Source: an optimization exercise on an open RTL-to-GDS flow (aim: small area). Production flows keep margins and buffers that such runs may drop. Only simulation tests tie the RTL to the original design; equivalence was not proved. The series may have gaps, and a smaller design here may also do less where the tests do not look. Power is estimated from default activity; no workload was simulated.

--- design/flow/flow/run.sh ---
#!/bin/bash
set -euo pipefail
bash standard.sh 'BUFFER_PORTS_ARGS=-buffer_cell sky130_fd_sc_hd__buf_1' finish > flow_make.log 2>&1
--- design/flow/standard.sh ---
#!/bin/bash
# synth_recipe.tcl (not shown) runs the flow's synth.tcl, then flattens the netlist and writes it again
# the make line also repeats each setting of config.mk as NAME=value (left out here)
make -C /OpenROAD-flow-scripts/flow DESIGN_CONFIG=/design/flow/config.mk WORK_HOME=/design/flow/orfs CLKGATE_MAP_FILE= SYNTH_SCRIPT=/design/flow/synth_recipe.tcl "${@:-finish}"
--- design/flow/config.mk ---
export PLATFORM = sky130hd
export DESIGN_NAME = arith_lite
export DESIGN_NICKNAME = arith_lite
export VERILOG_FILES = /design/flow/design.v
export SDC_FILE = /design/flow/constraint.sdc
export NUM_CORES = 4
export LEC_CHECK = 0
export ABC_AREA = 0
export ABC_CLOCK_PERIOD_IN_PS = 100000
export CAP_MARGIN = 20
export CORE_MARGIN = 2
export CORE_UTILIZATION = 40
export CTS_BUF_LIST = sky130_fd_sc_hd__clkbuf_8
export GPL_TIMING_DRIVEN = 0
export PLACE_DENSITY = 0.5
export SLEW_MARGIN = 20
export SYNTH_HIERARCHICAL = 1
export SYNTH_MINIMUM_KEEP_SIZE = 0
--- design/flow/constraint.sdc ---
create_clock -name core_clock -period 7.5 [get_ports {clk_i}]
set_input_delay 1.5000 -clock core_clock [delete_from_list [all_inputs] [get_ports {clk_i}]]
set_output_delay 1.5000 -clock core_clock [all_outputs]
set_load 0.01 [all_outputs]
--- design/flow/design.v ---
module arith_lite(
   input  logic        clk_i,
   input  logic        rst_ni,
   input  logic [31:0] inp_a,
   input  logic [31:0] inp_b,
   input  logic [1:0]  op,
   output logic [31:0] sum_o,
   output logic [31:0] mult_o,
   output logic        eq_o
);
   wire [1:0] tag_d = {op[0] ^ op[1], ~op[0]};
   wire       mul1  = op == 2'd1;
   wire [31:0] m1 = mul1 ? {inp_a[30:0], 1'b0} : inp_b;
   logic [31:0] ta_p, ta_g, ta_c, ta_s;
   assign ta_p[0] = inp_a[0] ^ m1[0];
   assign ta_g[0] = inp_a[0] & m1[0];
   assign ta_p[1] = inp_a[1] ^ m1[1];
   assign ta_g[1] = inp_a[1] & m1[1];
   assign ta_p[2] = inp_a[2] ^ m1[2];
   assign ta_g[2] = inp_a[2] & m1[2];
   assign ta_p[3] = inp_a[3] ^ m1[3];
   assign ta_g[3] = inp_a[3] & m1[3];
   assign ta_p[4] = inp_a[4] ^ m1[4];
   assign ta_g[4] = inp_a[4] & m1[4];
   assign ta_p[5] = inp_a[5] ^ m1[5];
   assign ta_g[5] = inp_a[5] & m1[5];
   assign ta_p[6] = inp_a[6] ^ m1[6];
   assign ta_g[6] = inp_a[6] & m1[6];
   assign ta_p[7] = inp_a[7] ^ m1[7];
   assign ta_g[7] = inp_a[7] & m1[7];
   assign ta_p[8] = inp_a[8] ^ m1[8];
   assign ta_g[8] = inp_a[8] & m1[8];
   assign ta_p[9] = inp_a[9] ^ m1[9];
   assign ta_g[9] = inp_a[9] & m1[9];
   assign ta_p[10] = inp_a[10] ^ m1[10];
   assign ta_g[10] = inp_a[10] & m1[10];
   assign ta_p[11] = inp_a[11] ^ m1[11];
   assign ta_g[11] = inp_a[11] & m1[11];
   assign ta_p[12] = inp_a[12] ^ m1[12];
   assign ta_g[12] = inp_a[12] & m1[12];
   assign ta_p[13] = inp_a[13] ^ m1[13];
   assign ta_g[13] = inp_a[13] & m1[13];
   assign ta_p[14] = inp_a[14] ^ m1[14];
   assign ta_g[14] = inp_a[14] & m1[14];
   assign ta_p[15] = inp_a[15] ^ m1[15];
   assign ta_g[15] = inp_a[15] & m1[15];
   assign ta_p[16] = inp_a[16] ^ m1[16];
   assign ta_g[16] = inp_a[16] & m1[16];
   assign ta_p[17] = inp_a[17] ^ m1[17];
   assign ta_g[17] = inp_a[17] & m1[17];
   assign ta_p[18] = inp_a[18] ^ m1[18];
   assign ta_g[18] = inp_a[18] & m1[18];
   assign ta_p[19] = inp_a[19] ^ m1[19];
   assign ta_g[19] = inp_a[19] & m1[19];
   assign ta_p[20] = inp_a[20] ^ m1[20];
   assign ta_g[20] = inp_a[20] & m1[20];
   assign ta_p[21] = inp_a[21] ^ m1[21];
   assign ta_g[21] = inp_a[21] & m1[21];
   assign ta_p[22] = inp_a[22] ^ m1[22];
   assign ta_g[22] = inp_a[22] & m1[22];
   assign ta_p[23] = inp_a[23] ^ m1[23];
   assign ta_g[23] = inp_a[23] & m1[23];
   assign ta_p[24] = inp_a[24] ^ m1[24];
   assign ta_g[24] = inp_a[24] & m1[24];
   assign ta_p[25] = inp_a[25] ^ m1[25];
   assign ta_g[25] = inp_a[25] & m1[25];
   assign ta_p[26] = inp_a[26] ^ m1[26];
   assign ta_g[26] = inp_a[26] & m1[26];
   assign ta_p[27] = inp_a[27] ^ m1[27];
   assign ta_g[27] = inp_a[27] & m1[27];
   assign ta_p[28] = inp_a[28] ^ m1[28];
   assign ta_g[28] = inp_a[28] & m1[28];
   assign ta_p[29] = inp_a[29] ^ m1[29];
   assign ta_g[29] = inp_a[29] & m1[29];
   assign ta_p[30] = inp_a[30] ^ m1[30];
   assign ta_g[30] = inp_a[30] & m1[30];
   assign ta_p[31] = inp_a[31] ^ m1[31];
   assign ta_g[31] = inp_a[31] & m1[31];
   wire ta_G1_0 = ta_g[1] | (ta_p[1] & ta_g[0]);
   wire ta_G3_2 = ta_g[3] | (ta_p[3] & ta_g[2]);
   wire ta_P3_2 = ta_p[3] & ta_p[2];
   wire ta_G5_4 = ta_g[5] | (ta_p[5] & ta_g[4]);
   wire ta_P5_4 = ta_p[5] & ta_p[4];
   wire ta_G7_6 = ta_g[7] | (ta_p[7] & ta_g[6]);
   wire ta_P7_6 = ta_p[7] & ta_p[6];
   wire ta_G9_8 = ta_g[9] | (ta_p[9] & ta_g[8]);
   wire ta_P9_8 = ta_p[9] & ta_p[8];
   wire ta_G11_10 = ta_g[11] | (ta_p[11] & ta_g[10]);
   wire ta_P11_10 = ta_p[11] & ta_p[10];
   wire ta_G13_12 = ta_g[13] | (ta_p[13] & ta_g[12]);
   wire ta_P13_12 = ta_p[13] & ta_p[12];
   wire ta_G15_14 = ta_g[15] | (ta_p[15] & ta_g[14]);
   wire ta_P15_14 = ta_p[15] & ta_p[14];
   wire ta_G17_16 = ta_g[17] | (ta_p[17] & ta_g[16]);
   wire ta_P17_16 = ta_p[17] & ta_p[16];
   wire ta_G19_18 = ta_g[19] | (ta_p[19] & ta_g[18]);
   wire ta_P19_18 = ta_p[19] & ta_p[18];
   wire ta_G21_20 = ta_g[21] | (ta_p[21] & ta_g[20]);
   wire ta_P21_20 = ta_p[21] & ta_p[20];
   wire ta_G23_22 = ta_g[23] | (ta_p[23] & ta_g[22]);
   wire ta_P23_22 = ta_p[23] & ta_p[22];
   wire ta_G25_24 = ta_g[25] | (ta_p[25] & ta_g[24]);
   wire ta_P25_24 = ta_p[25] & ta_p[24];
   wire ta_G27_26 = ta_g[27] | (ta_p[27] & ta_g[26]);
   wire ta_P27_26 = ta_p[27] & ta_p[26];
   wire ta_G29_28 = ta_g[29] | (ta_p[29] & ta_g[28]);
   wire ta_P29_28 = ta_p[29] & ta_p[28];
   wire ta_G31_30 = ta_g[31] | (ta_p[31] & ta_g[30]);
   wire ta_P31_30 = ta_p[31] & ta_p[30];
   wire ta_G3_0 = ta_G3_2 | (ta_P3_2 & ta_G1_0);
   wire ta_G7_4 = ta_G7_6 | (ta_P7_6 & ta_G5_4);
   wire ta_P7_4 = ta_P7_6 & ta_P5_4;
   wire ta_G11_8 = ta_G11_10 | (ta_P11_10 & ta_G9_8);
   wire ta_P11_8 = ta_P11_10 & ta_P9_8;
   wire ta_G15_12 = ta_G15_14 | (ta_P15_14 & ta_G13_12);
   wire ta_P15_12 = ta_P15_14 & ta_P13_12;
   wire ta_G19_16 = ta_G19_18 | (ta_P19_18 & ta_G17_16);
   wire ta_P19_16 = ta_P19_18 & ta_P17_16;
   wire ta_G23_20 = ta_G23_22 | (ta_P23_22 & ta_G21_20);
   wire ta_P23_20 = ta_P23_22 & ta_P21_20;
   wire ta_G27_24 = ta_G27_26 | (ta_P27_26 & ta_G25_24);
   wire ta_P27_24 = ta_P27_26 & ta_P25_24;
   wire ta_G31_28 = ta_G31_30 | (ta_P31_30 & ta_G29_28);
   wire ta_P31_28 = ta_P31_30 & ta_P29_28;
   wire ta_G7_0 = ta_G7_4 | (ta_P7_4 & ta_G3_0);
   wire ta_G15_8 = ta_G15_12 | (ta_P15_12 & ta_G11_8);
   wire ta_P15_8 = ta_P15_12 & ta_P11_8;
   wire ta_G23_16 = ta_G23_20 | (ta_P23_20 & ta_G19_16);
   wire ta_P23_16 = ta_P23_20 & ta_P19_16;
   wire ta_G31_24 = ta_G31_28 | (ta_P31_28 & ta_G27_24);
   wire ta_P31_24 = ta_P31_28 & ta_P27_24;
   wire ta_G15_0 = ta_G15_8 | (ta_P15_8 & ta_G7_0);
   wire ta_G31_16 = ta_G31_24 | (ta_P31_24 & ta_G23_16);
   wire ta_P31_16 = ta_P31_24 & ta_P23_16;
   wire ta_G31_0 = ta_G31_16 | (ta_P31_16 & ta_G15_0);
   wire ta_G23_0 = ta_G23_16 | (ta_P23_16 & ta_G15_0);
   wire ta_G11_0 = ta_G11_8 | (ta_P11_8 & ta_G7_0);
   wire ta_G19_0 = ta_G19_16 | (ta_P19_16 & ta_G15_0);
   wire ta_G27_0 = ta_G27_24 | (ta_P27_24 & ta_G23_0);
   wire ta_G5_0 = ta_G5_4 | (ta_P5_4 & ta_G3_0);
   wire ta_G9_0 = ta_G9_8 | (ta_P9_8 & ta_G7_0);
   wire ta_G13_0 = ta_G13_12 | (ta_P13_12 & ta_G11_0);
   wire ta_G17_0 = ta_G17_16 | (ta_P17_16 & ta_G15_0);
   wire ta_G21_0 = ta_G21_20 | (ta_P21_20 & ta_G19_0);
   wire ta_G25_0 = ta_G25_24 | (ta_P25_24 & ta_G23_0);
   wire ta_G29_0 = ta_G29_28 | (ta_P29_28 & ta_G27_0);
   wire ta_G2_0 = ta_g[2] | (ta_p[2] & ta_G1_0);
   wire ta_G4_0 = ta_g[4] | (ta_p[4] & ta_G3_0);
   wire ta_G6_0 = ta_g[6] | (ta_p[6] & ta_G5_0);
   wire ta_G8_0 = ta_g[8] | (ta_p[8] & ta_G7_0);
   wire ta_G10_0 = ta_g[10] | (ta_p[10] & ta_G9_0);
   wire ta_G12_0 = ta_g[12] | (ta_p[12] & ta_G11_0);
   wire ta_G14_0 = ta_g[14] | (ta_p[14] & ta_G13_0);
   wire ta_G16_0 = ta_g[16] | (ta_p[16] & ta_G15_0);
   wire ta_G18_0 = ta_g[18] | (ta_p[18] & ta_G17_0);
   wire ta_G20_0 = ta_g[20] | (ta_p[20] & ta_G19_0);
   wire ta_G22_0 = ta_g[22] | (ta_p[22] & ta_G21_0);
   wire ta_G24_0 = ta_g[24] | (ta_p[24] & ta_G23_0);
   wire ta_G26_0 = ta_g[26] | (ta_p[26] & ta_G25_0);
   wire ta_G28_0 = ta_g[28] | (ta_p[28] & ta_G27_0);
   wire ta_G30_0 = ta_g[30] | (ta_p[30] & ta_G29_0);
   assign ta_c[0] = 1'b0;
   assign ta_c[1] = ta_g[0];
   assign ta_c[2] = ta_G1_0;
   assign ta_c[3] = ta_G2_0;
   assign ta_c[4] = ta_G3_0;
   assign ta_c[5] = ta_G4_0;
   assign ta_c[6] = ta_G5_0;
   assign ta_c[7] = ta_G6_0;
   assign ta_c[8] = ta_G7_0;
   assign ta_c[9] = ta_G8_0;
   assign ta_c[10] = ta_G9_0;
   assign ta_c[11] = ta_G10_0;
   assign ta_c[12] = ta_G11_0;
   assign ta_c[13] = ta_G12_0;
   assign ta_c[14] = ta_G13_0;
   assign ta_c[15] = ta_G14_0;
   assign ta_c[16] = ta_G15_0;
   assign ta_c[17] = ta_G16_0;
   assign ta_c[18] = ta_G17_0;
   assign ta_c[19] = ta_G18_0;
   assign ta_c[20] = ta_G19_0;
   assign ta_c[21] = ta_G20_0;
   assign ta_c[22] = ta_G21_0;
   assign ta_c[23] = ta_G22_0;
   assign ta_c[24] = ta_G23_0;
   assign ta_c[25] = ta_G24_0;
   assign ta_c[26] = ta_G25_0;
   assign ta_c[27] = ta_G26_0;
   assign ta_c[28] = ta_G27_0;
   assign ta_c[29] = ta_G28_0;
   assign ta_c[30] = ta_G29_0;
   assign ta_c[31] = ta_G30_0;
   al_x2 u_ta_x0 (.a(ta_p[0]), .b(ta_c[0]), .y(ta_s[0]));
   al_x2 u_ta_x1 (.a(ta_p[1]), .b(ta_c[1]), .y(ta_s[1]));
   al_x2 u_ta_x2 (.a(ta_p[2]), .b(ta_c[2]), .y(ta_s[2]));
   al_x2 u_ta_x3 (.a(ta_p[3]), .b(ta_c[3]), .y(ta_s[3]));
   al_x2 u_ta_x4 (.a(ta_p[4]), .b(ta_c[4]), .y(ta_s[4]));
   al_x2 u_ta_x5 (.a(ta_p[5]), .b(ta_c[5]), .y(ta_s[5]));
   al_x2 u_ta_x6 (.a(ta_p[6]), .b(ta_c[6]), .y(ta_s[6]));
   al_x2 u_ta_x7 (.a(ta_p[7]), .b(ta_c[7]), .y(ta_s[7]));
   al_x2 u_ta_x8 (.a(ta_p[8]), .b(ta_c[8]), .y(ta_s[8]));
   al_x2 u_ta_x9 (.a(ta_p[9]), .b(ta_c[9]), .y(ta_s[9]));
   al_x2 u_ta_x10 (.a(ta_p[10]), .b(ta_c[10]), .y(ta_s[10]));
   al_x2 u_ta_x11 (.a(ta_p[11]), .b(ta_c[11]), .y(ta_s[11]));
   al_x2 u_ta_x12 (.a(ta_p[12]), .b(ta_c[12]), .y(ta_s[12]));
   al_x2 u_ta_x13 (.a(ta_p[13]), .b(ta_c[13]), .y(ta_s[13]));
   al_x2 u_ta_x14 (.a(ta_p[14]), .b(ta_c[14]), .y(ta_s[14]));
   al_x2 u_ta_x15 (.a(ta_p[15]), .b(ta_c[15]), .y(ta_s[15]));
   al_x2 u_ta_x16 (.a(ta_p[16]), .b(ta_c[16]), .y(ta_s[16]));
   al_x2 u_ta_x17 (.a(ta_p[17]), .b(ta_c[17]), .y(ta_s[17]));
   al_x2 u_ta_x18 (.a(ta_p[18]), .b(ta_c[18]), .y(ta_s[18]));
   al_x2 u_ta_x19 (.a(ta_p[19]), .b(ta_c[19]), .y(ta_s[19]));
   al_x2 u_ta_x20 (.a(ta_p[20]), .b(ta_c[20]), .y(ta_s[20]));
   al_x2 u_ta_x21 (.a(ta_p[21]), .b(ta_c[21]), .y(ta_s[21]));
   al_x2 u_ta_x22 (.a(ta_p[22]), .b(ta_c[22]), .y(ta_s[22]));
   al_x2 u_ta_x23 (.a(ta_p[23]), .b(ta_c[23]), .y(ta_s[23]));
   al_x2 u_ta_x24 (.a(ta_p[24]), .b(ta_c[24]), .y(ta_s[24]));
   al_x2 u_ta_x25 (.a(ta_p[25]), .b(ta_c[25]), .y(ta_s[25]));
   al_x2 u_ta_x26 (.a(ta_p[26]), .b(ta_c[26]), .y(ta_s[26]));
   al_x2 u_ta_x27 (.a(ta_p[27]), .b(ta_c[27]), .y(ta_s[27]));
   al_x2 u_ta_x28 (.a(ta_p[28]), .b(ta_c[28]), .y(ta_s[28]));
   al_x2 u_ta_x29 (.a(ta_p[29]), .b(ta_c[29]), .y(ta_s[29]));
   al_x2 u_ta_x30 (.a(ta_p[30]), .b(ta_c[30]), .y(ta_s[30]));
   al_x2 u_ta_x31 (.a(ta_p[31]), .b(ta_c[31]), .y(ta_s[31]));
   wire ta_co = ta_G31_0;
   wire eq1 = ~|ta_p;
   wire [31:0] t1 = {ta_s[31:1], (op == 2'd2) ? eq1 : ta_s[0]};
   logic [31:0] a_q, b_q, t_q;
   logic [1:0]  tag1_q, tag2_q;
   always_ff @(posedge clk_i) begin
      a_q  <= inp_a;
      b_q  <= inp_b;
      t_q  <= t1;
   end
   always_ff @(posedge clk_i, negedge rst_ni) begin
      if (~rst_ni) begin
         tag1_q <= 2'b00;
         tag2_q <= 2'b00;
      end else begin
         tag1_q <= tag_d;
         tag2_q <= tag1_q;
      end
   end
   wire mul = tag1_q == 2'b10;
   logic [15:0] s1, s2, s3;
   for (genvar j = 0; j < 16; j++) begin : g_dig
      assign s1[j] = mul &  b_q[2*j] & ~b_q[2*j+1];
      assign s2[j] = mul & ~b_q[2*j] &  b_q[2*j+1];
      if (j == 0) begin : g_row0
         assign s3[j] = ~mul | (b_q[2*j] & b_q[2*j+1]);
      end else begin : g_rown
         assign s3[j] = mul & b_q[2*j] & b_q[2*j+1];
      end
   end
   wire pp0_0;  al_sel3 u_pp0_0 (.s1(s1[0]), .a(a_q[0]), .s2(1'b0), .b(1'b0), .s3(s3[0]), .t(t_q[0]), .y(pp0_0));
   wire pp0_1;  al_sel3 u_pp0_1 (.s1(s1[0]), .a(a_q[1]), .s2(s2[0]), .b(a_q[0]), .s3(s3[0]), .t(t_q[1]), .y(pp0_1));
   wire pp0_2;  al_sel3 u_pp0_2 (.s1(s1[0]), .a(a_q[2]), .s2(s2[0]), .b(a_q[1]), .s3(s3[0]), .t(t_q[2]), .y(pp0_2));
   wire pp0_3;  al_sel3 u_pp0_3 (.s1(s1[0]), .a(a_q[3]), .s2(s2[0]), .b(a_q[2]), .s3(s3[0]), .t(t_q[3]), .y(pp0_3));
   wire pp0_4;  al_sel3 u_pp0_4 (.s1(s1[0]), .a(a_q[4]), .s2(s2[0]), .b(a_q[3]), .s3(s3[0]), .t(t_q[4]), .y(pp0_4));
   wire pp0_5;  al_sel3 u_pp0_5 (.s1(s1[0]), .a(a_q[5]), .s2(s2[0]), .b(a_q[4]), .s3(s3[0]), .t(t_q[5]), .y(pp0_5));
   wire pp0_6;  al_sel3 u_pp0_6 (.s1(s1[0]), .a(a_q[6]), .s2(s2[0]), .b(a_q[5]), .s3(s3[0]), .t(t_q[6]), .y(pp0_6));
   wire pp0_7;  al_sel3 u_pp0_7 (.s1(s1[0]), .a(a_q[7]), .s2(s2[0]), .b(a_q[6]), .s3(s3[0]), .t(t_q[7]), .y(pp0_7));
   wire pp0_8;  al_sel3 u_pp0_8 (.s1(s1[0]), .a(a_q[8]), .s2(s2[0]), .b(a_q[7]), .s3(s3[0]), .t(t_q[8]), .y(pp0_8));
   wire pp0_9;  al_sel3 u_pp0_9 (.s1(s1[0]), .a(a_q[9]), .s2(s2[0]), .b(a_q[8]), .s3(s3[0]), .t(t_q[9]), .y(pp0_9));
   wire pp0_10;  al_sel3 u_pp0_10 (.s1(s1[0]), .a(a_q[10]), .s2(s2[0]), .b(a_q[9]), .s3(s3[0]), .t(t_q[10]), .y(pp0_10));
   wire pp0_11;  al_sel3 u_pp0_11 (.s1(s1[0]), .a(a_q[11]), .s2(s2[0]), .b(a_q[10]), .s3(s3[0]), .t(t_q[11]), .y(pp0_11));
   wire pp0_12;  al_sel3 u_pp0_12 (.s1(s1[0]), .a(a_q[12]), .s2(s2[0]), .b(a_q[11]), .s3(s3[0]), .t(t_q[12]), .y(pp0_12));
   wire pp0_13;  al_sel3 u_pp0_13 (.s1(s1[0]), .a(a_q[13]), .s2(s2[0]), .b(a_q[12]), .s3(s3[0]), .t(t_q[13]), .y(pp0_13));
   wire pp0_14;  al_sel3 u_pp0_14 (.s1(s1[0]), .a(a_q[14]), .s2(s2[0]), .b(a_q[13]), .s3(s3[0]), .t(t_q[14]), .y(pp0_14));
   wire pp0_15;  al_sel3 u_pp0_15 (.s1(s1[0]), .a(a_q[15]), .s2(s2[0]), .b(a_q[14]), .s3(s3[0]), .t(t_q[15]), .y(pp0_15));
   wire pp0_16;  al_sel3 u_pp0_16 (.s1(s1[0]), .a(a_q[16]), .s2(s2[0]), .b(a_q[15]), .s3(s3[0]), .t(t_q[16]), .y(pp0_16));
   wire pp0_17;  al_sel3 u_pp0_17 (.s1(s1[0]), .a(a_q[17]), .s2(s2[0]), .b(a_q[16]), .s3(s3[0]), .t(t_q[17]), .y(pp0_17));
   wire pp0_18;  al_sel3 u_pp0_18 (.s1(s1[0]), .a(a_q[18]), .s2(s2[0]), .b(a_q[17]), .s3(s3[0]), .t(t_q[18]), .y(pp0_18));
   wire pp0_19;  al_sel3 u_pp0_19 (.s1(s1[0]), .a(a_q[19]), .s2(s2[0]), .b(a_q[18]), .s3(s3[0]), .t(t_q[19]), .y(pp0_19));
   wire pp0_20;  al_sel3 u_pp0_20 (.s1(s1[0]), .a(a_q[20]), .s2(s2[0]), .b(a_q[19]), .s3(s3[0]), .t(t_q[20]), .y(pp0_20));
   wire pp0_21;  al_sel3 u_pp0_21 (.s1(s1[0]), .a(a_q[21]), .s2(s2[0]), .b(a_q[20]), .s3(s3[0]), .t(t_q[21]), .y(pp0_21));
   wire pp0_22;  al_sel3 u_pp0_22 (.s1(s1[0]), .a(a_q[22]), .s2(s2[0]), .b(a_q[21]), .s3(s3[0]), .t(t_q[22]), .y(pp0_22));
   wire pp0_23;  al_sel3 u_pp0_23 (.s1(s1[0]), .a(a_q[23]), .s2(s2[0]), .b(a_q[22]), .s3(s3[0]), .t(t_q[23]), .y(pp0_23));
   wire pp0_24;  al_sel3 u_pp0_24 (.s1(s1[0]), .a(a_q[24]), .s2(s2[0]), .b(a_q[23]), .s3(s3[0]), .t(t_q[24]), .y(pp0_24));
   wire pp0_25;  al_sel3 u_pp0_25 (.s1(s1[0]), .a(a_q[25]), .s2(s2[0]), .b(a_q[24]), .s3(s3[0]), .t(t_q[25]), .y(pp0_25));
   wire pp0_26;  al_sel3 u_pp0_26 (.s1(s1[0]), .a(a_q[26]), .s2(s2[0]), .b(a_q[25]), .s3(s3[0]), .t(t_q[26]), .y(pp0_26));
   wire pp0_27;  al_sel3 u_pp0_27 (.s1(s1[0]), .a(a_q[27]), .s2(s2[0]), .b(a_q[26]), .s3(s3[0]), .t(t_q[27]), .y(pp0_27));
   wire pp0_28;  al_sel3 u_pp0_28 (.s1(s1[0]), .a(a_q[28]), .s2(s2[0]), .b(a_q[27]), .s3(s3[0]), .t(t_q[28]), .y(pp0_28));
   wire pp0_29;  al_sel3 u_pp0_29 (.s1(s1[0]), .a(a_q[29]), .s2(s2[0]), .b(a_q[28]), .s3(s3[0]), .t(t_q[29]), .y(pp0_29));
   wire pp0_30;  al_sel3 u_pp0_30 (.s1(s1[0]), .a(a_q[30]), .s2(s2[0]), .b(a_q[29]), .s3(s3[0]), .t(t_q[30]), .y(pp0_30));
   wire pp0_31;  al_sel3 u_pp0_31 (.s1(s1[0]), .a(a_q[31]), .s2(s2[0]), .b(a_q[30]), .s3(s3[0]), .t(t_q[31]), .y(pp0_31));
   wire pp1_0;  al_sel3 u_pp1_0 (.s1(s1[1]), .a(a_q[0]), .s2(1'b0), .b(1'b0), .s3(s3[1]), .t(t_q[0]), .y(pp1_0));
   wire pp1_1;  al_sel3 u_pp1_1 (.s1(s1[1]), .a(a_q[1]), .s2(s2[1]), .b(a_q[0]), .s3(s3[1]), .t(t_q[1]), .y(pp1_1));
   wire pp1_2;  al_sel3 u_pp1_2 (.s1(s1[1]), .a(a_q[2]), .s2(s2[1]), .b(a_q[1]), .s3(s3[1]), .t(t_q[2]), .y(pp1_2));
   wire pp1_3;  al_sel3 u_pp1_3 (.s1(s1[1]), .a(a_q[3]), .s2(s2[1]), .b(a_q[2]), .s3(s3[1]), .t(t_q[3]), .y(pp1_3));
   wire pp1_4;  al_sel3 u_pp1_4 (.s1(s1[1]), .a(a_q[4]), .s2(s2[1]), .b(a_q[3]), .s3(s3[1]), .t(t_q[4]), .y(pp1_4));
   wire pp1_5;  al_sel3 u_pp1_5 (.s1(s1[1]), .a(a_q[5]), .s2(s2[1]), .b(a_q[4]), .s3(s3[1]), .t(t_q[5]), .y(pp1_5));
   wire pp1_6;  al_sel3 u_pp1_6 (.s1(s1[1]), .a(a_q[6]), .s2(s2[1]), .b(a_q[5]), .s3(s3[1]), .t(t_q[6]), .y(pp1_6));
   wire pp1_7;  al_sel3 u_pp1_7 (.s1(s1[1]), .a(a_q[7]), .s2(s2[1]), .b(a_q[6]), .s3(s3[1]), .t(t_q[7]), .y(pp1_7));
   wire pp1_8;  al_sel3 u_pp1_8 (.s1(s1[1]), .a(a_q[8]), .s2(s2[1]), .b(a_q[7]), .s3(s3[1]), .t(t_q[8]), .y(pp1_8));
   wire pp1_9;  al_sel3 u_pp1_9 (.s1(s1[1]), .a(a_q[9]), .s2(s2[1]), .b(a_q[8]), .s3(s3[1]), .t(t_q[9]), .y(pp1_9));
   wire pp1_10;  al_sel3 u_pp1_10 (.s1(s1[1]), .a(a_q[10]), .s2(s2[1]), .b(a_q[9]), .s3(s3[1]), .t(t_q[10]), .y(pp1_10));
   wire pp1_11;  al_sel3 u_pp1_11 (.s1(s1[1]), .a(a_q[11]), .s2(s2[1]), .b(a_q[10]), .s3(s3[1]), .t(t_q[11]), .y(pp1_11));
   wire pp1_12;  al_sel3 u_pp1_12 (.s1(s1[1]), .a(a_q[12]), .s2(s2[1]), .b(a_q[11]), .s3(s3[1]), .t(t_q[12]), .y(pp1_12));
   wire pp1_13;  al_sel3 u_pp1_13 (.s1(s1[1]), .a(a_q[13]), .s2(s2[1]), .b(a_q[12]), .s3(s3[1]), .t(t_q[13]), .y(pp1_13));
   wire pp1_14;  al_sel3 u_pp1_14 (.s1(s1[1]), .a(a_q[14]), .s2(s2[1]), .b(a_q[13]), .s3(s3[1]), .t(t_q[14]), .y(pp1_14));
   wire pp1_15;  al_sel3 u_pp1_15 (.s1(s1[1]), .a(a_q[15]), .s2(s2[1]), .b(a_q[14]), .s3(s3[1]), .t(t_q[15]), .y(pp1_15));
   wire pp1_16;  al_sel3 u_pp1_16 (.s1(s1[1]), .a(a_q[16]), .s2(s2[1]), .b(a_q[15]), .s3(s3[1]), .t(t_q[16]), .y(pp1_16));
   wire pp1_17;  al_sel3 u_pp1_17 (.s1(s1[1]), .a(a_q[17]), .s2(s2[1]), .b(a_q[16]), .s3(s3[1]), .t(t_q[17]), .y(pp1_17));
   wire pp1_18;  al_sel3 u_pp1_18 (.s1(s1[1]), .a(a_q[18]), .s2(s2[1]), .b(a_q[17]), .s3(s3[1]), .t(t_q[18]), .y(pp1_18));
   wire pp1_19;  al_sel3 u_pp1_19 (.s1(s1[1]), .a(a_q[19]), .s2(s2[1]), .b(a_q[18]), .s3(s3[1]), .t(t_q[19]), .y(pp1_19));
   wire pp1_20;  al_sel3 u_pp1_20 (.s1(s1[1]), .a(a_q[20]), .s2(s2[1]), .b(a_q[19]), .s3(s3[1]), .t(t_q[20]), .y(pp1_20));
   wire pp1_21;  al_sel3 u_pp1_21 (.s1(s1[1]), .a(a_q[21]), .s2(s2[1]), .b(a_q[20]), .s3(s3[1]), .t(t_q[21]), .y(pp1_21));
   wire pp1_22;  al_sel3 u_pp1_22 (.s1(s1[1]), .a(a_q[22]), .s2(s2[1]), .b(a_q[21]), .s3(s3[1]), .t(t_q[22]), .y(pp1_22));
   wire pp1_23;  al_sel3 u_pp1_23 (.s1(s1[1]), .a(a_q[23]), .s2(s2[1]), .b(a_q[22]), .s3(s3[1]), .t(t_q[23]), .y(pp1_23));
   wire pp1_24;  al_sel3 u_pp1_24 (.s1(s1[1]), .a(a_q[24]), .s2(s2[1]), .b(a_q[23]), .s3(s3[1]), .t(t_q[24]), .y(pp1_24));
   wire pp1_25;  al_sel3 u_pp1_25 (.s1(s1[1]), .a(a_q[25]), .s2(s2[1]), .b(a_q[24]), .s3(s3[1]), .t(t_q[25]), .y(pp1_25));
   wire pp1_26;  al_sel3 u_pp1_26 (.s1(s1[1]), .a(a_q[26]), .s2(s2[1]), .b(a_q[25]), .s3(s3[1]), .t(t_q[26]), .y(pp1_26));
   wire pp1_27;  al_sel3 u_pp1_27 (.s1(s1[1]), .a(a_q[27]), .s2(s2[1]), .b(a_q[26]), .s3(s3[1]), .t(t_q[27]), .y(pp1_27));
   wire pp1_28;  al_sel3 u_pp1_28 (.s1(s1[1]), .a(a_q[28]), .s2(s2[1]), .b(a_q[27]), .s3(s3[1]), .t(t_q[28]), .y(pp1_28));
   wire pp1_29;  al_sel3 u_pp1_29 (.s1(s1[1]), .a(a_q[29]), .s2(s2[1]), .b(a_q[28]), .s3(s3[1]), .t(t_q[29]), .y(pp1_29));
   wire pp2_0;  al_sel3 u_pp2_0 (.s1(s1[2]), .a(a_q[0]), .s2(1'b0), .b(1'b0), .s3(s3[2]), .t(t_q[0]), .y(pp2_0));
   wire pp2_1;  al_sel3 u_pp2_1 (.s1(s1[2]), .a(a_q[1]), .s2(s2[2]), .b(a_q[0]), .s3(s3[2]), .t(t_q[1]), .y(pp2_1));
   wire pp2_2;  al_sel3 u_pp2_2 (.s1(s1[2]), .a(a_q[2]), .s2(s2[2]), .b(a_q[1]), .s3(s3[2]), .t(t_q[2]), .y(pp2_2));
   wire pp2_3;  al_sel3 u_pp2_3 (.s1(s1[2]), .a(a_q[3]), .s2(s2[2]), .b(a_q[2]), .s3(s3[2]), .t(t_q[3]), .y(pp2_3));
   wire pp2_4;  al_sel3 u_pp2_4 (.s1(s1[2]), .a(a_q[4]), .s2(s2[2]), .b(a_q[3]), .s3(s3[2]), .t(t_q[4]), .y(pp2_4));
   wire pp2_5;  al_sel3 u_pp2_5 (.s1(s1[2]), .a(a_q[5]), .s2(s2[2]), .b(a_q[4]), .s3(s3[2]), .t(t_q[5]), .y(pp2_5));
   wire pp2_6;  al_sel3 u_pp2_6 (.s1(s1[2]), .a(a_q[6]), .s2(s2[2]), .b(a_q[5]), .s3(s3[2]), .t(t_q[6]), .y(pp2_6));
   wire pp2_7;  al_sel3 u_pp2_7 (.s1(s1[2]), .a(a_q[7]), .s2(s2[2]), .b(a_q[6]), .s3(s3[2]), .t(t_q[7]), .y(pp2_7));
   wire pp2_8;  al_sel3 u_pp2_8 (.s1(s1[2]), .a(a_q[8]), .s2(s2[2]), .b(a_q[7]), .s3(s3[2]), .t(t_q[8]), .y(pp2_8));
   wire pp2_9;  al_sel3 u_pp2_9 (.s1(s1[2]), .a(a_q[9]), .s2(s2[2]), .b(a_q[8]), .s3(s3[2]), .t(t_q[9]), .y(pp2_9));
   wire pp2_10;  al_sel3 u_pp2_10 (.s1(s1[2]), .a(a_q[10]), .s2(s2[2]), .b(a_q[9]), .s3(s3[2]), .t(t_q[10]), .y(pp2_10));
   wire pp2_11;  al_sel3 u_pp2_11 (.s1(s1[2]), .a(a_q[11]), .s2(s2[2]), .b(a_q[10]), .s3(s3[2]), .t(t_q[11]), .y(pp2_11));
   wire pp2_12;  al_sel3 u_pp2_12 (.s1(s1[2]), .a(a_q[12]), .s2(s2[2]), .b(a_q[11]), .s3(s3[2]), .t(t_q[12]), .y(pp2_12));
   wire pp2_13;  al_sel3 u_pp2_13 (.s1(s1[2]), .a(a_q[13]), .s2(s2[2]), .b(a_q[12]), .s3(s3[2]), .t(t_q[13]), .y(pp2_13));
   wire pp2_14;  al_sel3 u_pp2_14 (.s1(s1[2]), .a(a_q[14]), .s2(s2[2]), .b(a_q[13]), .s3(s3[2]), .t(t_q[14]), .y(pp2_14));
   wire pp2_15;  al_sel3 u_pp2_15 (.s1(s1[2]), .a(a_q[15]), .s2(s2[2]), .b(a_q[14]), .s3(s3[2]), .t(t_q[15]), .y(pp2_15));
   wire pp2_16;  al_sel3 u_pp2_16 (.s1(s1[2]), .a(a_q[16]), .s2(s2[2]), .b(a_q[15]), .s3(s3[2]), .t(t_q[16]), .y(pp2_16));
   wire pp2_17;  al_sel3 u_pp2_17 (.s1(s1[2]), .a(a_q[17]), .s2(s2[2]), .b(a_q[16]), .s3(s3[2]), .t(t_q[17]), .y(pp2_17));
   wire pp2_18;  al_sel3 u_pp2_18 (.s1(s1[2]), .a(a_q[18]), .s2(s2[2]), .b(a_q[17]), .s3(s3[2]), .t(t_q[18]), .y(pp2_18));
   wire pp2_19;  al_sel3 u_pp2_19 (.s1(s1[2]), .a(a_q[19]), .s2(s2[2]), .b(a_q[18]), .s3(s3[2]), .t(t_q[19]), .y(pp2_19));
   wire pp2_20;  al_sel3 u_pp2_20 (.s1(s1[2]), .a(a_q[20]), .s2(s2[2]), .b(a_q[19]), .s3(s3[2]), .t(t_q[20]), .y(pp2_20));
   wire pp2_21;  al_sel3 u_pp2_21 (.s1(s1[2]), .a(a_q[21]), .s2(s2[2]), .b(a_q[20]), .s3(s3[2]), .t(t_q[21]), .y(pp2_21));
   wire pp2_22;  al_sel3 u_pp2_22 (.s1(s1[2]), .a(a_q[22]), .s2(s2[2]), .b(a_q[21]), .s3(s3[2]), .t(t_q[22]), .y(pp2_22));
   wire pp2_23;  al_sel3 u_pp2_23 (.s1(s1[2]), .a(a_q[23]), .s2(s2[2]), .b(a_q[22]), .s3(s3[2]), .t(t_q[23]), .y(pp2_23));
   wire pp2_24;  al_sel3 u_pp2_24 (.s1(s1[2]), .a(a_q[24]), .s2(s2[2]), .b(a_q[23]), .s3(s3[2]), .t(t_q[24]), .y(pp2_24));
   wire pp2_25;  al_sel3 u_pp2_25 (.s1(s1[2]), .a(a_q[25]), .s2(s2[2]), .b(a_q[24]), .s3(s3[2]), .t(t_q[25]), .y(pp2_25));
   wire pp2_26;  al_sel3 u_pp2_26 (.s1(s1[2]), .a(a_q[26]), .s2(s2[2]), .b(a_q[25]), .s3(s3[2]), .t(t_q[26]), .y(pp2_26));
   wire pp2_27;  al_sel3 u_pp2_27 (.s1(s1[2]), .a(a_q[27]), .s2(s2[2]), .b(a_q[26]), .s3(s3[2]), .t(t_q[27]), .y(pp2_27));
   wire pp3_0;  al_sel3 u_pp3_0 (.s1(s1[3]), .a(a_q[0]), .s2(1'b0), .b(1'b0), .s3(s3[3]), .t(t_q[0]), .y(pp3_0));
   wire pp3_1;  al_sel3 u_pp3_1 (.s1(s1[3]), .a(a_q[1]), .s2(s2[3]), .b(a_q[0]), .s3(s3[3]), .t(t_q[1]), .y(pp3_1));
   wire pp3_2;  al_sel3 u_pp3_2 (.s1(s1[3]), .a(a_q[2]), .s2(s2[3]), .b(a_q[1]), .s3(s3[3]), .t(t_q[2]), .y(pp3_2));
   wire pp3_3;  al_sel3 u_pp3_3 (.s1(s1[3]), .a(a_q[3]), .s2(s2[3]), .b(a_q[2]), .s3(s3[3]), .t(t_q[3]), .y(pp3_3));
   wire pp3_4;  al_sel3 u_pp3_4 (.s1(s1[3]), .a(a_q[4]), .s2(s2[3]), .b(a_q[3]), .s3(s3[3]), .t(t_q[4]), .y(pp3_4));
   wire pp3_5;  al_sel3 u_pp3_5 (.s1(s1[3]), .a(a_q[5]), .s2(s2[3]), .b(a_q[4]), .s3(s3[3]), .t(t_q[5]), .y(pp3_5));
   wire pp3_6;  al_sel3 u_pp3_6 (.s1(s1[3]), .a(a_q[6]), .s2(s2[3]), .b(a_q[5]), .s3(s3[3]), .t(t_q[6]), .y(pp3_6));
   wire pp3_7;  al_sel3 u_pp3_7 (.s1(s1[3]), .a(a_q[7]), .s2(s2[3]), .b(a_q[6]), .s3(s3[3]), .t(t_q[7]), .y(pp3_7));
   wire pp3_8;  al_sel3 u_pp3_8 (.s1(s1[3]), .a(a_q[8]), .s2(s2[3]), .b(a_q[7]), .s3(s3[3]), .t(t_q[8]), .y(pp3_8));
   wire pp3_9;  al_sel3 u_pp3_9 (.s1(s1[3]), .a(a_q[9]), .s2(s2[3]), .b(a_q[8]), .s3(s3[3]), .t(t_q[9]), .y(pp3_9));
   wire pp3_10;  al_sel3 u_pp3_10 (.s1(s1[3]), .a(a_q[10]), .s2(s2[3]), .b(a_q[9]), .s3(s3[3]), .t(t_q[10]), .y(pp3_10));
   wire pp3_11;  al_sel3 u_pp3_11 (.s1(s1[3]), .a(a_q[11]), .s2(s2[3]), .b(a_q[10]), .s3(s3[3]), .t(t_q[11]), .y(pp3_11));
   wire pp3_12;  al_sel3 u_pp3_12 (.s1(s1[3]), .a(a_q[12]), .s2(s2[3]), .b(a_q[11]), .s3(s3[3]), .t(t_q[12]), .y(pp3_12));
   wire pp3_13;  al_sel3 u_pp3_13 (.s1(s1[3]), .a(a_q[13]), .s2(s2[3]), .b(a_q[12]), .s3(s3[3]), .t(t_q[13]), .y(pp3_13));
   wire pp3_14;  al_sel3 u_pp3_14 (.s1(s1[3]), .a(a_q[14]), .s2(s2[3]), .b(a_q[13]), .s3(s3[3]), .t(t_q[14]), .y(pp3_14));
   wire pp3_15;  al_sel3 u_pp3_15 (.s1(s1[3]), .a(a_q[15]), .s2(s2[3]), .b(a_q[14]), .s3(s3[3]), .t(t_q[15]), .y(pp3_15));
   wire pp3_16;  al_sel3 u_pp3_16 (.s1(s1[3]), .a(a_q[16]), .s2(s2[3]), .b(a_q[15]), .s3(s3[3]), .t(t_q[16]), .y(pp3_16));
   wire pp3_17;  al_sel3 u_pp3_17 (.s1(s1[3]), .a(a_q[17]), .s2(s2[3]), .b(a_q[16]), .s3(s3[3]), .t(t_q[17]), .y(pp3_17));
   wire pp3_18;  al_sel3 u_pp3_18 (.s1(s1[3]), .a(a_q[18]), .s2(s2[3]), .b(a_q[17]), .s3(s3[3]), .t(t_q[18]), .y(pp3_18));
   wire pp3_19;  al_sel3 u_pp3_19 (.s1(s1[3]), .a(a_q[19]), .s2(s2[3]), .b(a_q[18]), .s3(s3[3]), .t(t_q[19]), .y(pp3_19));
   wire pp3_20;  al_sel3 u_pp3_20 (.s1(s1[3]), .a(a_q[20]), .s2(s2[3]), .b(a_q[19]), .s3(s3[3]), .t(t_q[20]), .y(pp3_20));
   wire pp3_21;  al_sel3 u_pp3_21 (.s1(s1[3]), .a(a_q[21]), .s2(s2[3]), .b(a_q[20]), .s3(s3[3]), .t(t_q[21]), .y(pp3_21));
   wire pp3_22;  al_sel3 u_pp3_22 (.s1(s1[3]), .a(a_q[22]), .s2(s2[3]), .b(a_q[21]), .s3(s3[3]), .t(t_q[22]), .y(pp3_22));
   wire pp3_23;  al_sel3 u_pp3_23 (.s1(s1[3]), .a(a_q[23]), .s2(s2[3]), .b(a_q[22]), .s3(s3[3]), .t(t_q[23]), .y(pp3_23));
   wire pp3_24;  al_sel3 u_pp3_24 (.s1(s1[3]), .a(a_q[24]), .s2(s2[3]), .b(a_q[23]), .s3(s3[3]), .t(t_q[24]), .y(pp3_24));
   wire pp3_25;  al_sel3 u_pp3_25 (.s1(s1[3]), .a(a_q[25]), .s2(s2[3]), .b(a_q[24]), .s3(s3[3]), .t(t_q[25]), .y(pp3_25));
   wire pp4_0;  al_sel3 u_pp4_0 (.s1(s1[4]), .a(a_q[0]), .s2(1'b0), .b(1'b0), .s3(s3[4]), .t(t_q[0]), .y(pp4_0));
   wire pp4_1;  al_sel3 u_pp4_1 (.s1(s1[4]), .a(a_q[1]), .s2(s2[4]), .b(a_q[0]), .s3(s3[4]), .t(t_q[1]), .y(pp4_1));
   wire pp4_2;  al_sel3 u_pp4_2 (.s1(s1[4]), .a(a_q[2]), .s2(s2[4]), .b(a_q[1]), .s3(s3[4]), .t(t_q[2]), .y(pp4_2));
   wire pp4_3;  al_sel3 u_pp4_3 (.s1(s1[4]), .a(a_q[3]), .s2(s2[4]), .b(a_q[2]), .s3(s3[4]), .t(t_q[3]), .y(pp4_3));
   wire pp4_4;  al_sel3 u_pp4_4 (.s1(s1[4]), .a(a_q[4]), .s2(s2[4]), .b(a_q[3]), .s3(s3[4]), .t(t_q[4]), .y(pp4_4));
   wire pp4_5;  al_sel3 u_pp4_5 (.s1(s1[4]), .a(a_q[5]), .s2(s2[4]), .b(a_q[4]), .s3(s3[4]), .t(t_q[5]), .y(pp4_5));
   wire pp4_6;  al_sel3 u_pp4_6 (.s1(s1[4]), .a(a_q[6]), .s2(s2[4]), .b(a_q[5]), .s3(s3[4]), .t(t_q[6]), .y(pp4_6));
   wire pp4_7;  al_sel3 u_pp4_7 (.s1(s1[4]), .a(a_q[7]), .s2(s2[4]), .b(a_q[6]), .s3(s3[4]), .t(t_q[7]), .y(pp4_7));
   wire pp4_8;  al_sel3 u_pp4_8 (.s1(s1[4]), .a(a_q[8]), .s2(s2[4]), .b(a_q[7]), .s3(s3[4]), .t(t_q[8]), .y(pp4_8));
   wire pp4_9;  al_sel3 u_pp4_9 (.s1(s1[4]), .a(a_q[9]), .s2(s2[4]), .b(a_q[8]), .s3(s3[4]), .t(t_q[9]), .y(pp4_9));
   wire pp4_10;  al_sel3 u_pp4_10 (.s1(s1[4]), .a(a_q[10]), .s2(s2[4]), .b(a_q[9]), .s3(s3[4]), .t(t_q[10]), .y(pp4_10));
   wire pp4_11;  al_sel3 u_pp4_11 (.s1(s1[4]), .a(a_q[11]), .s2(s2[4]), .b(a_q[10]), .s3(s3[4]), .t(t_q[11]), .y(pp4_11));
   wire pp4_12;  al_sel3 u_pp4_12 (.s1(s1[4]), .a(a_q[12]), .s2(s2[4]), .b(a_q[11]), .s3(s3[4]), .t(t_q[12]), .y(pp4_12));
   wire pp4_13;  al_sel3 u_pp4_13 (.s1(s1[4]), .a(a_q[13]), .s2(s2[4]), .b(a_q[12]), .s3(s3[4]), .t(t_q[13]), .y(pp4_13));
   wire pp4_14;  al_sel3 u_pp4_14 (.s1(s1[4]), .a(a_q[14]), .s2(s2[4]), .b(a_q[13]), .s3(s3[4]), .t(t_q[14]), .y(pp4_14));
   wire pp4_15;  al_sel3 u_pp4_15 (.s1(s1[4]), .a(a_q[15]), .s2(s2[4]), .b(a_q[14]), .s3(s3[4]), .t(t_q[15]), .y(pp4_15));
   wire pp4_16;  al_sel3 u_pp4_16 (.s1(s1[4]), .a(a_q[16]), .s2(s2[4]), .b(a_q[15]), .s3(s3[4]), .t(t_q[16]), .y(pp4_16));
   wire pp4_17;  al_sel3 u_pp4_17 (.s1(s1[4]), .a(a_q[17]), .s2(s2[4]), .b(a_q[16]), .s3(s3[4]), .t(t_q[17]), .y(pp4_17));
   wire pp4_18;  al_sel3 u_pp4_18 (.s1(s1[4]), .a(a_q[18]), .s2(s2[4]), .b(a_q[17]), .s3(s3[4]), .t(t_q[18]), .y(pp4_18));
   wire pp4_19;  al_sel3 u_pp4_19 (.s1(s1[4]), .a(a_q[19]), .s2(s2[4]), .b(a_q[18]), .s3(s3[4]), .t(t_q[19]), .y(pp4_19));
   wire pp4_20;  al_sel3 u_pp4_20 (.s1(s1[4]), .a(a_q[20]), .s2(s2[4]), .b(a_q[19]), .s3(s3[4]), .t(t_q[20]), .y(pp4_20));
   wire pp4_21;  al_sel3 u_pp4_21 (.s1(s1[4]), .a(a_q[21]), .s2(s2[4]), .b(a_q[20]), .s3(s3[4]), .t(t_q[21]), .y(pp4_21));
   wire pp4_22;  al_sel3 u_pp4_22 (.s1(s1[4]), .a(a_q[22]), .s2(s2[4]), .b(a_q[21]), .s3(s3[4]), .t(t_q[22]), .y(pp4_22));
   wire pp4_23;  al_sel3 u_pp4_23 (.s1(s1[4]), .a(a_q[23]), .s2(s2[4]), .b(a_q[22]), .s3(s3[4]), .t(t_q[23]), .y(pp4_23));
   wire pp5_0;  al_sel3 u_pp5_0 (.s1(s1[5]), .a(a_q[0]), .s2(1'b0), .b(1'b0), .s3(s3[5]), .t(t_q[0]), .y(pp5_0));
   wire pp5_1;  al_sel3 u_pp5_1 (.s1(s1[5]), .a(a_q[1]), .s2(s2[5]), .b(a_q[0]), .s3(s3[5]), .t(t_q[1]), .y(pp5_1));
   wire pp5_2;  al_sel3 u_pp5_2 (.s1(s1[5]), .a(a_q[2]), .s2(s2[5]), .b(a_q[1]), .s3(s3[5]), .t(t_q[2]), .y(pp5_2));
   wire pp5_3;  al_sel3 u_pp5_3 (.s1(s1[5]), .a(a_q[3]), .s2(s2[5]), .b(a_q[2]), .s3(s3[5]), .t(t_q[3]), .y(pp5_3));
   wire pp5_4;  al_sel3 u_pp5_4 (.s1(s1[5]), .a(a_q[4]), .s2(s2[5]), .b(a_q[3]), .s3(s3[5]), .t(t_q[4]), .y(pp5_4));
   wire pp5_5;  al_sel3 u_pp5_5 (.s1(s1[5]), .a(a_q[5]), .s2(s2[5]), .b(a_q[4]), .s3(s3[5]), .t(t_q[5]), .y(pp5_5));
   wire pp5_6;  al_sel3 u_pp5_6 (.s1(s1[5]), .a(a_q[6]), .s2(s2[5]), .b(a_q[5]), .s3(s3[5]), .t(t_q[6]), .y(pp5_6));
   wire pp5_7;  al_sel3 u_pp5_7 (.s1(s1[5]), .a(a_q[7]), .s2(s2[5]), .b(a_q[6]), .s3(s3[5]), .t(t_q[7]), .y(pp5_7));
   wire pp5_8;  al_sel3 u_pp5_8 (.s1(s1[5]), .a(a_q[8]), .s2(s2[5]), .b(a_q[7]), .s3(s3[5]), .t(t_q[8]), .y(pp5_8));
   wire pp5_9;  al_sel3 u_pp5_9 (.s1(s1[5]), .a(a_q[9]), .s2(s2[5]), .b(a_q[8]), .s3(s3[5]), .t(t_q[9]), .y(pp5_9));
   wire pp5_10;  al_sel3 u_pp5_10 (.s1(s1[5]), .a(a_q[10]), .s2(s2[5]), .b(a_q[9]), .s3(s3[5]), .t(t_q[10]), .y(pp5_10));
   wire pp5_11;  al_sel3 u_pp5_11 (.s1(s1[5]), .a(a_q[11]), .s2(s2[5]), .b(a_q[10]), .s3(s3[5]), .t(t_q[11]), .y(pp5_11));
   wire pp5_12;  al_sel3 u_pp5_12 (.s1(s1[5]), .a(a_q[12]), .s2(s2[5]), .b(a_q[11]), .s3(s3[5]), .t(t_q[12]), .y(pp5_12));
   wire pp5_13;  al_sel3 u_pp5_13 (.s1(s1[5]), .a(a_q[13]), .s2(s2[5]), .b(a_q[12]), .s3(s3[5]), .t(t_q[13]), .y(pp5_13));
   wire pp5_14;  al_sel3 u_pp5_14 (.s1(s1[5]), .a(a_q[14]), .s2(s2[5]), .b(a_q[13]), .s3(s3[5]), .t(t_q[14]), .y(pp5_14));
   wire pp5_15;  al_sel3 u_pp5_15 (.s1(s1[5]), .a(a_q[15]), .s2(s2[5]), .b(a_q[14]), .s3(s3[5]), .t(t_q[15]), .y(pp5_15));
   wire pp5_16;  al_sel3 u_pp5_16 (.s1(s1[5]), .a(a_q[16]), .s2(s2[5]), .b(a_q[15]), .s3(s3[5]), .t(t_q[16]), .y(pp5_16));
   wire pp5_17;  al_sel3 u_pp5_17 (.s1(s1[5]), .a(a_q[17]), .s2(s2[5]), .b(a_q[16]), .s3(s3[5]), .t(t_q[17]), .y(pp5_17));
   wire pp5_18;  al_sel3 u_pp5_18 (.s1(s1[5]), .a(a_q[18]), .s2(s2[5]), .b(a_q[17]), .s3(s3[5]), .t(t_q[18]), .y(pp5_18));
   wire pp5_19;  al_sel3 u_pp5_19 (.s1(s1[5]), .a(a_q[19]), .s2(s2[5]), .b(a_q[18]), .s3(s3[5]), .t(t_q[19]), .y(pp5_19));
   wire pp5_20;  al_sel3 u_pp5_20 (.s1(s1[5]), .a(a_q[20]), .s2(s2[5]), .b(a_q[19]), .s3(s3[5]), .t(t_q[20]), .y(pp5_20));
   wire pp5_21;  al_sel3 u_pp5_21 (.s1(s1[5]), .a(a_q[21]), .s2(s2[5]), .b(a_q[20]), .s3(s3[5]), .t(t_q[21]), .y(pp5_21));
   wire pp6_0;  al_sel3 u_pp6_0 (.s1(s1[6]), .a(a_q[0]), .s2(1'b0), .b(1'b0), .s3(s3[6]), .t(t_q[0]), .y(pp6_0));
   wire pp6_1;  al_sel3 u_pp6_1 (.s1(s1[6]), .a(a_q[1]), .s2(s2[6]), .b(a_q[0]), .s3(s3[6]), .t(t_q[1]), .y(pp6_1));
   wire pp6_2;  al_sel3 u_pp6_2 (.s1(s1[6]), .a(a_q[2]), .s2(s2[6]), .b(a_q[1]), .s3(s3[6]), .t(t_q[2]), .y(pp6_2));
   wire pp6_3;  al_sel3 u_pp6_3 (.s1(s1[6]), .a(a_q[3]), .s2(s2[6]), .b(a_q[2]), .s3(s3[6]), .t(t_q[3]), .y(pp6_3));
   wire pp6_4;  al_sel3 u_pp6_4 (.s1(s1[6]), .a(a_q[4]), .s2(s2[6]), .b(a_q[3]), .s3(s3[6]), .t(t_q[4]), .y(pp6_4));
   wire pp6_5;  al_sel3 u_pp6_5 (.s1(s1[6]), .a(a_q[5]), .s2(s2[6]), .b(a_q[4]), .s3(s3[6]), .t(t_q[5]), .y(pp6_5));
   wire pp6_6;  al_sel3 u_pp6_6 (.s1(s1[6]), .a(a_q[6]), .s2(s2[6]), .b(a_q[5]), .s3(s3[6]), .t(t_q[6]), .y(pp6_6));
   wire pp6_7;  al_sel3 u_pp6_7 (.s1(s1[6]), .a(a_q[7]), .s2(s2[6]), .b(a_q[6]), .s3(s3[6]), .t(t_q[7]), .y(pp6_7));
   wire pp6_8;  al_sel3 u_pp6_8 (.s1(s1[6]), .a(a_q[8]), .s2(s2[6]), .b(a_q[7]), .s3(s3[6]), .t(t_q[8]), .y(pp6_8));
   wire pp6_9;  al_sel3 u_pp6_9 (.s1(s1[6]), .a(a_q[9]), .s2(s2[6]), .b(a_q[8]), .s3(s3[6]), .t(t_q[9]), .y(pp6_9));
   wire pp6_10;  al_sel3 u_pp6_10 (.s1(s1[6]), .a(a_q[10]), .s2(s2[6]), .b(a_q[9]), .s3(s3[6]), .t(t_q[10]), .y(pp6_10));
   wire pp6_11;  al_sel3 u_pp6_11 (.s1(s1[6]), .a(a_q[11]), .s2(s2[6]), .b(a_q[10]), .s3(s3[6]), .t(t_q[11]), .y(pp6_11));
   wire pp6_12;  al_sel3 u_pp6_12 (.s1(s1[6]), .a(a_q[12]), .s2(s2[6]), .b(a_q[11]), .s3(s3[6]), .t(t_q[12]), .y(pp6_12));
   wire pp6_13;  al_sel3 u_pp6_13 (.s1(s1[6]), .a(a_q[13]), .s2(s2[6]), .b(a_q[12]), .s3(s3[6]), .t(t_q[13]), .y(pp6_13));
   wire pp6_14;  al_sel3 u_pp6_14 (.s1(s1[6]), .a(a_q[14]), .s2(s2[6]), .b(a_q[13]), .s3(s3[6]), .t(t_q[14]), .y(pp6_14));
   wire pp6_15;  al_sel3 u_pp6_15 (.s1(s1[6]), .a(a_q[15]), .s2(s2[6]), .b(a_q[14]), .s3(s3[6]), .t(t_q[15]), .y(pp6_15));
   wire pp6_16;  al_sel3 u_pp6_16 (.s1(s1[6]), .a(a_q[16]), .s2(s2[6]), .b(a_q[15]), .s3(s3[6]), .t(t_q[16]), .y(pp6_16));
   wire pp6_17;  al_sel3 u_pp6_17 (.s1(s1[6]), .a(a_q[17]), .s2(s2[6]), .b(a_q[16]), .s3(s3[6]), .t(t_q[17]), .y(pp6_17));
   wire pp6_18;  al_sel3 u_pp6_18 (.s1(s1[6]), .a(a_q[18]), .s2(s2[6]), .b(a_q[17]), .s3(s3[6]), .t(t_q[18]), .y(pp6_18));
   wire pp6_19;  al_sel3 u_pp6_19 (.s1(s1[6]), .a(a_q[19]), .s2(s2[6]), .b(a_q[18]), .s3(s3[6]), .t(t_q[19]), .y(pp6_19));
   wire pp7_0;  al_sel3 u_pp7_0 (.s1(s1[7]), .a(a_q[0]), .s2(1'b0), .b(1'b0), .s3(s3[7]), .t(t_q[0]), .y(pp7_0));
   wire pp7_1;  al_sel3 u_pp7_1 (.s1(s1[7]), .a(a_q[1]), .s2(s2[7]), .b(a_q[0]), .s3(s3[7]), .t(t_q[1]), .y(pp7_1));
   wire pp7_2;  al_sel3 u_pp7_2 (.s1(s1[7]), .a(a_q[2]), .s2(s2[7]), .b(a_q[1]), .s3(s3[7]), .t(t_q[2]), .y(pp7_2));
   wire pp7_3;  al_sel3 u_pp7_3 (.s1(s1[7]), .a(a_q[3]), .s2(s2[7]), .b(a_q[2]), .s3(s3[7]), .t(t_q[3]), .y(pp7_3));
   wire pp7_4;  al_sel3 u_pp7_4 (.s1(s1[7]), .a(a_q[4]), .s2(s2[7]), .b(a_q[3]), .s3(s3[7]), .t(t_q[4]), .y(pp7_4));
   wire pp7_5;  al_sel3 u_pp7_5 (.s1(s1[7]), .a(a_q[5]), .s2(s2[7]), .b(a_q[4]), .s3(s3[7]), .t(t_q[5]), .y(pp7_5));
   wire pp7_6;  al_sel3 u_pp7_6 (.s1(s1[7]), .a(a_q[6]), .s2(s2[7]), .b(a_q[5]), .s3(s3[7]), .t(t_q[6]), .y(pp7_6));
   wire pp7_7;  al_sel3 u_pp7_7 (.s1(s1[7]), .a(a_q[7]), .s2(s2[7]), .b(a_q[6]), .s3(s3[7]), .t(t_q[7]), .y(pp7_7));
   wire pp7_8;  al_sel3 u_pp7_8 (.s1(s1[7]), .a(a_q[8]), .s2(s2[7]), .b(a_q[7]), .s3(s3[7]), .t(t_q[8]), .y(pp7_8));
   wire pp7_9;  al_sel3 u_pp7_9 (.s1(s1[7]), .a(a_q[9]), .s2(s2[7]), .b(a_q[8]), .s3(s3[7]), .t(t_q[9]), .y(pp7_9));
   wire pp7_10;  al_sel3 u_pp7_10 (.s1(s1[7]), .a(a_q[10]), .s2(s2[7]), .b(a_q[9]), .s3(s3[7]), .t(t_q[10]), .y(pp7_10));
   wire pp7_11;  al_sel3 u_pp7_11 (.s1(s1[7]), .a(a_q[11]), .s2(s2[7]), .b(a_q[10]), .s3(s3[7]), .t(t_q[11]), .y(pp7_11));
   wire pp7_12;  al_sel3 u_pp7_12 (.s1(s1[7]), .a(a_q[12]), .s2(s2[7]), .b(a_q[11]), .s3(s3[7]), .t(t_q[12]), .y(pp7_12));
   wire pp7_13;  al_sel3 u_pp7_13 (.s1(s1[7]), .a(a_q[13]), .s2(s2[7]), .b(a_q[12]), .s3(s3[7]), .t(t_q[13]), .y(pp7_13));
   wire pp7_14;  al_sel3 u_pp7_14 (.s1(s1[7]), .a(a_q[14]), .s2(s2[7]), .b(a_q[13]), .s3(s3[7]), .t(t_q[14]), .y(pp7_14));
   wire pp7_15;  al_sel3 u_pp7_15 (.s1(s1[7]), .a(a_q[15]), .s2(s2[7]), .b(a_q[14]), .s3(s3[7]), .t(t_q[15]), .y(pp7_15));
   wire pp7_16;  al_sel3 u_pp7_16 (.s1(s1[7]), .a(a_q[16]), .s2(s2[7]), .b(a_q[15]), .s3(s3[7]), .t(t_q[16]), .y(pp7_16));
   wire pp7_17;  al_sel3 u_pp7_17 (.s1(s1[7]), .a(a_q[17]), .s2(s2[7]), .b(a_q[16]), .s3(s3[7]), .t(t_q[17]), .y(pp7_17));
   wire pp8_0;  al_sel3 u_pp8_0 (.s1(s1[8]), .a(a_q[0]), .s2(1'b0), .b(1'b0), .s3(s3[8]), .t(t_q[0]), .y(pp8_0));
   wire pp8_1;  al_sel3 u_pp8_1 (.s1(s1[8]), .a(a_q[1]), .s2(s2[8]), .b(a_q[0]), .s3(s3[8]), .t(t_q[1]), .y(pp8_1));
   wire pp8_2;  al_sel3 u_pp8_2 (.s1(s1[8]), .a(a_q[2]), .s2(s2[8]), .b(a_q[1]), .s3(s3[8]), .t(t_q[2]), .y(pp8_2));
   wire pp8_3;  al_sel3 u_pp8_3 (.s1(s1[8]), .a(a_q[3]), .s2(s2[8]), .b(a_q[2]), .s3(s3[8]), .t(t_q[3]), .y(pp8_3));
   wire pp8_4;  al_sel3 u_pp8_4 (.s1(s1[8]), .a(a_q[4]), .s2(s2[8]), .b(a_q[3]), .s3(s3[8]), .t(t_q[4]), .y(pp8_4));
   wire pp8_5;  al_sel3 u_pp8_5 (.s1(s1[8]), .a(a_q[5]), .s2(s2[8]), .b(a_q[4]), .s3(s3[8]), .t(t_q[5]), .y(pp8_5));
   wire pp8_6;  al_sel3 u_pp8_6 (.s1(s1[8]), .a(a_q[6]), .s2(s2[8]), .b(a_q[5]), .s3(s3[8]), .t(t_q[6]), .y(pp8_6));
   wire pp8_7;  al_sel3 u_pp8_7 (.s1(s1[8]), .a(a_q[7]), .s2(s2[8]), .b(a_q[6]), .s3(s3[8]), .t(t_q[7]), .y(pp8_7));
   wire pp8_8;  al_sel3 u_pp8_8 (.s1(s1[8]), .a(a_q[8]), .s2(s2[8]), .b(a_q[7]), .s3(s3[8]), .t(t_q[8]), .y(pp8_8));
   wire pp8_9;  al_sel3 u_pp8_9 (.s1(s1[8]), .a(a_q[9]), .s2(s2[8]), .b(a_q[8]), .s3(s3[8]), .t(t_q[9]), .y(pp8_9));
   wire pp8_10;  al_sel3 u_pp8_10 (.s1(s1[8]), .a(a_q[10]), .s2(s2[8]), .b(a_q[9]), .s3(s3[8]), .t(t_q[10]), .y(pp8_10));
   wire pp8_11;  al_sel3 u_pp8_11 (.s1(s1[8]), .a(a_q[11]), .s2(s2[8]), .b(a_q[10]), .s3(s3[8]), .t(t_q[11]), .y(pp8_11));
   wire pp8_12;  al_sel3 u_pp8_12 (.s1(s1[8]), .a(a_q[12]), .s2(s2[8]), .b(a_q[11]), .s3(s3[8]), .t(t_q[12]), .y(pp8_12));
   wire pp8_13;  al_sel3 u_pp8_13 (.s1(s1[8]), .a(a_q[13]), .s2(s2[8]), .b(a_q[12]), .s3(s3[8]), .t(t_q[13]), .y(pp8_13));
   wire pp8_14;  al_sel3 u_pp8_14 (.s1(s1[8]), .a(a_q[14]), .s2(s2[8]), .b(a_q[13]), .s3(s3[8]), .t(t_q[14]), .y(pp8_14));
   wire pp8_15;  al_sel3 u_pp8_15 (.s1(s1[8]), .a(a_q[15]), .s2(s2[8]), .b(a_q[14]), .s3(s3[8]), .t(t_q[15]), .y(pp8_15));
   wire pp9_0;  al_sel3 u_pp9_0 (.s1(s1[9]), .a(a_q[0]), .s2(1'b0), .b(1'b0), .s3(s3[9]), .t(t_q[0]), .y(pp9_0));
   wire pp9_1;  al_sel3 u_pp9_1 (.s1(s1[9]), .a(a_q[1]), .s2(s2[9]), .b(a_q[0]), .s3(s3[9]), .t(t_q[1]), .y(pp9_1));
   wire pp9_2;  al_sel3 u_pp9_2 (.s1(s1[9]), .a(a_q[2]), .s2(s2[9]), .b(a_q[1]), .s3(s3[9]), .t(t_q[2]), .y(pp9_2));
   wire pp9_3;  al_sel3 u_pp9_3 (.s1(s1[9]), .a(a_q[3]), .s2(s2[9]), .b(a_q[2]), .s3(s3[9]), .t(t_q[3]), .y(pp9_3));
   wire pp9_4;  al_sel3 u_pp9_4 (.s1(s1[9]), .a(a_q[4]), .s2(s2[9]), .b(a_q[3]), .s3(s3[9]), .t(t_q[4]), .y(pp9_4));
   wire pp9_5;  al_sel3 u_pp9_5 (.s1(s1[9]), .a(a_q[5]), .s2(s2[9]), .b(a_q[4]), .s3(s3[9]), .t(t_q[5]), .y(pp9_5));
   wire pp9_6;  al_sel3 u_pp9_6 (.s1(s1[9]), .a(a_q[6]), .s2(s2[9]), .b(a_q[5]), .s3(s3[9]), .t(t_q[6]), .y(pp9_6));
   wire pp9_7;  al_sel3 u_pp9_7 (.s1(s1[9]), .a(a_q[7]), .s2(s2[9]), .b(a_q[6]), .s3(s3[9]), .t(t_q[7]), .y(pp9_7));
   wire pp9_8;  al_sel3 u_pp9_8 (.s1(s1[9]), .a(a_q[8]), .s2(s2[9]), .b(a_q[7]), .s3(s3[9]), .t(t_q[8]), .y(pp9_8));
   wire pp9_9;  al_sel3 u_pp9_9 (.s1(s1[9]), .a(a_q[9]), .s2(s2[9]), .b(a_q[8]), .s3(s3[9]), .t(t_q[9]), .y(pp9_9));
   wire pp9_10;  al_sel3 u_pp9_10 (.s1(s1[9]), .a(a_q[10]), .s2(s2[9]), .b(a_q[9]), .s3(s3[9]), .t(t_q[10]), .y(pp9_10));
   wire pp9_11;  al_sel3 u_pp9_11 (.s1(s1[9]), .a(a_q[11]), .s2(s2[9]), .b(a_q[10]), .s3(s3[9]), .t(t_q[11]), .y(pp9_11));
   wire pp9_12;  al_sel3 u_pp9_12 (.s1(s1[9]), .a(a_q[12]), .s2(s2[9]), .b(a_q[11]), .s3(s3[9]), .t(t_q[12]), .y(pp9_12));
   wire pp9_13;  al_sel3 u_pp9_13 (.s1(s1[9]), .a(a_q[13]), .s2(s2[9]), .b(a_q[12]), .s3(s3[9]), .t(t_q[13]), .y(pp9_13));
   wire pp10_0;  al_sel3 u_pp10_0 (.s1(s1[10]), .a(a_q[0]), .s2(1'b0), .b(1'b0), .s3(s3[10]), .t(t_q[0]), .y(pp10_0));
   wire pp10_1;  al_sel3 u_pp10_1 (.s1(s1[10]), .a(a_q[1]), .s2(s2[10]), .b(a_q[0]), .s3(s3[10]), .t(t_q[1]), .y(pp10_1));
   wire pp10_2;  al_sel3 u_pp10_2 (.s1(s1[10]), .a(a_q[2]), .s2(s2[10]), .b(a_q[1]), .s3(s3[10]), .t(t_q[2]), .y(pp10_2));
   wire pp10_3;  al_sel3 u_pp10_3 (.s1(s1[10]), .a(a_q[3]), .s2(s2[10]), .b(a_q[2]), .s3(s3[10]), .t(t_q[3]), .y(pp10_3));
   wire pp10_4;  al_sel3 u_pp10_4 (.s1(s1[10]), .a(a_q[4]), .s2(s2[10]), .b(a_q[3]), .s3(s3[10]), .t(t_q[4]), .y(pp10_4));
   wire pp10_5;  al_sel3 u_pp10_5 (.s1(s1[10]), .a(a_q[5]), .s2(s2[10]), .b(a_q[4]), .s3(s3[10]), .t(t_q[5]), .y(pp10_5));
   wire pp10_6;  al_sel3 u_pp10_6 (.s1(s1[10]), .a(a_q[6]), .s2(s2[10]), .b(a_q[5]), .s3(s3[10]), .t(t_q[6]), .y(pp10_6));
   wire pp10_7;  al_sel3 u_pp10_7 (.s1(s1[10]), .a(a_q[7]), .s2(s2[10]), .b(a_q[6]), .s3(s3[10]), .t(t_q[7]), .y(pp10_7));
   wire pp10_8;  al_sel3 u_pp10_8 (.s1(s1[10]), .a(a_q[8]), .s2(s2[10]), .b(a_q[7]), .s3(s3[10]), .t(t_q[8]), .y(pp10_8));
   wire pp10_9;  al_sel3 u_pp10_9 (.s1(s1[10]), .a(a_q[9]), .s2(s2[10]), .b(a_q[8]), .s3(s3[10]), .t(t_q[9]), .y(pp10_9));
   wire pp10_10;  al_sel3 u_pp10_10 (.s1(s1[10]), .a(a_q[10]), .s2(s2[10]), .b(a_q[9]), .s3(s3[10]), .t(t_q[10]), .y(pp10_10));
   wire pp10_11;  al_sel3 u_pp10_11 (.s1(s1[10]), .a(a_q[11]), .s2(s2[10]), .b(a_q[10]), .s3(s3[10]), .t(t_q[11]), .y(pp10_11));
   wire pp11_0;  al_sel3 u_pp11_0 (.s1(s1[11]), .a(a_q[0]), .s2(1'b0), .b(1'b0), .s3(s3[11]), .t(t_q[0]), .y(pp11_0));
   wire pp11_1;  al_sel3 u_pp11_1 (.s1(s1[11]), .a(a_q[1]), .s2(s2[11]), .b(a_q[0]), .s3(s3[11]), .t(t_q[1]), .y(pp11_1));
   wire pp11_2;  al_sel3 u_pp11_2 (.s1(s1[11]), .a(a_q[2]), .s2(s2[11]), .b(a_q[1]), .s3(s3[11]), .t(t_q[2]), .y(pp11_2));
   wire pp11_3;  al_sel3 u_pp11_3 (.s1(s1[11]), .a(a_q[3]), .s2(s2[11]), .b(a_q[2]), .s3(s3[11]), .t(t_q[3]), .y(pp11_3));
   wire pp11_4;  al_sel3 u_pp11_4 (.s1(s1[11]), .a(a_q[4]), .s2(s2[11]), .b(a_q[3]), .s3(s3[11]), .t(t_q[4]), .y(pp11_4));
   wire pp11_5;  al_sel3 u_pp11_5 (.s1(s1[11]), .a(a_q[5]), .s2(s2[11]), .b(a_q[4]), .s3(s3[11]), .t(t_q[5]), .y(pp11_5));
   wire pp11_6;  al_sel3 u_pp11_6 (.s1(s1[11]), .a(a_q[6]), .s2(s2[11]), .b(a_q[5]), .s3(s3[11]), .t(t_q[6]), .y(pp11_6));
   wire pp11_7;  al_sel3 u_pp11_7 (.s1(s1[11]), .a(a_q[7]), .s2(s2[11]), .b(a_q[6]), .s3(s3[11]), .t(t_q[7]), .y(pp11_7));
   wire pp11_8;  al_sel3 u_pp11_8 (.s1(s1[11]), .a(a_q[8]), .s2(s2[11]), .b(a_q[7]), .s3(s3[11]), .t(t_q[8]), .y(pp11_8));
   wire pp11_9;  al_sel3 u_pp11_9 (.s1(s1[11]), .a(a_q[9]), .s2(s2[11]), .b(a_q[8]), .s3(s3[11]), .t(t_q[9]), .y(pp11_9));
   wire pp12_0;  al_sel3 u_pp12_0 (.s1(s1[12]), .a(a_q[0]), .s2(1'b0), .b(1'b0), .s3(s3[12]), .t(t_q[0]), .y(pp12_0));
   wire pp12_1;  al_sel3 u_pp12_1 (.s1(s1[12]), .a(a_q[1]), .s2(s2[12]), .b(a_q[0]), .s3(s3[12]), .t(t_q[1]), .y(pp12_1));
   wire pp12_2;  al_sel3 u_pp12_2 (.s1(s1[12]), .a(a_q[2]), .s2(s2[12]), .b(a_q[1]), .s3(s3[12]), .t(t_q[2]), .y(pp12_2));
   wire pp12_3;  al_sel3 u_pp12_3 (.s1(s1[12]), .a(a_q[3]), .s2(s2[12]), .b(a_q[2]), .s3(s3[12]), .t(t_q[3]), .y(pp12_3));
   wire pp12_4;  al_sel3 u_pp12_4 (.s1(s1[12]), .a(a_q[4]), .s2(s2[12]), .b(a_q[3]), .s3(s3[12]), .t(t_q[4]), .y(pp12_4));
   wire pp12_5;  al_sel3 u_pp12_5 (.s1(s1[12]), .a(a_q[5]), .s2(s2[12]), .b(a_q[4]), .s3(s3[12]), .t(t_q[5]), .y(pp12_5));
   wire pp12_6;  al_sel3 u_pp12_6 (.s1(s1[12]), .a(a_q[6]), .s2(s2[12]), .b(a_q[5]), .s3(s3[12]), .t(t_q[6]), .y(pp12_6));
   wire pp12_7;  al_sel3 u_pp12_7 (.s1(s1[12]), .a(a_q[7]), .s2(s2[12]), .b(a_q[6]), .s3(s3[12]), .t(t_q[7]), .y(pp12_7));
   wire pp13_0;  al_sel3 u_pp13_0 (.s1(s1[13]), .a(a_q[0]), .s2(1'b0), .b(1'b0), .s3(s3[13]), .t(t_q[0]), .y(pp13_0));
   wire pp13_1;  al_sel3 u_pp13_1 (.s1(s1[13]), .a(a_q[1]), .s2(s2[13]), .b(a_q[0]), .s3(s3[13]), .t(t_q[1]), .y(pp13_1));
   wire pp13_2;  al_sel3 u_pp13_2 (.s1(s1[13]), .a(a_q[2]), .s2(s2[13]), .b(a_q[1]), .s3(s3[13]), .t(t_q[2]), .y(pp13_2));
   wire pp13_3;  al_sel3 u_pp13_3 (.s1(s1[13]), .a(a_q[3]), .s2(s2[13]), .b(a_q[2]), .s3(s3[13]), .t(t_q[3]), .y(pp13_3));
   wire pp13_4;  al_sel3 u_pp13_4 (.s1(s1[13]), .a(a_q[4]), .s2(s2[13]), .b(a_q[3]), .s3(s3[13]), .t(t_q[4]), .y(pp13_4));
   wire pp13_5;  al_sel3 u_pp13_5 (.s1(s1[13]), .a(a_q[5]), .s2(s2[13]), .b(a_q[4]), .s3(s3[13]), .t(t_q[5]), .y(pp13_5));
   wire pp14_0;  al_sel3 u_pp14_0 (.s1(s1[14]), .a(a_q[0]), .s2(1'b0), .b(1'b0), .s3(s3[14]), .t(t_q[0]), .y(pp14_0));
   wire pp14_1;  al_sel3 u_pp14_1 (.s1(s1[14]), .a(a_q[1]), .s2(s2[14]), .b(a_q[0]), .s3(s3[14]), .t(t_q[1]), .y(pp14_1));
   wire pp14_2;  al_sel3 u_pp14_2 (.s1(s1[14]), .a(a_q[2]), .s2(s2[14]), .b(a_q[1]), .s3(s3[14]), .t(t_q[2]), .y(pp14_2));
   wire pp14_3;  al_sel3 u_pp14_3 (.s1(s1[14]), .a(a_q[3]), .s2(s2[14]), .b(a_q[2]), .s3(s3[14]), .t(t_q[3]), .y(pp14_3));
   wire pp15_0;  al_sel3 u_pp15_0 (.s1(s1[15]), .a(a_q[0]), .s2(1'b0), .b(1'b0), .s3(s3[15]), .t(t_q[0]), .y(pp15_0));
   wire pp15_1;  al_sel3 u_pp15_1 (.s1(s1[15]), .a(a_q[1]), .s2(s2[15]), .b(a_q[0]), .s3(s3[15]), .t(t_q[1]), .y(pp15_1));
   wire fs1, fc2;  al_fa u_fs1 (.a(pp0_4), .b(pp1_2), .c(pp2_0), .s(fs1), .co(fc2));
   wire fs3, fc4;  al_fa u_fs3 (.a(pp0_5), .b(pp1_3), .c(pp2_1), .s(fs3), .co(fc4));
   wire fs5, fc6;  al_fa u_fs5 (.a(pp0_6), .b(pp1_4), .c(pp2_2), .s(fs5), .co(fc6));
   wire fs7, fc8;  al_fa u_fs7 (.a(pp3_0), .b(fc4), .c(fs5), .s(fs7), .co(fc8));
   wire fs9, fc10;  al_fa u_fs9 (.a(pp0_7), .b(pp1_5), .c(pp2_3), .s(fs9), .co(fc10));
   wire fs11, fc12;  al_fa u_fs11 (.a(pp3_1), .b(fc6), .c(fs9), .s(fs11), .co(fc12));
   wire fs13, fc14;  al_fa u_fs13 (.a(pp0_8), .b(pp1_6), .c(pp2_4), .s(fs13), .co(fc14));
   wire fs15, fc16;  al_fa u_fs15 (.a(pp3_2), .b(pp4_0), .c(fc10), .s(fs15), .co(fc16));
   wire fs17, fc18;  al_fa u_fs17 (.a(fs13), .b(fc12), .c(fs15), .s(fs17), .co(fc18));
   wire fs19, fc20;  al_fa u_fs19 (.a(pp0_9), .b(pp1_7), .c(pp2_5), .s(fs19), .co(fc20));
   wire fs21, fc22;  al_fa u_fs21 (.a(pp3_3), .b(pp4_1), .c(fc14), .s(fs21), .co(fc22));
   wire fs23, fc24;  al_fa u_fs23 (.a(fs19), .b(fc16), .c(fs21), .s(fs23), .co(fc24));
   wire fs25, fc26;  al_fa u_fs25 (.a(pp0_10), .b(pp1_8), .c(pp2_6), .s(fs25), .co(fc26));
   wire fs27, fc28;  al_fa u_fs27 (.a(pp3_4), .b(pp4_2), .c(pp5_0), .s(fs27), .co(fc28));
   wire fs29, fc30;  al_fa u_fs29 (.a(fc20), .b(fs25), .c(fs27), .s(fs29), .co(fc30));
   wire fs31, fc32;  al_fa u_fs31 (.a(fc22), .b(fs29), .c(fc24), .s(fs31), .co(fc32));
   wire fs33, fc34;  al_fa u_fs33 (.a(pp0_11), .b(pp1_9), .c(pp2_7), .s(fs33), .co(fc34));
   wire fs35, fc36;  al_fa u_fs35 (.a(pp3_5), .b(pp4_3), .c(pp5_1), .s(fs35), .co(fc36));
   wire fs37, fc38;  al_fa u_fs37 (.a(fc26), .b(fc28), .c(fs33), .s(fs37), .co(fc38));
   wire fs39, fc40;  al_fa u_fs39 (.a(fs35), .b(fc30), .c(fs37), .s(fs39), .co(fc40));
   wire fs41, fc42;  al_fa u_fs41 (.a(pp0_12), .b(pp1_10), .c(pp2_8), .s(fs41), .co(fc42));
   wire fs43, fc44;  al_fa u_fs43 (.a(pp3_6), .b(pp4_4), .c(pp5_2), .s(fs43), .co(fc44));
   wire fs45, fc46;  al_fa u_fs45 (.a(pp6_0), .b(fc34), .c(fc36), .s(fs45), .co(fc46));
   wire fs47, fc48;  al_fa u_fs47 (.a(fs41), .b(fs43), .c(fc38), .s(fs47), .co(fc48));
   wire fs49, fc50;  al_fa u_fs49 (.a(fs45), .b(fc40), .c(fs47), .s(fs49), .co(fc50));
   wire fs51, fc52;  al_fa u_fs51 (.a(pp0_13), .b(pp1_11), .c(pp2_9), .s(fs51), .co(fc52));
   wire fs53, fc54;  al_fa u_fs53 (.a(pp3_7), .b(pp4_5), .c(pp5_3), .s(fs53), .co(fc54));
   wire fs55, fc56;  al_fa u_fs55 (.a(pp6_1), .b(fc42), .c(fc44), .s(fs55), .co(fc56));
   wire fs57, fc58;  al_fa u_fs57 (.a(fs51), .b(fs53), .c(fc46), .s(fs57), .co(fc58));
   wire fs59, fc60;  al_fa u_fs59 (.a(fs55), .b(fc48), .c(fs57), .s(fs59), .co(fc60));
   wire fs61, fc62;  al_fa u_fs61 (.a(pp0_14), .b(pp1_12), .c(pp2_10), .s(fs61), .co(fc62));
   wire fs63, fc64;  al_fa u_fs63 (.a(pp3_8), .b(pp4_6), .c(pp5_4), .s(fs63), .co(fc64));
   wire fs65, fc66;  al_fa u_fs65 (.a(pp6_2), .b(pp7_0), .c(fc52), .s(fs65), .co(fc66));
   wire fs67, fc68;  al_fa u_fs67 (.a(fc54), .b(fs61), .c(fs63), .s(fs67), .co(fc68));
   wire fs69, fc70;  al_fa u_fs69 (.a(fc56), .b(fs65), .c(fs67), .s(fs69), .co(fc70));
   wire fs71, fc72;  al_fa u_fs71 (.a(fc58), .b(fs69), .c(fc60), .s(fs71), .co(fc72));
   wire fs73, fc74;  al_fa u_fs73 (.a(pp0_15), .b(pp1_13), .c(pp2_11), .s(fs73), .co(fc74));
   wire fs75, fc76;  al_fa u_fs75 (.a(pp3_9), .b(pp4_7), .c(pp5_5), .s(fs75), .co(fc76));
   wire fs77, fc78;  al_fa u_fs77 (.a(pp6_3), .b(pp7_1), .c(fc62), .s(fs77), .co(fc78));
   wire fs79, fc80;  al_fa u_fs79 (.a(fc64), .b(fs73), .c(fs75), .s(fs79), .co(fc80));
   wire fs81, fc82;  al_fa u_fs81 (.a(fc66), .b(fc68), .c(fs77), .s(fs81), .co(fc82));
   wire fs83, fc84;  al_fa u_fs83 (.a(fs79), .b(fc70), .c(fs81), .s(fs83), .co(fc84));
   wire fs85, fc86;  al_fa u_fs85 (.a(pp0_16), .b(pp1_14), .c(pp2_12), .s(fs85), .co(fc86));
   wire fs87, fc88;  al_fa u_fs87 (.a(pp3_10), .b(pp4_8), .c(pp5_6), .s(fs87), .co(fc88));
   wire fs89, fc90;  al_fa u_fs89 (.a(pp6_4), .b(pp7_2), .c(pp8_0), .s(fs89), .co(fc90));
   wire fs91, fc92;  al_fa u_fs91 (.a(fc74), .b(fc76), .c(fs85), .s(fs91), .co(fc92));
   wire fs93, fc94;  al_fa u_fs93 (.a(fs87), .b(fs89), .c(fc78), .s(fs93), .co(fc94));
   wire fs95, fc96;  al_fa u_fs95 (.a(fc80), .b(fs91), .c(fc82), .s(fs95), .co(fc96));
   wire fs97, fc98;  al_fa u_fs97 (.a(fs93), .b(fc84), .c(fs95), .s(fs97), .co(fc98));
   wire fs99, fc100;  al_fa u_fs99 (.a(pp0_17), .b(pp1_15), .c(pp2_13), .s(fs99), .co(fc100));
   wire fs101, fc102;  al_fa u_fs101 (.a(pp3_11), .b(pp4_9), .c(pp5_7), .s(fs101), .co(fc102));
   wire fs103, fc104;  al_fa u_fs103 (.a(pp6_5), .b(pp7_3), .c(pp8_1), .s(fs103), .co(fc104));
   wire fs105, fc106;  al_fa u_fs105 (.a(fc86), .b(fc88), .c(fc90), .s(fs105), .co(fc106));
   wire fs107, fc108;  al_fa u_fs107 (.a(fs101), .b(fs103), .c(fs99), .s(fs107), .co(fc108));
   wire fs109, fc110;  al_fa u_fs109 (.a(fc92), .b(fs105), .c(fs107), .s(fs109), .co(fc110));
   wire fs111, fc112;  al_fa u_fs111 (.a(fc94), .b(fs109), .c(fc96), .s(fs111), .co(fc112));
   wire fs113, fc114;  al_fa u_fs113 (.a(pp0_18), .b(pp1_16), .c(pp2_14), .s(fs113), .co(fc114));
   wire fs115, fc116;  al_fa u_fs115 (.a(pp3_12), .b(pp4_10), .c(pp5_8), .s(fs115), .co(fc116));
   wire fs117, fc118;  al_fa u_fs117 (.a(pp6_6), .b(pp7_4), .c(pp8_2), .s(fs117), .co(fc118));
   wire fs119, fc120;  al_fa u_fs119 (.a(pp9_0), .b(fc100), .c(fc102), .s(fs119), .co(fc120));
   wire fs121, fc122;  al_fa u_fs121 (.a(fc104), .b(fs113), .c(fs115), .s(fs121), .co(fc122));
   wire fs123, fc124;  al_fa u_fs123 (.a(fs117), .b(fc106), .c(fc108), .s(fs123), .co(fc124));
   wire fs125, fc126;  al_fa u_fs125 (.a(fs119), .b(fs121), .c(fc110), .s(fs125), .co(fc126));
   wire fs127, fc128;  al_fa u_fs127 (.a(fs123), .b(fs125), .c(fc112), .s(fs127), .co(fc128));
   wire fs129, fc130;  al_fa u_fs129 (.a(pp0_19), .b(pp1_17), .c(pp2_15), .s(fs129), .co(fc130));
   wire fs131, fc132;  al_fa u_fs131 (.a(pp3_13), .b(pp4_11), .c(pp5_9), .s(fs131), .co(fc132));
   wire fs133, fc134;  al_fa u_fs133 (.a(pp6_7), .b(pp7_5), .c(pp8_3), .s(fs133), .co(fc134));
   wire fs135, fc136;  al_fa u_fs135 (.a(pp9_1), .b(fc114), .c(fc116), .s(fs135), .co(fc136));
   wire fs137, fc138;  al_fa u_fs137 (.a(fc118), .b(fs129), .c(fs131), .s(fs137), .co(fc138));
   wire fs139, fc140;  al_fa u_fs139 (.a(fs133), .b(fc120), .c(fc122), .s(fs139), .co(fc140));
   wire fs141, fc142;  al_fa u_fs141 (.a(fs135), .b(fs137), .c(fc124), .s(fs141), .co(fc142));
   wire fs143, fc144;  al_fa u_fs143 (.a(fs139), .b(fc126), .c(fs141), .s(fs143), .co(fc144));
   wire fs145, fc146;  al_fa u_fs145 (.a(pp0_20), .b(pp10_0), .c(pp1_18), .s(fs145), .co(fc146));
   wire fs147, fc148;  al_fa u_fs147 (.a(pp2_16), .b(pp3_14), .c(pp4_12), .s(fs147), .co(fc148));
   wire fs149, fc150;  al_fa u_fs149 (.a(pp5_10), .b(pp6_8), .c(pp7_6), .s(fs149), .co(fc150));
   wire fs151, fc152;  al_fa u_fs151 (.a(pp8_4), .b(pp9_2), .c(fc130), .s(fs151), .co(fc152));
   wire fs153, fc154;  al_fa u_fs153 (.a(fc132), .b(fc134), .c(fs145), .s(fs153), .co(fc154));
   wire fs155, fc156;  al_fa u_fs155 (.a(fs147), .b(fs149), .c(fc136), .s(fs155), .co(fc156));
   wire fs157, fc158;  al_fa u_fs157 (.a(fc138), .b(fs151), .c(fs153), .s(fs157), .co(fc158));
   wire fs159, fc160;  al_fa u_fs159 (.a(fc140), .b(fs155), .c(fs157), .s(fs159), .co(fc160));
   wire fs161, fc162;  al_fa u_fs161 (.a(fc142), .b(fs159), .c(fc144), .s(fs161), .co(fc162));
   wire fs163, fc164;  al_fa u_fs163 (.a(pp0_21), .b(pp10_1), .c(pp1_19), .s(fs163), .co(fc164));
   wire fs165, fc166;  al_fa u_fs165 (.a(pp2_17), .b(pp3_15), .c(pp4_13), .s(fs165), .co(fc166));
   wire fs167, fc168;  al_fa u_fs167 (.a(pp5_11), .b(pp6_9), .c(pp7_7), .s(fs167), .co(fc168));
   wire fs169, fc170;  al_fa u_fs169 (.a(pp8_5), .b(pp9_3), .c(fc146), .s(fs169), .co(fc170));
   wire fs171, fc172;  al_fa u_fs171 (.a(fc148), .b(fc150), .c(fs163), .s(fs171), .co(fc172));
   wire fs173, fc174;  al_fa u_fs173 (.a(fs165), .b(fs167), .c(fc152), .s(fs173), .co(fc174));
   wire fs175, fc176;  al_fa u_fs175 (.a(fc154), .b(fs169), .c(fs171), .s(fs175), .co(fc176));
   wire fs177, fc178;  al_fa u_fs177 (.a(fc156), .b(fs173), .c(fc158), .s(fs177), .co(fc178));
   wire fs179, fc180;  al_fa u_fs179 (.a(fs175), .b(fc160), .c(fs177), .s(fs179), .co(fc180));
   wire fs181, fc182;  al_fa u_fs181 (.a(pp0_22), .b(pp10_2), .c(pp11_0), .s(fs181), .co(fc182));
   wire fs183, fc184;  al_fa u_fs183 (.a(pp1_20), .b(pp2_18), .c(pp3_16), .s(fs183), .co(fc184));
   wire fs185, fc186;  al_fa u_fs185 (.a(pp4_14), .b(pp5_12), .c(pp6_10), .s(fs185), .co(fc186));
   wire fs187, fc188;  al_fa u_fs187 (.a(pp7_8), .b(pp8_6), .c(pp9_4), .s(fs187), .co(fc188));
   wire fs189, fc190;  al_fa u_fs189 (.a(fc164), .b(fc166), .c(fc168), .s(fs189), .co(fc190));
   wire fs191, fc192;  al_fa u_fs191 (.a(fs181), .b(fs183), .c(fs185), .s(fs191), .co(fc192));
   wire fs193, fc194;  al_fa u_fs193 (.a(fs187), .b(fc170), .c(fc172), .s(fs193), .co(fc194));
   wire fs195, fc196;  al_fa u_fs195 (.a(fs189), .b(fs191), .c(fc174), .s(fs195), .co(fc196));
   wire fs197, fc198;  al_fa u_fs197 (.a(fc176), .b(fs193), .c(fs195), .s(fs197), .co(fc198));
   wire fs199, fc200;  al_fa u_fs199 (.a(fc178), .b(fs197), .c(fc180), .s(fs199), .co(fc200));
   wire fs201, fc202;  al_fa u_fs201 (.a(pp0_23), .b(pp10_3), .c(pp11_1), .s(fs201), .co(fc202));
   wire fs203, fc204;  al_fa u_fs203 (.a(pp1_21), .b(pp2_19), .c(pp3_17), .s(fs203), .co(fc204));
   wire fs205, fc206;  al_fa u_fs205 (.a(pp4_15), .b(pp5_13), .c(pp6_11), .s(fs205), .co(fc206));
   wire fs207, fc208;  al_fa u_fs207 (.a(pp7_9), .b(pp8_7), .c(pp9_5), .s(fs207), .co(fc208));
   wire fs209, fc210;  al_fa u_fs209 (.a(fc182), .b(fc184), .c(fc186), .s(fs209), .co(fc210));
   wire fs211, fc212;  al_fa u_fs211 (.a(fc188), .b(fs201), .c(fs203), .s(fs211), .co(fc212));
   wire fs213, fc214;  al_fa u_fs213 (.a(fs205), .b(fs207), .c(fc190), .s(fs213), .co(fc214));
   wire fs215, fc216;  al_fa u_fs215 (.a(fc192), .b(fs209), .c(fs211), .s(fs215), .co(fc216));
   wire fs217, fc218;  al_fa u_fs217 (.a(fc194), .b(fs213), .c(fs215), .s(fs217), .co(fc218));
   wire fs219, fc220;  al_fa u_fs219 (.a(fc196), .b(fs217), .c(fc198), .s(fs219), .co(fc220));
   wire fs221, fc222;  al_fa u_fs221 (.a(pp0_24), .b(pp10_4), .c(pp11_2), .s(fs221), .co(fc222));
   wire fs223, fc224;  al_fa u_fs223 (.a(pp12_0), .b(pp1_22), .c(pp2_20), .s(fs223), .co(fc224));
   wire fs225, fc226;  al_fa u_fs225 (.a(pp3_18), .b(pp4_16), .c(pp5_14), .s(fs225), .co(fc226));
   wire fs227, fc228;  al_fa u_fs227 (.a(pp6_12), .b(pp7_10), .c(pp8_8), .s(fs227), .co(fc228));
   wire fs229, fc230;  al_fa u_fs229 (.a(pp9_6), .b(fc202), .c(fc204), .s(fs229), .co(fc230));
   wire fs231, fc232;  al_fa u_fs231 (.a(fc206), .b(fc208), .c(fs221), .s(fs231), .co(fc232));
   wire fs233, fc234;  al_fa u_fs233 (.a(fs223), .b(fs225), .c(fs227), .s(fs233), .co(fc234));
   wire fs235, fc236;  al_fa u_fs235 (.a(fc210), .b(fc212), .c(fs229), .s(fs235), .co(fc236));
   wire fs237, fc238;  al_fa u_fs237 (.a(fs231), .b(fs233), .c(fc214), .s(fs237), .co(fc238));
   wire fs239, fc240;  al_fa u_fs239 (.a(fc216), .b(fs235), .c(fs237), .s(fs239), .co(fc240));
   wire fs241, fc242;  al_fa u_fs241 (.a(fc218), .b(fs239), .c(fc220), .s(fs241), .co(fc242));
   wire fs243, fc244;  al_fa u_fs243 (.a(pp0_25), .b(pp10_5), .c(pp11_3), .s(fs243), .co(fc244));
   wire fs245, fc246;  al_fa u_fs245 (.a(pp12_1), .b(pp1_23), .c(pp2_21), .s(fs245), .co(fc246));
   wire fs247, fc248;  al_fa u_fs247 (.a(pp3_19), .b(pp4_17), .c(pp5_15), .s(fs247), .co(fc248));
   wire fs249, fc250;  al_fa u_fs249 (.a(pp6_13), .b(pp7_11), .c(pp8_9), .s(fs249), .co(fc250));
   wire fs251, fc252;  al_fa u_fs251 (.a(pp9_7), .b(fc222), .c(fc224), .s(fs251), .co(fc252));
   wire fs253, fc254;  al_fa u_fs253 (.a(fc226), .b(fc228), .c(fs243), .s(fs253), .co(fc254));
   wire fs255, fc256;  al_fa u_fs255 (.a(fs245), .b(fs247), .c(fs249), .s(fs255), .co(fc256));
   wire fs257, fc258;  al_fa u_fs257 (.a(fc230), .b(fc232), .c(fc234), .s(fs257), .co(fc258));
   wire fs259, fc260;  al_fa u_fs259 (.a(fs251), .b(fs253), .c(fs255), .s(fs259), .co(fc260));
   wire fs261, fc262;  al_fa u_fs261 (.a(fc236), .b(fs257), .c(fs259), .s(fs261), .co(fc262));
   wire fs263, fc264;  al_fa u_fs263 (.a(fc238), .b(fs261), .c(fc240), .s(fs263), .co(fc264));
   wire fs265, fc266;  al_fa u_fs265 (.a(pp0_26), .b(pp10_6), .c(pp11_4), .s(fs265), .co(fc266));
   wire fs267, fc268;  al_fa u_fs267 (.a(pp12_2), .b(pp13_0), .c(pp1_24), .s(fs267), .co(fc268));
   wire fs269, fc270;  al_fa u_fs269 (.a(pp2_22), .b(pp3_20), .c(pp4_18), .s(fs269), .co(fc270));
   wire fs271, fc272;  al_fa u_fs271 (.a(pp5_16), .b(pp6_14), .c(pp7_12), .s(fs271), .co(fc272));
   wire fs273, fc274;  al_fa u_fs273 (.a(pp8_10), .b(pp9_8), .c(fc244), .s(fs273), .co(fc274));
   wire fs275, fc276;  al_fa u_fs275 (.a(fc246), .b(fc248), .c(fc250), .s(fs275), .co(fc276));
   wire fs277, fc278;  al_fa u_fs277 (.a(fs265), .b(fs267), .c(fs269), .s(fs277), .co(fc278));
   wire fs279, fc280;  al_fa u_fs279 (.a(fs271), .b(fc252), .c(fc254), .s(fs279), .co(fc280));
   wire fs281, fc282;  al_fa u_fs281 (.a(fc256), .b(fs273), .c(fs275), .s(fs281), .co(fc282));
   wire fs283, fc284;  al_fa u_fs283 (.a(fs277), .b(fc258), .c(fc260), .s(fs283), .co(fc284));
   wire fs285, fc286;  al_fa u_fs285 (.a(fs279), .b(fs281), .c(fc262), .s(fs285), .co(fc286));
   wire fs287, fc288;  al_fa u_fs287 (.a(fs283), .b(fs285), .c(fc264), .s(fs287), .co(fc288));
   wire fs289, fc290;  al_fa u_fs289 (.a(pp0_27), .b(pp10_7), .c(pp11_5), .s(fs289), .co(fc290));
   wire fs291, fc292;  al_fa u_fs291 (.a(pp12_3), .b(pp13_1), .c(pp1_25), .s(fs291), .co(fc292));
   wire fs293, fc294;  al_fa u_fs293 (.a(pp2_23), .b(pp3_21), .c(pp4_19), .s(fs293), .co(fc294));
   wire fs295, fc296;  al_fa u_fs295 (.a(pp5_17), .b(pp6_15), .c(pp7_13), .s(fs295), .co(fc296));
   wire fs297, fc298;  al_fa u_fs297 (.a(pp8_11), .b(pp9_9), .c(fc266), .s(fs297), .co(fc298));
   wire fs299, fc300;  al_fa u_fs299 (.a(fc268), .b(fc270), .c(fc272), .s(fs299), .co(fc300));
   wire fs301, fc302;  al_fa u_fs301 (.a(fs289), .b(fs291), .c(fs293), .s(fs301), .co(fc302));
   wire fs303, fc304;  al_fa u_fs303 (.a(fs295), .b(fc274), .c(fc276), .s(fs303), .co(fc304));
   wire fs305, fc306;  al_fa u_fs305 (.a(fc278), .b(fs297), .c(fs299), .s(fs305), .co(fc306));
   wire fs307, fc308;  al_fa u_fs307 (.a(fs301), .b(fc280), .c(fc282), .s(fs307), .co(fc308));
   wire fs309, fc310;  al_fa u_fs309 (.a(fs303), .b(fs305), .c(fc284), .s(fs309), .co(fc310));
   wire fs311, fc312;  al_fa u_fs311 (.a(fs307), .b(fc286), .c(fs309), .s(fs311), .co(fc312));
   wire fs313, fc314;  al_fa u_fs313 (.a(pp0_28), .b(pp10_8), .c(pp11_6), .s(fs313), .co(fc314));
   wire fs315, fc316;  al_fa u_fs315 (.a(pp12_4), .b(pp13_2), .c(pp14_0), .s(fs315), .co(fc316));
   wire fs317, fc318;  al_fa u_fs317 (.a(pp1_26), .b(pp2_24), .c(pp3_22), .s(fs317), .co(fc318));
   wire fs319, fc320;  al_fa u_fs319 (.a(pp4_20), .b(pp5_18), .c(pp6_16), .s(fs319), .co(fc320));
   wire fs321, fc322;  al_fa u_fs321 (.a(pp7_14), .b(pp8_12), .c(pp9_10), .s(fs321), .co(fc322));
   wire fs323, fc324;  al_fa u_fs323 (.a(fc290), .b(fc292), .c(fc294), .s(fs323), .co(fc324));
   wire fs325, fc326;  al_fa u_fs325 (.a(fc296), .b(fs313), .c(fs315), .s(fs325), .co(fc326));
   wire fs327, fc328;  al_fa u_fs327 (.a(fs317), .b(fs319), .c(fs321), .s(fs327), .co(fc328));
   wire fs329, fc330;  al_fa u_fs329 (.a(fc298), .b(fc300), .c(fc302), .s(fs329), .co(fc330));
   wire fs331, fc332;  al_fa u_fs331 (.a(fs323), .b(fs325), .c(fs327), .s(fs331), .co(fc332));
   wire fs333, fc334;  al_fa u_fs333 (.a(fc304), .b(fc306), .c(fs329), .s(fs333), .co(fc334));
   wire fs335, fc336;  al_fa u_fs335 (.a(fs331), .b(fc308), .c(fs333), .s(fs335), .co(fc336));
   wire fs337, fc338;  al_fa u_fs337 (.a(fc310), .b(fs335), .c(fc312), .s(fs337), .co(fc338));
   wire fs339, fc340;  al_fa u_fs339 (.a(pp0_29), .b(pp10_9), .c(pp11_7), .s(fs339), .co(fc340));
   wire fs341, fc342;  al_fa u_fs341 (.a(pp12_5), .b(pp13_3), .c(pp14_1), .s(fs341), .co(fc342));
   wire fs343, fc344;  al_fa u_fs343 (.a(pp1_27), .b(pp2_25), .c(pp3_23), .s(fs343), .co(fc344));
   wire fs345, fc346;  al_fa u_fs345 (.a(pp4_21), .b(pp5_19), .c(pp6_17), .s(fs345), .co(fc346));
   wire fs347, fc348;  al_fa u_fs347 (.a(pp7_15), .b(pp8_13), .c(pp9_11), .s(fs347), .co(fc348));
   wire fs349, fc350;  al_fa u_fs349 (.a(fc314), .b(fc316), .c(fc318), .s(fs349), .co(fc350));
   wire fs351, fc352;  al_fa u_fs351 (.a(fc320), .b(fc322), .c(fs339), .s(fs351), .co(fc352));
   wire fs353, fc354;  al_fa u_fs353 (.a(fs341), .b(fs343), .c(fs345), .s(fs353), .co(fc354));
   wire fs355, fc356;  al_fa u_fs355 (.a(fs347), .b(fc324), .c(fc326), .s(fs355), .co(fc356));
   wire fs357, fc358;  al_fa u_fs357 (.a(fc328), .b(fs349), .c(fs351), .s(fs357), .co(fc358));
   wire fs359, fc360;  al_fa u_fs359 (.a(fs353), .b(fc330), .c(fc332), .s(fs359), .co(fc360));
   wire fs361, fc362;  al_fa u_fs361 (.a(fs355), .b(fs357), .c(fc334), .s(fs361), .co(fc362));
   wire fs363, fc364;  al_fa u_fs363 (.a(fs359), .b(fc336), .c(fs361), .s(fs363), .co(fc364));
   wire fs365, fc366;  al_fa u_fs365 (.a(pp0_30), .b(pp10_10), .c(pp11_8), .s(fs365), .co(fc366));
   wire fs367, fc368;  al_fa u_fs367 (.a(pp12_6), .b(pp13_4), .c(pp14_2), .s(fs367), .co(fc368));
   wire fs369, fc370;  al_fa u_fs369 (.a(pp15_0), .b(pp1_28), .c(pp2_26), .s(fs369), .co(fc370));
   wire fs371, fc372;  al_fa u_fs371 (.a(pp3_24), .b(pp4_22), .c(pp5_20), .s(fs371), .co(fc372));
   wire fs373, fc374;  al_fa u_fs373 (.a(pp6_18), .b(pp7_16), .c(pp8_14), .s(fs373), .co(fc374));
   wire fs375, fc376;  al_fa u_fs375 (.a(pp9_12), .b(fc340), .c(fc342), .s(fs375), .co(fc376));
   wire fs377, fc378;  al_fa u_fs377 (.a(fc344), .b(fc346), .c(fc348), .s(fs377), .co(fc378));
   wire fs379, fc380;  al_fa u_fs379 (.a(fs365), .b(fs367), .c(fs369), .s(fs379), .co(fc380));
   wire fs381, fc382;  al_fa u_fs381 (.a(fs371), .b(fs373), .c(fc350), .s(fs381), .co(fc382));
   wire fs383, fc384;  al_fa u_fs383 (.a(fc352), .b(fc354), .c(fs375), .s(fs383), .co(fc384));
   wire fs385, fc386;  al_fa u_fs385 (.a(fs377), .b(fs379), .c(fc356), .s(fs385), .co(fc386));
   wire fs387, fc388;  al_fa u_fs387 (.a(fs381), .b(fc358), .c(fs383), .s(fs387), .co(fc388));
   wire fs389, fc390;  al_fa u_fs389 (.a(fc360), .b(fs385), .c(fs387), .s(fs389), .co(fc390));
   wire fs391, fc392;  al_fa u_fs391 (.a(fc362), .b(fs389), .c(fc364), .s(fs391), .co(fc392));
   wire xs393;  al_x2 u_xs393 (.a(pp0_31), .b(pp10_11), .y(xs393));
   wire xs394;  al_x2 u_xs394 (.a(pp11_9), .b(pp12_7), .y(xs394));
   wire xs395;  al_x2 u_xs395 (.a(pp13_5), .b(pp14_3), .y(xs395));
   wire xs396;  al_x2 u_xs396 (.a(pp15_1), .b(pp1_29), .y(xs396));
   wire xs397;  al_x2 u_xs397 (.a(pp2_27), .b(pp3_25), .y(xs397));
   wire xs398;  al_x2 u_xs398 (.a(pp4_23), .b(pp5_21), .y(xs398));
   wire xs399;  al_x2 u_xs399 (.a(pp6_19), .b(pp7_17), .y(xs399));
   wire xs400;  al_x2 u_xs400 (.a(pp8_15), .b(pp9_13), .y(xs400));
   wire xs401;  al_x2 u_xs401 (.a(xs393), .b(xs394), .y(xs401));
   wire xs402;  al_x2 u_xs402 (.a(xs395), .b(xs396), .y(xs402));
   wire xs403;  al_x2 u_xs403 (.a(xs397), .b(xs398), .y(xs403));
   wire xs404;  al_x2 u_xs404 (.a(xs399), .b(xs400), .y(xs404));
   wire xs405;  al_x2 u_xs405 (.a(xs401), .b(xs402), .y(xs405));
   wire xs406;  al_x2 u_xs406 (.a(xs403), .b(xs404), .y(xs406));
   wire xs407;  al_x2 u_xs407 (.a(fc366), .b(fc368), .y(xs407));
   wire xs408;  al_x2 u_xs408 (.a(fc370), .b(fc372), .y(xs408));
   wire xs409;  al_x2 u_xs409 (.a(fc374), .b(xs405), .y(xs409));
   wire xs410;  al_x2 u_xs410 (.a(xs406), .b(xs407), .y(xs410));
   wire xs411;  al_x2 u_xs411 (.a(xs408), .b(xs409), .y(xs411));
   wire xs412;  al_x2 u_xs412 (.a(xs410), .b(fc376), .y(xs412));
   wire xs413;  al_x2 u_xs413 (.a(fc378), .b(xs411), .y(xs413));
   wire xs414;  al_x2 u_xs414 (.a(fc380), .b(xs412), .y(xs414));
   wire xs415;  al_x2 u_xs415 (.a(xs413), .b(xs414), .y(xs415));
   wire xs416;  al_x2 u_xs416 (.a(fc382), .b(fc384), .y(xs416));
   wire xs417;  al_x2 u_xs417 (.a(xs415), .b(xs416), .y(xs417));
   wire xs418;  al_x2 u_xs418 (.a(xs417), .b(fc386), .y(xs418));
   wire xs419;  al_x2 u_xs419 (.a(fc388), .b(xs418), .y(xs419));
   wire xs420;  al_x2 u_xs420 (.a(xs419), .b(fc390), .y(xs420));
   wire xs421;  al_x2 u_xs421 (.a(xs420), .b(fc392), .y(xs421));
   wire c31x = xs421;
   logic [30:0] fa_p, fa_g, fa_c, fa_s;
   assign fa_p[0] = pp0_0 ^ 1'b1;
   assign fa_g[0] = pp0_0 & 1'b1;
   assign fa_p[1] = pp0_1 ^ 1'b1;
   assign fa_g[1] = pp0_1 & 1'b1;
   assign fa_p[2] = pp0_2 ^ pp1_0;
   assign fa_g[2] = pp0_2 & pp1_0;
   assign fa_p[3] = pp0_3 ^ pp1_1;
   assign fa_g[3] = pp0_3 & pp1_1;
   assign fa_p[4] = fs1 ^ 1'b1;
   assign fa_g[4] = fs1 & 1'b1;
   assign fa_p[5] = fc2 ^ fs3;
   assign fa_g[5] = fc2 & fs3;
   assign fa_p[6] = fs7 ^ 1'b1;
   assign fa_g[6] = fs7 & 1'b1;
   assign fa_p[7] = fc8 ^ fs11;
   assign fa_g[7] = fc8 & fs11;
   assign fa_p[8] = fs17 ^ 1'b1;
   assign fa_g[8] = fs17 & 1'b1;
   assign fa_p[9] = fc18 ^ fs23;
   assign fa_g[9] = fc18 & fs23;
   assign fa_p[10] = fs31 ^ 1'b1;
   assign fa_g[10] = fs31 & 1'b1;
   assign fa_p[11] = fs39 ^ fc32;
   assign fa_g[11] = fs39 & fc32;
   assign fa_p[12] = fs49 ^ 1'b1;
   assign fa_g[12] = fs49 & 1'b1;
   assign fa_p[13] = fc50 ^ fs59;
   assign fa_g[13] = fc50 & fs59;
   assign fa_p[14] = fs71 ^ 1'b1;
   assign fa_g[14] = fs71 & 1'b1;
   assign fa_p[15] = fs83 ^ fc72;
   assign fa_g[15] = fs83 & fc72;
   assign fa_p[16] = fs97 ^ 1'b1;
   assign fa_g[16] = fs97 & 1'b1;
   assign fa_p[17] = fc98 ^ fs111;
   assign fa_g[17] = fc98 & fs111;
   assign fa_p[18] = fs127 ^ 1'b1;
   assign fa_g[18] = fs127 & 1'b1;
   assign fa_p[19] = fs143 ^ fc128;
   assign fa_g[19] = fs143 & fc128;
   assign fa_p[20] = fs161 ^ 1'b1;
   assign fa_g[20] = fs161 & 1'b1;
   assign fa_p[21] = fs179 ^ fc162;
   assign fa_g[21] = fs179 & fc162;
   assign fa_p[22] = fs199 ^ 1'b1;
   assign fa_g[22] = fs199 & 1'b1;
   assign fa_p[23] = fs219 ^ fc200;
   assign fa_g[23] = fs219 & fc200;
   assign fa_p[24] = fs241 ^ 1'b1;
   assign fa_g[24] = fs241 & 1'b1;
   assign fa_p[25] = fs263 ^ fc242;
   assign fa_g[25] = fs263 & fc242;
   assign fa_p[26] = fs287 ^ 1'b1;
   assign fa_g[26] = fs287 & 1'b1;
   assign fa_p[27] = fs311 ^ fc288;
   assign fa_g[27] = fs311 & fc288;
   assign fa_p[28] = fs337 ^ 1'b1;
   assign fa_g[28] = fs337 & 1'b1;
   assign fa_p[29] = fs363 ^ fc338;
   assign fa_g[29] = fs363 & fc338;
   assign fa_p[30] = fs391 ^ 1'b1;
   assign fa_g[30] = fs391 & 1'b1;
   wire fa_g0c = fa_g[0] | (fa_p[0] & 1'b1);
   wire fa_G1_0 = fa_g[1] | (fa_p[1] & fa_g0c);
   wire fa_G3_2 = fa_g[3] | (fa_p[3] & fa_g[2]);
   wire fa_P3_2 = fa_p[3] & fa_p[2];
   wire fa_G5_4 = fa_g[5] | (fa_p[5] & fa_g[4]);
   wire fa_P5_4 = fa_p[5] & fa_p[4];
   wire fa_G7_6 = fa_g[7] | (fa_p[7] & fa_g[6]);
   wire fa_P7_6 = fa_p[7] & fa_p[6];
   wire fa_G9_8 = fa_g[9] | (fa_p[9] & fa_g[8]);
   wire fa_P9_8 = fa_p[9] & fa_p[8];
   wire fa_G11_10 = fa_g[11] | (fa_p[11] & fa_g[10]);
   wire fa_P11_10 = fa_p[11] & fa_p[10];
   wire fa_G13_12 = fa_g[13] | (fa_p[13] & fa_g[12]);
   wire fa_P13_12 = fa_p[13] & fa_p[12];
   wire fa_G15_14 = fa_g[15] | (fa_p[15] & fa_g[14]);
   wire fa_P15_14 = fa_p[15] & fa_p[14];
   wire fa_G17_16 = fa_g[17] | (fa_p[17] & fa_g[16]);
   wire fa_P17_16 = fa_p[17] & fa_p[16];
   wire fa_G19_18 = fa_g[19] | (fa_p[19] & fa_g[18]);
   wire fa_P19_18 = fa_p[19] & fa_p[18];
   wire fa_G21_20 = fa_g[21] | (fa_p[21] & fa_g[20]);
   wire fa_P21_20 = fa_p[21] & fa_p[20];
   wire fa_G23_22 = fa_g[23] | (fa_p[23] & fa_g[22]);
   wire fa_P23_22 = fa_p[23] & fa_p[22];
   wire fa_G25_24 = fa_g[25] | (fa_p[25] & fa_g[24]);
   wire fa_P25_24 = fa_p[25] & fa_p[24];
   wire fa_G27_26 = fa_g[27] | (fa_p[27] & fa_g[26]);
   wire fa_P27_26 = fa_p[27] & fa_p[26];
   wire fa_G29_28 = fa_g[29] | (fa_p[29] & fa_g[28]);
   wire fa_P29_28 = fa_p[29] & fa_p[28];
   wire fa_G3_0 = fa_G3_2 | (fa_P3_2 & fa_G1_0);
   wire fa_G7_4 = fa_G7_6 | (fa_P7_6 & fa_G5_4);
   wire fa_P7_4 = fa_P7_6 & fa_P5_4;
   wire fa_G11_8 = fa_G11_10 | (fa_P11_10 & fa_G9_8);
   wire fa_P11_8 = fa_P11_10 & fa_P9_8;
   wire fa_G15_12 = fa_G15_14 | (fa_P15_14 & fa_G13_12);
   wire fa_P15_12 = fa_P15_14 & fa_P13_12;
   wire fa_G19_16 = fa_G19_18 | (fa_P19_18 & fa_G17_16);
   wire fa_P19_16 = fa_P19_18 & fa_P17_16;
   wire fa_G23_20 = fa_G23_22 | (fa_P23_22 & fa_G21_20);
   wire fa_P23_20 = fa_P23_22 & fa_P21_20;
   wire fa_G27_24 = fa_G27_26 | (fa_P27_26 & fa_G25_24);
   wire fa_P27_24 = fa_P27_26 & fa_P25_24;
   wire fa_G7_0 = fa_G7_4 | (fa_P7_4 & fa_G3_0);
   wire fa_G15_8 = fa_G15_12 | (fa_P15_12 & fa_G11_8);
   wire fa_P15_8 = fa_P15_12 & fa_P11_8;
   wire fa_G23_16 = fa_G23_20 | (fa_P23_20 & fa_G19_16);
   wire fa_P23_16 = fa_P23_20 & fa_P19_16;
   wire fa_G15_0 = fa_G15_8 | (fa_P15_8 & fa_G7_0);
   wire fa_G23_0 = fa_G23_16 | (fa_P23_16 & fa_G15_0);
   wire fa_G11_0 = fa_G11_8 | (fa_P11_8 & fa_G7_0);
   wire fa_G19_0 = fa_G19_16 | (fa_P19_16 & fa_G15_0);
   wire fa_G27_0 = fa_G27_24 | (fa_P27_24 & fa_G23_0);
   wire fa_G5_0 = fa_G5_4 | (fa_P5_4 & fa_G3_0);
   wire fa_G9_0 = fa_G9_8 | (fa_P9_8 & fa_G7_0);
   wire fa_G13_0 = fa_G13_12 | (fa_P13_12 & fa_G11_0);
   wire fa_G17_0 = fa_G17_16 | (fa_P17_16 & fa_G15_0);
   wire fa_G21_0 = fa_G21_20 | (fa_P21_20 & fa_G19_0);
   wire fa_G25_0 = fa_G25_24 | (fa_P25_24 & fa_G23_0);
   wire fa_G29_0 = fa_G29_28 | (fa_P29_28 & fa_G27_0);
   wire fa_G2_0 = fa_g[2] | (fa_p[2] & fa_G1_0);
   wire fa_G4_0 = fa_g[4] | (fa_p[4] & fa_G3_0);
   wire fa_G6_0 = fa_g[6] | (fa_p[6] & fa_G5_0);
   wire fa_G8_0 = fa_g[8] | (fa_p[8] & fa_G7_0);
   wire fa_G10_0 = fa_g[10] | (fa_p[10] & fa_G9_0);
   wire fa_G12_0 = fa_g[12] | (fa_p[12] & fa_G11_0);
   wire fa_G14_0 = fa_g[14] | (fa_p[14] & fa_G13_0);
   wire fa_G16_0 = fa_g[16] | (fa_p[16] & fa_G15_0);
   wire fa_G18_0 = fa_g[18] | (fa_p[18] & fa_G17_0);
   wire fa_G20_0 = fa_g[20] | (fa_p[20] & fa_G19_0);
   wire fa_G22_0 = fa_g[22] | (fa_p[22] & fa_G21_0);
   wire fa_G24_0 = fa_g[24] | (fa_p[24] & fa_G23_0);
   wire fa_G26_0 = fa_g[26] | (fa_p[26] & fa_G25_0);
   wire fa_G28_0 = fa_g[28] | (fa_p[28] & fa_G27_0);
   wire fa_G30_0 = fa_g[30] | (fa_p[30] & fa_G29_0);
   assign fa_c[0] = 1'b1;
   assign fa_c[1] = fa_g0c;
   assign fa_c[2] = fa_G1_0;
   assign fa_c[3] = fa_G2_0;
   assign fa_c[4] = fa_G3_0;
   assign fa_c[5] = fa_G4_0;
   assign fa_c[6] = fa_G5_0;
   assign fa_c[7] = fa_G6_0;
   assign fa_c[8] = fa_G7_0;
   assign fa_c[9] = fa_G8_0;
   assign fa_c[10] = fa_G9_0;
   assign fa_c[11] = fa_G10_0;
   assign fa_c[12] = fa_G11_0;
   assign fa_c[13] = fa_G12_0;
   assign fa_c[14] = fa_G13_0;
   assign fa_c[15] = fa_G14_0;
   assign fa_c[16] = fa_G15_0;
   assign fa_c[17] = fa_G16_0;
   assign fa_c[18] = fa_G17_0;
   assign fa_c[19] = fa_G18_0;
   assign fa_c[20] = fa_G19_0;
   assign fa_c[21] = fa_G20_0;
   assign fa_c[22] = fa_G21_0;
   assign fa_c[23] = fa_G22_0;
   assign fa_c[24] = fa_G23_0;
   assign fa_c[25] = fa_G24_0;
   assign fa_c[26] = fa_G25_0;
   assign fa_c[27] = fa_G26_0;
   assign fa_c[28] = fa_G27_0;
   assign fa_c[29] = fa_G28_0;
   assign fa_c[30] = fa_G29_0;
   al_x2 u_fa_x0 (.a(fa_p[0]), .b(fa_c[0]), .y(fa_s[0]));
   al_x2 u_fa_x1 (.a(fa_p[1]), .b(fa_c[1]), .y(fa_s[1]));
   al_x2 u_fa_x2 (.a(fa_p[2]), .b(fa_c[2]), .y(fa_s[2]));
   al_x2 u_fa_x3 (.a(fa_p[3]), .b(fa_c[3]), .y(fa_s[3]));
   al_x2 u_fa_x4 (.a(fa_p[4]), .b(fa_c[4]), .y(fa_s[4]));
   al_x2 u_fa_x5 (.a(fa_p[5]), .b(fa_c[5]), .y(fa_s[5]));
   al_x2 u_fa_x6 (.a(fa_p[6]), .b(fa_c[6]), .y(fa_s[6]));
   al_x2 u_fa_x7 (.a(fa_p[7]), .b(fa_c[7]), .y(fa_s[7]));
   al_x2 u_fa_x8 (.a(fa_p[8]), .b(fa_c[8]), .y(fa_s[8]));
   al_x2 u_fa_x9 (.a(fa_p[9]), .b(fa_c[9]), .y(fa_s[9]));
   al_x2 u_fa_x10 (.a(fa_p[10]), .b(fa_c[10]), .y(fa_s[10]));
   al_x2 u_fa_x11 (.a(fa_p[11]), .b(fa_c[11]), .y(fa_s[11]));
   al_x2 u_fa_x12 (.a(fa_p[12]), .b(fa_c[12]), .y(fa_s[12]));
   al_x2 u_fa_x13 (.a(fa_p[13]), .b(fa_c[13]), .y(fa_s[13]));
   al_x2 u_fa_x14 (.a(fa_p[14]), .b(fa_c[14]), .y(fa_s[14]));
   al_x2 u_fa_x15 (.a(fa_p[15]), .b(fa_c[15]), .y(fa_s[15]));
   al_x2 u_fa_x16 (.a(fa_p[16]), .b(fa_c[16]), .y(fa_s[16]));
   al_x2 u_fa_x17 (.a(fa_p[17]), .b(fa_c[17]), .y(fa_s[17]));
   al_x2 u_fa_x18 (.a(fa_p[18]), .b(fa_c[18]), .y(fa_s[18]));
   al_x2 u_fa_x19 (.a(fa_p[19]), .b(fa_c[19]), .y(fa_s[19]));
   al_x2 u_fa_x20 (.a(fa_p[20]), .b(fa_c[20]), .y(fa_s[20]));
   al_x2 u_fa_x21 (.a(fa_p[21]), .b(fa_c[21]), .y(fa_s[21]));
   al_x2 u_fa_x22 (.a(fa_p[22]), .b(fa_c[22]), .y(fa_s[22]));
   al_x2 u_fa_x23 (.a(fa_p[23]), .b(fa_c[23]), .y(fa_s[23]));
   al_x2 u_fa_x24 (.a(fa_p[24]), .b(fa_c[24]), .y(fa_s[24]));
   al_x2 u_fa_x25 (.a(fa_p[25]), .b(fa_c[25]), .y(fa_s[25]));
   al_x2 u_fa_x26 (.a(fa_p[26]), .b(fa_c[26]), .y(fa_s[26]));
   al_x2 u_fa_x27 (.a(fa_p[27]), .b(fa_c[27]), .y(fa_s[27]));
   al_x2 u_fa_x28 (.a(fa_p[28]), .b(fa_c[28]), .y(fa_s[28]));
   al_x2 u_fa_x29 (.a(fa_p[29]), .b(fa_c[29]), .y(fa_s[29]));
   al_x2 u_fa_x30 (.a(fa_p[30]), .b(fa_c[30]), .y(fa_s[30]));
   wire fa_co = fa_G30_0;
   wire rn31;  al_x2 u_rn31 (.a(c31x), .b(fa_co), .y(rn31));
   wire [31:0] rn = {rn31, fa_s[30], fa_s[29], fa_s[28], fa_s[27], fa_s[26], fa_s[25], fa_s[24], fa_s[23], fa_s[22], fa_s[21], fa_s[20], fa_s[19], fa_s[18], fa_s[17], fa_s[16], fa_s[15], fa_s[14], fa_s[13], fa_s[12], fa_s[11], fa_s[10], fa_s[9], fa_s[8], fa_s[7], fa_s[6], fa_s[5], fa_s[4], fa_s[3], fa_s[2], fa_s[1], fa_s[0]};
   logic [31:0] rn_q;
   always_ff @(posedge clk_i) begin
      rn_q <= rn;
   end
   wire add_n = ~(tag2_q == 2'b01);
   wire mul_n = ~(tag2_q == 2'b10);
   assign sum_o  = ~(rn_q | {32{add_n}});
   assign mult_o = ~(rn_q | {32{mul_n}});
   wire eq_n  = ~(tag2_q == 2'b11);
   assign eq_o   = ~(rn_q[0] | eq_n);
endmodule
module al_fa(input logic a, input logic b, input logic c, output logic s, output logic co);
   assign s  = a ^ b ^ c;
   assign co = (a & b) | (a & c) | (b & c);
endmodule
module al_ha(input logic a, input logic b, output logic s, output logic co);
   assign s  = a ^ b;
   assign co = a & b;
endmodule
module al_x2(input logic a, input logic b, output logic y);
   assign y = a ^ b;
endmodule
module al_sel3(input logic s1, input logic a, input logic s2, input logic b,
               input logic s3, input logic t, output logic y);
   assign y = ~((s1 & a) | (s2 & b) | (s3 & t));
endmodule
==> flow_summary.json, run 1 <==
{
  "status": "finished clean",
  "drt_iter0_markers": 3769,
  "synth-edff-count": 0,
  "cts_tree": "built",
  "combPwrFrac": 0.657,
  "grt_usage": 0.308,
  "portBuffers": 132,
  "layout.cells.non_filler": 1739,
  "fin_crit_ns": 7.11,
  "seq_area_frac_synth": 0.208,
  "area_growth_pct": 16.1,
  "drtAntennaViolNets": 0,
  "htreeDepth": 4,
  "dp_cells": 1707,
  "initial_core_util": 0.406,
  "synthDistinctLibCells": 47,
  "overflow": 0,
  "grt_pass1_vias": 12400,
  "cts_setup_buffers": 0,
  "worst_slew_pin_slew_ns": 1.26,
  "grt_max_degree": 32,
  "synth_top_area_cell": "fa_1",
  "switching_share": 0.490,
  "synth-seq-cells": 132,
  "cp.required_ns": 7.88,
  "async_flop_share": 0.0303,
  "core_mm2": 0.0316,
  "vdd_drop_max_v": 0.000268,
  "yosysMostFrequentCell": "a222oi_1",
  "start_kind": "register",
  "yosysTopAreaCellShare": 0.306,
  "switching_power_mw": 2.77,
  "endpoint_kind": "register",
  "diodes": 0,
  "path_clk_slew_ns": 0.09,
  "fin_tns_setup_ns": 0,
  "cts_max_path_buffers": 2,
  "cellLeakagePower_nw": 4.84,
  "fmax_mhz": 141,
  "numCtsBuffers": 17,
  "finalMaxSlewViolations": 0,
  "fin_crit_sh": 0.948,
  "max-cap-violations": 0,
  "rsz0062_at_grt": "false",
  "yosysWarnings": 7,
  "place_area_mm2": 0.0144,
  "ys.flop_type": "dfxtp_1",
  "cts_root_buf": "clkbuf_8",
  "finalNetCount": 1637,
  "finalSetupViolations": 0,
  "power.internal_mw": 2.88,
  "cts_hold_buffers": 0,
  "synth_common_cells": "a222oi_1, fa_1, dfxtp_1",
  "viasPerCell": 7.07,
  "grt_first_pass_wirelength_um": 76700,
  "fillers": 2997,
  "drc": 0,
  "wire_per_inst_um": 29.9,
  "holdCritPathClass": "register to register",
  "gp_congestion": 0.891,
  "cp_max_fo": 11,
  "clkSinkCount": 132,
  "cellPowerDensity_mw_per_mm2": 380,
  "slew-limit-headroom": 0.159,
  "critPathKind": "register to register",
  "syn_inst": 1109,
  "hold_viol": 0,
  "whs_ns": 0.398,
  "dr.pass1.iters": 17,
  "p_seq_frac": 0.223,
  "syn_avg_cell_area_um2": 11.6,
  "hpwl_um": 36100,
  "antenna_found_initial": 0,
  "drive_gt1_frac": 0.105,
  "arrival_ns": 7.50,
  "dieArea_mm2": 0.0335,
  "synthTopCellsByArea": "fa_1, a222oi_1, dfxtp_1",
  "synth_area_mm2": 0.0128
}
## run 1: power groups by stage
stage	sequential [mW]	combinational, mW	clock, mW
after global routing	1.26	4.23	0.724
after floorplan	1.09	2.81	0
after CTS	1.23	3.77	0.698
after detailed placement	1.24	3.74	0
after global placement	1.25	3.66	0
final	1.26	3.71	0.681
## run 1: cells in the final DEF (no fill, tap or decap), drive strengths merged, types with 18 or more instances in the layout
cell type | netlist | routed
clkbuf | 15 | 32
nand2 | 39 | 39
nand2b | 18 | 18
a21o | 21 | 21
ha | 49 | 49
xor2 | 93 | 93
and3 | 20 | 20
nor2 | 92 | 92
buf | 0 | 162
inv | 28 | 39
mux2 | 30 | 30
dfxtp | 128 | 128
a222oi | 272 | 272
fa | 196 | 196
conb | 2 | 36
## run 1: area by class of cell
class | instances | area (um2) | area share
inverter | 28 | 105 | 0.00706
buffer | 15 | 62.6 | 0.00420
timing repair buffer | 162 | 828 | 0.0557
multi-input combinational | 968 | 10300 | 0.691
tap | 402 | 503 | 0.0338
sequential | 132 | 2670 | 0.180
clock inverter | 15 | 198 | 0.0133
clock buffer | 17 | 234 | 0.0157
## run 1: logic make-up (layout without fill, tap and decap cells)
logic type | after synthesis | count (layout) | share of synthesized area
mux | 31 | 31 | 0.0271
fa+ha+maj | 245 | 245 | 0.354
flops | 132 | 132 | 0.208
xor+xnor | 94 | 94 | 0.0642
buf+inv | 43 | 237 | 0.0126
other cells | 2 | 36 | 0.000586
simple gates | 213 | 213 | 0.0799
compound gates | 349 | 349 | 0.254
## run 1: metrics by stage
step                utilization  worst slack [ns]  total power [mW]
global placement          0.442             -3.69              4.91
floorplan                     -            0.0648              3.90
global route              0.472            0.0131              6.22
finish                    0.472             0.388              5.65
CTS                       0.471           0.00532              5.70
detailed placement        0.456            -0.578              4.98
## run 1: per-module statistics from Yosys, one instance, submodules excluded
module / copies in the design / flops+latches
al_fa: 196 / 0
al_sel3: 272 / 0
al_x2: 93 / 0
arith_lite: 1 / 132
## run 1: repair_timing
item | CTS | global route
cloned | 0 | 0
endpoints found under the setup margin | 8 | 5
resized for setup | 15 | 8
pin swaps | 0 | 1
## run 1: sequential cells by signal, summed over array words and instances, names as in the netlist
register and flops:
b_q 32, tag1_q 2, t_q 32, a_q 32, rn_q 32, tag2_q 2
## run 1: final timing paths
check	start	to	slack, ns	cells past startpoint
min in group asynchronous	rst_ni	tag2_q[1]	0.80	1
max	tag1_q[0]	rn_q[30]	0.39	20
min reg2reg	tag1_q[1]	tag2_q[1]	0.40	0
min	tag1_q[1]	tag2_q[1]	0.40	0
max in group asynchronous	rst_ni	tag1_q[0]	6.53	1
max reg2reg	tag1_q[0]	rn_q[30]	0.39	20
## run 1: critical path: stages, from the launching register on
cell and delay, ns:
dfrtp_1 0.39, nand2b_1 0.20, clkbuf_2 0.37, nor3b_2 0.63, buf_4 0.26, buf_4 0.20
a222oi_1 0.14, fa_1 0.50, fa_1 0.45, fa_1 0.46, fa_1 0.44, fa_1 0.41
ha_1 0.37, a211o_1 0.36, a2111oi_2 0.46, o2111ai_1 0.20, a21oi_2 0.30, o21ai_0 0.24
o21ai_0 0.30, nand2b_1 0.11, xor2_1 0.18
## run 1: per-layer routing
metal / up-vias / wire length, um / global-route usage
met5: - / 0 / 0
met4: 0 / 2720 / 0.161
met3: 182 / 6560 / 0.0782
met2: 1038 / 23300 / 0.485
met1: 5998 / 19400 / 0.391
li1: 5071 / - / -
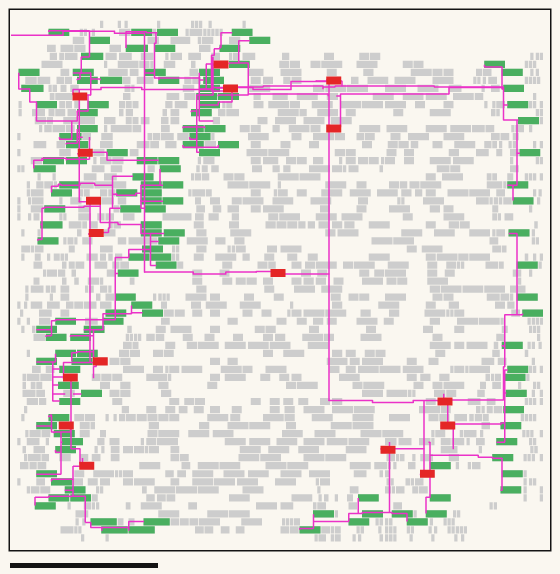
*Clock distribution, run 1*
Bar = 50 um.
[red] clock-net drivers | count: 17
[magenta] clock wires | length: 2110 um
[green] flip-flops | count: 132
flops lie: widely spread
routed clock nets: 18
Layout Skew: 0.0235 ns
Clk. pwr: 0.681 mW
Clk pwr share: 0.121
Worst-Skew Late Latency: 0.51 ns

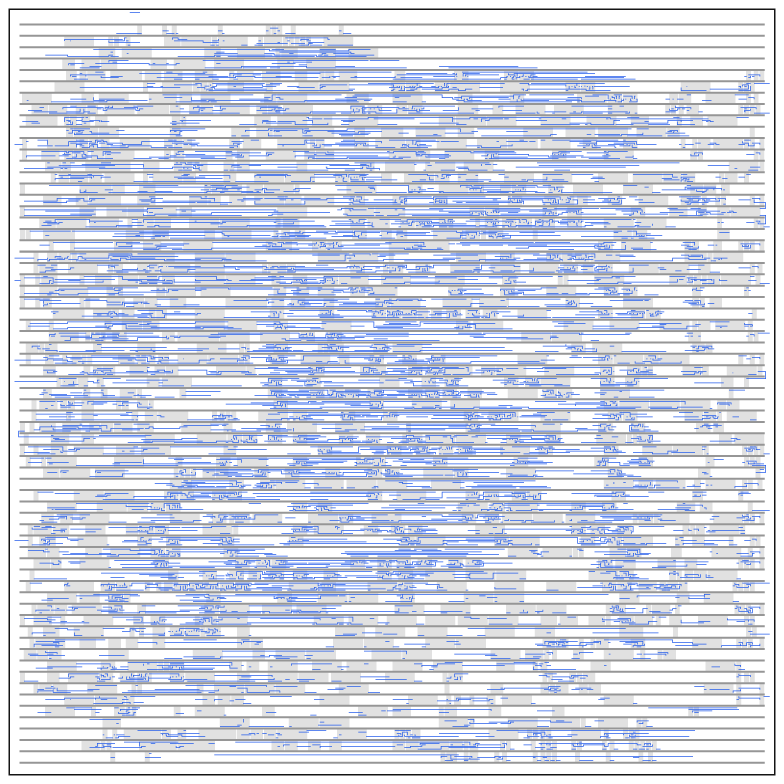
*Signal wires on met1, run 1*
Supply wires on this layer in gray. Cells faint in the background.
wire length on this layer: 19400 um
share of all routed wire: 37%
longest straight run: 89.2 um
nets with wire on the layer: 1462
total wire length: 52000 um
routed via count: 12.3k
GR Layer Usage met1: 0.391

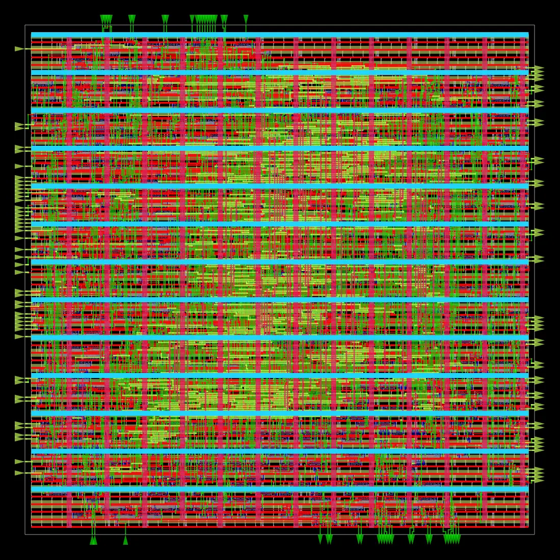
*Full-chip view from the flow's report step, run 1*
Horiz. Die Dim: 183 um
io pins: 133
FP Rows: 65
post-layout instance area: 0.0149 mm2
post-layout util: 0.472

==> inputs of run 2 (changes only) <==
--- a/design/flow/design.v
+++ b/design/flow/design.v
@@ -228,4 +228,5 @@
    wire [31:0] t1 = {ta_s[31:1], (op == 2'd2) ? eq1 : ta_s[0]};
    logic [31:0] a_q, b_q, t_q;
+   logic        m_q;
    logic [1:0]  tag1_q, tag2_q;
    always_ff @(posedge clk_i) begin
@@ -233,4 +234,5 @@
       b_q  <= inp_b;
       t_q  <= t1;
+      m_q  <= mul1;
    end
    always_ff @(posedge clk_i, negedge rst_ni) begin
@@ -243,5 +245,5 @@
       end
    end
-   wire mul = tag1_q == 2'b10;
+   wire mul = m_q;
    logic [15:0] s1, s2, s3;
    for (genvar j = 0; j < 16; j++) begin : g_dig
==> run 2 against run 1 <==
First-iteration DRC count shrank 3.1%. Cell count shrank 0.98%. Wire length shrank 0.34%. Still clean.
==> flow_summary.json, run 2 <==
{
  "status": "finished clean",
  "cts_tree": "built",
  "dpl_worst_slack_ns": 0.199,
  "portBuffers": 132,
  "ys.flop_type": "dfxtp_1",
  "arrival_ns": 7.54,
  "cp_common_cell": "fa_1",
  "place_area_mm2": 0.0143,
  "ios": 133,
  "slowest_delay_ns": 0.92,
  "finalMaxSlewViolations": 0,
  "async_flop_share": 0.0301,
  "cts_setup_buffers": 0,
  "initial_core_util": 0.407,
  "synth-simple-area-share": 0.0762,
  "finalSetupViolations": 0,
  "synth_compound_area_frac": 0.259,
  "vdd_drop_max_v": 0.000219,
  "synth_top_family_by_area": "adder cells",
  "final_area_mm2": 0.0147,
  "path_clk_slew_ns": 0.08,
  "overflow": 0,
  "cts_max_path_buffers": 2,
  "critPathKind": "register to register",
  "grt_usage": 0.304,
  "clkSinkCount": 133,
  "hold_viol": 0,
  "drtAntennaViolNets": 0,
  "fmax_mhz": 140,
  "antenna_found_initial": 0,
  "cts_root_buf": "clkbuf_8",
  "viasPerCell": 7.01,
  "wire_per_inst_um": 30.1,
  "layout_common_cells": "a222oi_1, fa_1, buf_1, dfxtp_1, xor2_1",
  "rows": 65,
  "synthMuxAreaShare": 0.0270,
  "cp.required_ns": 7.87,
  "fin_crit_sh": 0.956,
  "max-cap-violations": 0,
  "hold_path_depth": 0,
  "critical_path.slowest_cell": "nor2_1",
  "yosysMostFrequentCell": "a222oi_1",
  "slew-limit-headroom": 0.180,
  "drive_gt1_frac": 0.0887,
  "grt_first_pass_wirelength_um": 76000,
  "drt_iter0_markers": 3653,
  "syn_avg_cell_area_um2": 11.6,
  "endpoint_kind": "register",
  "final_common_cell": "a222oi_1",
  "syn_inst": 1111,
  "dr.pass1.iters": 17,
  "yosysWarnings": 7,
  "synth_area_mm2": 0.0129,
  "seq_area_frac_synth": 0.208,
  "wl_um": 51800,
  "cts_resized": 0,
  "die_w_um": 183,
  "grt_max_degree": 33,
  "synth-edff-count": 0,
  "start_kind": "register",
  "worst_slew_pin_slew_ns": 1.23,
  "cellPowerDensity_mw_per_mm2": 359,
  "gp_congestion": 0.905,
  "synthDistinctLibCells": 46,
  "numCtsBuffers": 17,
  "finalPower_mw": 5.29,
  "vias": 12100,
  "synth_common_cells": "a222oi_1, fa_1, dfxtp_1",
  "area_growth_pct": 14.4,
  "drc": 0,
  "synth-seq-cells": 133,
  "synthTopCellsByArea": "fa_1, a222oi_1, dfxtp_1",
  "grt_pass1_vias": 12100,
  "rsz0062_at_grt": "false",
  "ff2ff_path_depth": 18,
  "crit_chain": "clkbuf_1 -> clkbuf_2 -> nand2_1 -> nor2_1 -> a222oi_1 -> fa_1 -> fa_1 -> fa_1 -> fa_1 -> fa_1 -> fa_1 -> ha_1 -> and4_1 -> o21ai_0 -> a31o_2 -> nand3_1 -> a211o_1 -> xor2_1",
  "htreeDepth": 4,
  "synth-xor-area-share": 0.0639,
  "dieArea_mm2": 0.0336,
  "yosysTopAreaCellShare": 0.305,
  "cellLeakagePower_nw": 4.81,
  "cts_hold_buffers": 0,
  "cp_max_fo": 14
}
run 2: cell types whose count changed after synthesis, moves of 3 or more:
cell / delta
a21o_2: +5
and3b_1: +8
o21ai_0: -8
nor3b_1: -12
nand2b_1: -7
nor3_1: -4
a31o_2: +5
nor2_1: +3
o31ai_1: +4
nand2_1: +14
run 2: per-module statistics from Yosys, one instance, submodules excluded:
module | copies in the design | cells inside | flops+latches
arith_lite | 1 | 550 | 133
al_x2 | 93 | 1 | 0
al_fa | 196 | 1 | 0
al_sel3 | 272 | 1 | 0
run 2: worst paths after layout:
kind / from / to / slack [ns]
worst max-delay path: m_q / rn_q[31] / 0.33
worst min-delay path: tag1_q[0] / tag2_q[0] / 0.36
worst max register to register: m_q / rn_q[31] / 0.33
worst min register to register: tag1_q[0] / tag2_q[0] / 0.36
max in group asynchronous: rst_ni / tag2_q[1] / 6.50
min in group asynchronous: rst_ni / tag1_q[0] / 0.82
run 2: final cells by class:
| class | instances | area (um2) |
|---|---|---|
| plain buffers | 15 | 57.6 |
| inverters | 28 | 105 |
| well taps | 402 | 503 |
| flip-flops and latches | 133 | 2690 |
| multi-input cells | 970 | 10300 |
| clock buffers | 17 | 234 |
| fillers | 2999 | 16900 |
| clock inverters | 15 | 165 |
| repair buffers | 141 | 711 |
| diodes | 1 | 2.50 |
run 2: cells by family (layout without fill, tap and decap cells):
kind of cell,after synthesis,in the layout
compound gates,351,351
fa+ha+maj,245,245
simple gates,212,213
flops,133,133
xor+xnor,94,94
buf+inv,43,216
mux,31,31
other cells,2,37
run 2: metal layers:
layer | vias up | wire [um] | global-route usage
met5 | - | 0 | 0
met4 | 0 | 1940 | 0.136
met3 | 149 | 6210 | 0.0808
met2 | 997 | 23300 | 0.469
met1 | 5900 | 20300 | 0.400
li1 | 5033 | - | -
run 2: metrics by stage:
step | hold WS [ns] | instances
detailed placement | 0.340 | 1688
CTS | 0.358 | 1720
global route | 0.372 | 1721
floorplan | 0.331 | 1145
finish | 0.355 | 1722
global placement | 0.334 | 1679
run 2: worst register-to-register path: stages (launching register included):
cell and delay, ns:
dfxtp_1 0.48, clkbuf_1 0.47, clkbuf_2 0.41, nand2_1 0.08, nor2_1 0.92, a222oi_1 0.34
fa_1 0.48, fa_1 0.57, fa_1 0.43, fa_1 0.49, fa_1 0.46, fa_1 0.39
ha_1 0.37, and4_1 0.25, o21ai_0 0.08, a31o_2 0.18, nand3_1 0.16, a211o_1 0.34
xor2_1 0.16
run 2: report_power, final:
part	total (mW)	switching [mW]	internal (mW)
logic	3.40	1.94	1.47
registers	1.25	0.315	0.934
clock network	0.635	0.333	0.303
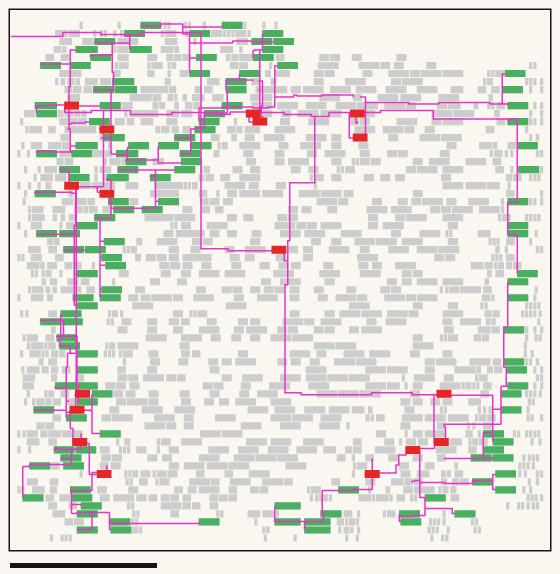
*Clock distribution, run 2*
Bar = 50 um.
[magenta] clock wires | length: 2090 um
[green] flip-flops | count: 133
[red] clock-net drivers | count: 17
routed clock nets: 18
flops lie: widely spread
Clk pwr share: 0.120
Layout Skew: 0.0219 ns
Clk. pwr: 0.635 mW
Worst-Skew Late Latency: 0.50 ns

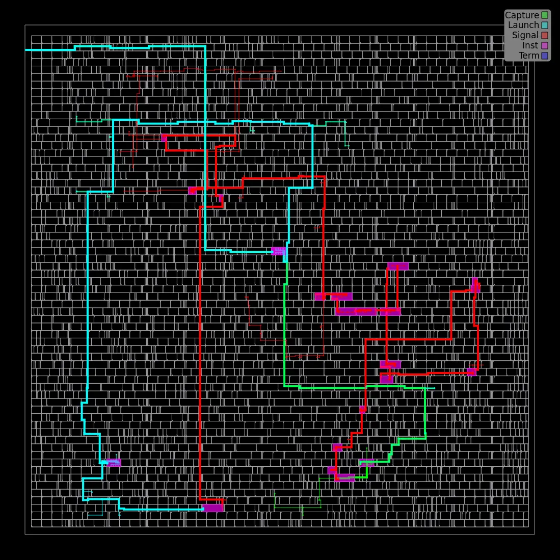
*The worst timing path, run 2*
Fin Setup TNS: 0 ns
post-layout util: 0.465
Cell Count, Final, Fillers Out: 1722
final critical-path required period: 7.17 ns
final worst slack: 0.332 ns

==> inputs of run 3 (changes only) <==
--- a/design/flow/design.v
+++ b/design/flow/design.v
@@ -11,5 +11,13 @@
    wire [1:0] tag_d = {op[0] ^ op[1], ~op[0]};
    wire       mul1  = op == 2'd1;
-   wire [31:0] m1 = mul1 ? {inp_a[30:0], 1'b0} : inp_b;
+   wire [31:0] m1;
+   wire        add1 = ~mul1;
+   for (genvar i = 0; i < 32; i++) begin : g_m1
+      if (i == 0) begin : g0
+         assign m1[i] = add1 & inp_b[i];
+      end else begin : gi
+         al_ao22 u_m (.a1(mul1), .a2(inp_a[i-1]), .b1(add1), .b2(inp_b[i]), .y(m1[i]));
+      end
+   end
    logic [31:0] ta_p, ta_g, ta_c, ta_s;
    assign ta_p[0] = inp_a[0] ^ m1[0];
@@ -976,4 +984,7 @@
    assign co = a & b;
 endmodule
+module al_ao22(input logic a1, input logic a2, input logic b1, input logic b2, output logic y);
+   assign y = (a1 & a2) | (b1 & b2);
+endmodule
 module al_x2(input logic a, input logic b, output logic y);
    assign y = a ^ b;
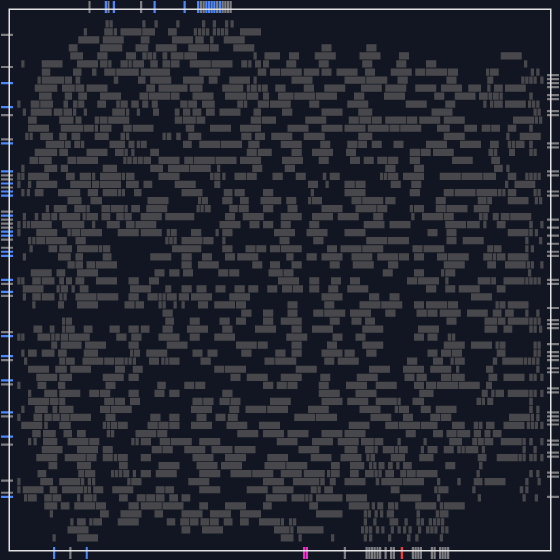
*Pin map, run 3*
Pins as bars across the die edge, other pins in gray.
[blue] inp_a | pins: 32 | direction: input | edge: 20 left, 10 top, 2 bottom
[magenta] op | pins: 2 | direction: input | edge: bottom
[red] eq_o | pins: 1 | direction: output | edge: bottom
port bufs: 132
Horiz. Die Dim: 183 um
Die Ht: 183 um

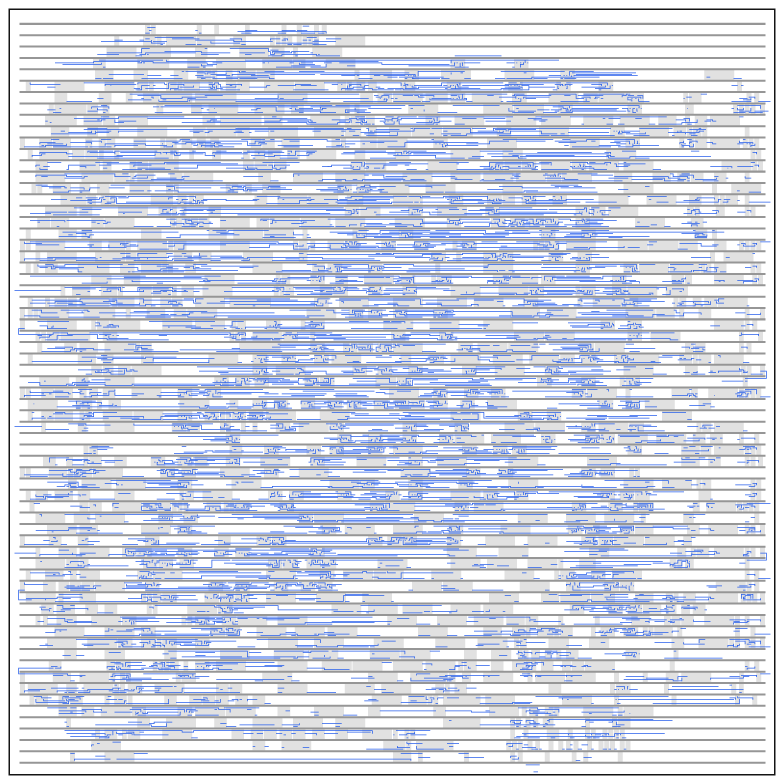
*Signal wires on met1, run 3*
Supply wires on this layer in gray. Cells faint in the background.
nets with wire on the layer: 1426
main direction: horizontal
wire length on this layer: 19600 um
share of all routed wire: 38%
longest straight run: 75.0 um
total wire length: 51800 um
GR Layer Usage met1: 0.397
routed via count: 12.3k

==> run 3 against run 2 <==
Still clean. Cell count rose by 0.52%. Combinational power fell by 2%. Synthesized area fell by 0.64%. Global-route usage rose by 0.50 points. Critical path type unchanged.
==> flow_summary.json, run 3 <==
{
  "p_clk_frac": 0.118,
  "grt_max_degree": 35,
  "seq_area_frac_synth": 0.210,
  "synth_common_cells": "a222oi_1, fa_1, dfxtp_1",
  "grt_pass1_vias": 12200,
  "layout_common_cells": "a222oi_1, fa_1, buf_1, dfxtp_1, xor2_1",
  "cts_tree": "built",
  "fin_crit_ns": 6.95,
  "vdd_drop_max_v": 0.000299,
  "htreeDepth": 4,
  "drt_iter0_markers": 3274,
  "endpoint_kind": "register",
  "syn_inst": 1118,
  "whs_ns": 0.364,
  "setup_ws_ns": 0.552,
  "slew-limit-headroom": 0.200,
  "synth_area_mm2": 0.0128,
  "syn_avg_cell_area_um2": 11.4,
  "status": "finished clean",
  "cp_max_fo": 21,
  "cellLeakagePower_nw": 4.87,
  "dpl_worst_slack_ns": 0.0978,
  "rsz0062_at_grt": "false",
  "synth-seq-cells": 133,
  "multiInputGateArea_mm2": 0.0102,
  "max-cap-violations": 0,
  "fillers": 2980,
  "arrival_ns": 7.34,
  "drtAntennaViolNets": 0,
  "ios": 133,
  "path_clk_slew_ns": 0.09,
  "fmax_mhz": 144,
  "wire_per_inst_um": 29.9,
  "critPathKind": "register to register",
  "cts_root_buf": "clkbuf_8",
  "switching_share": 0.484,
  "synth_top_family_by_area": "adder cells",
  "hold_path_depth": 0,
  "yosysWarnings": 7,
  "synth_compound_area_frac": 0.281,
  "final_common_cell": "a222oi_1",
  "r2r_end": "rn_q[31]",
  "diodes": 0,
  "holdPathEnd": "tag2_q[0]",
  "r2r_slack_ns": 0.55,
  "grt_first_pass_wirelength_um": 76400,
  "viasPerCell": 7.09,
  "drive_gt1_frac": 0.0707,
  "dieArea_mm2": 0.0334,
  "cts_max_path_buffers": 2,
  "cellPowerDensity_mw_per_mm2": 355,
  "synth-edff-count": 0,
  "area_growth_pct": 14.6,
  "gp_congestion": 0.896,
  "synthDistinctLibCells": 50,
  "worst_slew_pin_slew_ns": 1.20,
  "synth-xor-area-share": 0.0644,
  "fin_crit_sh": 0.926,
  "hold_viol": 0,
  "start_kind": "register",
  "cp.required_ns": 7.89,
  "ff2ff_path_depth": 20,
  "skew_ns": 0.0217,
  "switching_power_mw": 2.52,
  "ff_latch_area_mm2": 0.00269,
  "grt_usage": 0.309,
  "synthMuxAreaShare": 0,
  "yosysTopAreaCellShare": 0.307,
  "numCtsBuffers": 17,
  "rows": 65,
  "drc": 0
}
==> run 3: changes by cell type in the layout (fill, tap and decap cells not counted), moves of 5 or more <==
| cell | delta |
|---|---|
| a31o_2 | -5 |
| nor2_1 | +11 |
| clkbuf_1 | -5 |
| mux2_2 | -30 |
| and3b_1 | -5 |
| a22o_1 | +31 |
==> run 3: cells by family (layout without fill, tap and decap cells) <==
kind of cell / count (synthesis) / in the layout
flops: 133 / 133
other cells: 2 / 36
compound gates: 383 / 383
fa+ha+maj: 245 / 245
simple gates: 219 / 219
xor+xnor: 94 / 94
buf+inv: 42 / 219
==> run 3: routing by layer <==
layer	share of wire	wire, um	track usage	up-vias
met2	0.44	23000	0.487	1004
met1	0.38	19600	0.397	6004
li1	-	-	-	5065
met5	0	0	0	-
met3	0.12	6110	0.0709	201
met4	0.060	3090	0.164	0
==> run 3: cell type report <==
cell class	instances	share of cell area
flip-flops and latches	133	0.184
well taps	402	0.0343
clock inverters	14	0.00922
inverters	31	0.00794
multi-input cells	977	0.694
clock buffers	18	0.0169
plain buffers	11	0.00299
repair buffers	145	0.0505
==> run 3: worst max path at each step <==
stage | slack [ns] | cells past startpoint | end | start
finish | 0.55 | 20 | rn_q[31] | m_q
global route | 0.19 | 20 | rn_q[31] | m_q
CTS | 0.07 | 18 | rn_q[31] | m_q
detailed placement | 0.1 | 18 | rn_q[31] | m_q
global placement | -1.14 | 19 | rn_q[31] | m_q
floorplan | 1.07 | 19 | rn_q[31] | m_q
==> run 3: timing repair <==
action                                  CTS  global route
resized for setup                         0             7
endpoints found under the setup margin    0             8
setup buffers                             0             0
==> run 3: per-stage QoR <==
stage	utilization	cells	power, mW	instance area [um2]	TNS (ns)
after floorplan	-	1152	3.71	12900	0
after global placement	0.441	1686	4.55	13900	-10.58
after detailed placement	0.451	1698	4.62	14200	0
after CTS	0.463	1730	5.24	14600	0
after global routing	0.464	1731	5.71	14700	0
final	0.464	1731	5.21	14700	0
==> run 3: per-module statistics from Yosys (local to each module, per instance) <==
module,cells inside,flip-flops and latches
al_fa,1,0
al_ao22,1,0
al_x2,1,0
al_sel3,1,0
arith_lite,526,133
==> run 3: power groups by stage <==
stage          sequential (mW)  clock, mW  combinational (mW)
3_3_place_gp              1.24          0                3.31
5_1_grt                   1.26      0.659                3.79
3_5_place_dp              1.25          0                3.37
2_1_floorplan             1.09          0                2.62
6_report                  1.26      0.617                3.33
4_1_cts                   1.23      0.629                3.38
==> run 3: worst max-delay path, stage by stage (launching register included) <==
cell	delay (ns)
dfxtp_1	0.35
clkbuf_1	0.47
clkbuf_2	0.45
nand2_1	0.15
nor2_4	0.38
buf_16	0.22
a222oi_1	0.12
fa_1	0.57
fa_1	0.43
fa_1	0.42
fa_1	0.39
fa_1	0.39
fa_1	0.53
a211o_1	0.35
a2111oi_2	0.45
o2111ai_1	0.21
a21oi_2	0.35
o21ai_2	0.14
o21ai_1	0.18
nand2_1	0.08
xor2_1	0.16
### Clock distribution, run 3

Bar = 50 um.
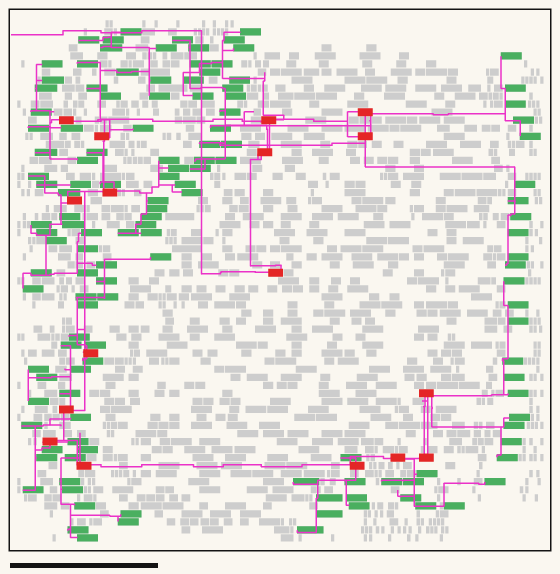

==> inputs of run 4 (changes only) <==
==> design/flow/flow/run.sh (replaced) <==
#!/bin/bash
set -euo pipefail
bash standard.sh 'BUFFER_PORTS_ARGS=-buffer_cell sky130_fd_sc_hd__buf_1' \
  'CTS_ARGS=-sink_clustering_enable -repair_clock_nets -buf_list sky130_fd_sc_hd__clkbuf_8 -dont_use_dummy_load' \
  finish > flow_make.log 2>&1
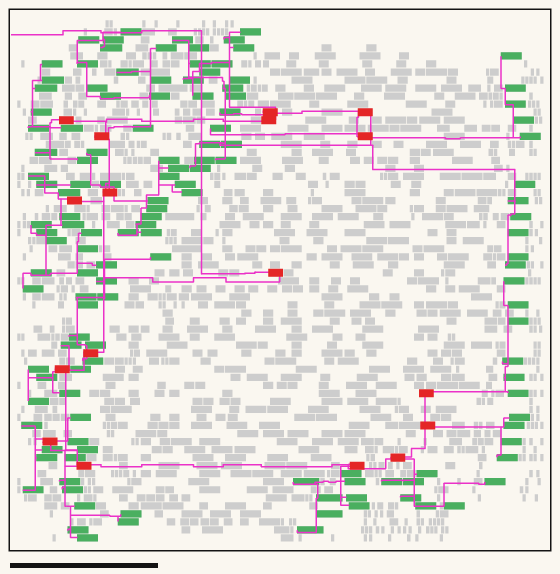
*Clock distribution, run 4*
Bar = 50 um.
[red] clock-net drivers | count: 17
[magenta] clock wires | length: 2080 um
[green] flip-flops | count: 133
flops lie: widely spread
Clk. pwr: 0.464 mW
Layout Skew: 0.0411 ns
Clk pwr share: 0.092

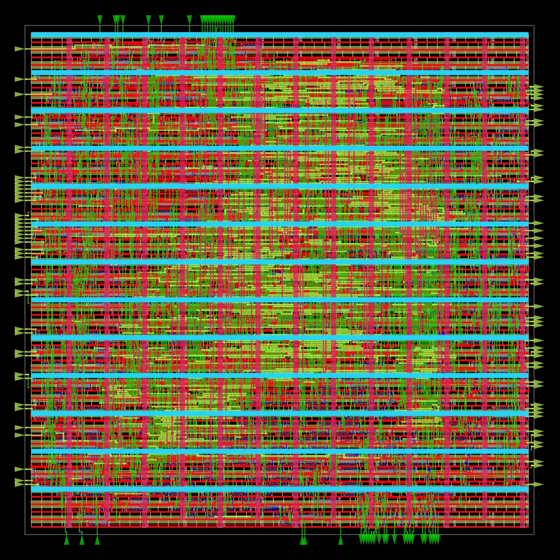
*Full-chip view from the flow's report step, run 4*
Die ar.: 0.0334 mm2
Cell Count, Final, Fillers Out: 1715
post-layout util: 0.459
post-layout instance area: 0.0145 mm2

==> run 4 against run 3 <==
Synthesized area unchanged. Design area down 1.1%. First-iteration DRC count down 2.9%. Total power down 2.9%. Non-clock buffer count down 1. Hold slack worse by 0.0049 ns. Highest routed layer unchanged. Critical path depth down 1. Global-route usage about the same. Largest power group unchanged.
==> flow_summary.json, run 4 <==
{
  "vias": 12100,
  "finalPower_mw": 5.06,
  "cts_setup_buffers": 0,
  "layout_common_cells": "a222oi_1, fa_1, buf_1, dfxtp_1, xor2_1",
  "antenna_found_initial": 0,
  "fmax_mhz": 141,
  "clkSinkCount": 133,
  "yosysTopAreaCellShare": 0.307,
  "slew-limit-headroom": 0.175,
  "ys.flop_type": "dfxtp_1",
  "worst_slew_pin_slew_ns": 1.24,
  "finalNetCount": 1628,
  "place_area_mm2": 0.0142,
  "final_common_cell": "a222oi_1",
  "finalSetupViolations": 0,
  "hold_viol": 0,
  "synth-edff-count": 0,
  "core_mm2": 0.0316,
  "yosysWarnings": 7,
  "slowest_delay_ns": 0.78,
  "die_w_um": 183,
  "drt_iter0_markers": 3179,
  "critical_path.slowest_cell": "nor2_2",
  "critPathKind": "register to register",
  "grt_usage": 0.309,
  "numCtsBuffers": 17,
  "overflow": 0,
  "synthTopCellsByArea": "fa_1, a222oi_1, dfxtp_1",
  "synth-seq-cells": 133,
  "synth_top_area_cell": "fa_1",
  "cellLeakagePower_nw": 4.79,
  "fin_tns_setup_ns": 0,
  "dr.pass1.iters": 13,
  "ios": 133,
  "drive_gt1_frac": 0.0602,
  "fin_crit_ns": 7.09,
  "initial_core_util": 0.405,
  "path_clk_slew_ns": 0.09,
  "status": "finished clean",
  "drc": 0,
  "cp_max_fo": 17,
  "arrival_ns": 7.46,
  "clock_latency_ns": 0.51,
  "grt_first_pass_wirelength_um": 76400,
  "synth_common_cells": "a222oi_1, fa_1, dfxtp_1",
  "vdd_drop_max_v": 0.000305,
  "rows": 65,
  "cellPowerDensity_mw_per_mm2": 349,
  "diodes": 0,
  "wire_per_inst_um": 30.0,
  "viasPerCell": 7.03,
  "gp_congestion": 0.896,
  "fin_crit_sh": 0.946,
  "cp_num_buf_inv": 2,
  "crit_chain": "clkbuf_1 -> clkbuf_2 -> nand2_1 -> nor2_2 -> a222oi_1 -> fa_1 -> fa_1 -> fa_1 -> fa_1 -> fa_1 -> fa_1 -> ha_1 -> a2111oi_2 -> o2111ai_1 -> a21oi_2 -> o21ai_2 -> o21ai_1 -> nand2_1 -> xor2_1",
  "cp.required_ns": 7.87,
  "hpwl_um": 35100,
  "synth_area_mm2": 0.0128,
  "area_growth_pct": 13.3,
  "htreeDepth": 4,
  "dp_cells": 1698,
  "start_kind": "register",
  "cts_root_buf": "clkbuf_8",
  "cts_tree": "built",
  "finalMaxSlewViolations": 0,
  "synthDistinctLibCells": 50,
  "portBuffers": 132,
  "seq_area_frac_synth": 0.210,
  "die_y_um": 183,
  "drtAntennaViolNets": 0,
  "yosysMostFrequentCell": "a222oi_1",
  "max-cap-violations": 0,
  "critPathTopFamily": "adder cells",
  "syn_avg_cell_area_um2": 11.4,
  "endpoint_kind": "register",
  "syn_inst": 1118,
  "holdCritPathClass": "register to register",
  "grt_pass1_vias": 12100,
  "cts_max_path_buffers": 2,
  "rsz0062_at_grt": "false",
  "wl_um": 51500,
  "async_flop_share": 0.0301,
  "grt_max_degree": 35,
  "cp_common_cell": "fa_1"
}
-- run 4: repair_timing --
action,CTS,global route
resized for setup,0,6
endpoints found under the setup margin,0,8
hold buffers,0,0
-- run 4: area by class of cell --
type	count	area [um2]
fillers	2981	17100
multi-input cells	977	10200
flip-flops and latches	133	2690
repair buffers	144	733
well taps	402	503
clock buffers	17	234
inverters	31	116
plain buffers	11	43.8
-- run 4: power by group --
group | internal (mW) | switching (mW)
clock network | 0.198 | 0.266
logic | 1.50 | 1.84
registers | 0.937 | 0.324
total | 2.63 | 2.43
-- run 4: metrics by stage --
step	hold slack, ns	setup slack [ns]
floorplan	0.331	1.07
global placement	0.335	-1.14
detailed placement	0.350	0.0978
CTS	0.364	0.0541
global route	0.375	0.158
finish	0.359	0.407
-- run 4: worst register-to-register path: cells and delay by family (launching register included) --
| family | cells | cell delay (ns) |
|---|---|---|
| fa+ha+maj | 7 | 3.01 |
| compound gates | 6 | 1.54 |
| simple gates | 3 | 0.97 |
| buf+inv | 2 | 0.92 |
| flops | 1 | 0.35 |
| xor+xnor | 1 | 0.16 |
-- run 4: metal layers --
metal / share of wire / global-route usage / routed length, um
met1: 0.38 / 0.398 / 19400
met2: 0.45 / 0.487 / 22900
met3: 0.12 / 0.0733 / 6100
met4: 0.059 / 0.155 / 3040
met5: 0 / 0 / 0
-- run 4: cells by family (layout without fill, tap and decap cells) --
group / count (synthesis) / in the layout / synth area share
DFF: 133 / 133 / 0.210
xor gates and xnor gates: 94 / 94 / 0.0644
adders and majority gates: 245 / 245 / 0.355
and+or+nand+nor: 219 / 219 / 0.0778
other: 2 / 36 / 0.000587
buffers and inverters: 42 / 203 / 0.0123
AOI/OAI and AO/OA: 383 / 383 / 0.281
-- run 4: worst paths after layout --
path / start / endpoint / slack [ns] / depth (start not counted)
setup / recovery: m_q / rn_q[31] / 0.41 / 19
max in group asynchronous: rst_ni / tag1_q[1] / 6.49 / 1
setup reg to reg: m_q / rn_q[31] / 0.41 / 19
hold reg to reg: tag1_q[0] / tag2_q[0] / 0.36 / 0
min in group asynchronous: rst_ni / tag1_q[0] / 0.83 / 1
hold / removal: tag1_q[0] / tag2_q[0] / 0.36 / 0
-- run 4: modules after synthesis, one instance, submodules excluded --
module | cell area [um2] | copies in the design | flops+latches | cells
al_x2 | 8.76 | 93 | 0 | 1
al_fa | 20.0 | 196 | 0 | 1
arith_lite | 5060 | 1 | 133 | 526
al_ao22 | 8.76 | 31 | 0 | 1
al_sel3 | 10.0 | 272 | 0 | 1
==> inputs of run 5 (changes only) <==
--- a/design/flow/config.mk
+++ b/design/flow/config.mk
@@ -10,8 +10,8 @@
 export CAP_MARGIN = 20
 export CORE_MARGIN = 2
-export CORE_UTILIZATION = 40
+export CORE_UTILIZATION = 55
 export CTS_BUF_LIST = sky130_fd_sc_hd__clkbuf_8
 export GPL_TIMING_DRIVEN = 0
-export PLACE_DENSITY = 0.5
+export PLACE_DENSITY = 0.65
 export SLEW_MARGIN = 20
 export SYNTH_HIERARCHICAL = 1
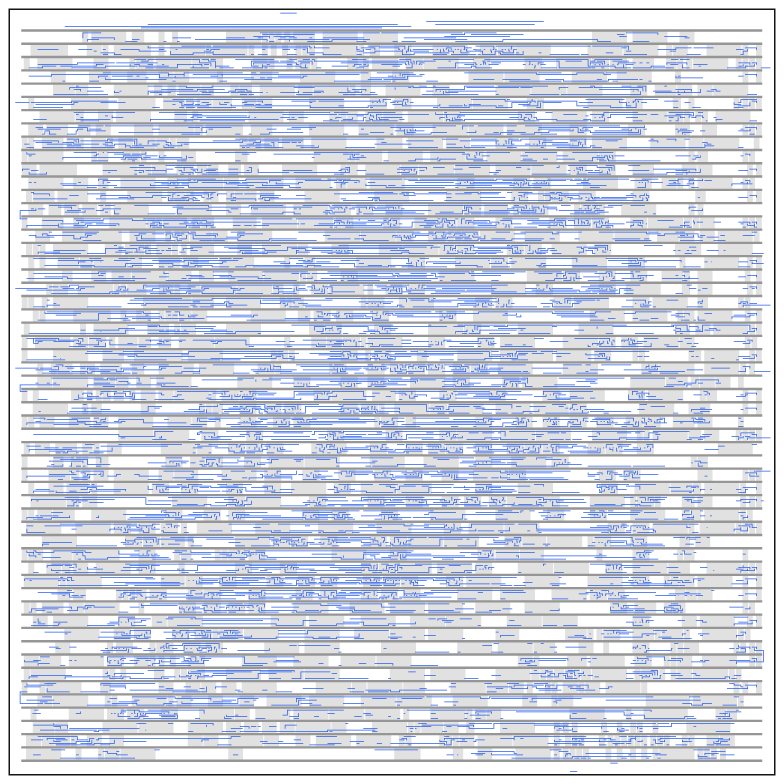
*Signal wires on met1, run 5*
Supply wires on this layer in gray. Cells faint in the background.
nets with wire on the layer: 1434
share of all routed wire: 35%
routed via count: 12.5k
total wire length: 48500 um
GR Layer Usage met1: 0.498

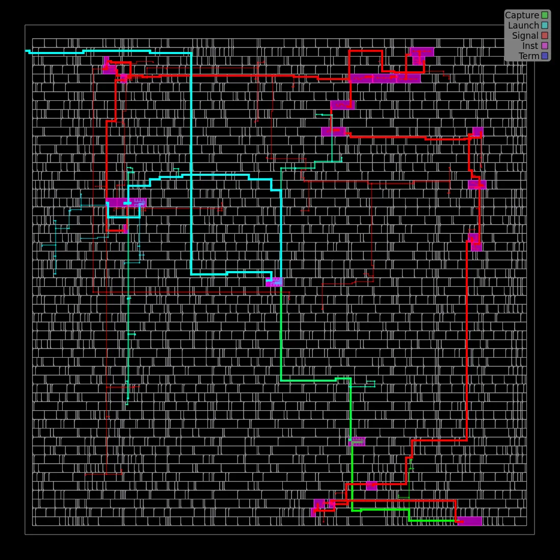
*The worst timing path, run 5*
Cell Count, Final, Fillers Out: 1597
final critical-path required period: 7.23 ns
final worst slack: 0.275 ns

==> run 5 against run 4 <==
Critical path depth unchanged. Clock skew up 0.0087 ns. Core utilization is 17 points higher. Worst setup slack lost 0.13 ns. Count of clock-buffer cells in the layout did not move. Wire length is 5.7% lower. Sequential share of layout area up 0.28 points. Sequential cell count unchanged. Total power down 0.32%. Via count rose by 3.8%. Synthesized cell count unchanged. Clock power barely moved. Critical path type unchanged. Highest routed layer unchanged.
==> flow_summary.json, run 5 <==
{
  "finalMaxSlewViolations": 0,
  "critical_path.slowest_cell": "fa_1",
  "synthDistinctLibCells": 50,
  "cp_common_cell": "fa_1",
  "syn_avg_cell_area_um2": 11.4,
  "skew_ns": 0.0498,
  "final_common_cell": "a222oi_1",
  "portBuffers": 132,
  "synth_area_mm2": 0.0128,
  "dieArea_mm2": 0.0245,
  "overflow": 0,
  "arrival_ns": 7.56,
  "slew-limit-headroom": 0.166,
  "clock_latency_ns": 0.48,
  "cts_root_buf": "clkbuf_8",
  "combPwrFrac": 0.658,
  "holdCritPathClass": "register to register",
  "cp.required_ns": 7.83,
  "wire_per_inst_um": 30.4,
  "switching_share": 0.479,
  "cts_tree": "built",
  "p_clk_frac": 0.092,
  "async_flop_share": 0.0301,
  "power.internal_mw": 2.63,
  "drive_gt1_frac": 0.0595,
  "seq_area_frac_synth": 0.210,
  "initial_core_util": 0.563,
  "grt_first_pass_wirelength_um": 71800,
  "synth_compound_area_frac": 0.281,
  "r2r_end": "rn_q[31]",
  "drc": 0,
  "gp_congestion": 0.942,
  "grt_usage": 0.392,
  "fin_crit_sh": 0.963,
  "synth-simple-area-share": 0.0778,
  "cts_max_path_buffers": 2,
  "cp_num_buf_inv": 2,
  "p_seq_frac": 0.250,
  "finalNetCount": 1627,
  "drtAntennaViolNets": 0,
  "path_clk_slew_ns": 0.09,
  "switching_power_mw": 2.42,
  "grt_max_degree": 35,
  "hold_viol": 0,
  "diodes": 0,
  "yosysWarnings": 7,
  "rows": 55,
  "dr.pass1.iters": 19,
  "ys.flop_type": "dfxtp_1",
  "cts_setup_buffers": 0,
  "cellPowerDensity_mw_per_mm2": 353,
  "multiInputGateArea_mm2": 0.0102,
  "die_y_um": 157,
  "worst_slew_pin_slew_ns": 1.25,
  "critPathTopFamily": "adder cells",
  "crit_chain": "clkbuf_1 -> clkbuf_2 -> nand2_1 -> nor2_4 -> a222oi_1 -> fa_1 -> fa_1 -> fa_1 -> fa_1 -> fa_1 -> fa_1 -> a211o_1 -> a2111oi_2 -> o2111ai_1 -> a21oi_2 -> o21ai_2 -> o21ai_1 -> nand2_1 -> xor2_1",
  "synth-seq-cells": 133,
  "ios": 133,
  "vdd_drop_max_v": 0.000364,
  "synth_top_family_by_area": "adder cells",
  "cellLeakagePower_nw": 4.76,
  "critPathKind": "register to register",
  "die_w_um": 157,
  "fmax_mhz": 138,
  "fillers": 1890,
  "synthTopCellsByArea": "fa_1, a222oi_1, dfxtp_1",
  "yosysMostFrequentCell": "a222oi_1",
  "synth_top_area_cell": "fa_1",
  "numCtsBuffers": 17,
  "place_area_mm2": 0.0140,
  "htreeDepth": 4,
  "start_kind": "register",
  "hold_path_depth": 0,
  "rsz0062_at_grt": "false",
  "holdPathEnd": "tag2_q[1]",
  "synth-xor-area-share": 0.0644,
  "endpoint_kind": "register",
  "antenna_found_initial": 0,
  "crit-reg2reg-launch": "m_q",
  "syn_inst": 1118,
  "ff2ff_path_depth": 19,
  "viasPerCell": 7.84,
  "clkSinkCount": 133,
  "hpwl_um": 31500,
  "area_growth_pct": 11.7,
  "layout_common_cells": "a222oi_1, fa_1, buf_1, dfxtp_1, xor2_1",
  "hp-start": "tag1_q[1]",
  "drt_iter0_markers": 3679,
  "max-cap-violations": 0,
  "cp_max_fo": 13,
  "synth_common_cells": "a222oi_1, fa_1, dfxtp_1",
  "synthAdderAreaFrac": 0.355,
  "synthMuxAreaShare": 0,
  "core_mm2": 0.0227,
  "synth-edff-count": 0,
  "yosysTopAreaCellShare": 0.307,
  "r2r_slack_ns": 0.27,
  "final_area_mm2": 0.0143,
  "finalSetupViolations": 0,
  "finalPower_mw": 5.04,
  "status": "finished clean",
  "grt_pass1_vias": 12300,
  "slowest_delay_ns": 0.55,
  "ff_latch_area_mm2": 0.00269
}
-- run 5: power groups by stage --
stage	registers, mW	clock network [mW]	logic [mW]
after floorplan	1.09	0	2.62
after CTS	1.22	0.470	3.34
after detailed placement	1.23	0	3.33
after global routing	1.25	0.495	3.79
after global placement	1.23	0	3.24
final	1.26	0.464	3.32
-- run 5: cell type report --
cell class | count | area share
well taps | 285 | 0.0250
plain buffers | 11 | 0.00307
inverters | 31 | 0.00815
clock buffers | 17 | 0.0164
repair buffers | 141 | 0.0458
multi-input cells | 979 | 0.713
flip-flops and latches | 133 | 0.189
-- run 5: through the flow --
stage / setup WS [ns] / std cells / TNS, ns / utilization / hold slack [ns]
3_5_place_dp: 0.138 / 1577 / 0 / 0.617 / 0.336
3_3_place_gp: -1.17 / 1569 / -10.15 / 0.607 / 0.334
4_1_cts: 0.0827 / 1594 / 0 / 0.627 / 0.345
5_1_grt: 0.00453 / 1597 / 0 / 0.629 / 0.353
2_1_floorplan: 1.07 / 1152 / 0 / - / 0.331
6_report: 0.275 / 1597 / 0 / 0.629 / 0.348
-- run 5: routing by layer --
metal	GRT usage	vias to the layer above	wire length [um]
met5	0.00621	-	0
met4	0.222	0	3290
met3	0.105	286	7170
met2	0.607	1255	21200
met1	0.498	5913	16800
li1	-	5063	-
-- run 5: Yosys stat by module (local to each module, per instance) --
| module | flip-flops and latches | cell area [um2] |
|---|---|---|
| al_ao22 | 0 | 8.76 |
| arith_lite | 133 | 5060 |
| al_sel3 | 0 | 10.0 |
| al_x2 | 0 | 8.76 |
| al_fa | 0 | 20.0 |
-- run 5: repair_timing --
action                                 4_1_cts  5_1_grt
hold buffers                                 0        0
setup endpoints to repair                    0        6
endpoints found under the hold margin        0        0
resized for setup                            0        6
-- run 5: cell families after synthesis --
group           count (synthesis)
flops                         133
other cells                     2
simple gates                  219
compound gates                383
buf+inv                        42
xor+xnor                       94
fa+ha+maj                     245
-- run 5: worst max-delay path by stage --
| stage | from | endpoint | slack, ns | cells past startpoint |
|---|---|---|---|---|
| 2_1_floorplan | m_q | rn_q[31] | 1.07 | 19 |
| 3_3_place_gp | m_q | rn_q[31] | -1.17 | 19 |
| 3_5_place_dp | m_q | rn_q[31] | 0.14 | 19 |
| 4_1_cts | m_q | rn_q[31] | 0.08 | 18 |
| 5_1_grt | m_q | rn_q[31] | 0.005 | 19 |
| 6_report | m_q | rn_q[31] | 0.27 | 19 |
==> inputs of run 6 (changes only) <==
--- a/design/flow/config.mk
+++ b/design/flow/config.mk
@@ -10,8 +10,8 @@
 export CAP_MARGIN = 20
 export CORE_MARGIN = 2
-export CORE_UTILIZATION = 55
+export CORE_UTILIZATION = 62
 export CTS_BUF_LIST = sky130_fd_sc_hd__clkbuf_8
 export GPL_TIMING_DRIVEN = 0
-export PLACE_DENSITY = 0.65
+export PLACE_DENSITY = 0.72
 export SLEW_MARGIN = 20
 export SYNTH_HIERARCHICAL = 1
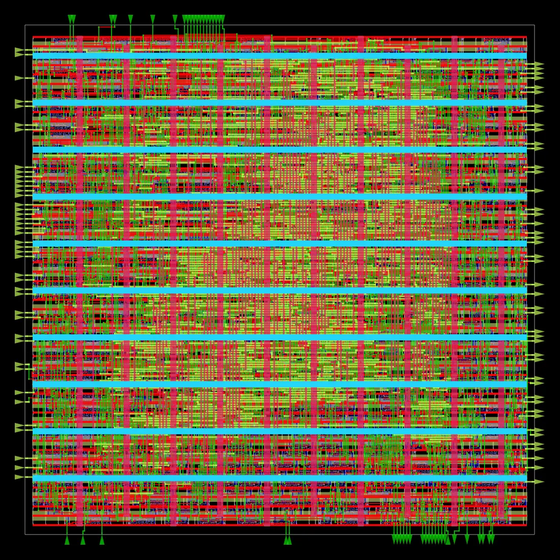
*Full-chip view from the flow's report step, run 6*
Horiz. Die Dim: 148 um
Die ar.: 0.0218 mm2
FP Rows: 52
post-layout util: 0.704

==> run 6 against run 5 <==
Synthesized area unchanged. Critical path depth unchanged. Count of clock-buffer cells in the layout unchanged. Fmax increased by 1.5%. Core utilization increased by 7.5 points. Via count increased by 1.8%. Worst setup slack improved by 0.11 ns. Synthesized cell count unchanged. Total power increased by 0.68%. Wire length decreased by 2.9%. Critical path type unchanged. Largest cell class unchanged.
==> flow_summary.json, run 6 <==
{
  "synthDistinctLibCells": 50,
  "grt_usage": 0.421,
  "cts_root_buf": "clkbuf_8",
  "yosysMostFrequentCell": "a222oi_1",
  "drc": 0,
  "status": "finished clean",
  "fin_crit_ns": 7.12,
  "synth_area_mm2": 0.0128,
  "grt_pass1_vias": 12300,
  "critical_path.slowest_cell": "fa_1",
  "htreeDepth": 4,
  "syn_avg_cell_area_um2": 11.4,
  "synth_top_area_cell": "fa_1",
  "area_growth_pct": 11.3,
  "vias": 12700,
  "hpwl_um": 30900,
  "hold_path_depth": 0,
  "drive_gt1_frac": 0.0572,
  "diodes": 0,
  "cp_max_fo": 14,
  "r2r_end": "rn_q[27]",
  "r2r_slack_ns": 0.38,
  "gp_congestion": 0.987,
  "initial_core_util": 0.632,
  "max-cap-violations": 0,
  "crit-reg2reg-launch": "m_q",
  "fin_tns_setup_ns": 0,
  "hold_viol": 0,
  "clkSinkCount": 133,
  "critPathKind": "register to register",
  "worst_slew_pin_slew_ns": 1.24,
  "core_mm2": 0.0202,
  "critPathTopFamily": "adder cells",
  "vdd_drop_max_v": 0.000335,
  "holdCritPathClass": "register to register",
  "numCtsBuffers": 17,
  "cp_num_buf_inv": 2,
  "overflow": 0,
  "wl_um": 47100,
  "slew-limit-headroom": 0.173,
  "synth_common_cells": "a222oi_1, fa_1, dfxtp_1",
  "ios": 133,
  "finalSetupViolations": 0,
  "slowest_delay_ns": 0.62,
  "fmax_mhz": 140,
  "cp_common_cell": "fa_1",
  "holdPathEnd": "tag2_q[1]",
  "layout_common_cells": "a222oi_1, fa_1, buf_1, dfxtp_1, xor2_1",
  "path_clk_slew_ns": 0.08,
  "grt_first_pass_wirelength_um": 69300,
  "syn_inst": 1118,
  "grt_max_degree": 35,
  "drtAntennaViolNets": 0,
  "crit_chain": "clkbuf_1 -> clkbuf_2 -> nand2_1 -> nor2_4 -> a222oi_1 -> fa_1 -> fa_1 -> fa_1 -> fa_1 -> fa_1 -> ha_1 -> a211o_1 -> a2111oi_2 -> o2111ai_1 -> a21oi_2 -> o21bai_2 -> o21ai_1 -> nand2_1 -> xor2_1",
  "ys.flop_type": "dfxtp_1",
  "yosysTopAreaCellShare": 0.307,
  "dr.pass1.iters": 21,
  "cellLeakagePower_nw": 4.75,
  "synthTopCellsByArea": "fa_1, a222oi_1, dfxtp_1",
  "drt_iter0_markers": 4172,
  "cts_max_path_buffers": 2,
  "final_common_cell": "a222oi_1",
  "hp-start": "tag1_q[1]",
  "arrival_ns": 7.42,
  "dpl_worst_slack_ns": 0.196,
  "cp.required_ns": 7.80,
  "finalMaxSlewViolations": 0,
  "async_flop_share": 0.0301,
  "cellPowerDensity_mw_per_mm2": 357,
  "endpoint_kind": "register",
  "synth-edff-count": 0,
  "cts_tree": "built",
  "setup_ws_ns": 0.382,
  "portBuffers": 132,
  "synth-seq-cells": 133,
  "start_kind": "register",
  "seq_area_frac_synth": 0.210,
  "fillers": 1555,
  "antenna_found_initial": 0,
  "rsz0062_at_grt": "false",
  "viasPerCell": 8.06,
  "ff2ff_path_depth": 19
}
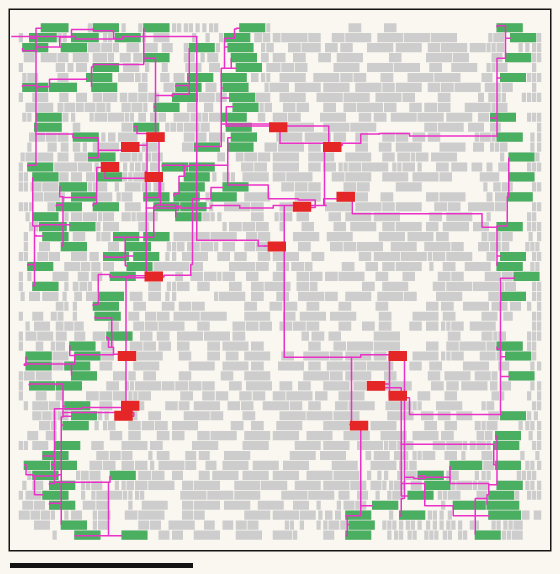
*Clock distribution, run 6*
Bar = 50 um.
[magenta] clock wires | length: 1860 um
[green] flip-flops | count: 133
[red] clock-net drivers | count: 17
routed clock nets: 18
flops lie: widely spread
Clk. pwr: 0.460 mW
Layout Skew: 0.0508 ns
Clk pwr share: 0.091
Worst-Skew Late Latency: 0.47 ns

[run 6: cells by family after synthesis]
kind of cell,Yosys count,share of synthesized area
AO/OA/AOI/OAI,383,0.281
XOR/XNOR,94,0.0644
buffers and inverters,42,0.0123
AND/OR/NAND/NOR,219,0.0778
flip-flops,133,0.210
other,2,0.000587
adder cells (fa/ha/maj),245,0.355
[run 6: power breakdown]
group | switching, mW | total, mW | internal (mW)
combinational | 1.86 | 3.36 | 1.50
sequential | 0.319 | 1.26 | 0.937
clock | 0.261 | 0.460 | 0.199
total | 2.44 | 5.08 | 2.64
[run 6: cell type report]
cell class,instances,area (um2),area share
Multi-Input combinational cell,980,10200,0.716
Sequential cell,133,2690,0.189
Timing Repair Buffer,139,623,0.0438
Tap cell,270,338,0.0237
Clock buffer,17,234,0.0164
Inverter,31,116,0.00817
Buffer,11,43.8,0.00308
[run 6: layer usage]
metal | track usage | wire length, um | up-vias
met4 | 0.254 | 4280 | 0
met3 | 0.144 | 7610 | 404
met1 | 0.523 | 15500 | 5913
li1 | - | - | 5047
met5 | 0 | 0 | -
met2 | 0.638 | 19800 | 1375
[run 6: through the flow]
stage	total power, mW	hold WS, ns	cell area, um2	util	instances
3_3_place_gp	4.43	0.335	13800	0.680	1554
3_5_place_dp	4.57	0.335	14000	0.690	1561
2_1_floorplan	3.71	0.331	12900	-	1152
5_1_grt	5.50	0.360	14200	0.704	1581
4_1_cts	5.03	0.339	14200	0.702	1578
6_report	5.08	0.344	14200	0.704	1581
[run 6: worst max path at each step]
stage | start | to | slack (ns) | cells past startpoint
CTS | m_q | rn_q[31] | 0.16 | 19
global route | m_q | rn_q[31] | 0.11 | 19
floorplan | m_q | rn_q[31] | 1.07 | 19
finish | m_q | rn_q[27] | 0.38 | 19
detailed placement | m_q | rn_q[31] | 0.20 | 19
global placement | m_q | rn_q[31] | -0.96 | 19
[run 6: modules after synthesis (local to each module, per instance)]
module / cell area, um2 / flip-flops and latches / cells / times used
al_ao22: 8.76 / 0 / 1 / 31
al_fa: 20.0 / 0 / 1 / 196
al_sel3: 10.0 / 0 / 1 / 272
al_x2: 8.76 / 0 / 1 / 93
arith_lite: 5060 / 133 / 526 / 1
[run 6: repair_timing]
item                                    CTS  global route
hold buffers                              0             0
endpoints found under the setup margin    0             6
resized for setup                         0             6
buffers inserted                          0             0

==> layout pictures side by side <==
Pin map.
Pins as bars across the die edge, other pins in gray.
(a)
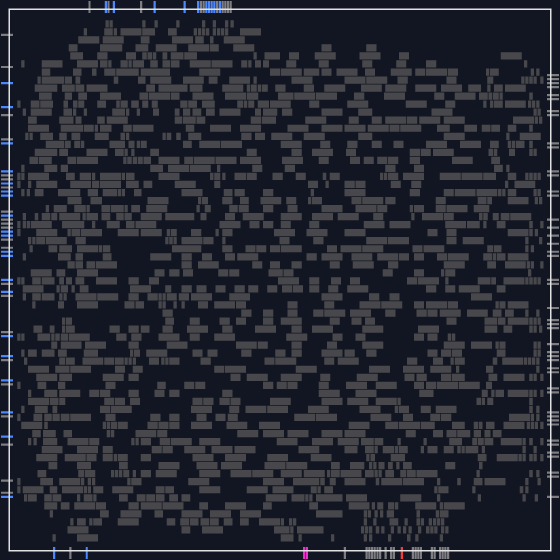
(b)
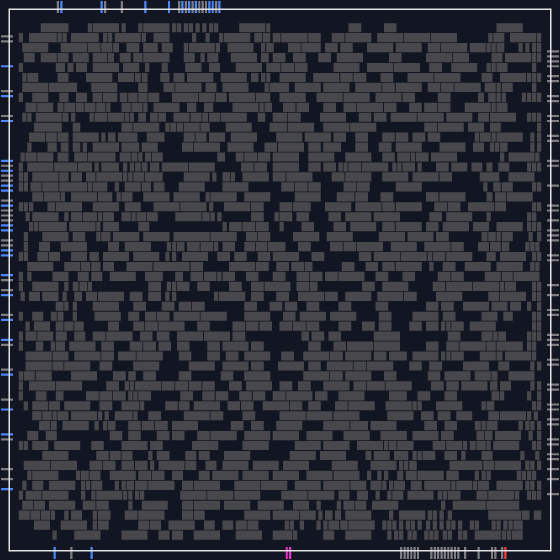
Run 6 is (b).
Run 4 is (a).

==> static timing again, ports no longer ideal <==
The flow's constraints put no driver on any port. The routed layouts listed below were extracted and timed again, unchanged, in two steps.
Step 1, drivers: a clkbuf_16 drives clk_i and a buf_2 each remaining input, both assumed.
Step 2 times the ports against the registers' clock, not the clock port: input delays grow and output delays shrink by t, the midpoint of the rising clock arrivals with the driver on.
Slacks: ideal ports / drivers / drivers and shift; pairs: ideal ports / drivers.
| run | shift t [ns] | setup WS [ns] | latest minus earliest clock arrival (ns) | worst slew at a driven data input, ns |
|---|---|---|---|---|
| run 1 | 0.546 | 0.388 / 0.388 / 0.388 | 0.025 / 0.025 | 0.04 |
| run 2 | 0.542 | 0.332 / 0.332 / 0.332 | 0.022 / 0.021 | 0.03 |
| run 3 | 0.552 | 0.552 / 0.552 / 0.552 | 0.022 / 0.022 | 0.03 |
| run 4 | 0.538 | 0.407 / 0.407 / 0.407 | 0.041 / 0.041 | 0.03 |
| run 5 | 0.497 | 0.275 / 0.275 / 0.275 | 0.056 / 0.055 | 0.03 |
| run 6 | 0.486 | 0.382 / 0.382 / 0.382 | 0.051 / 0.051 | 0.03 |
After both steps setup and hold are still met in every run listed.
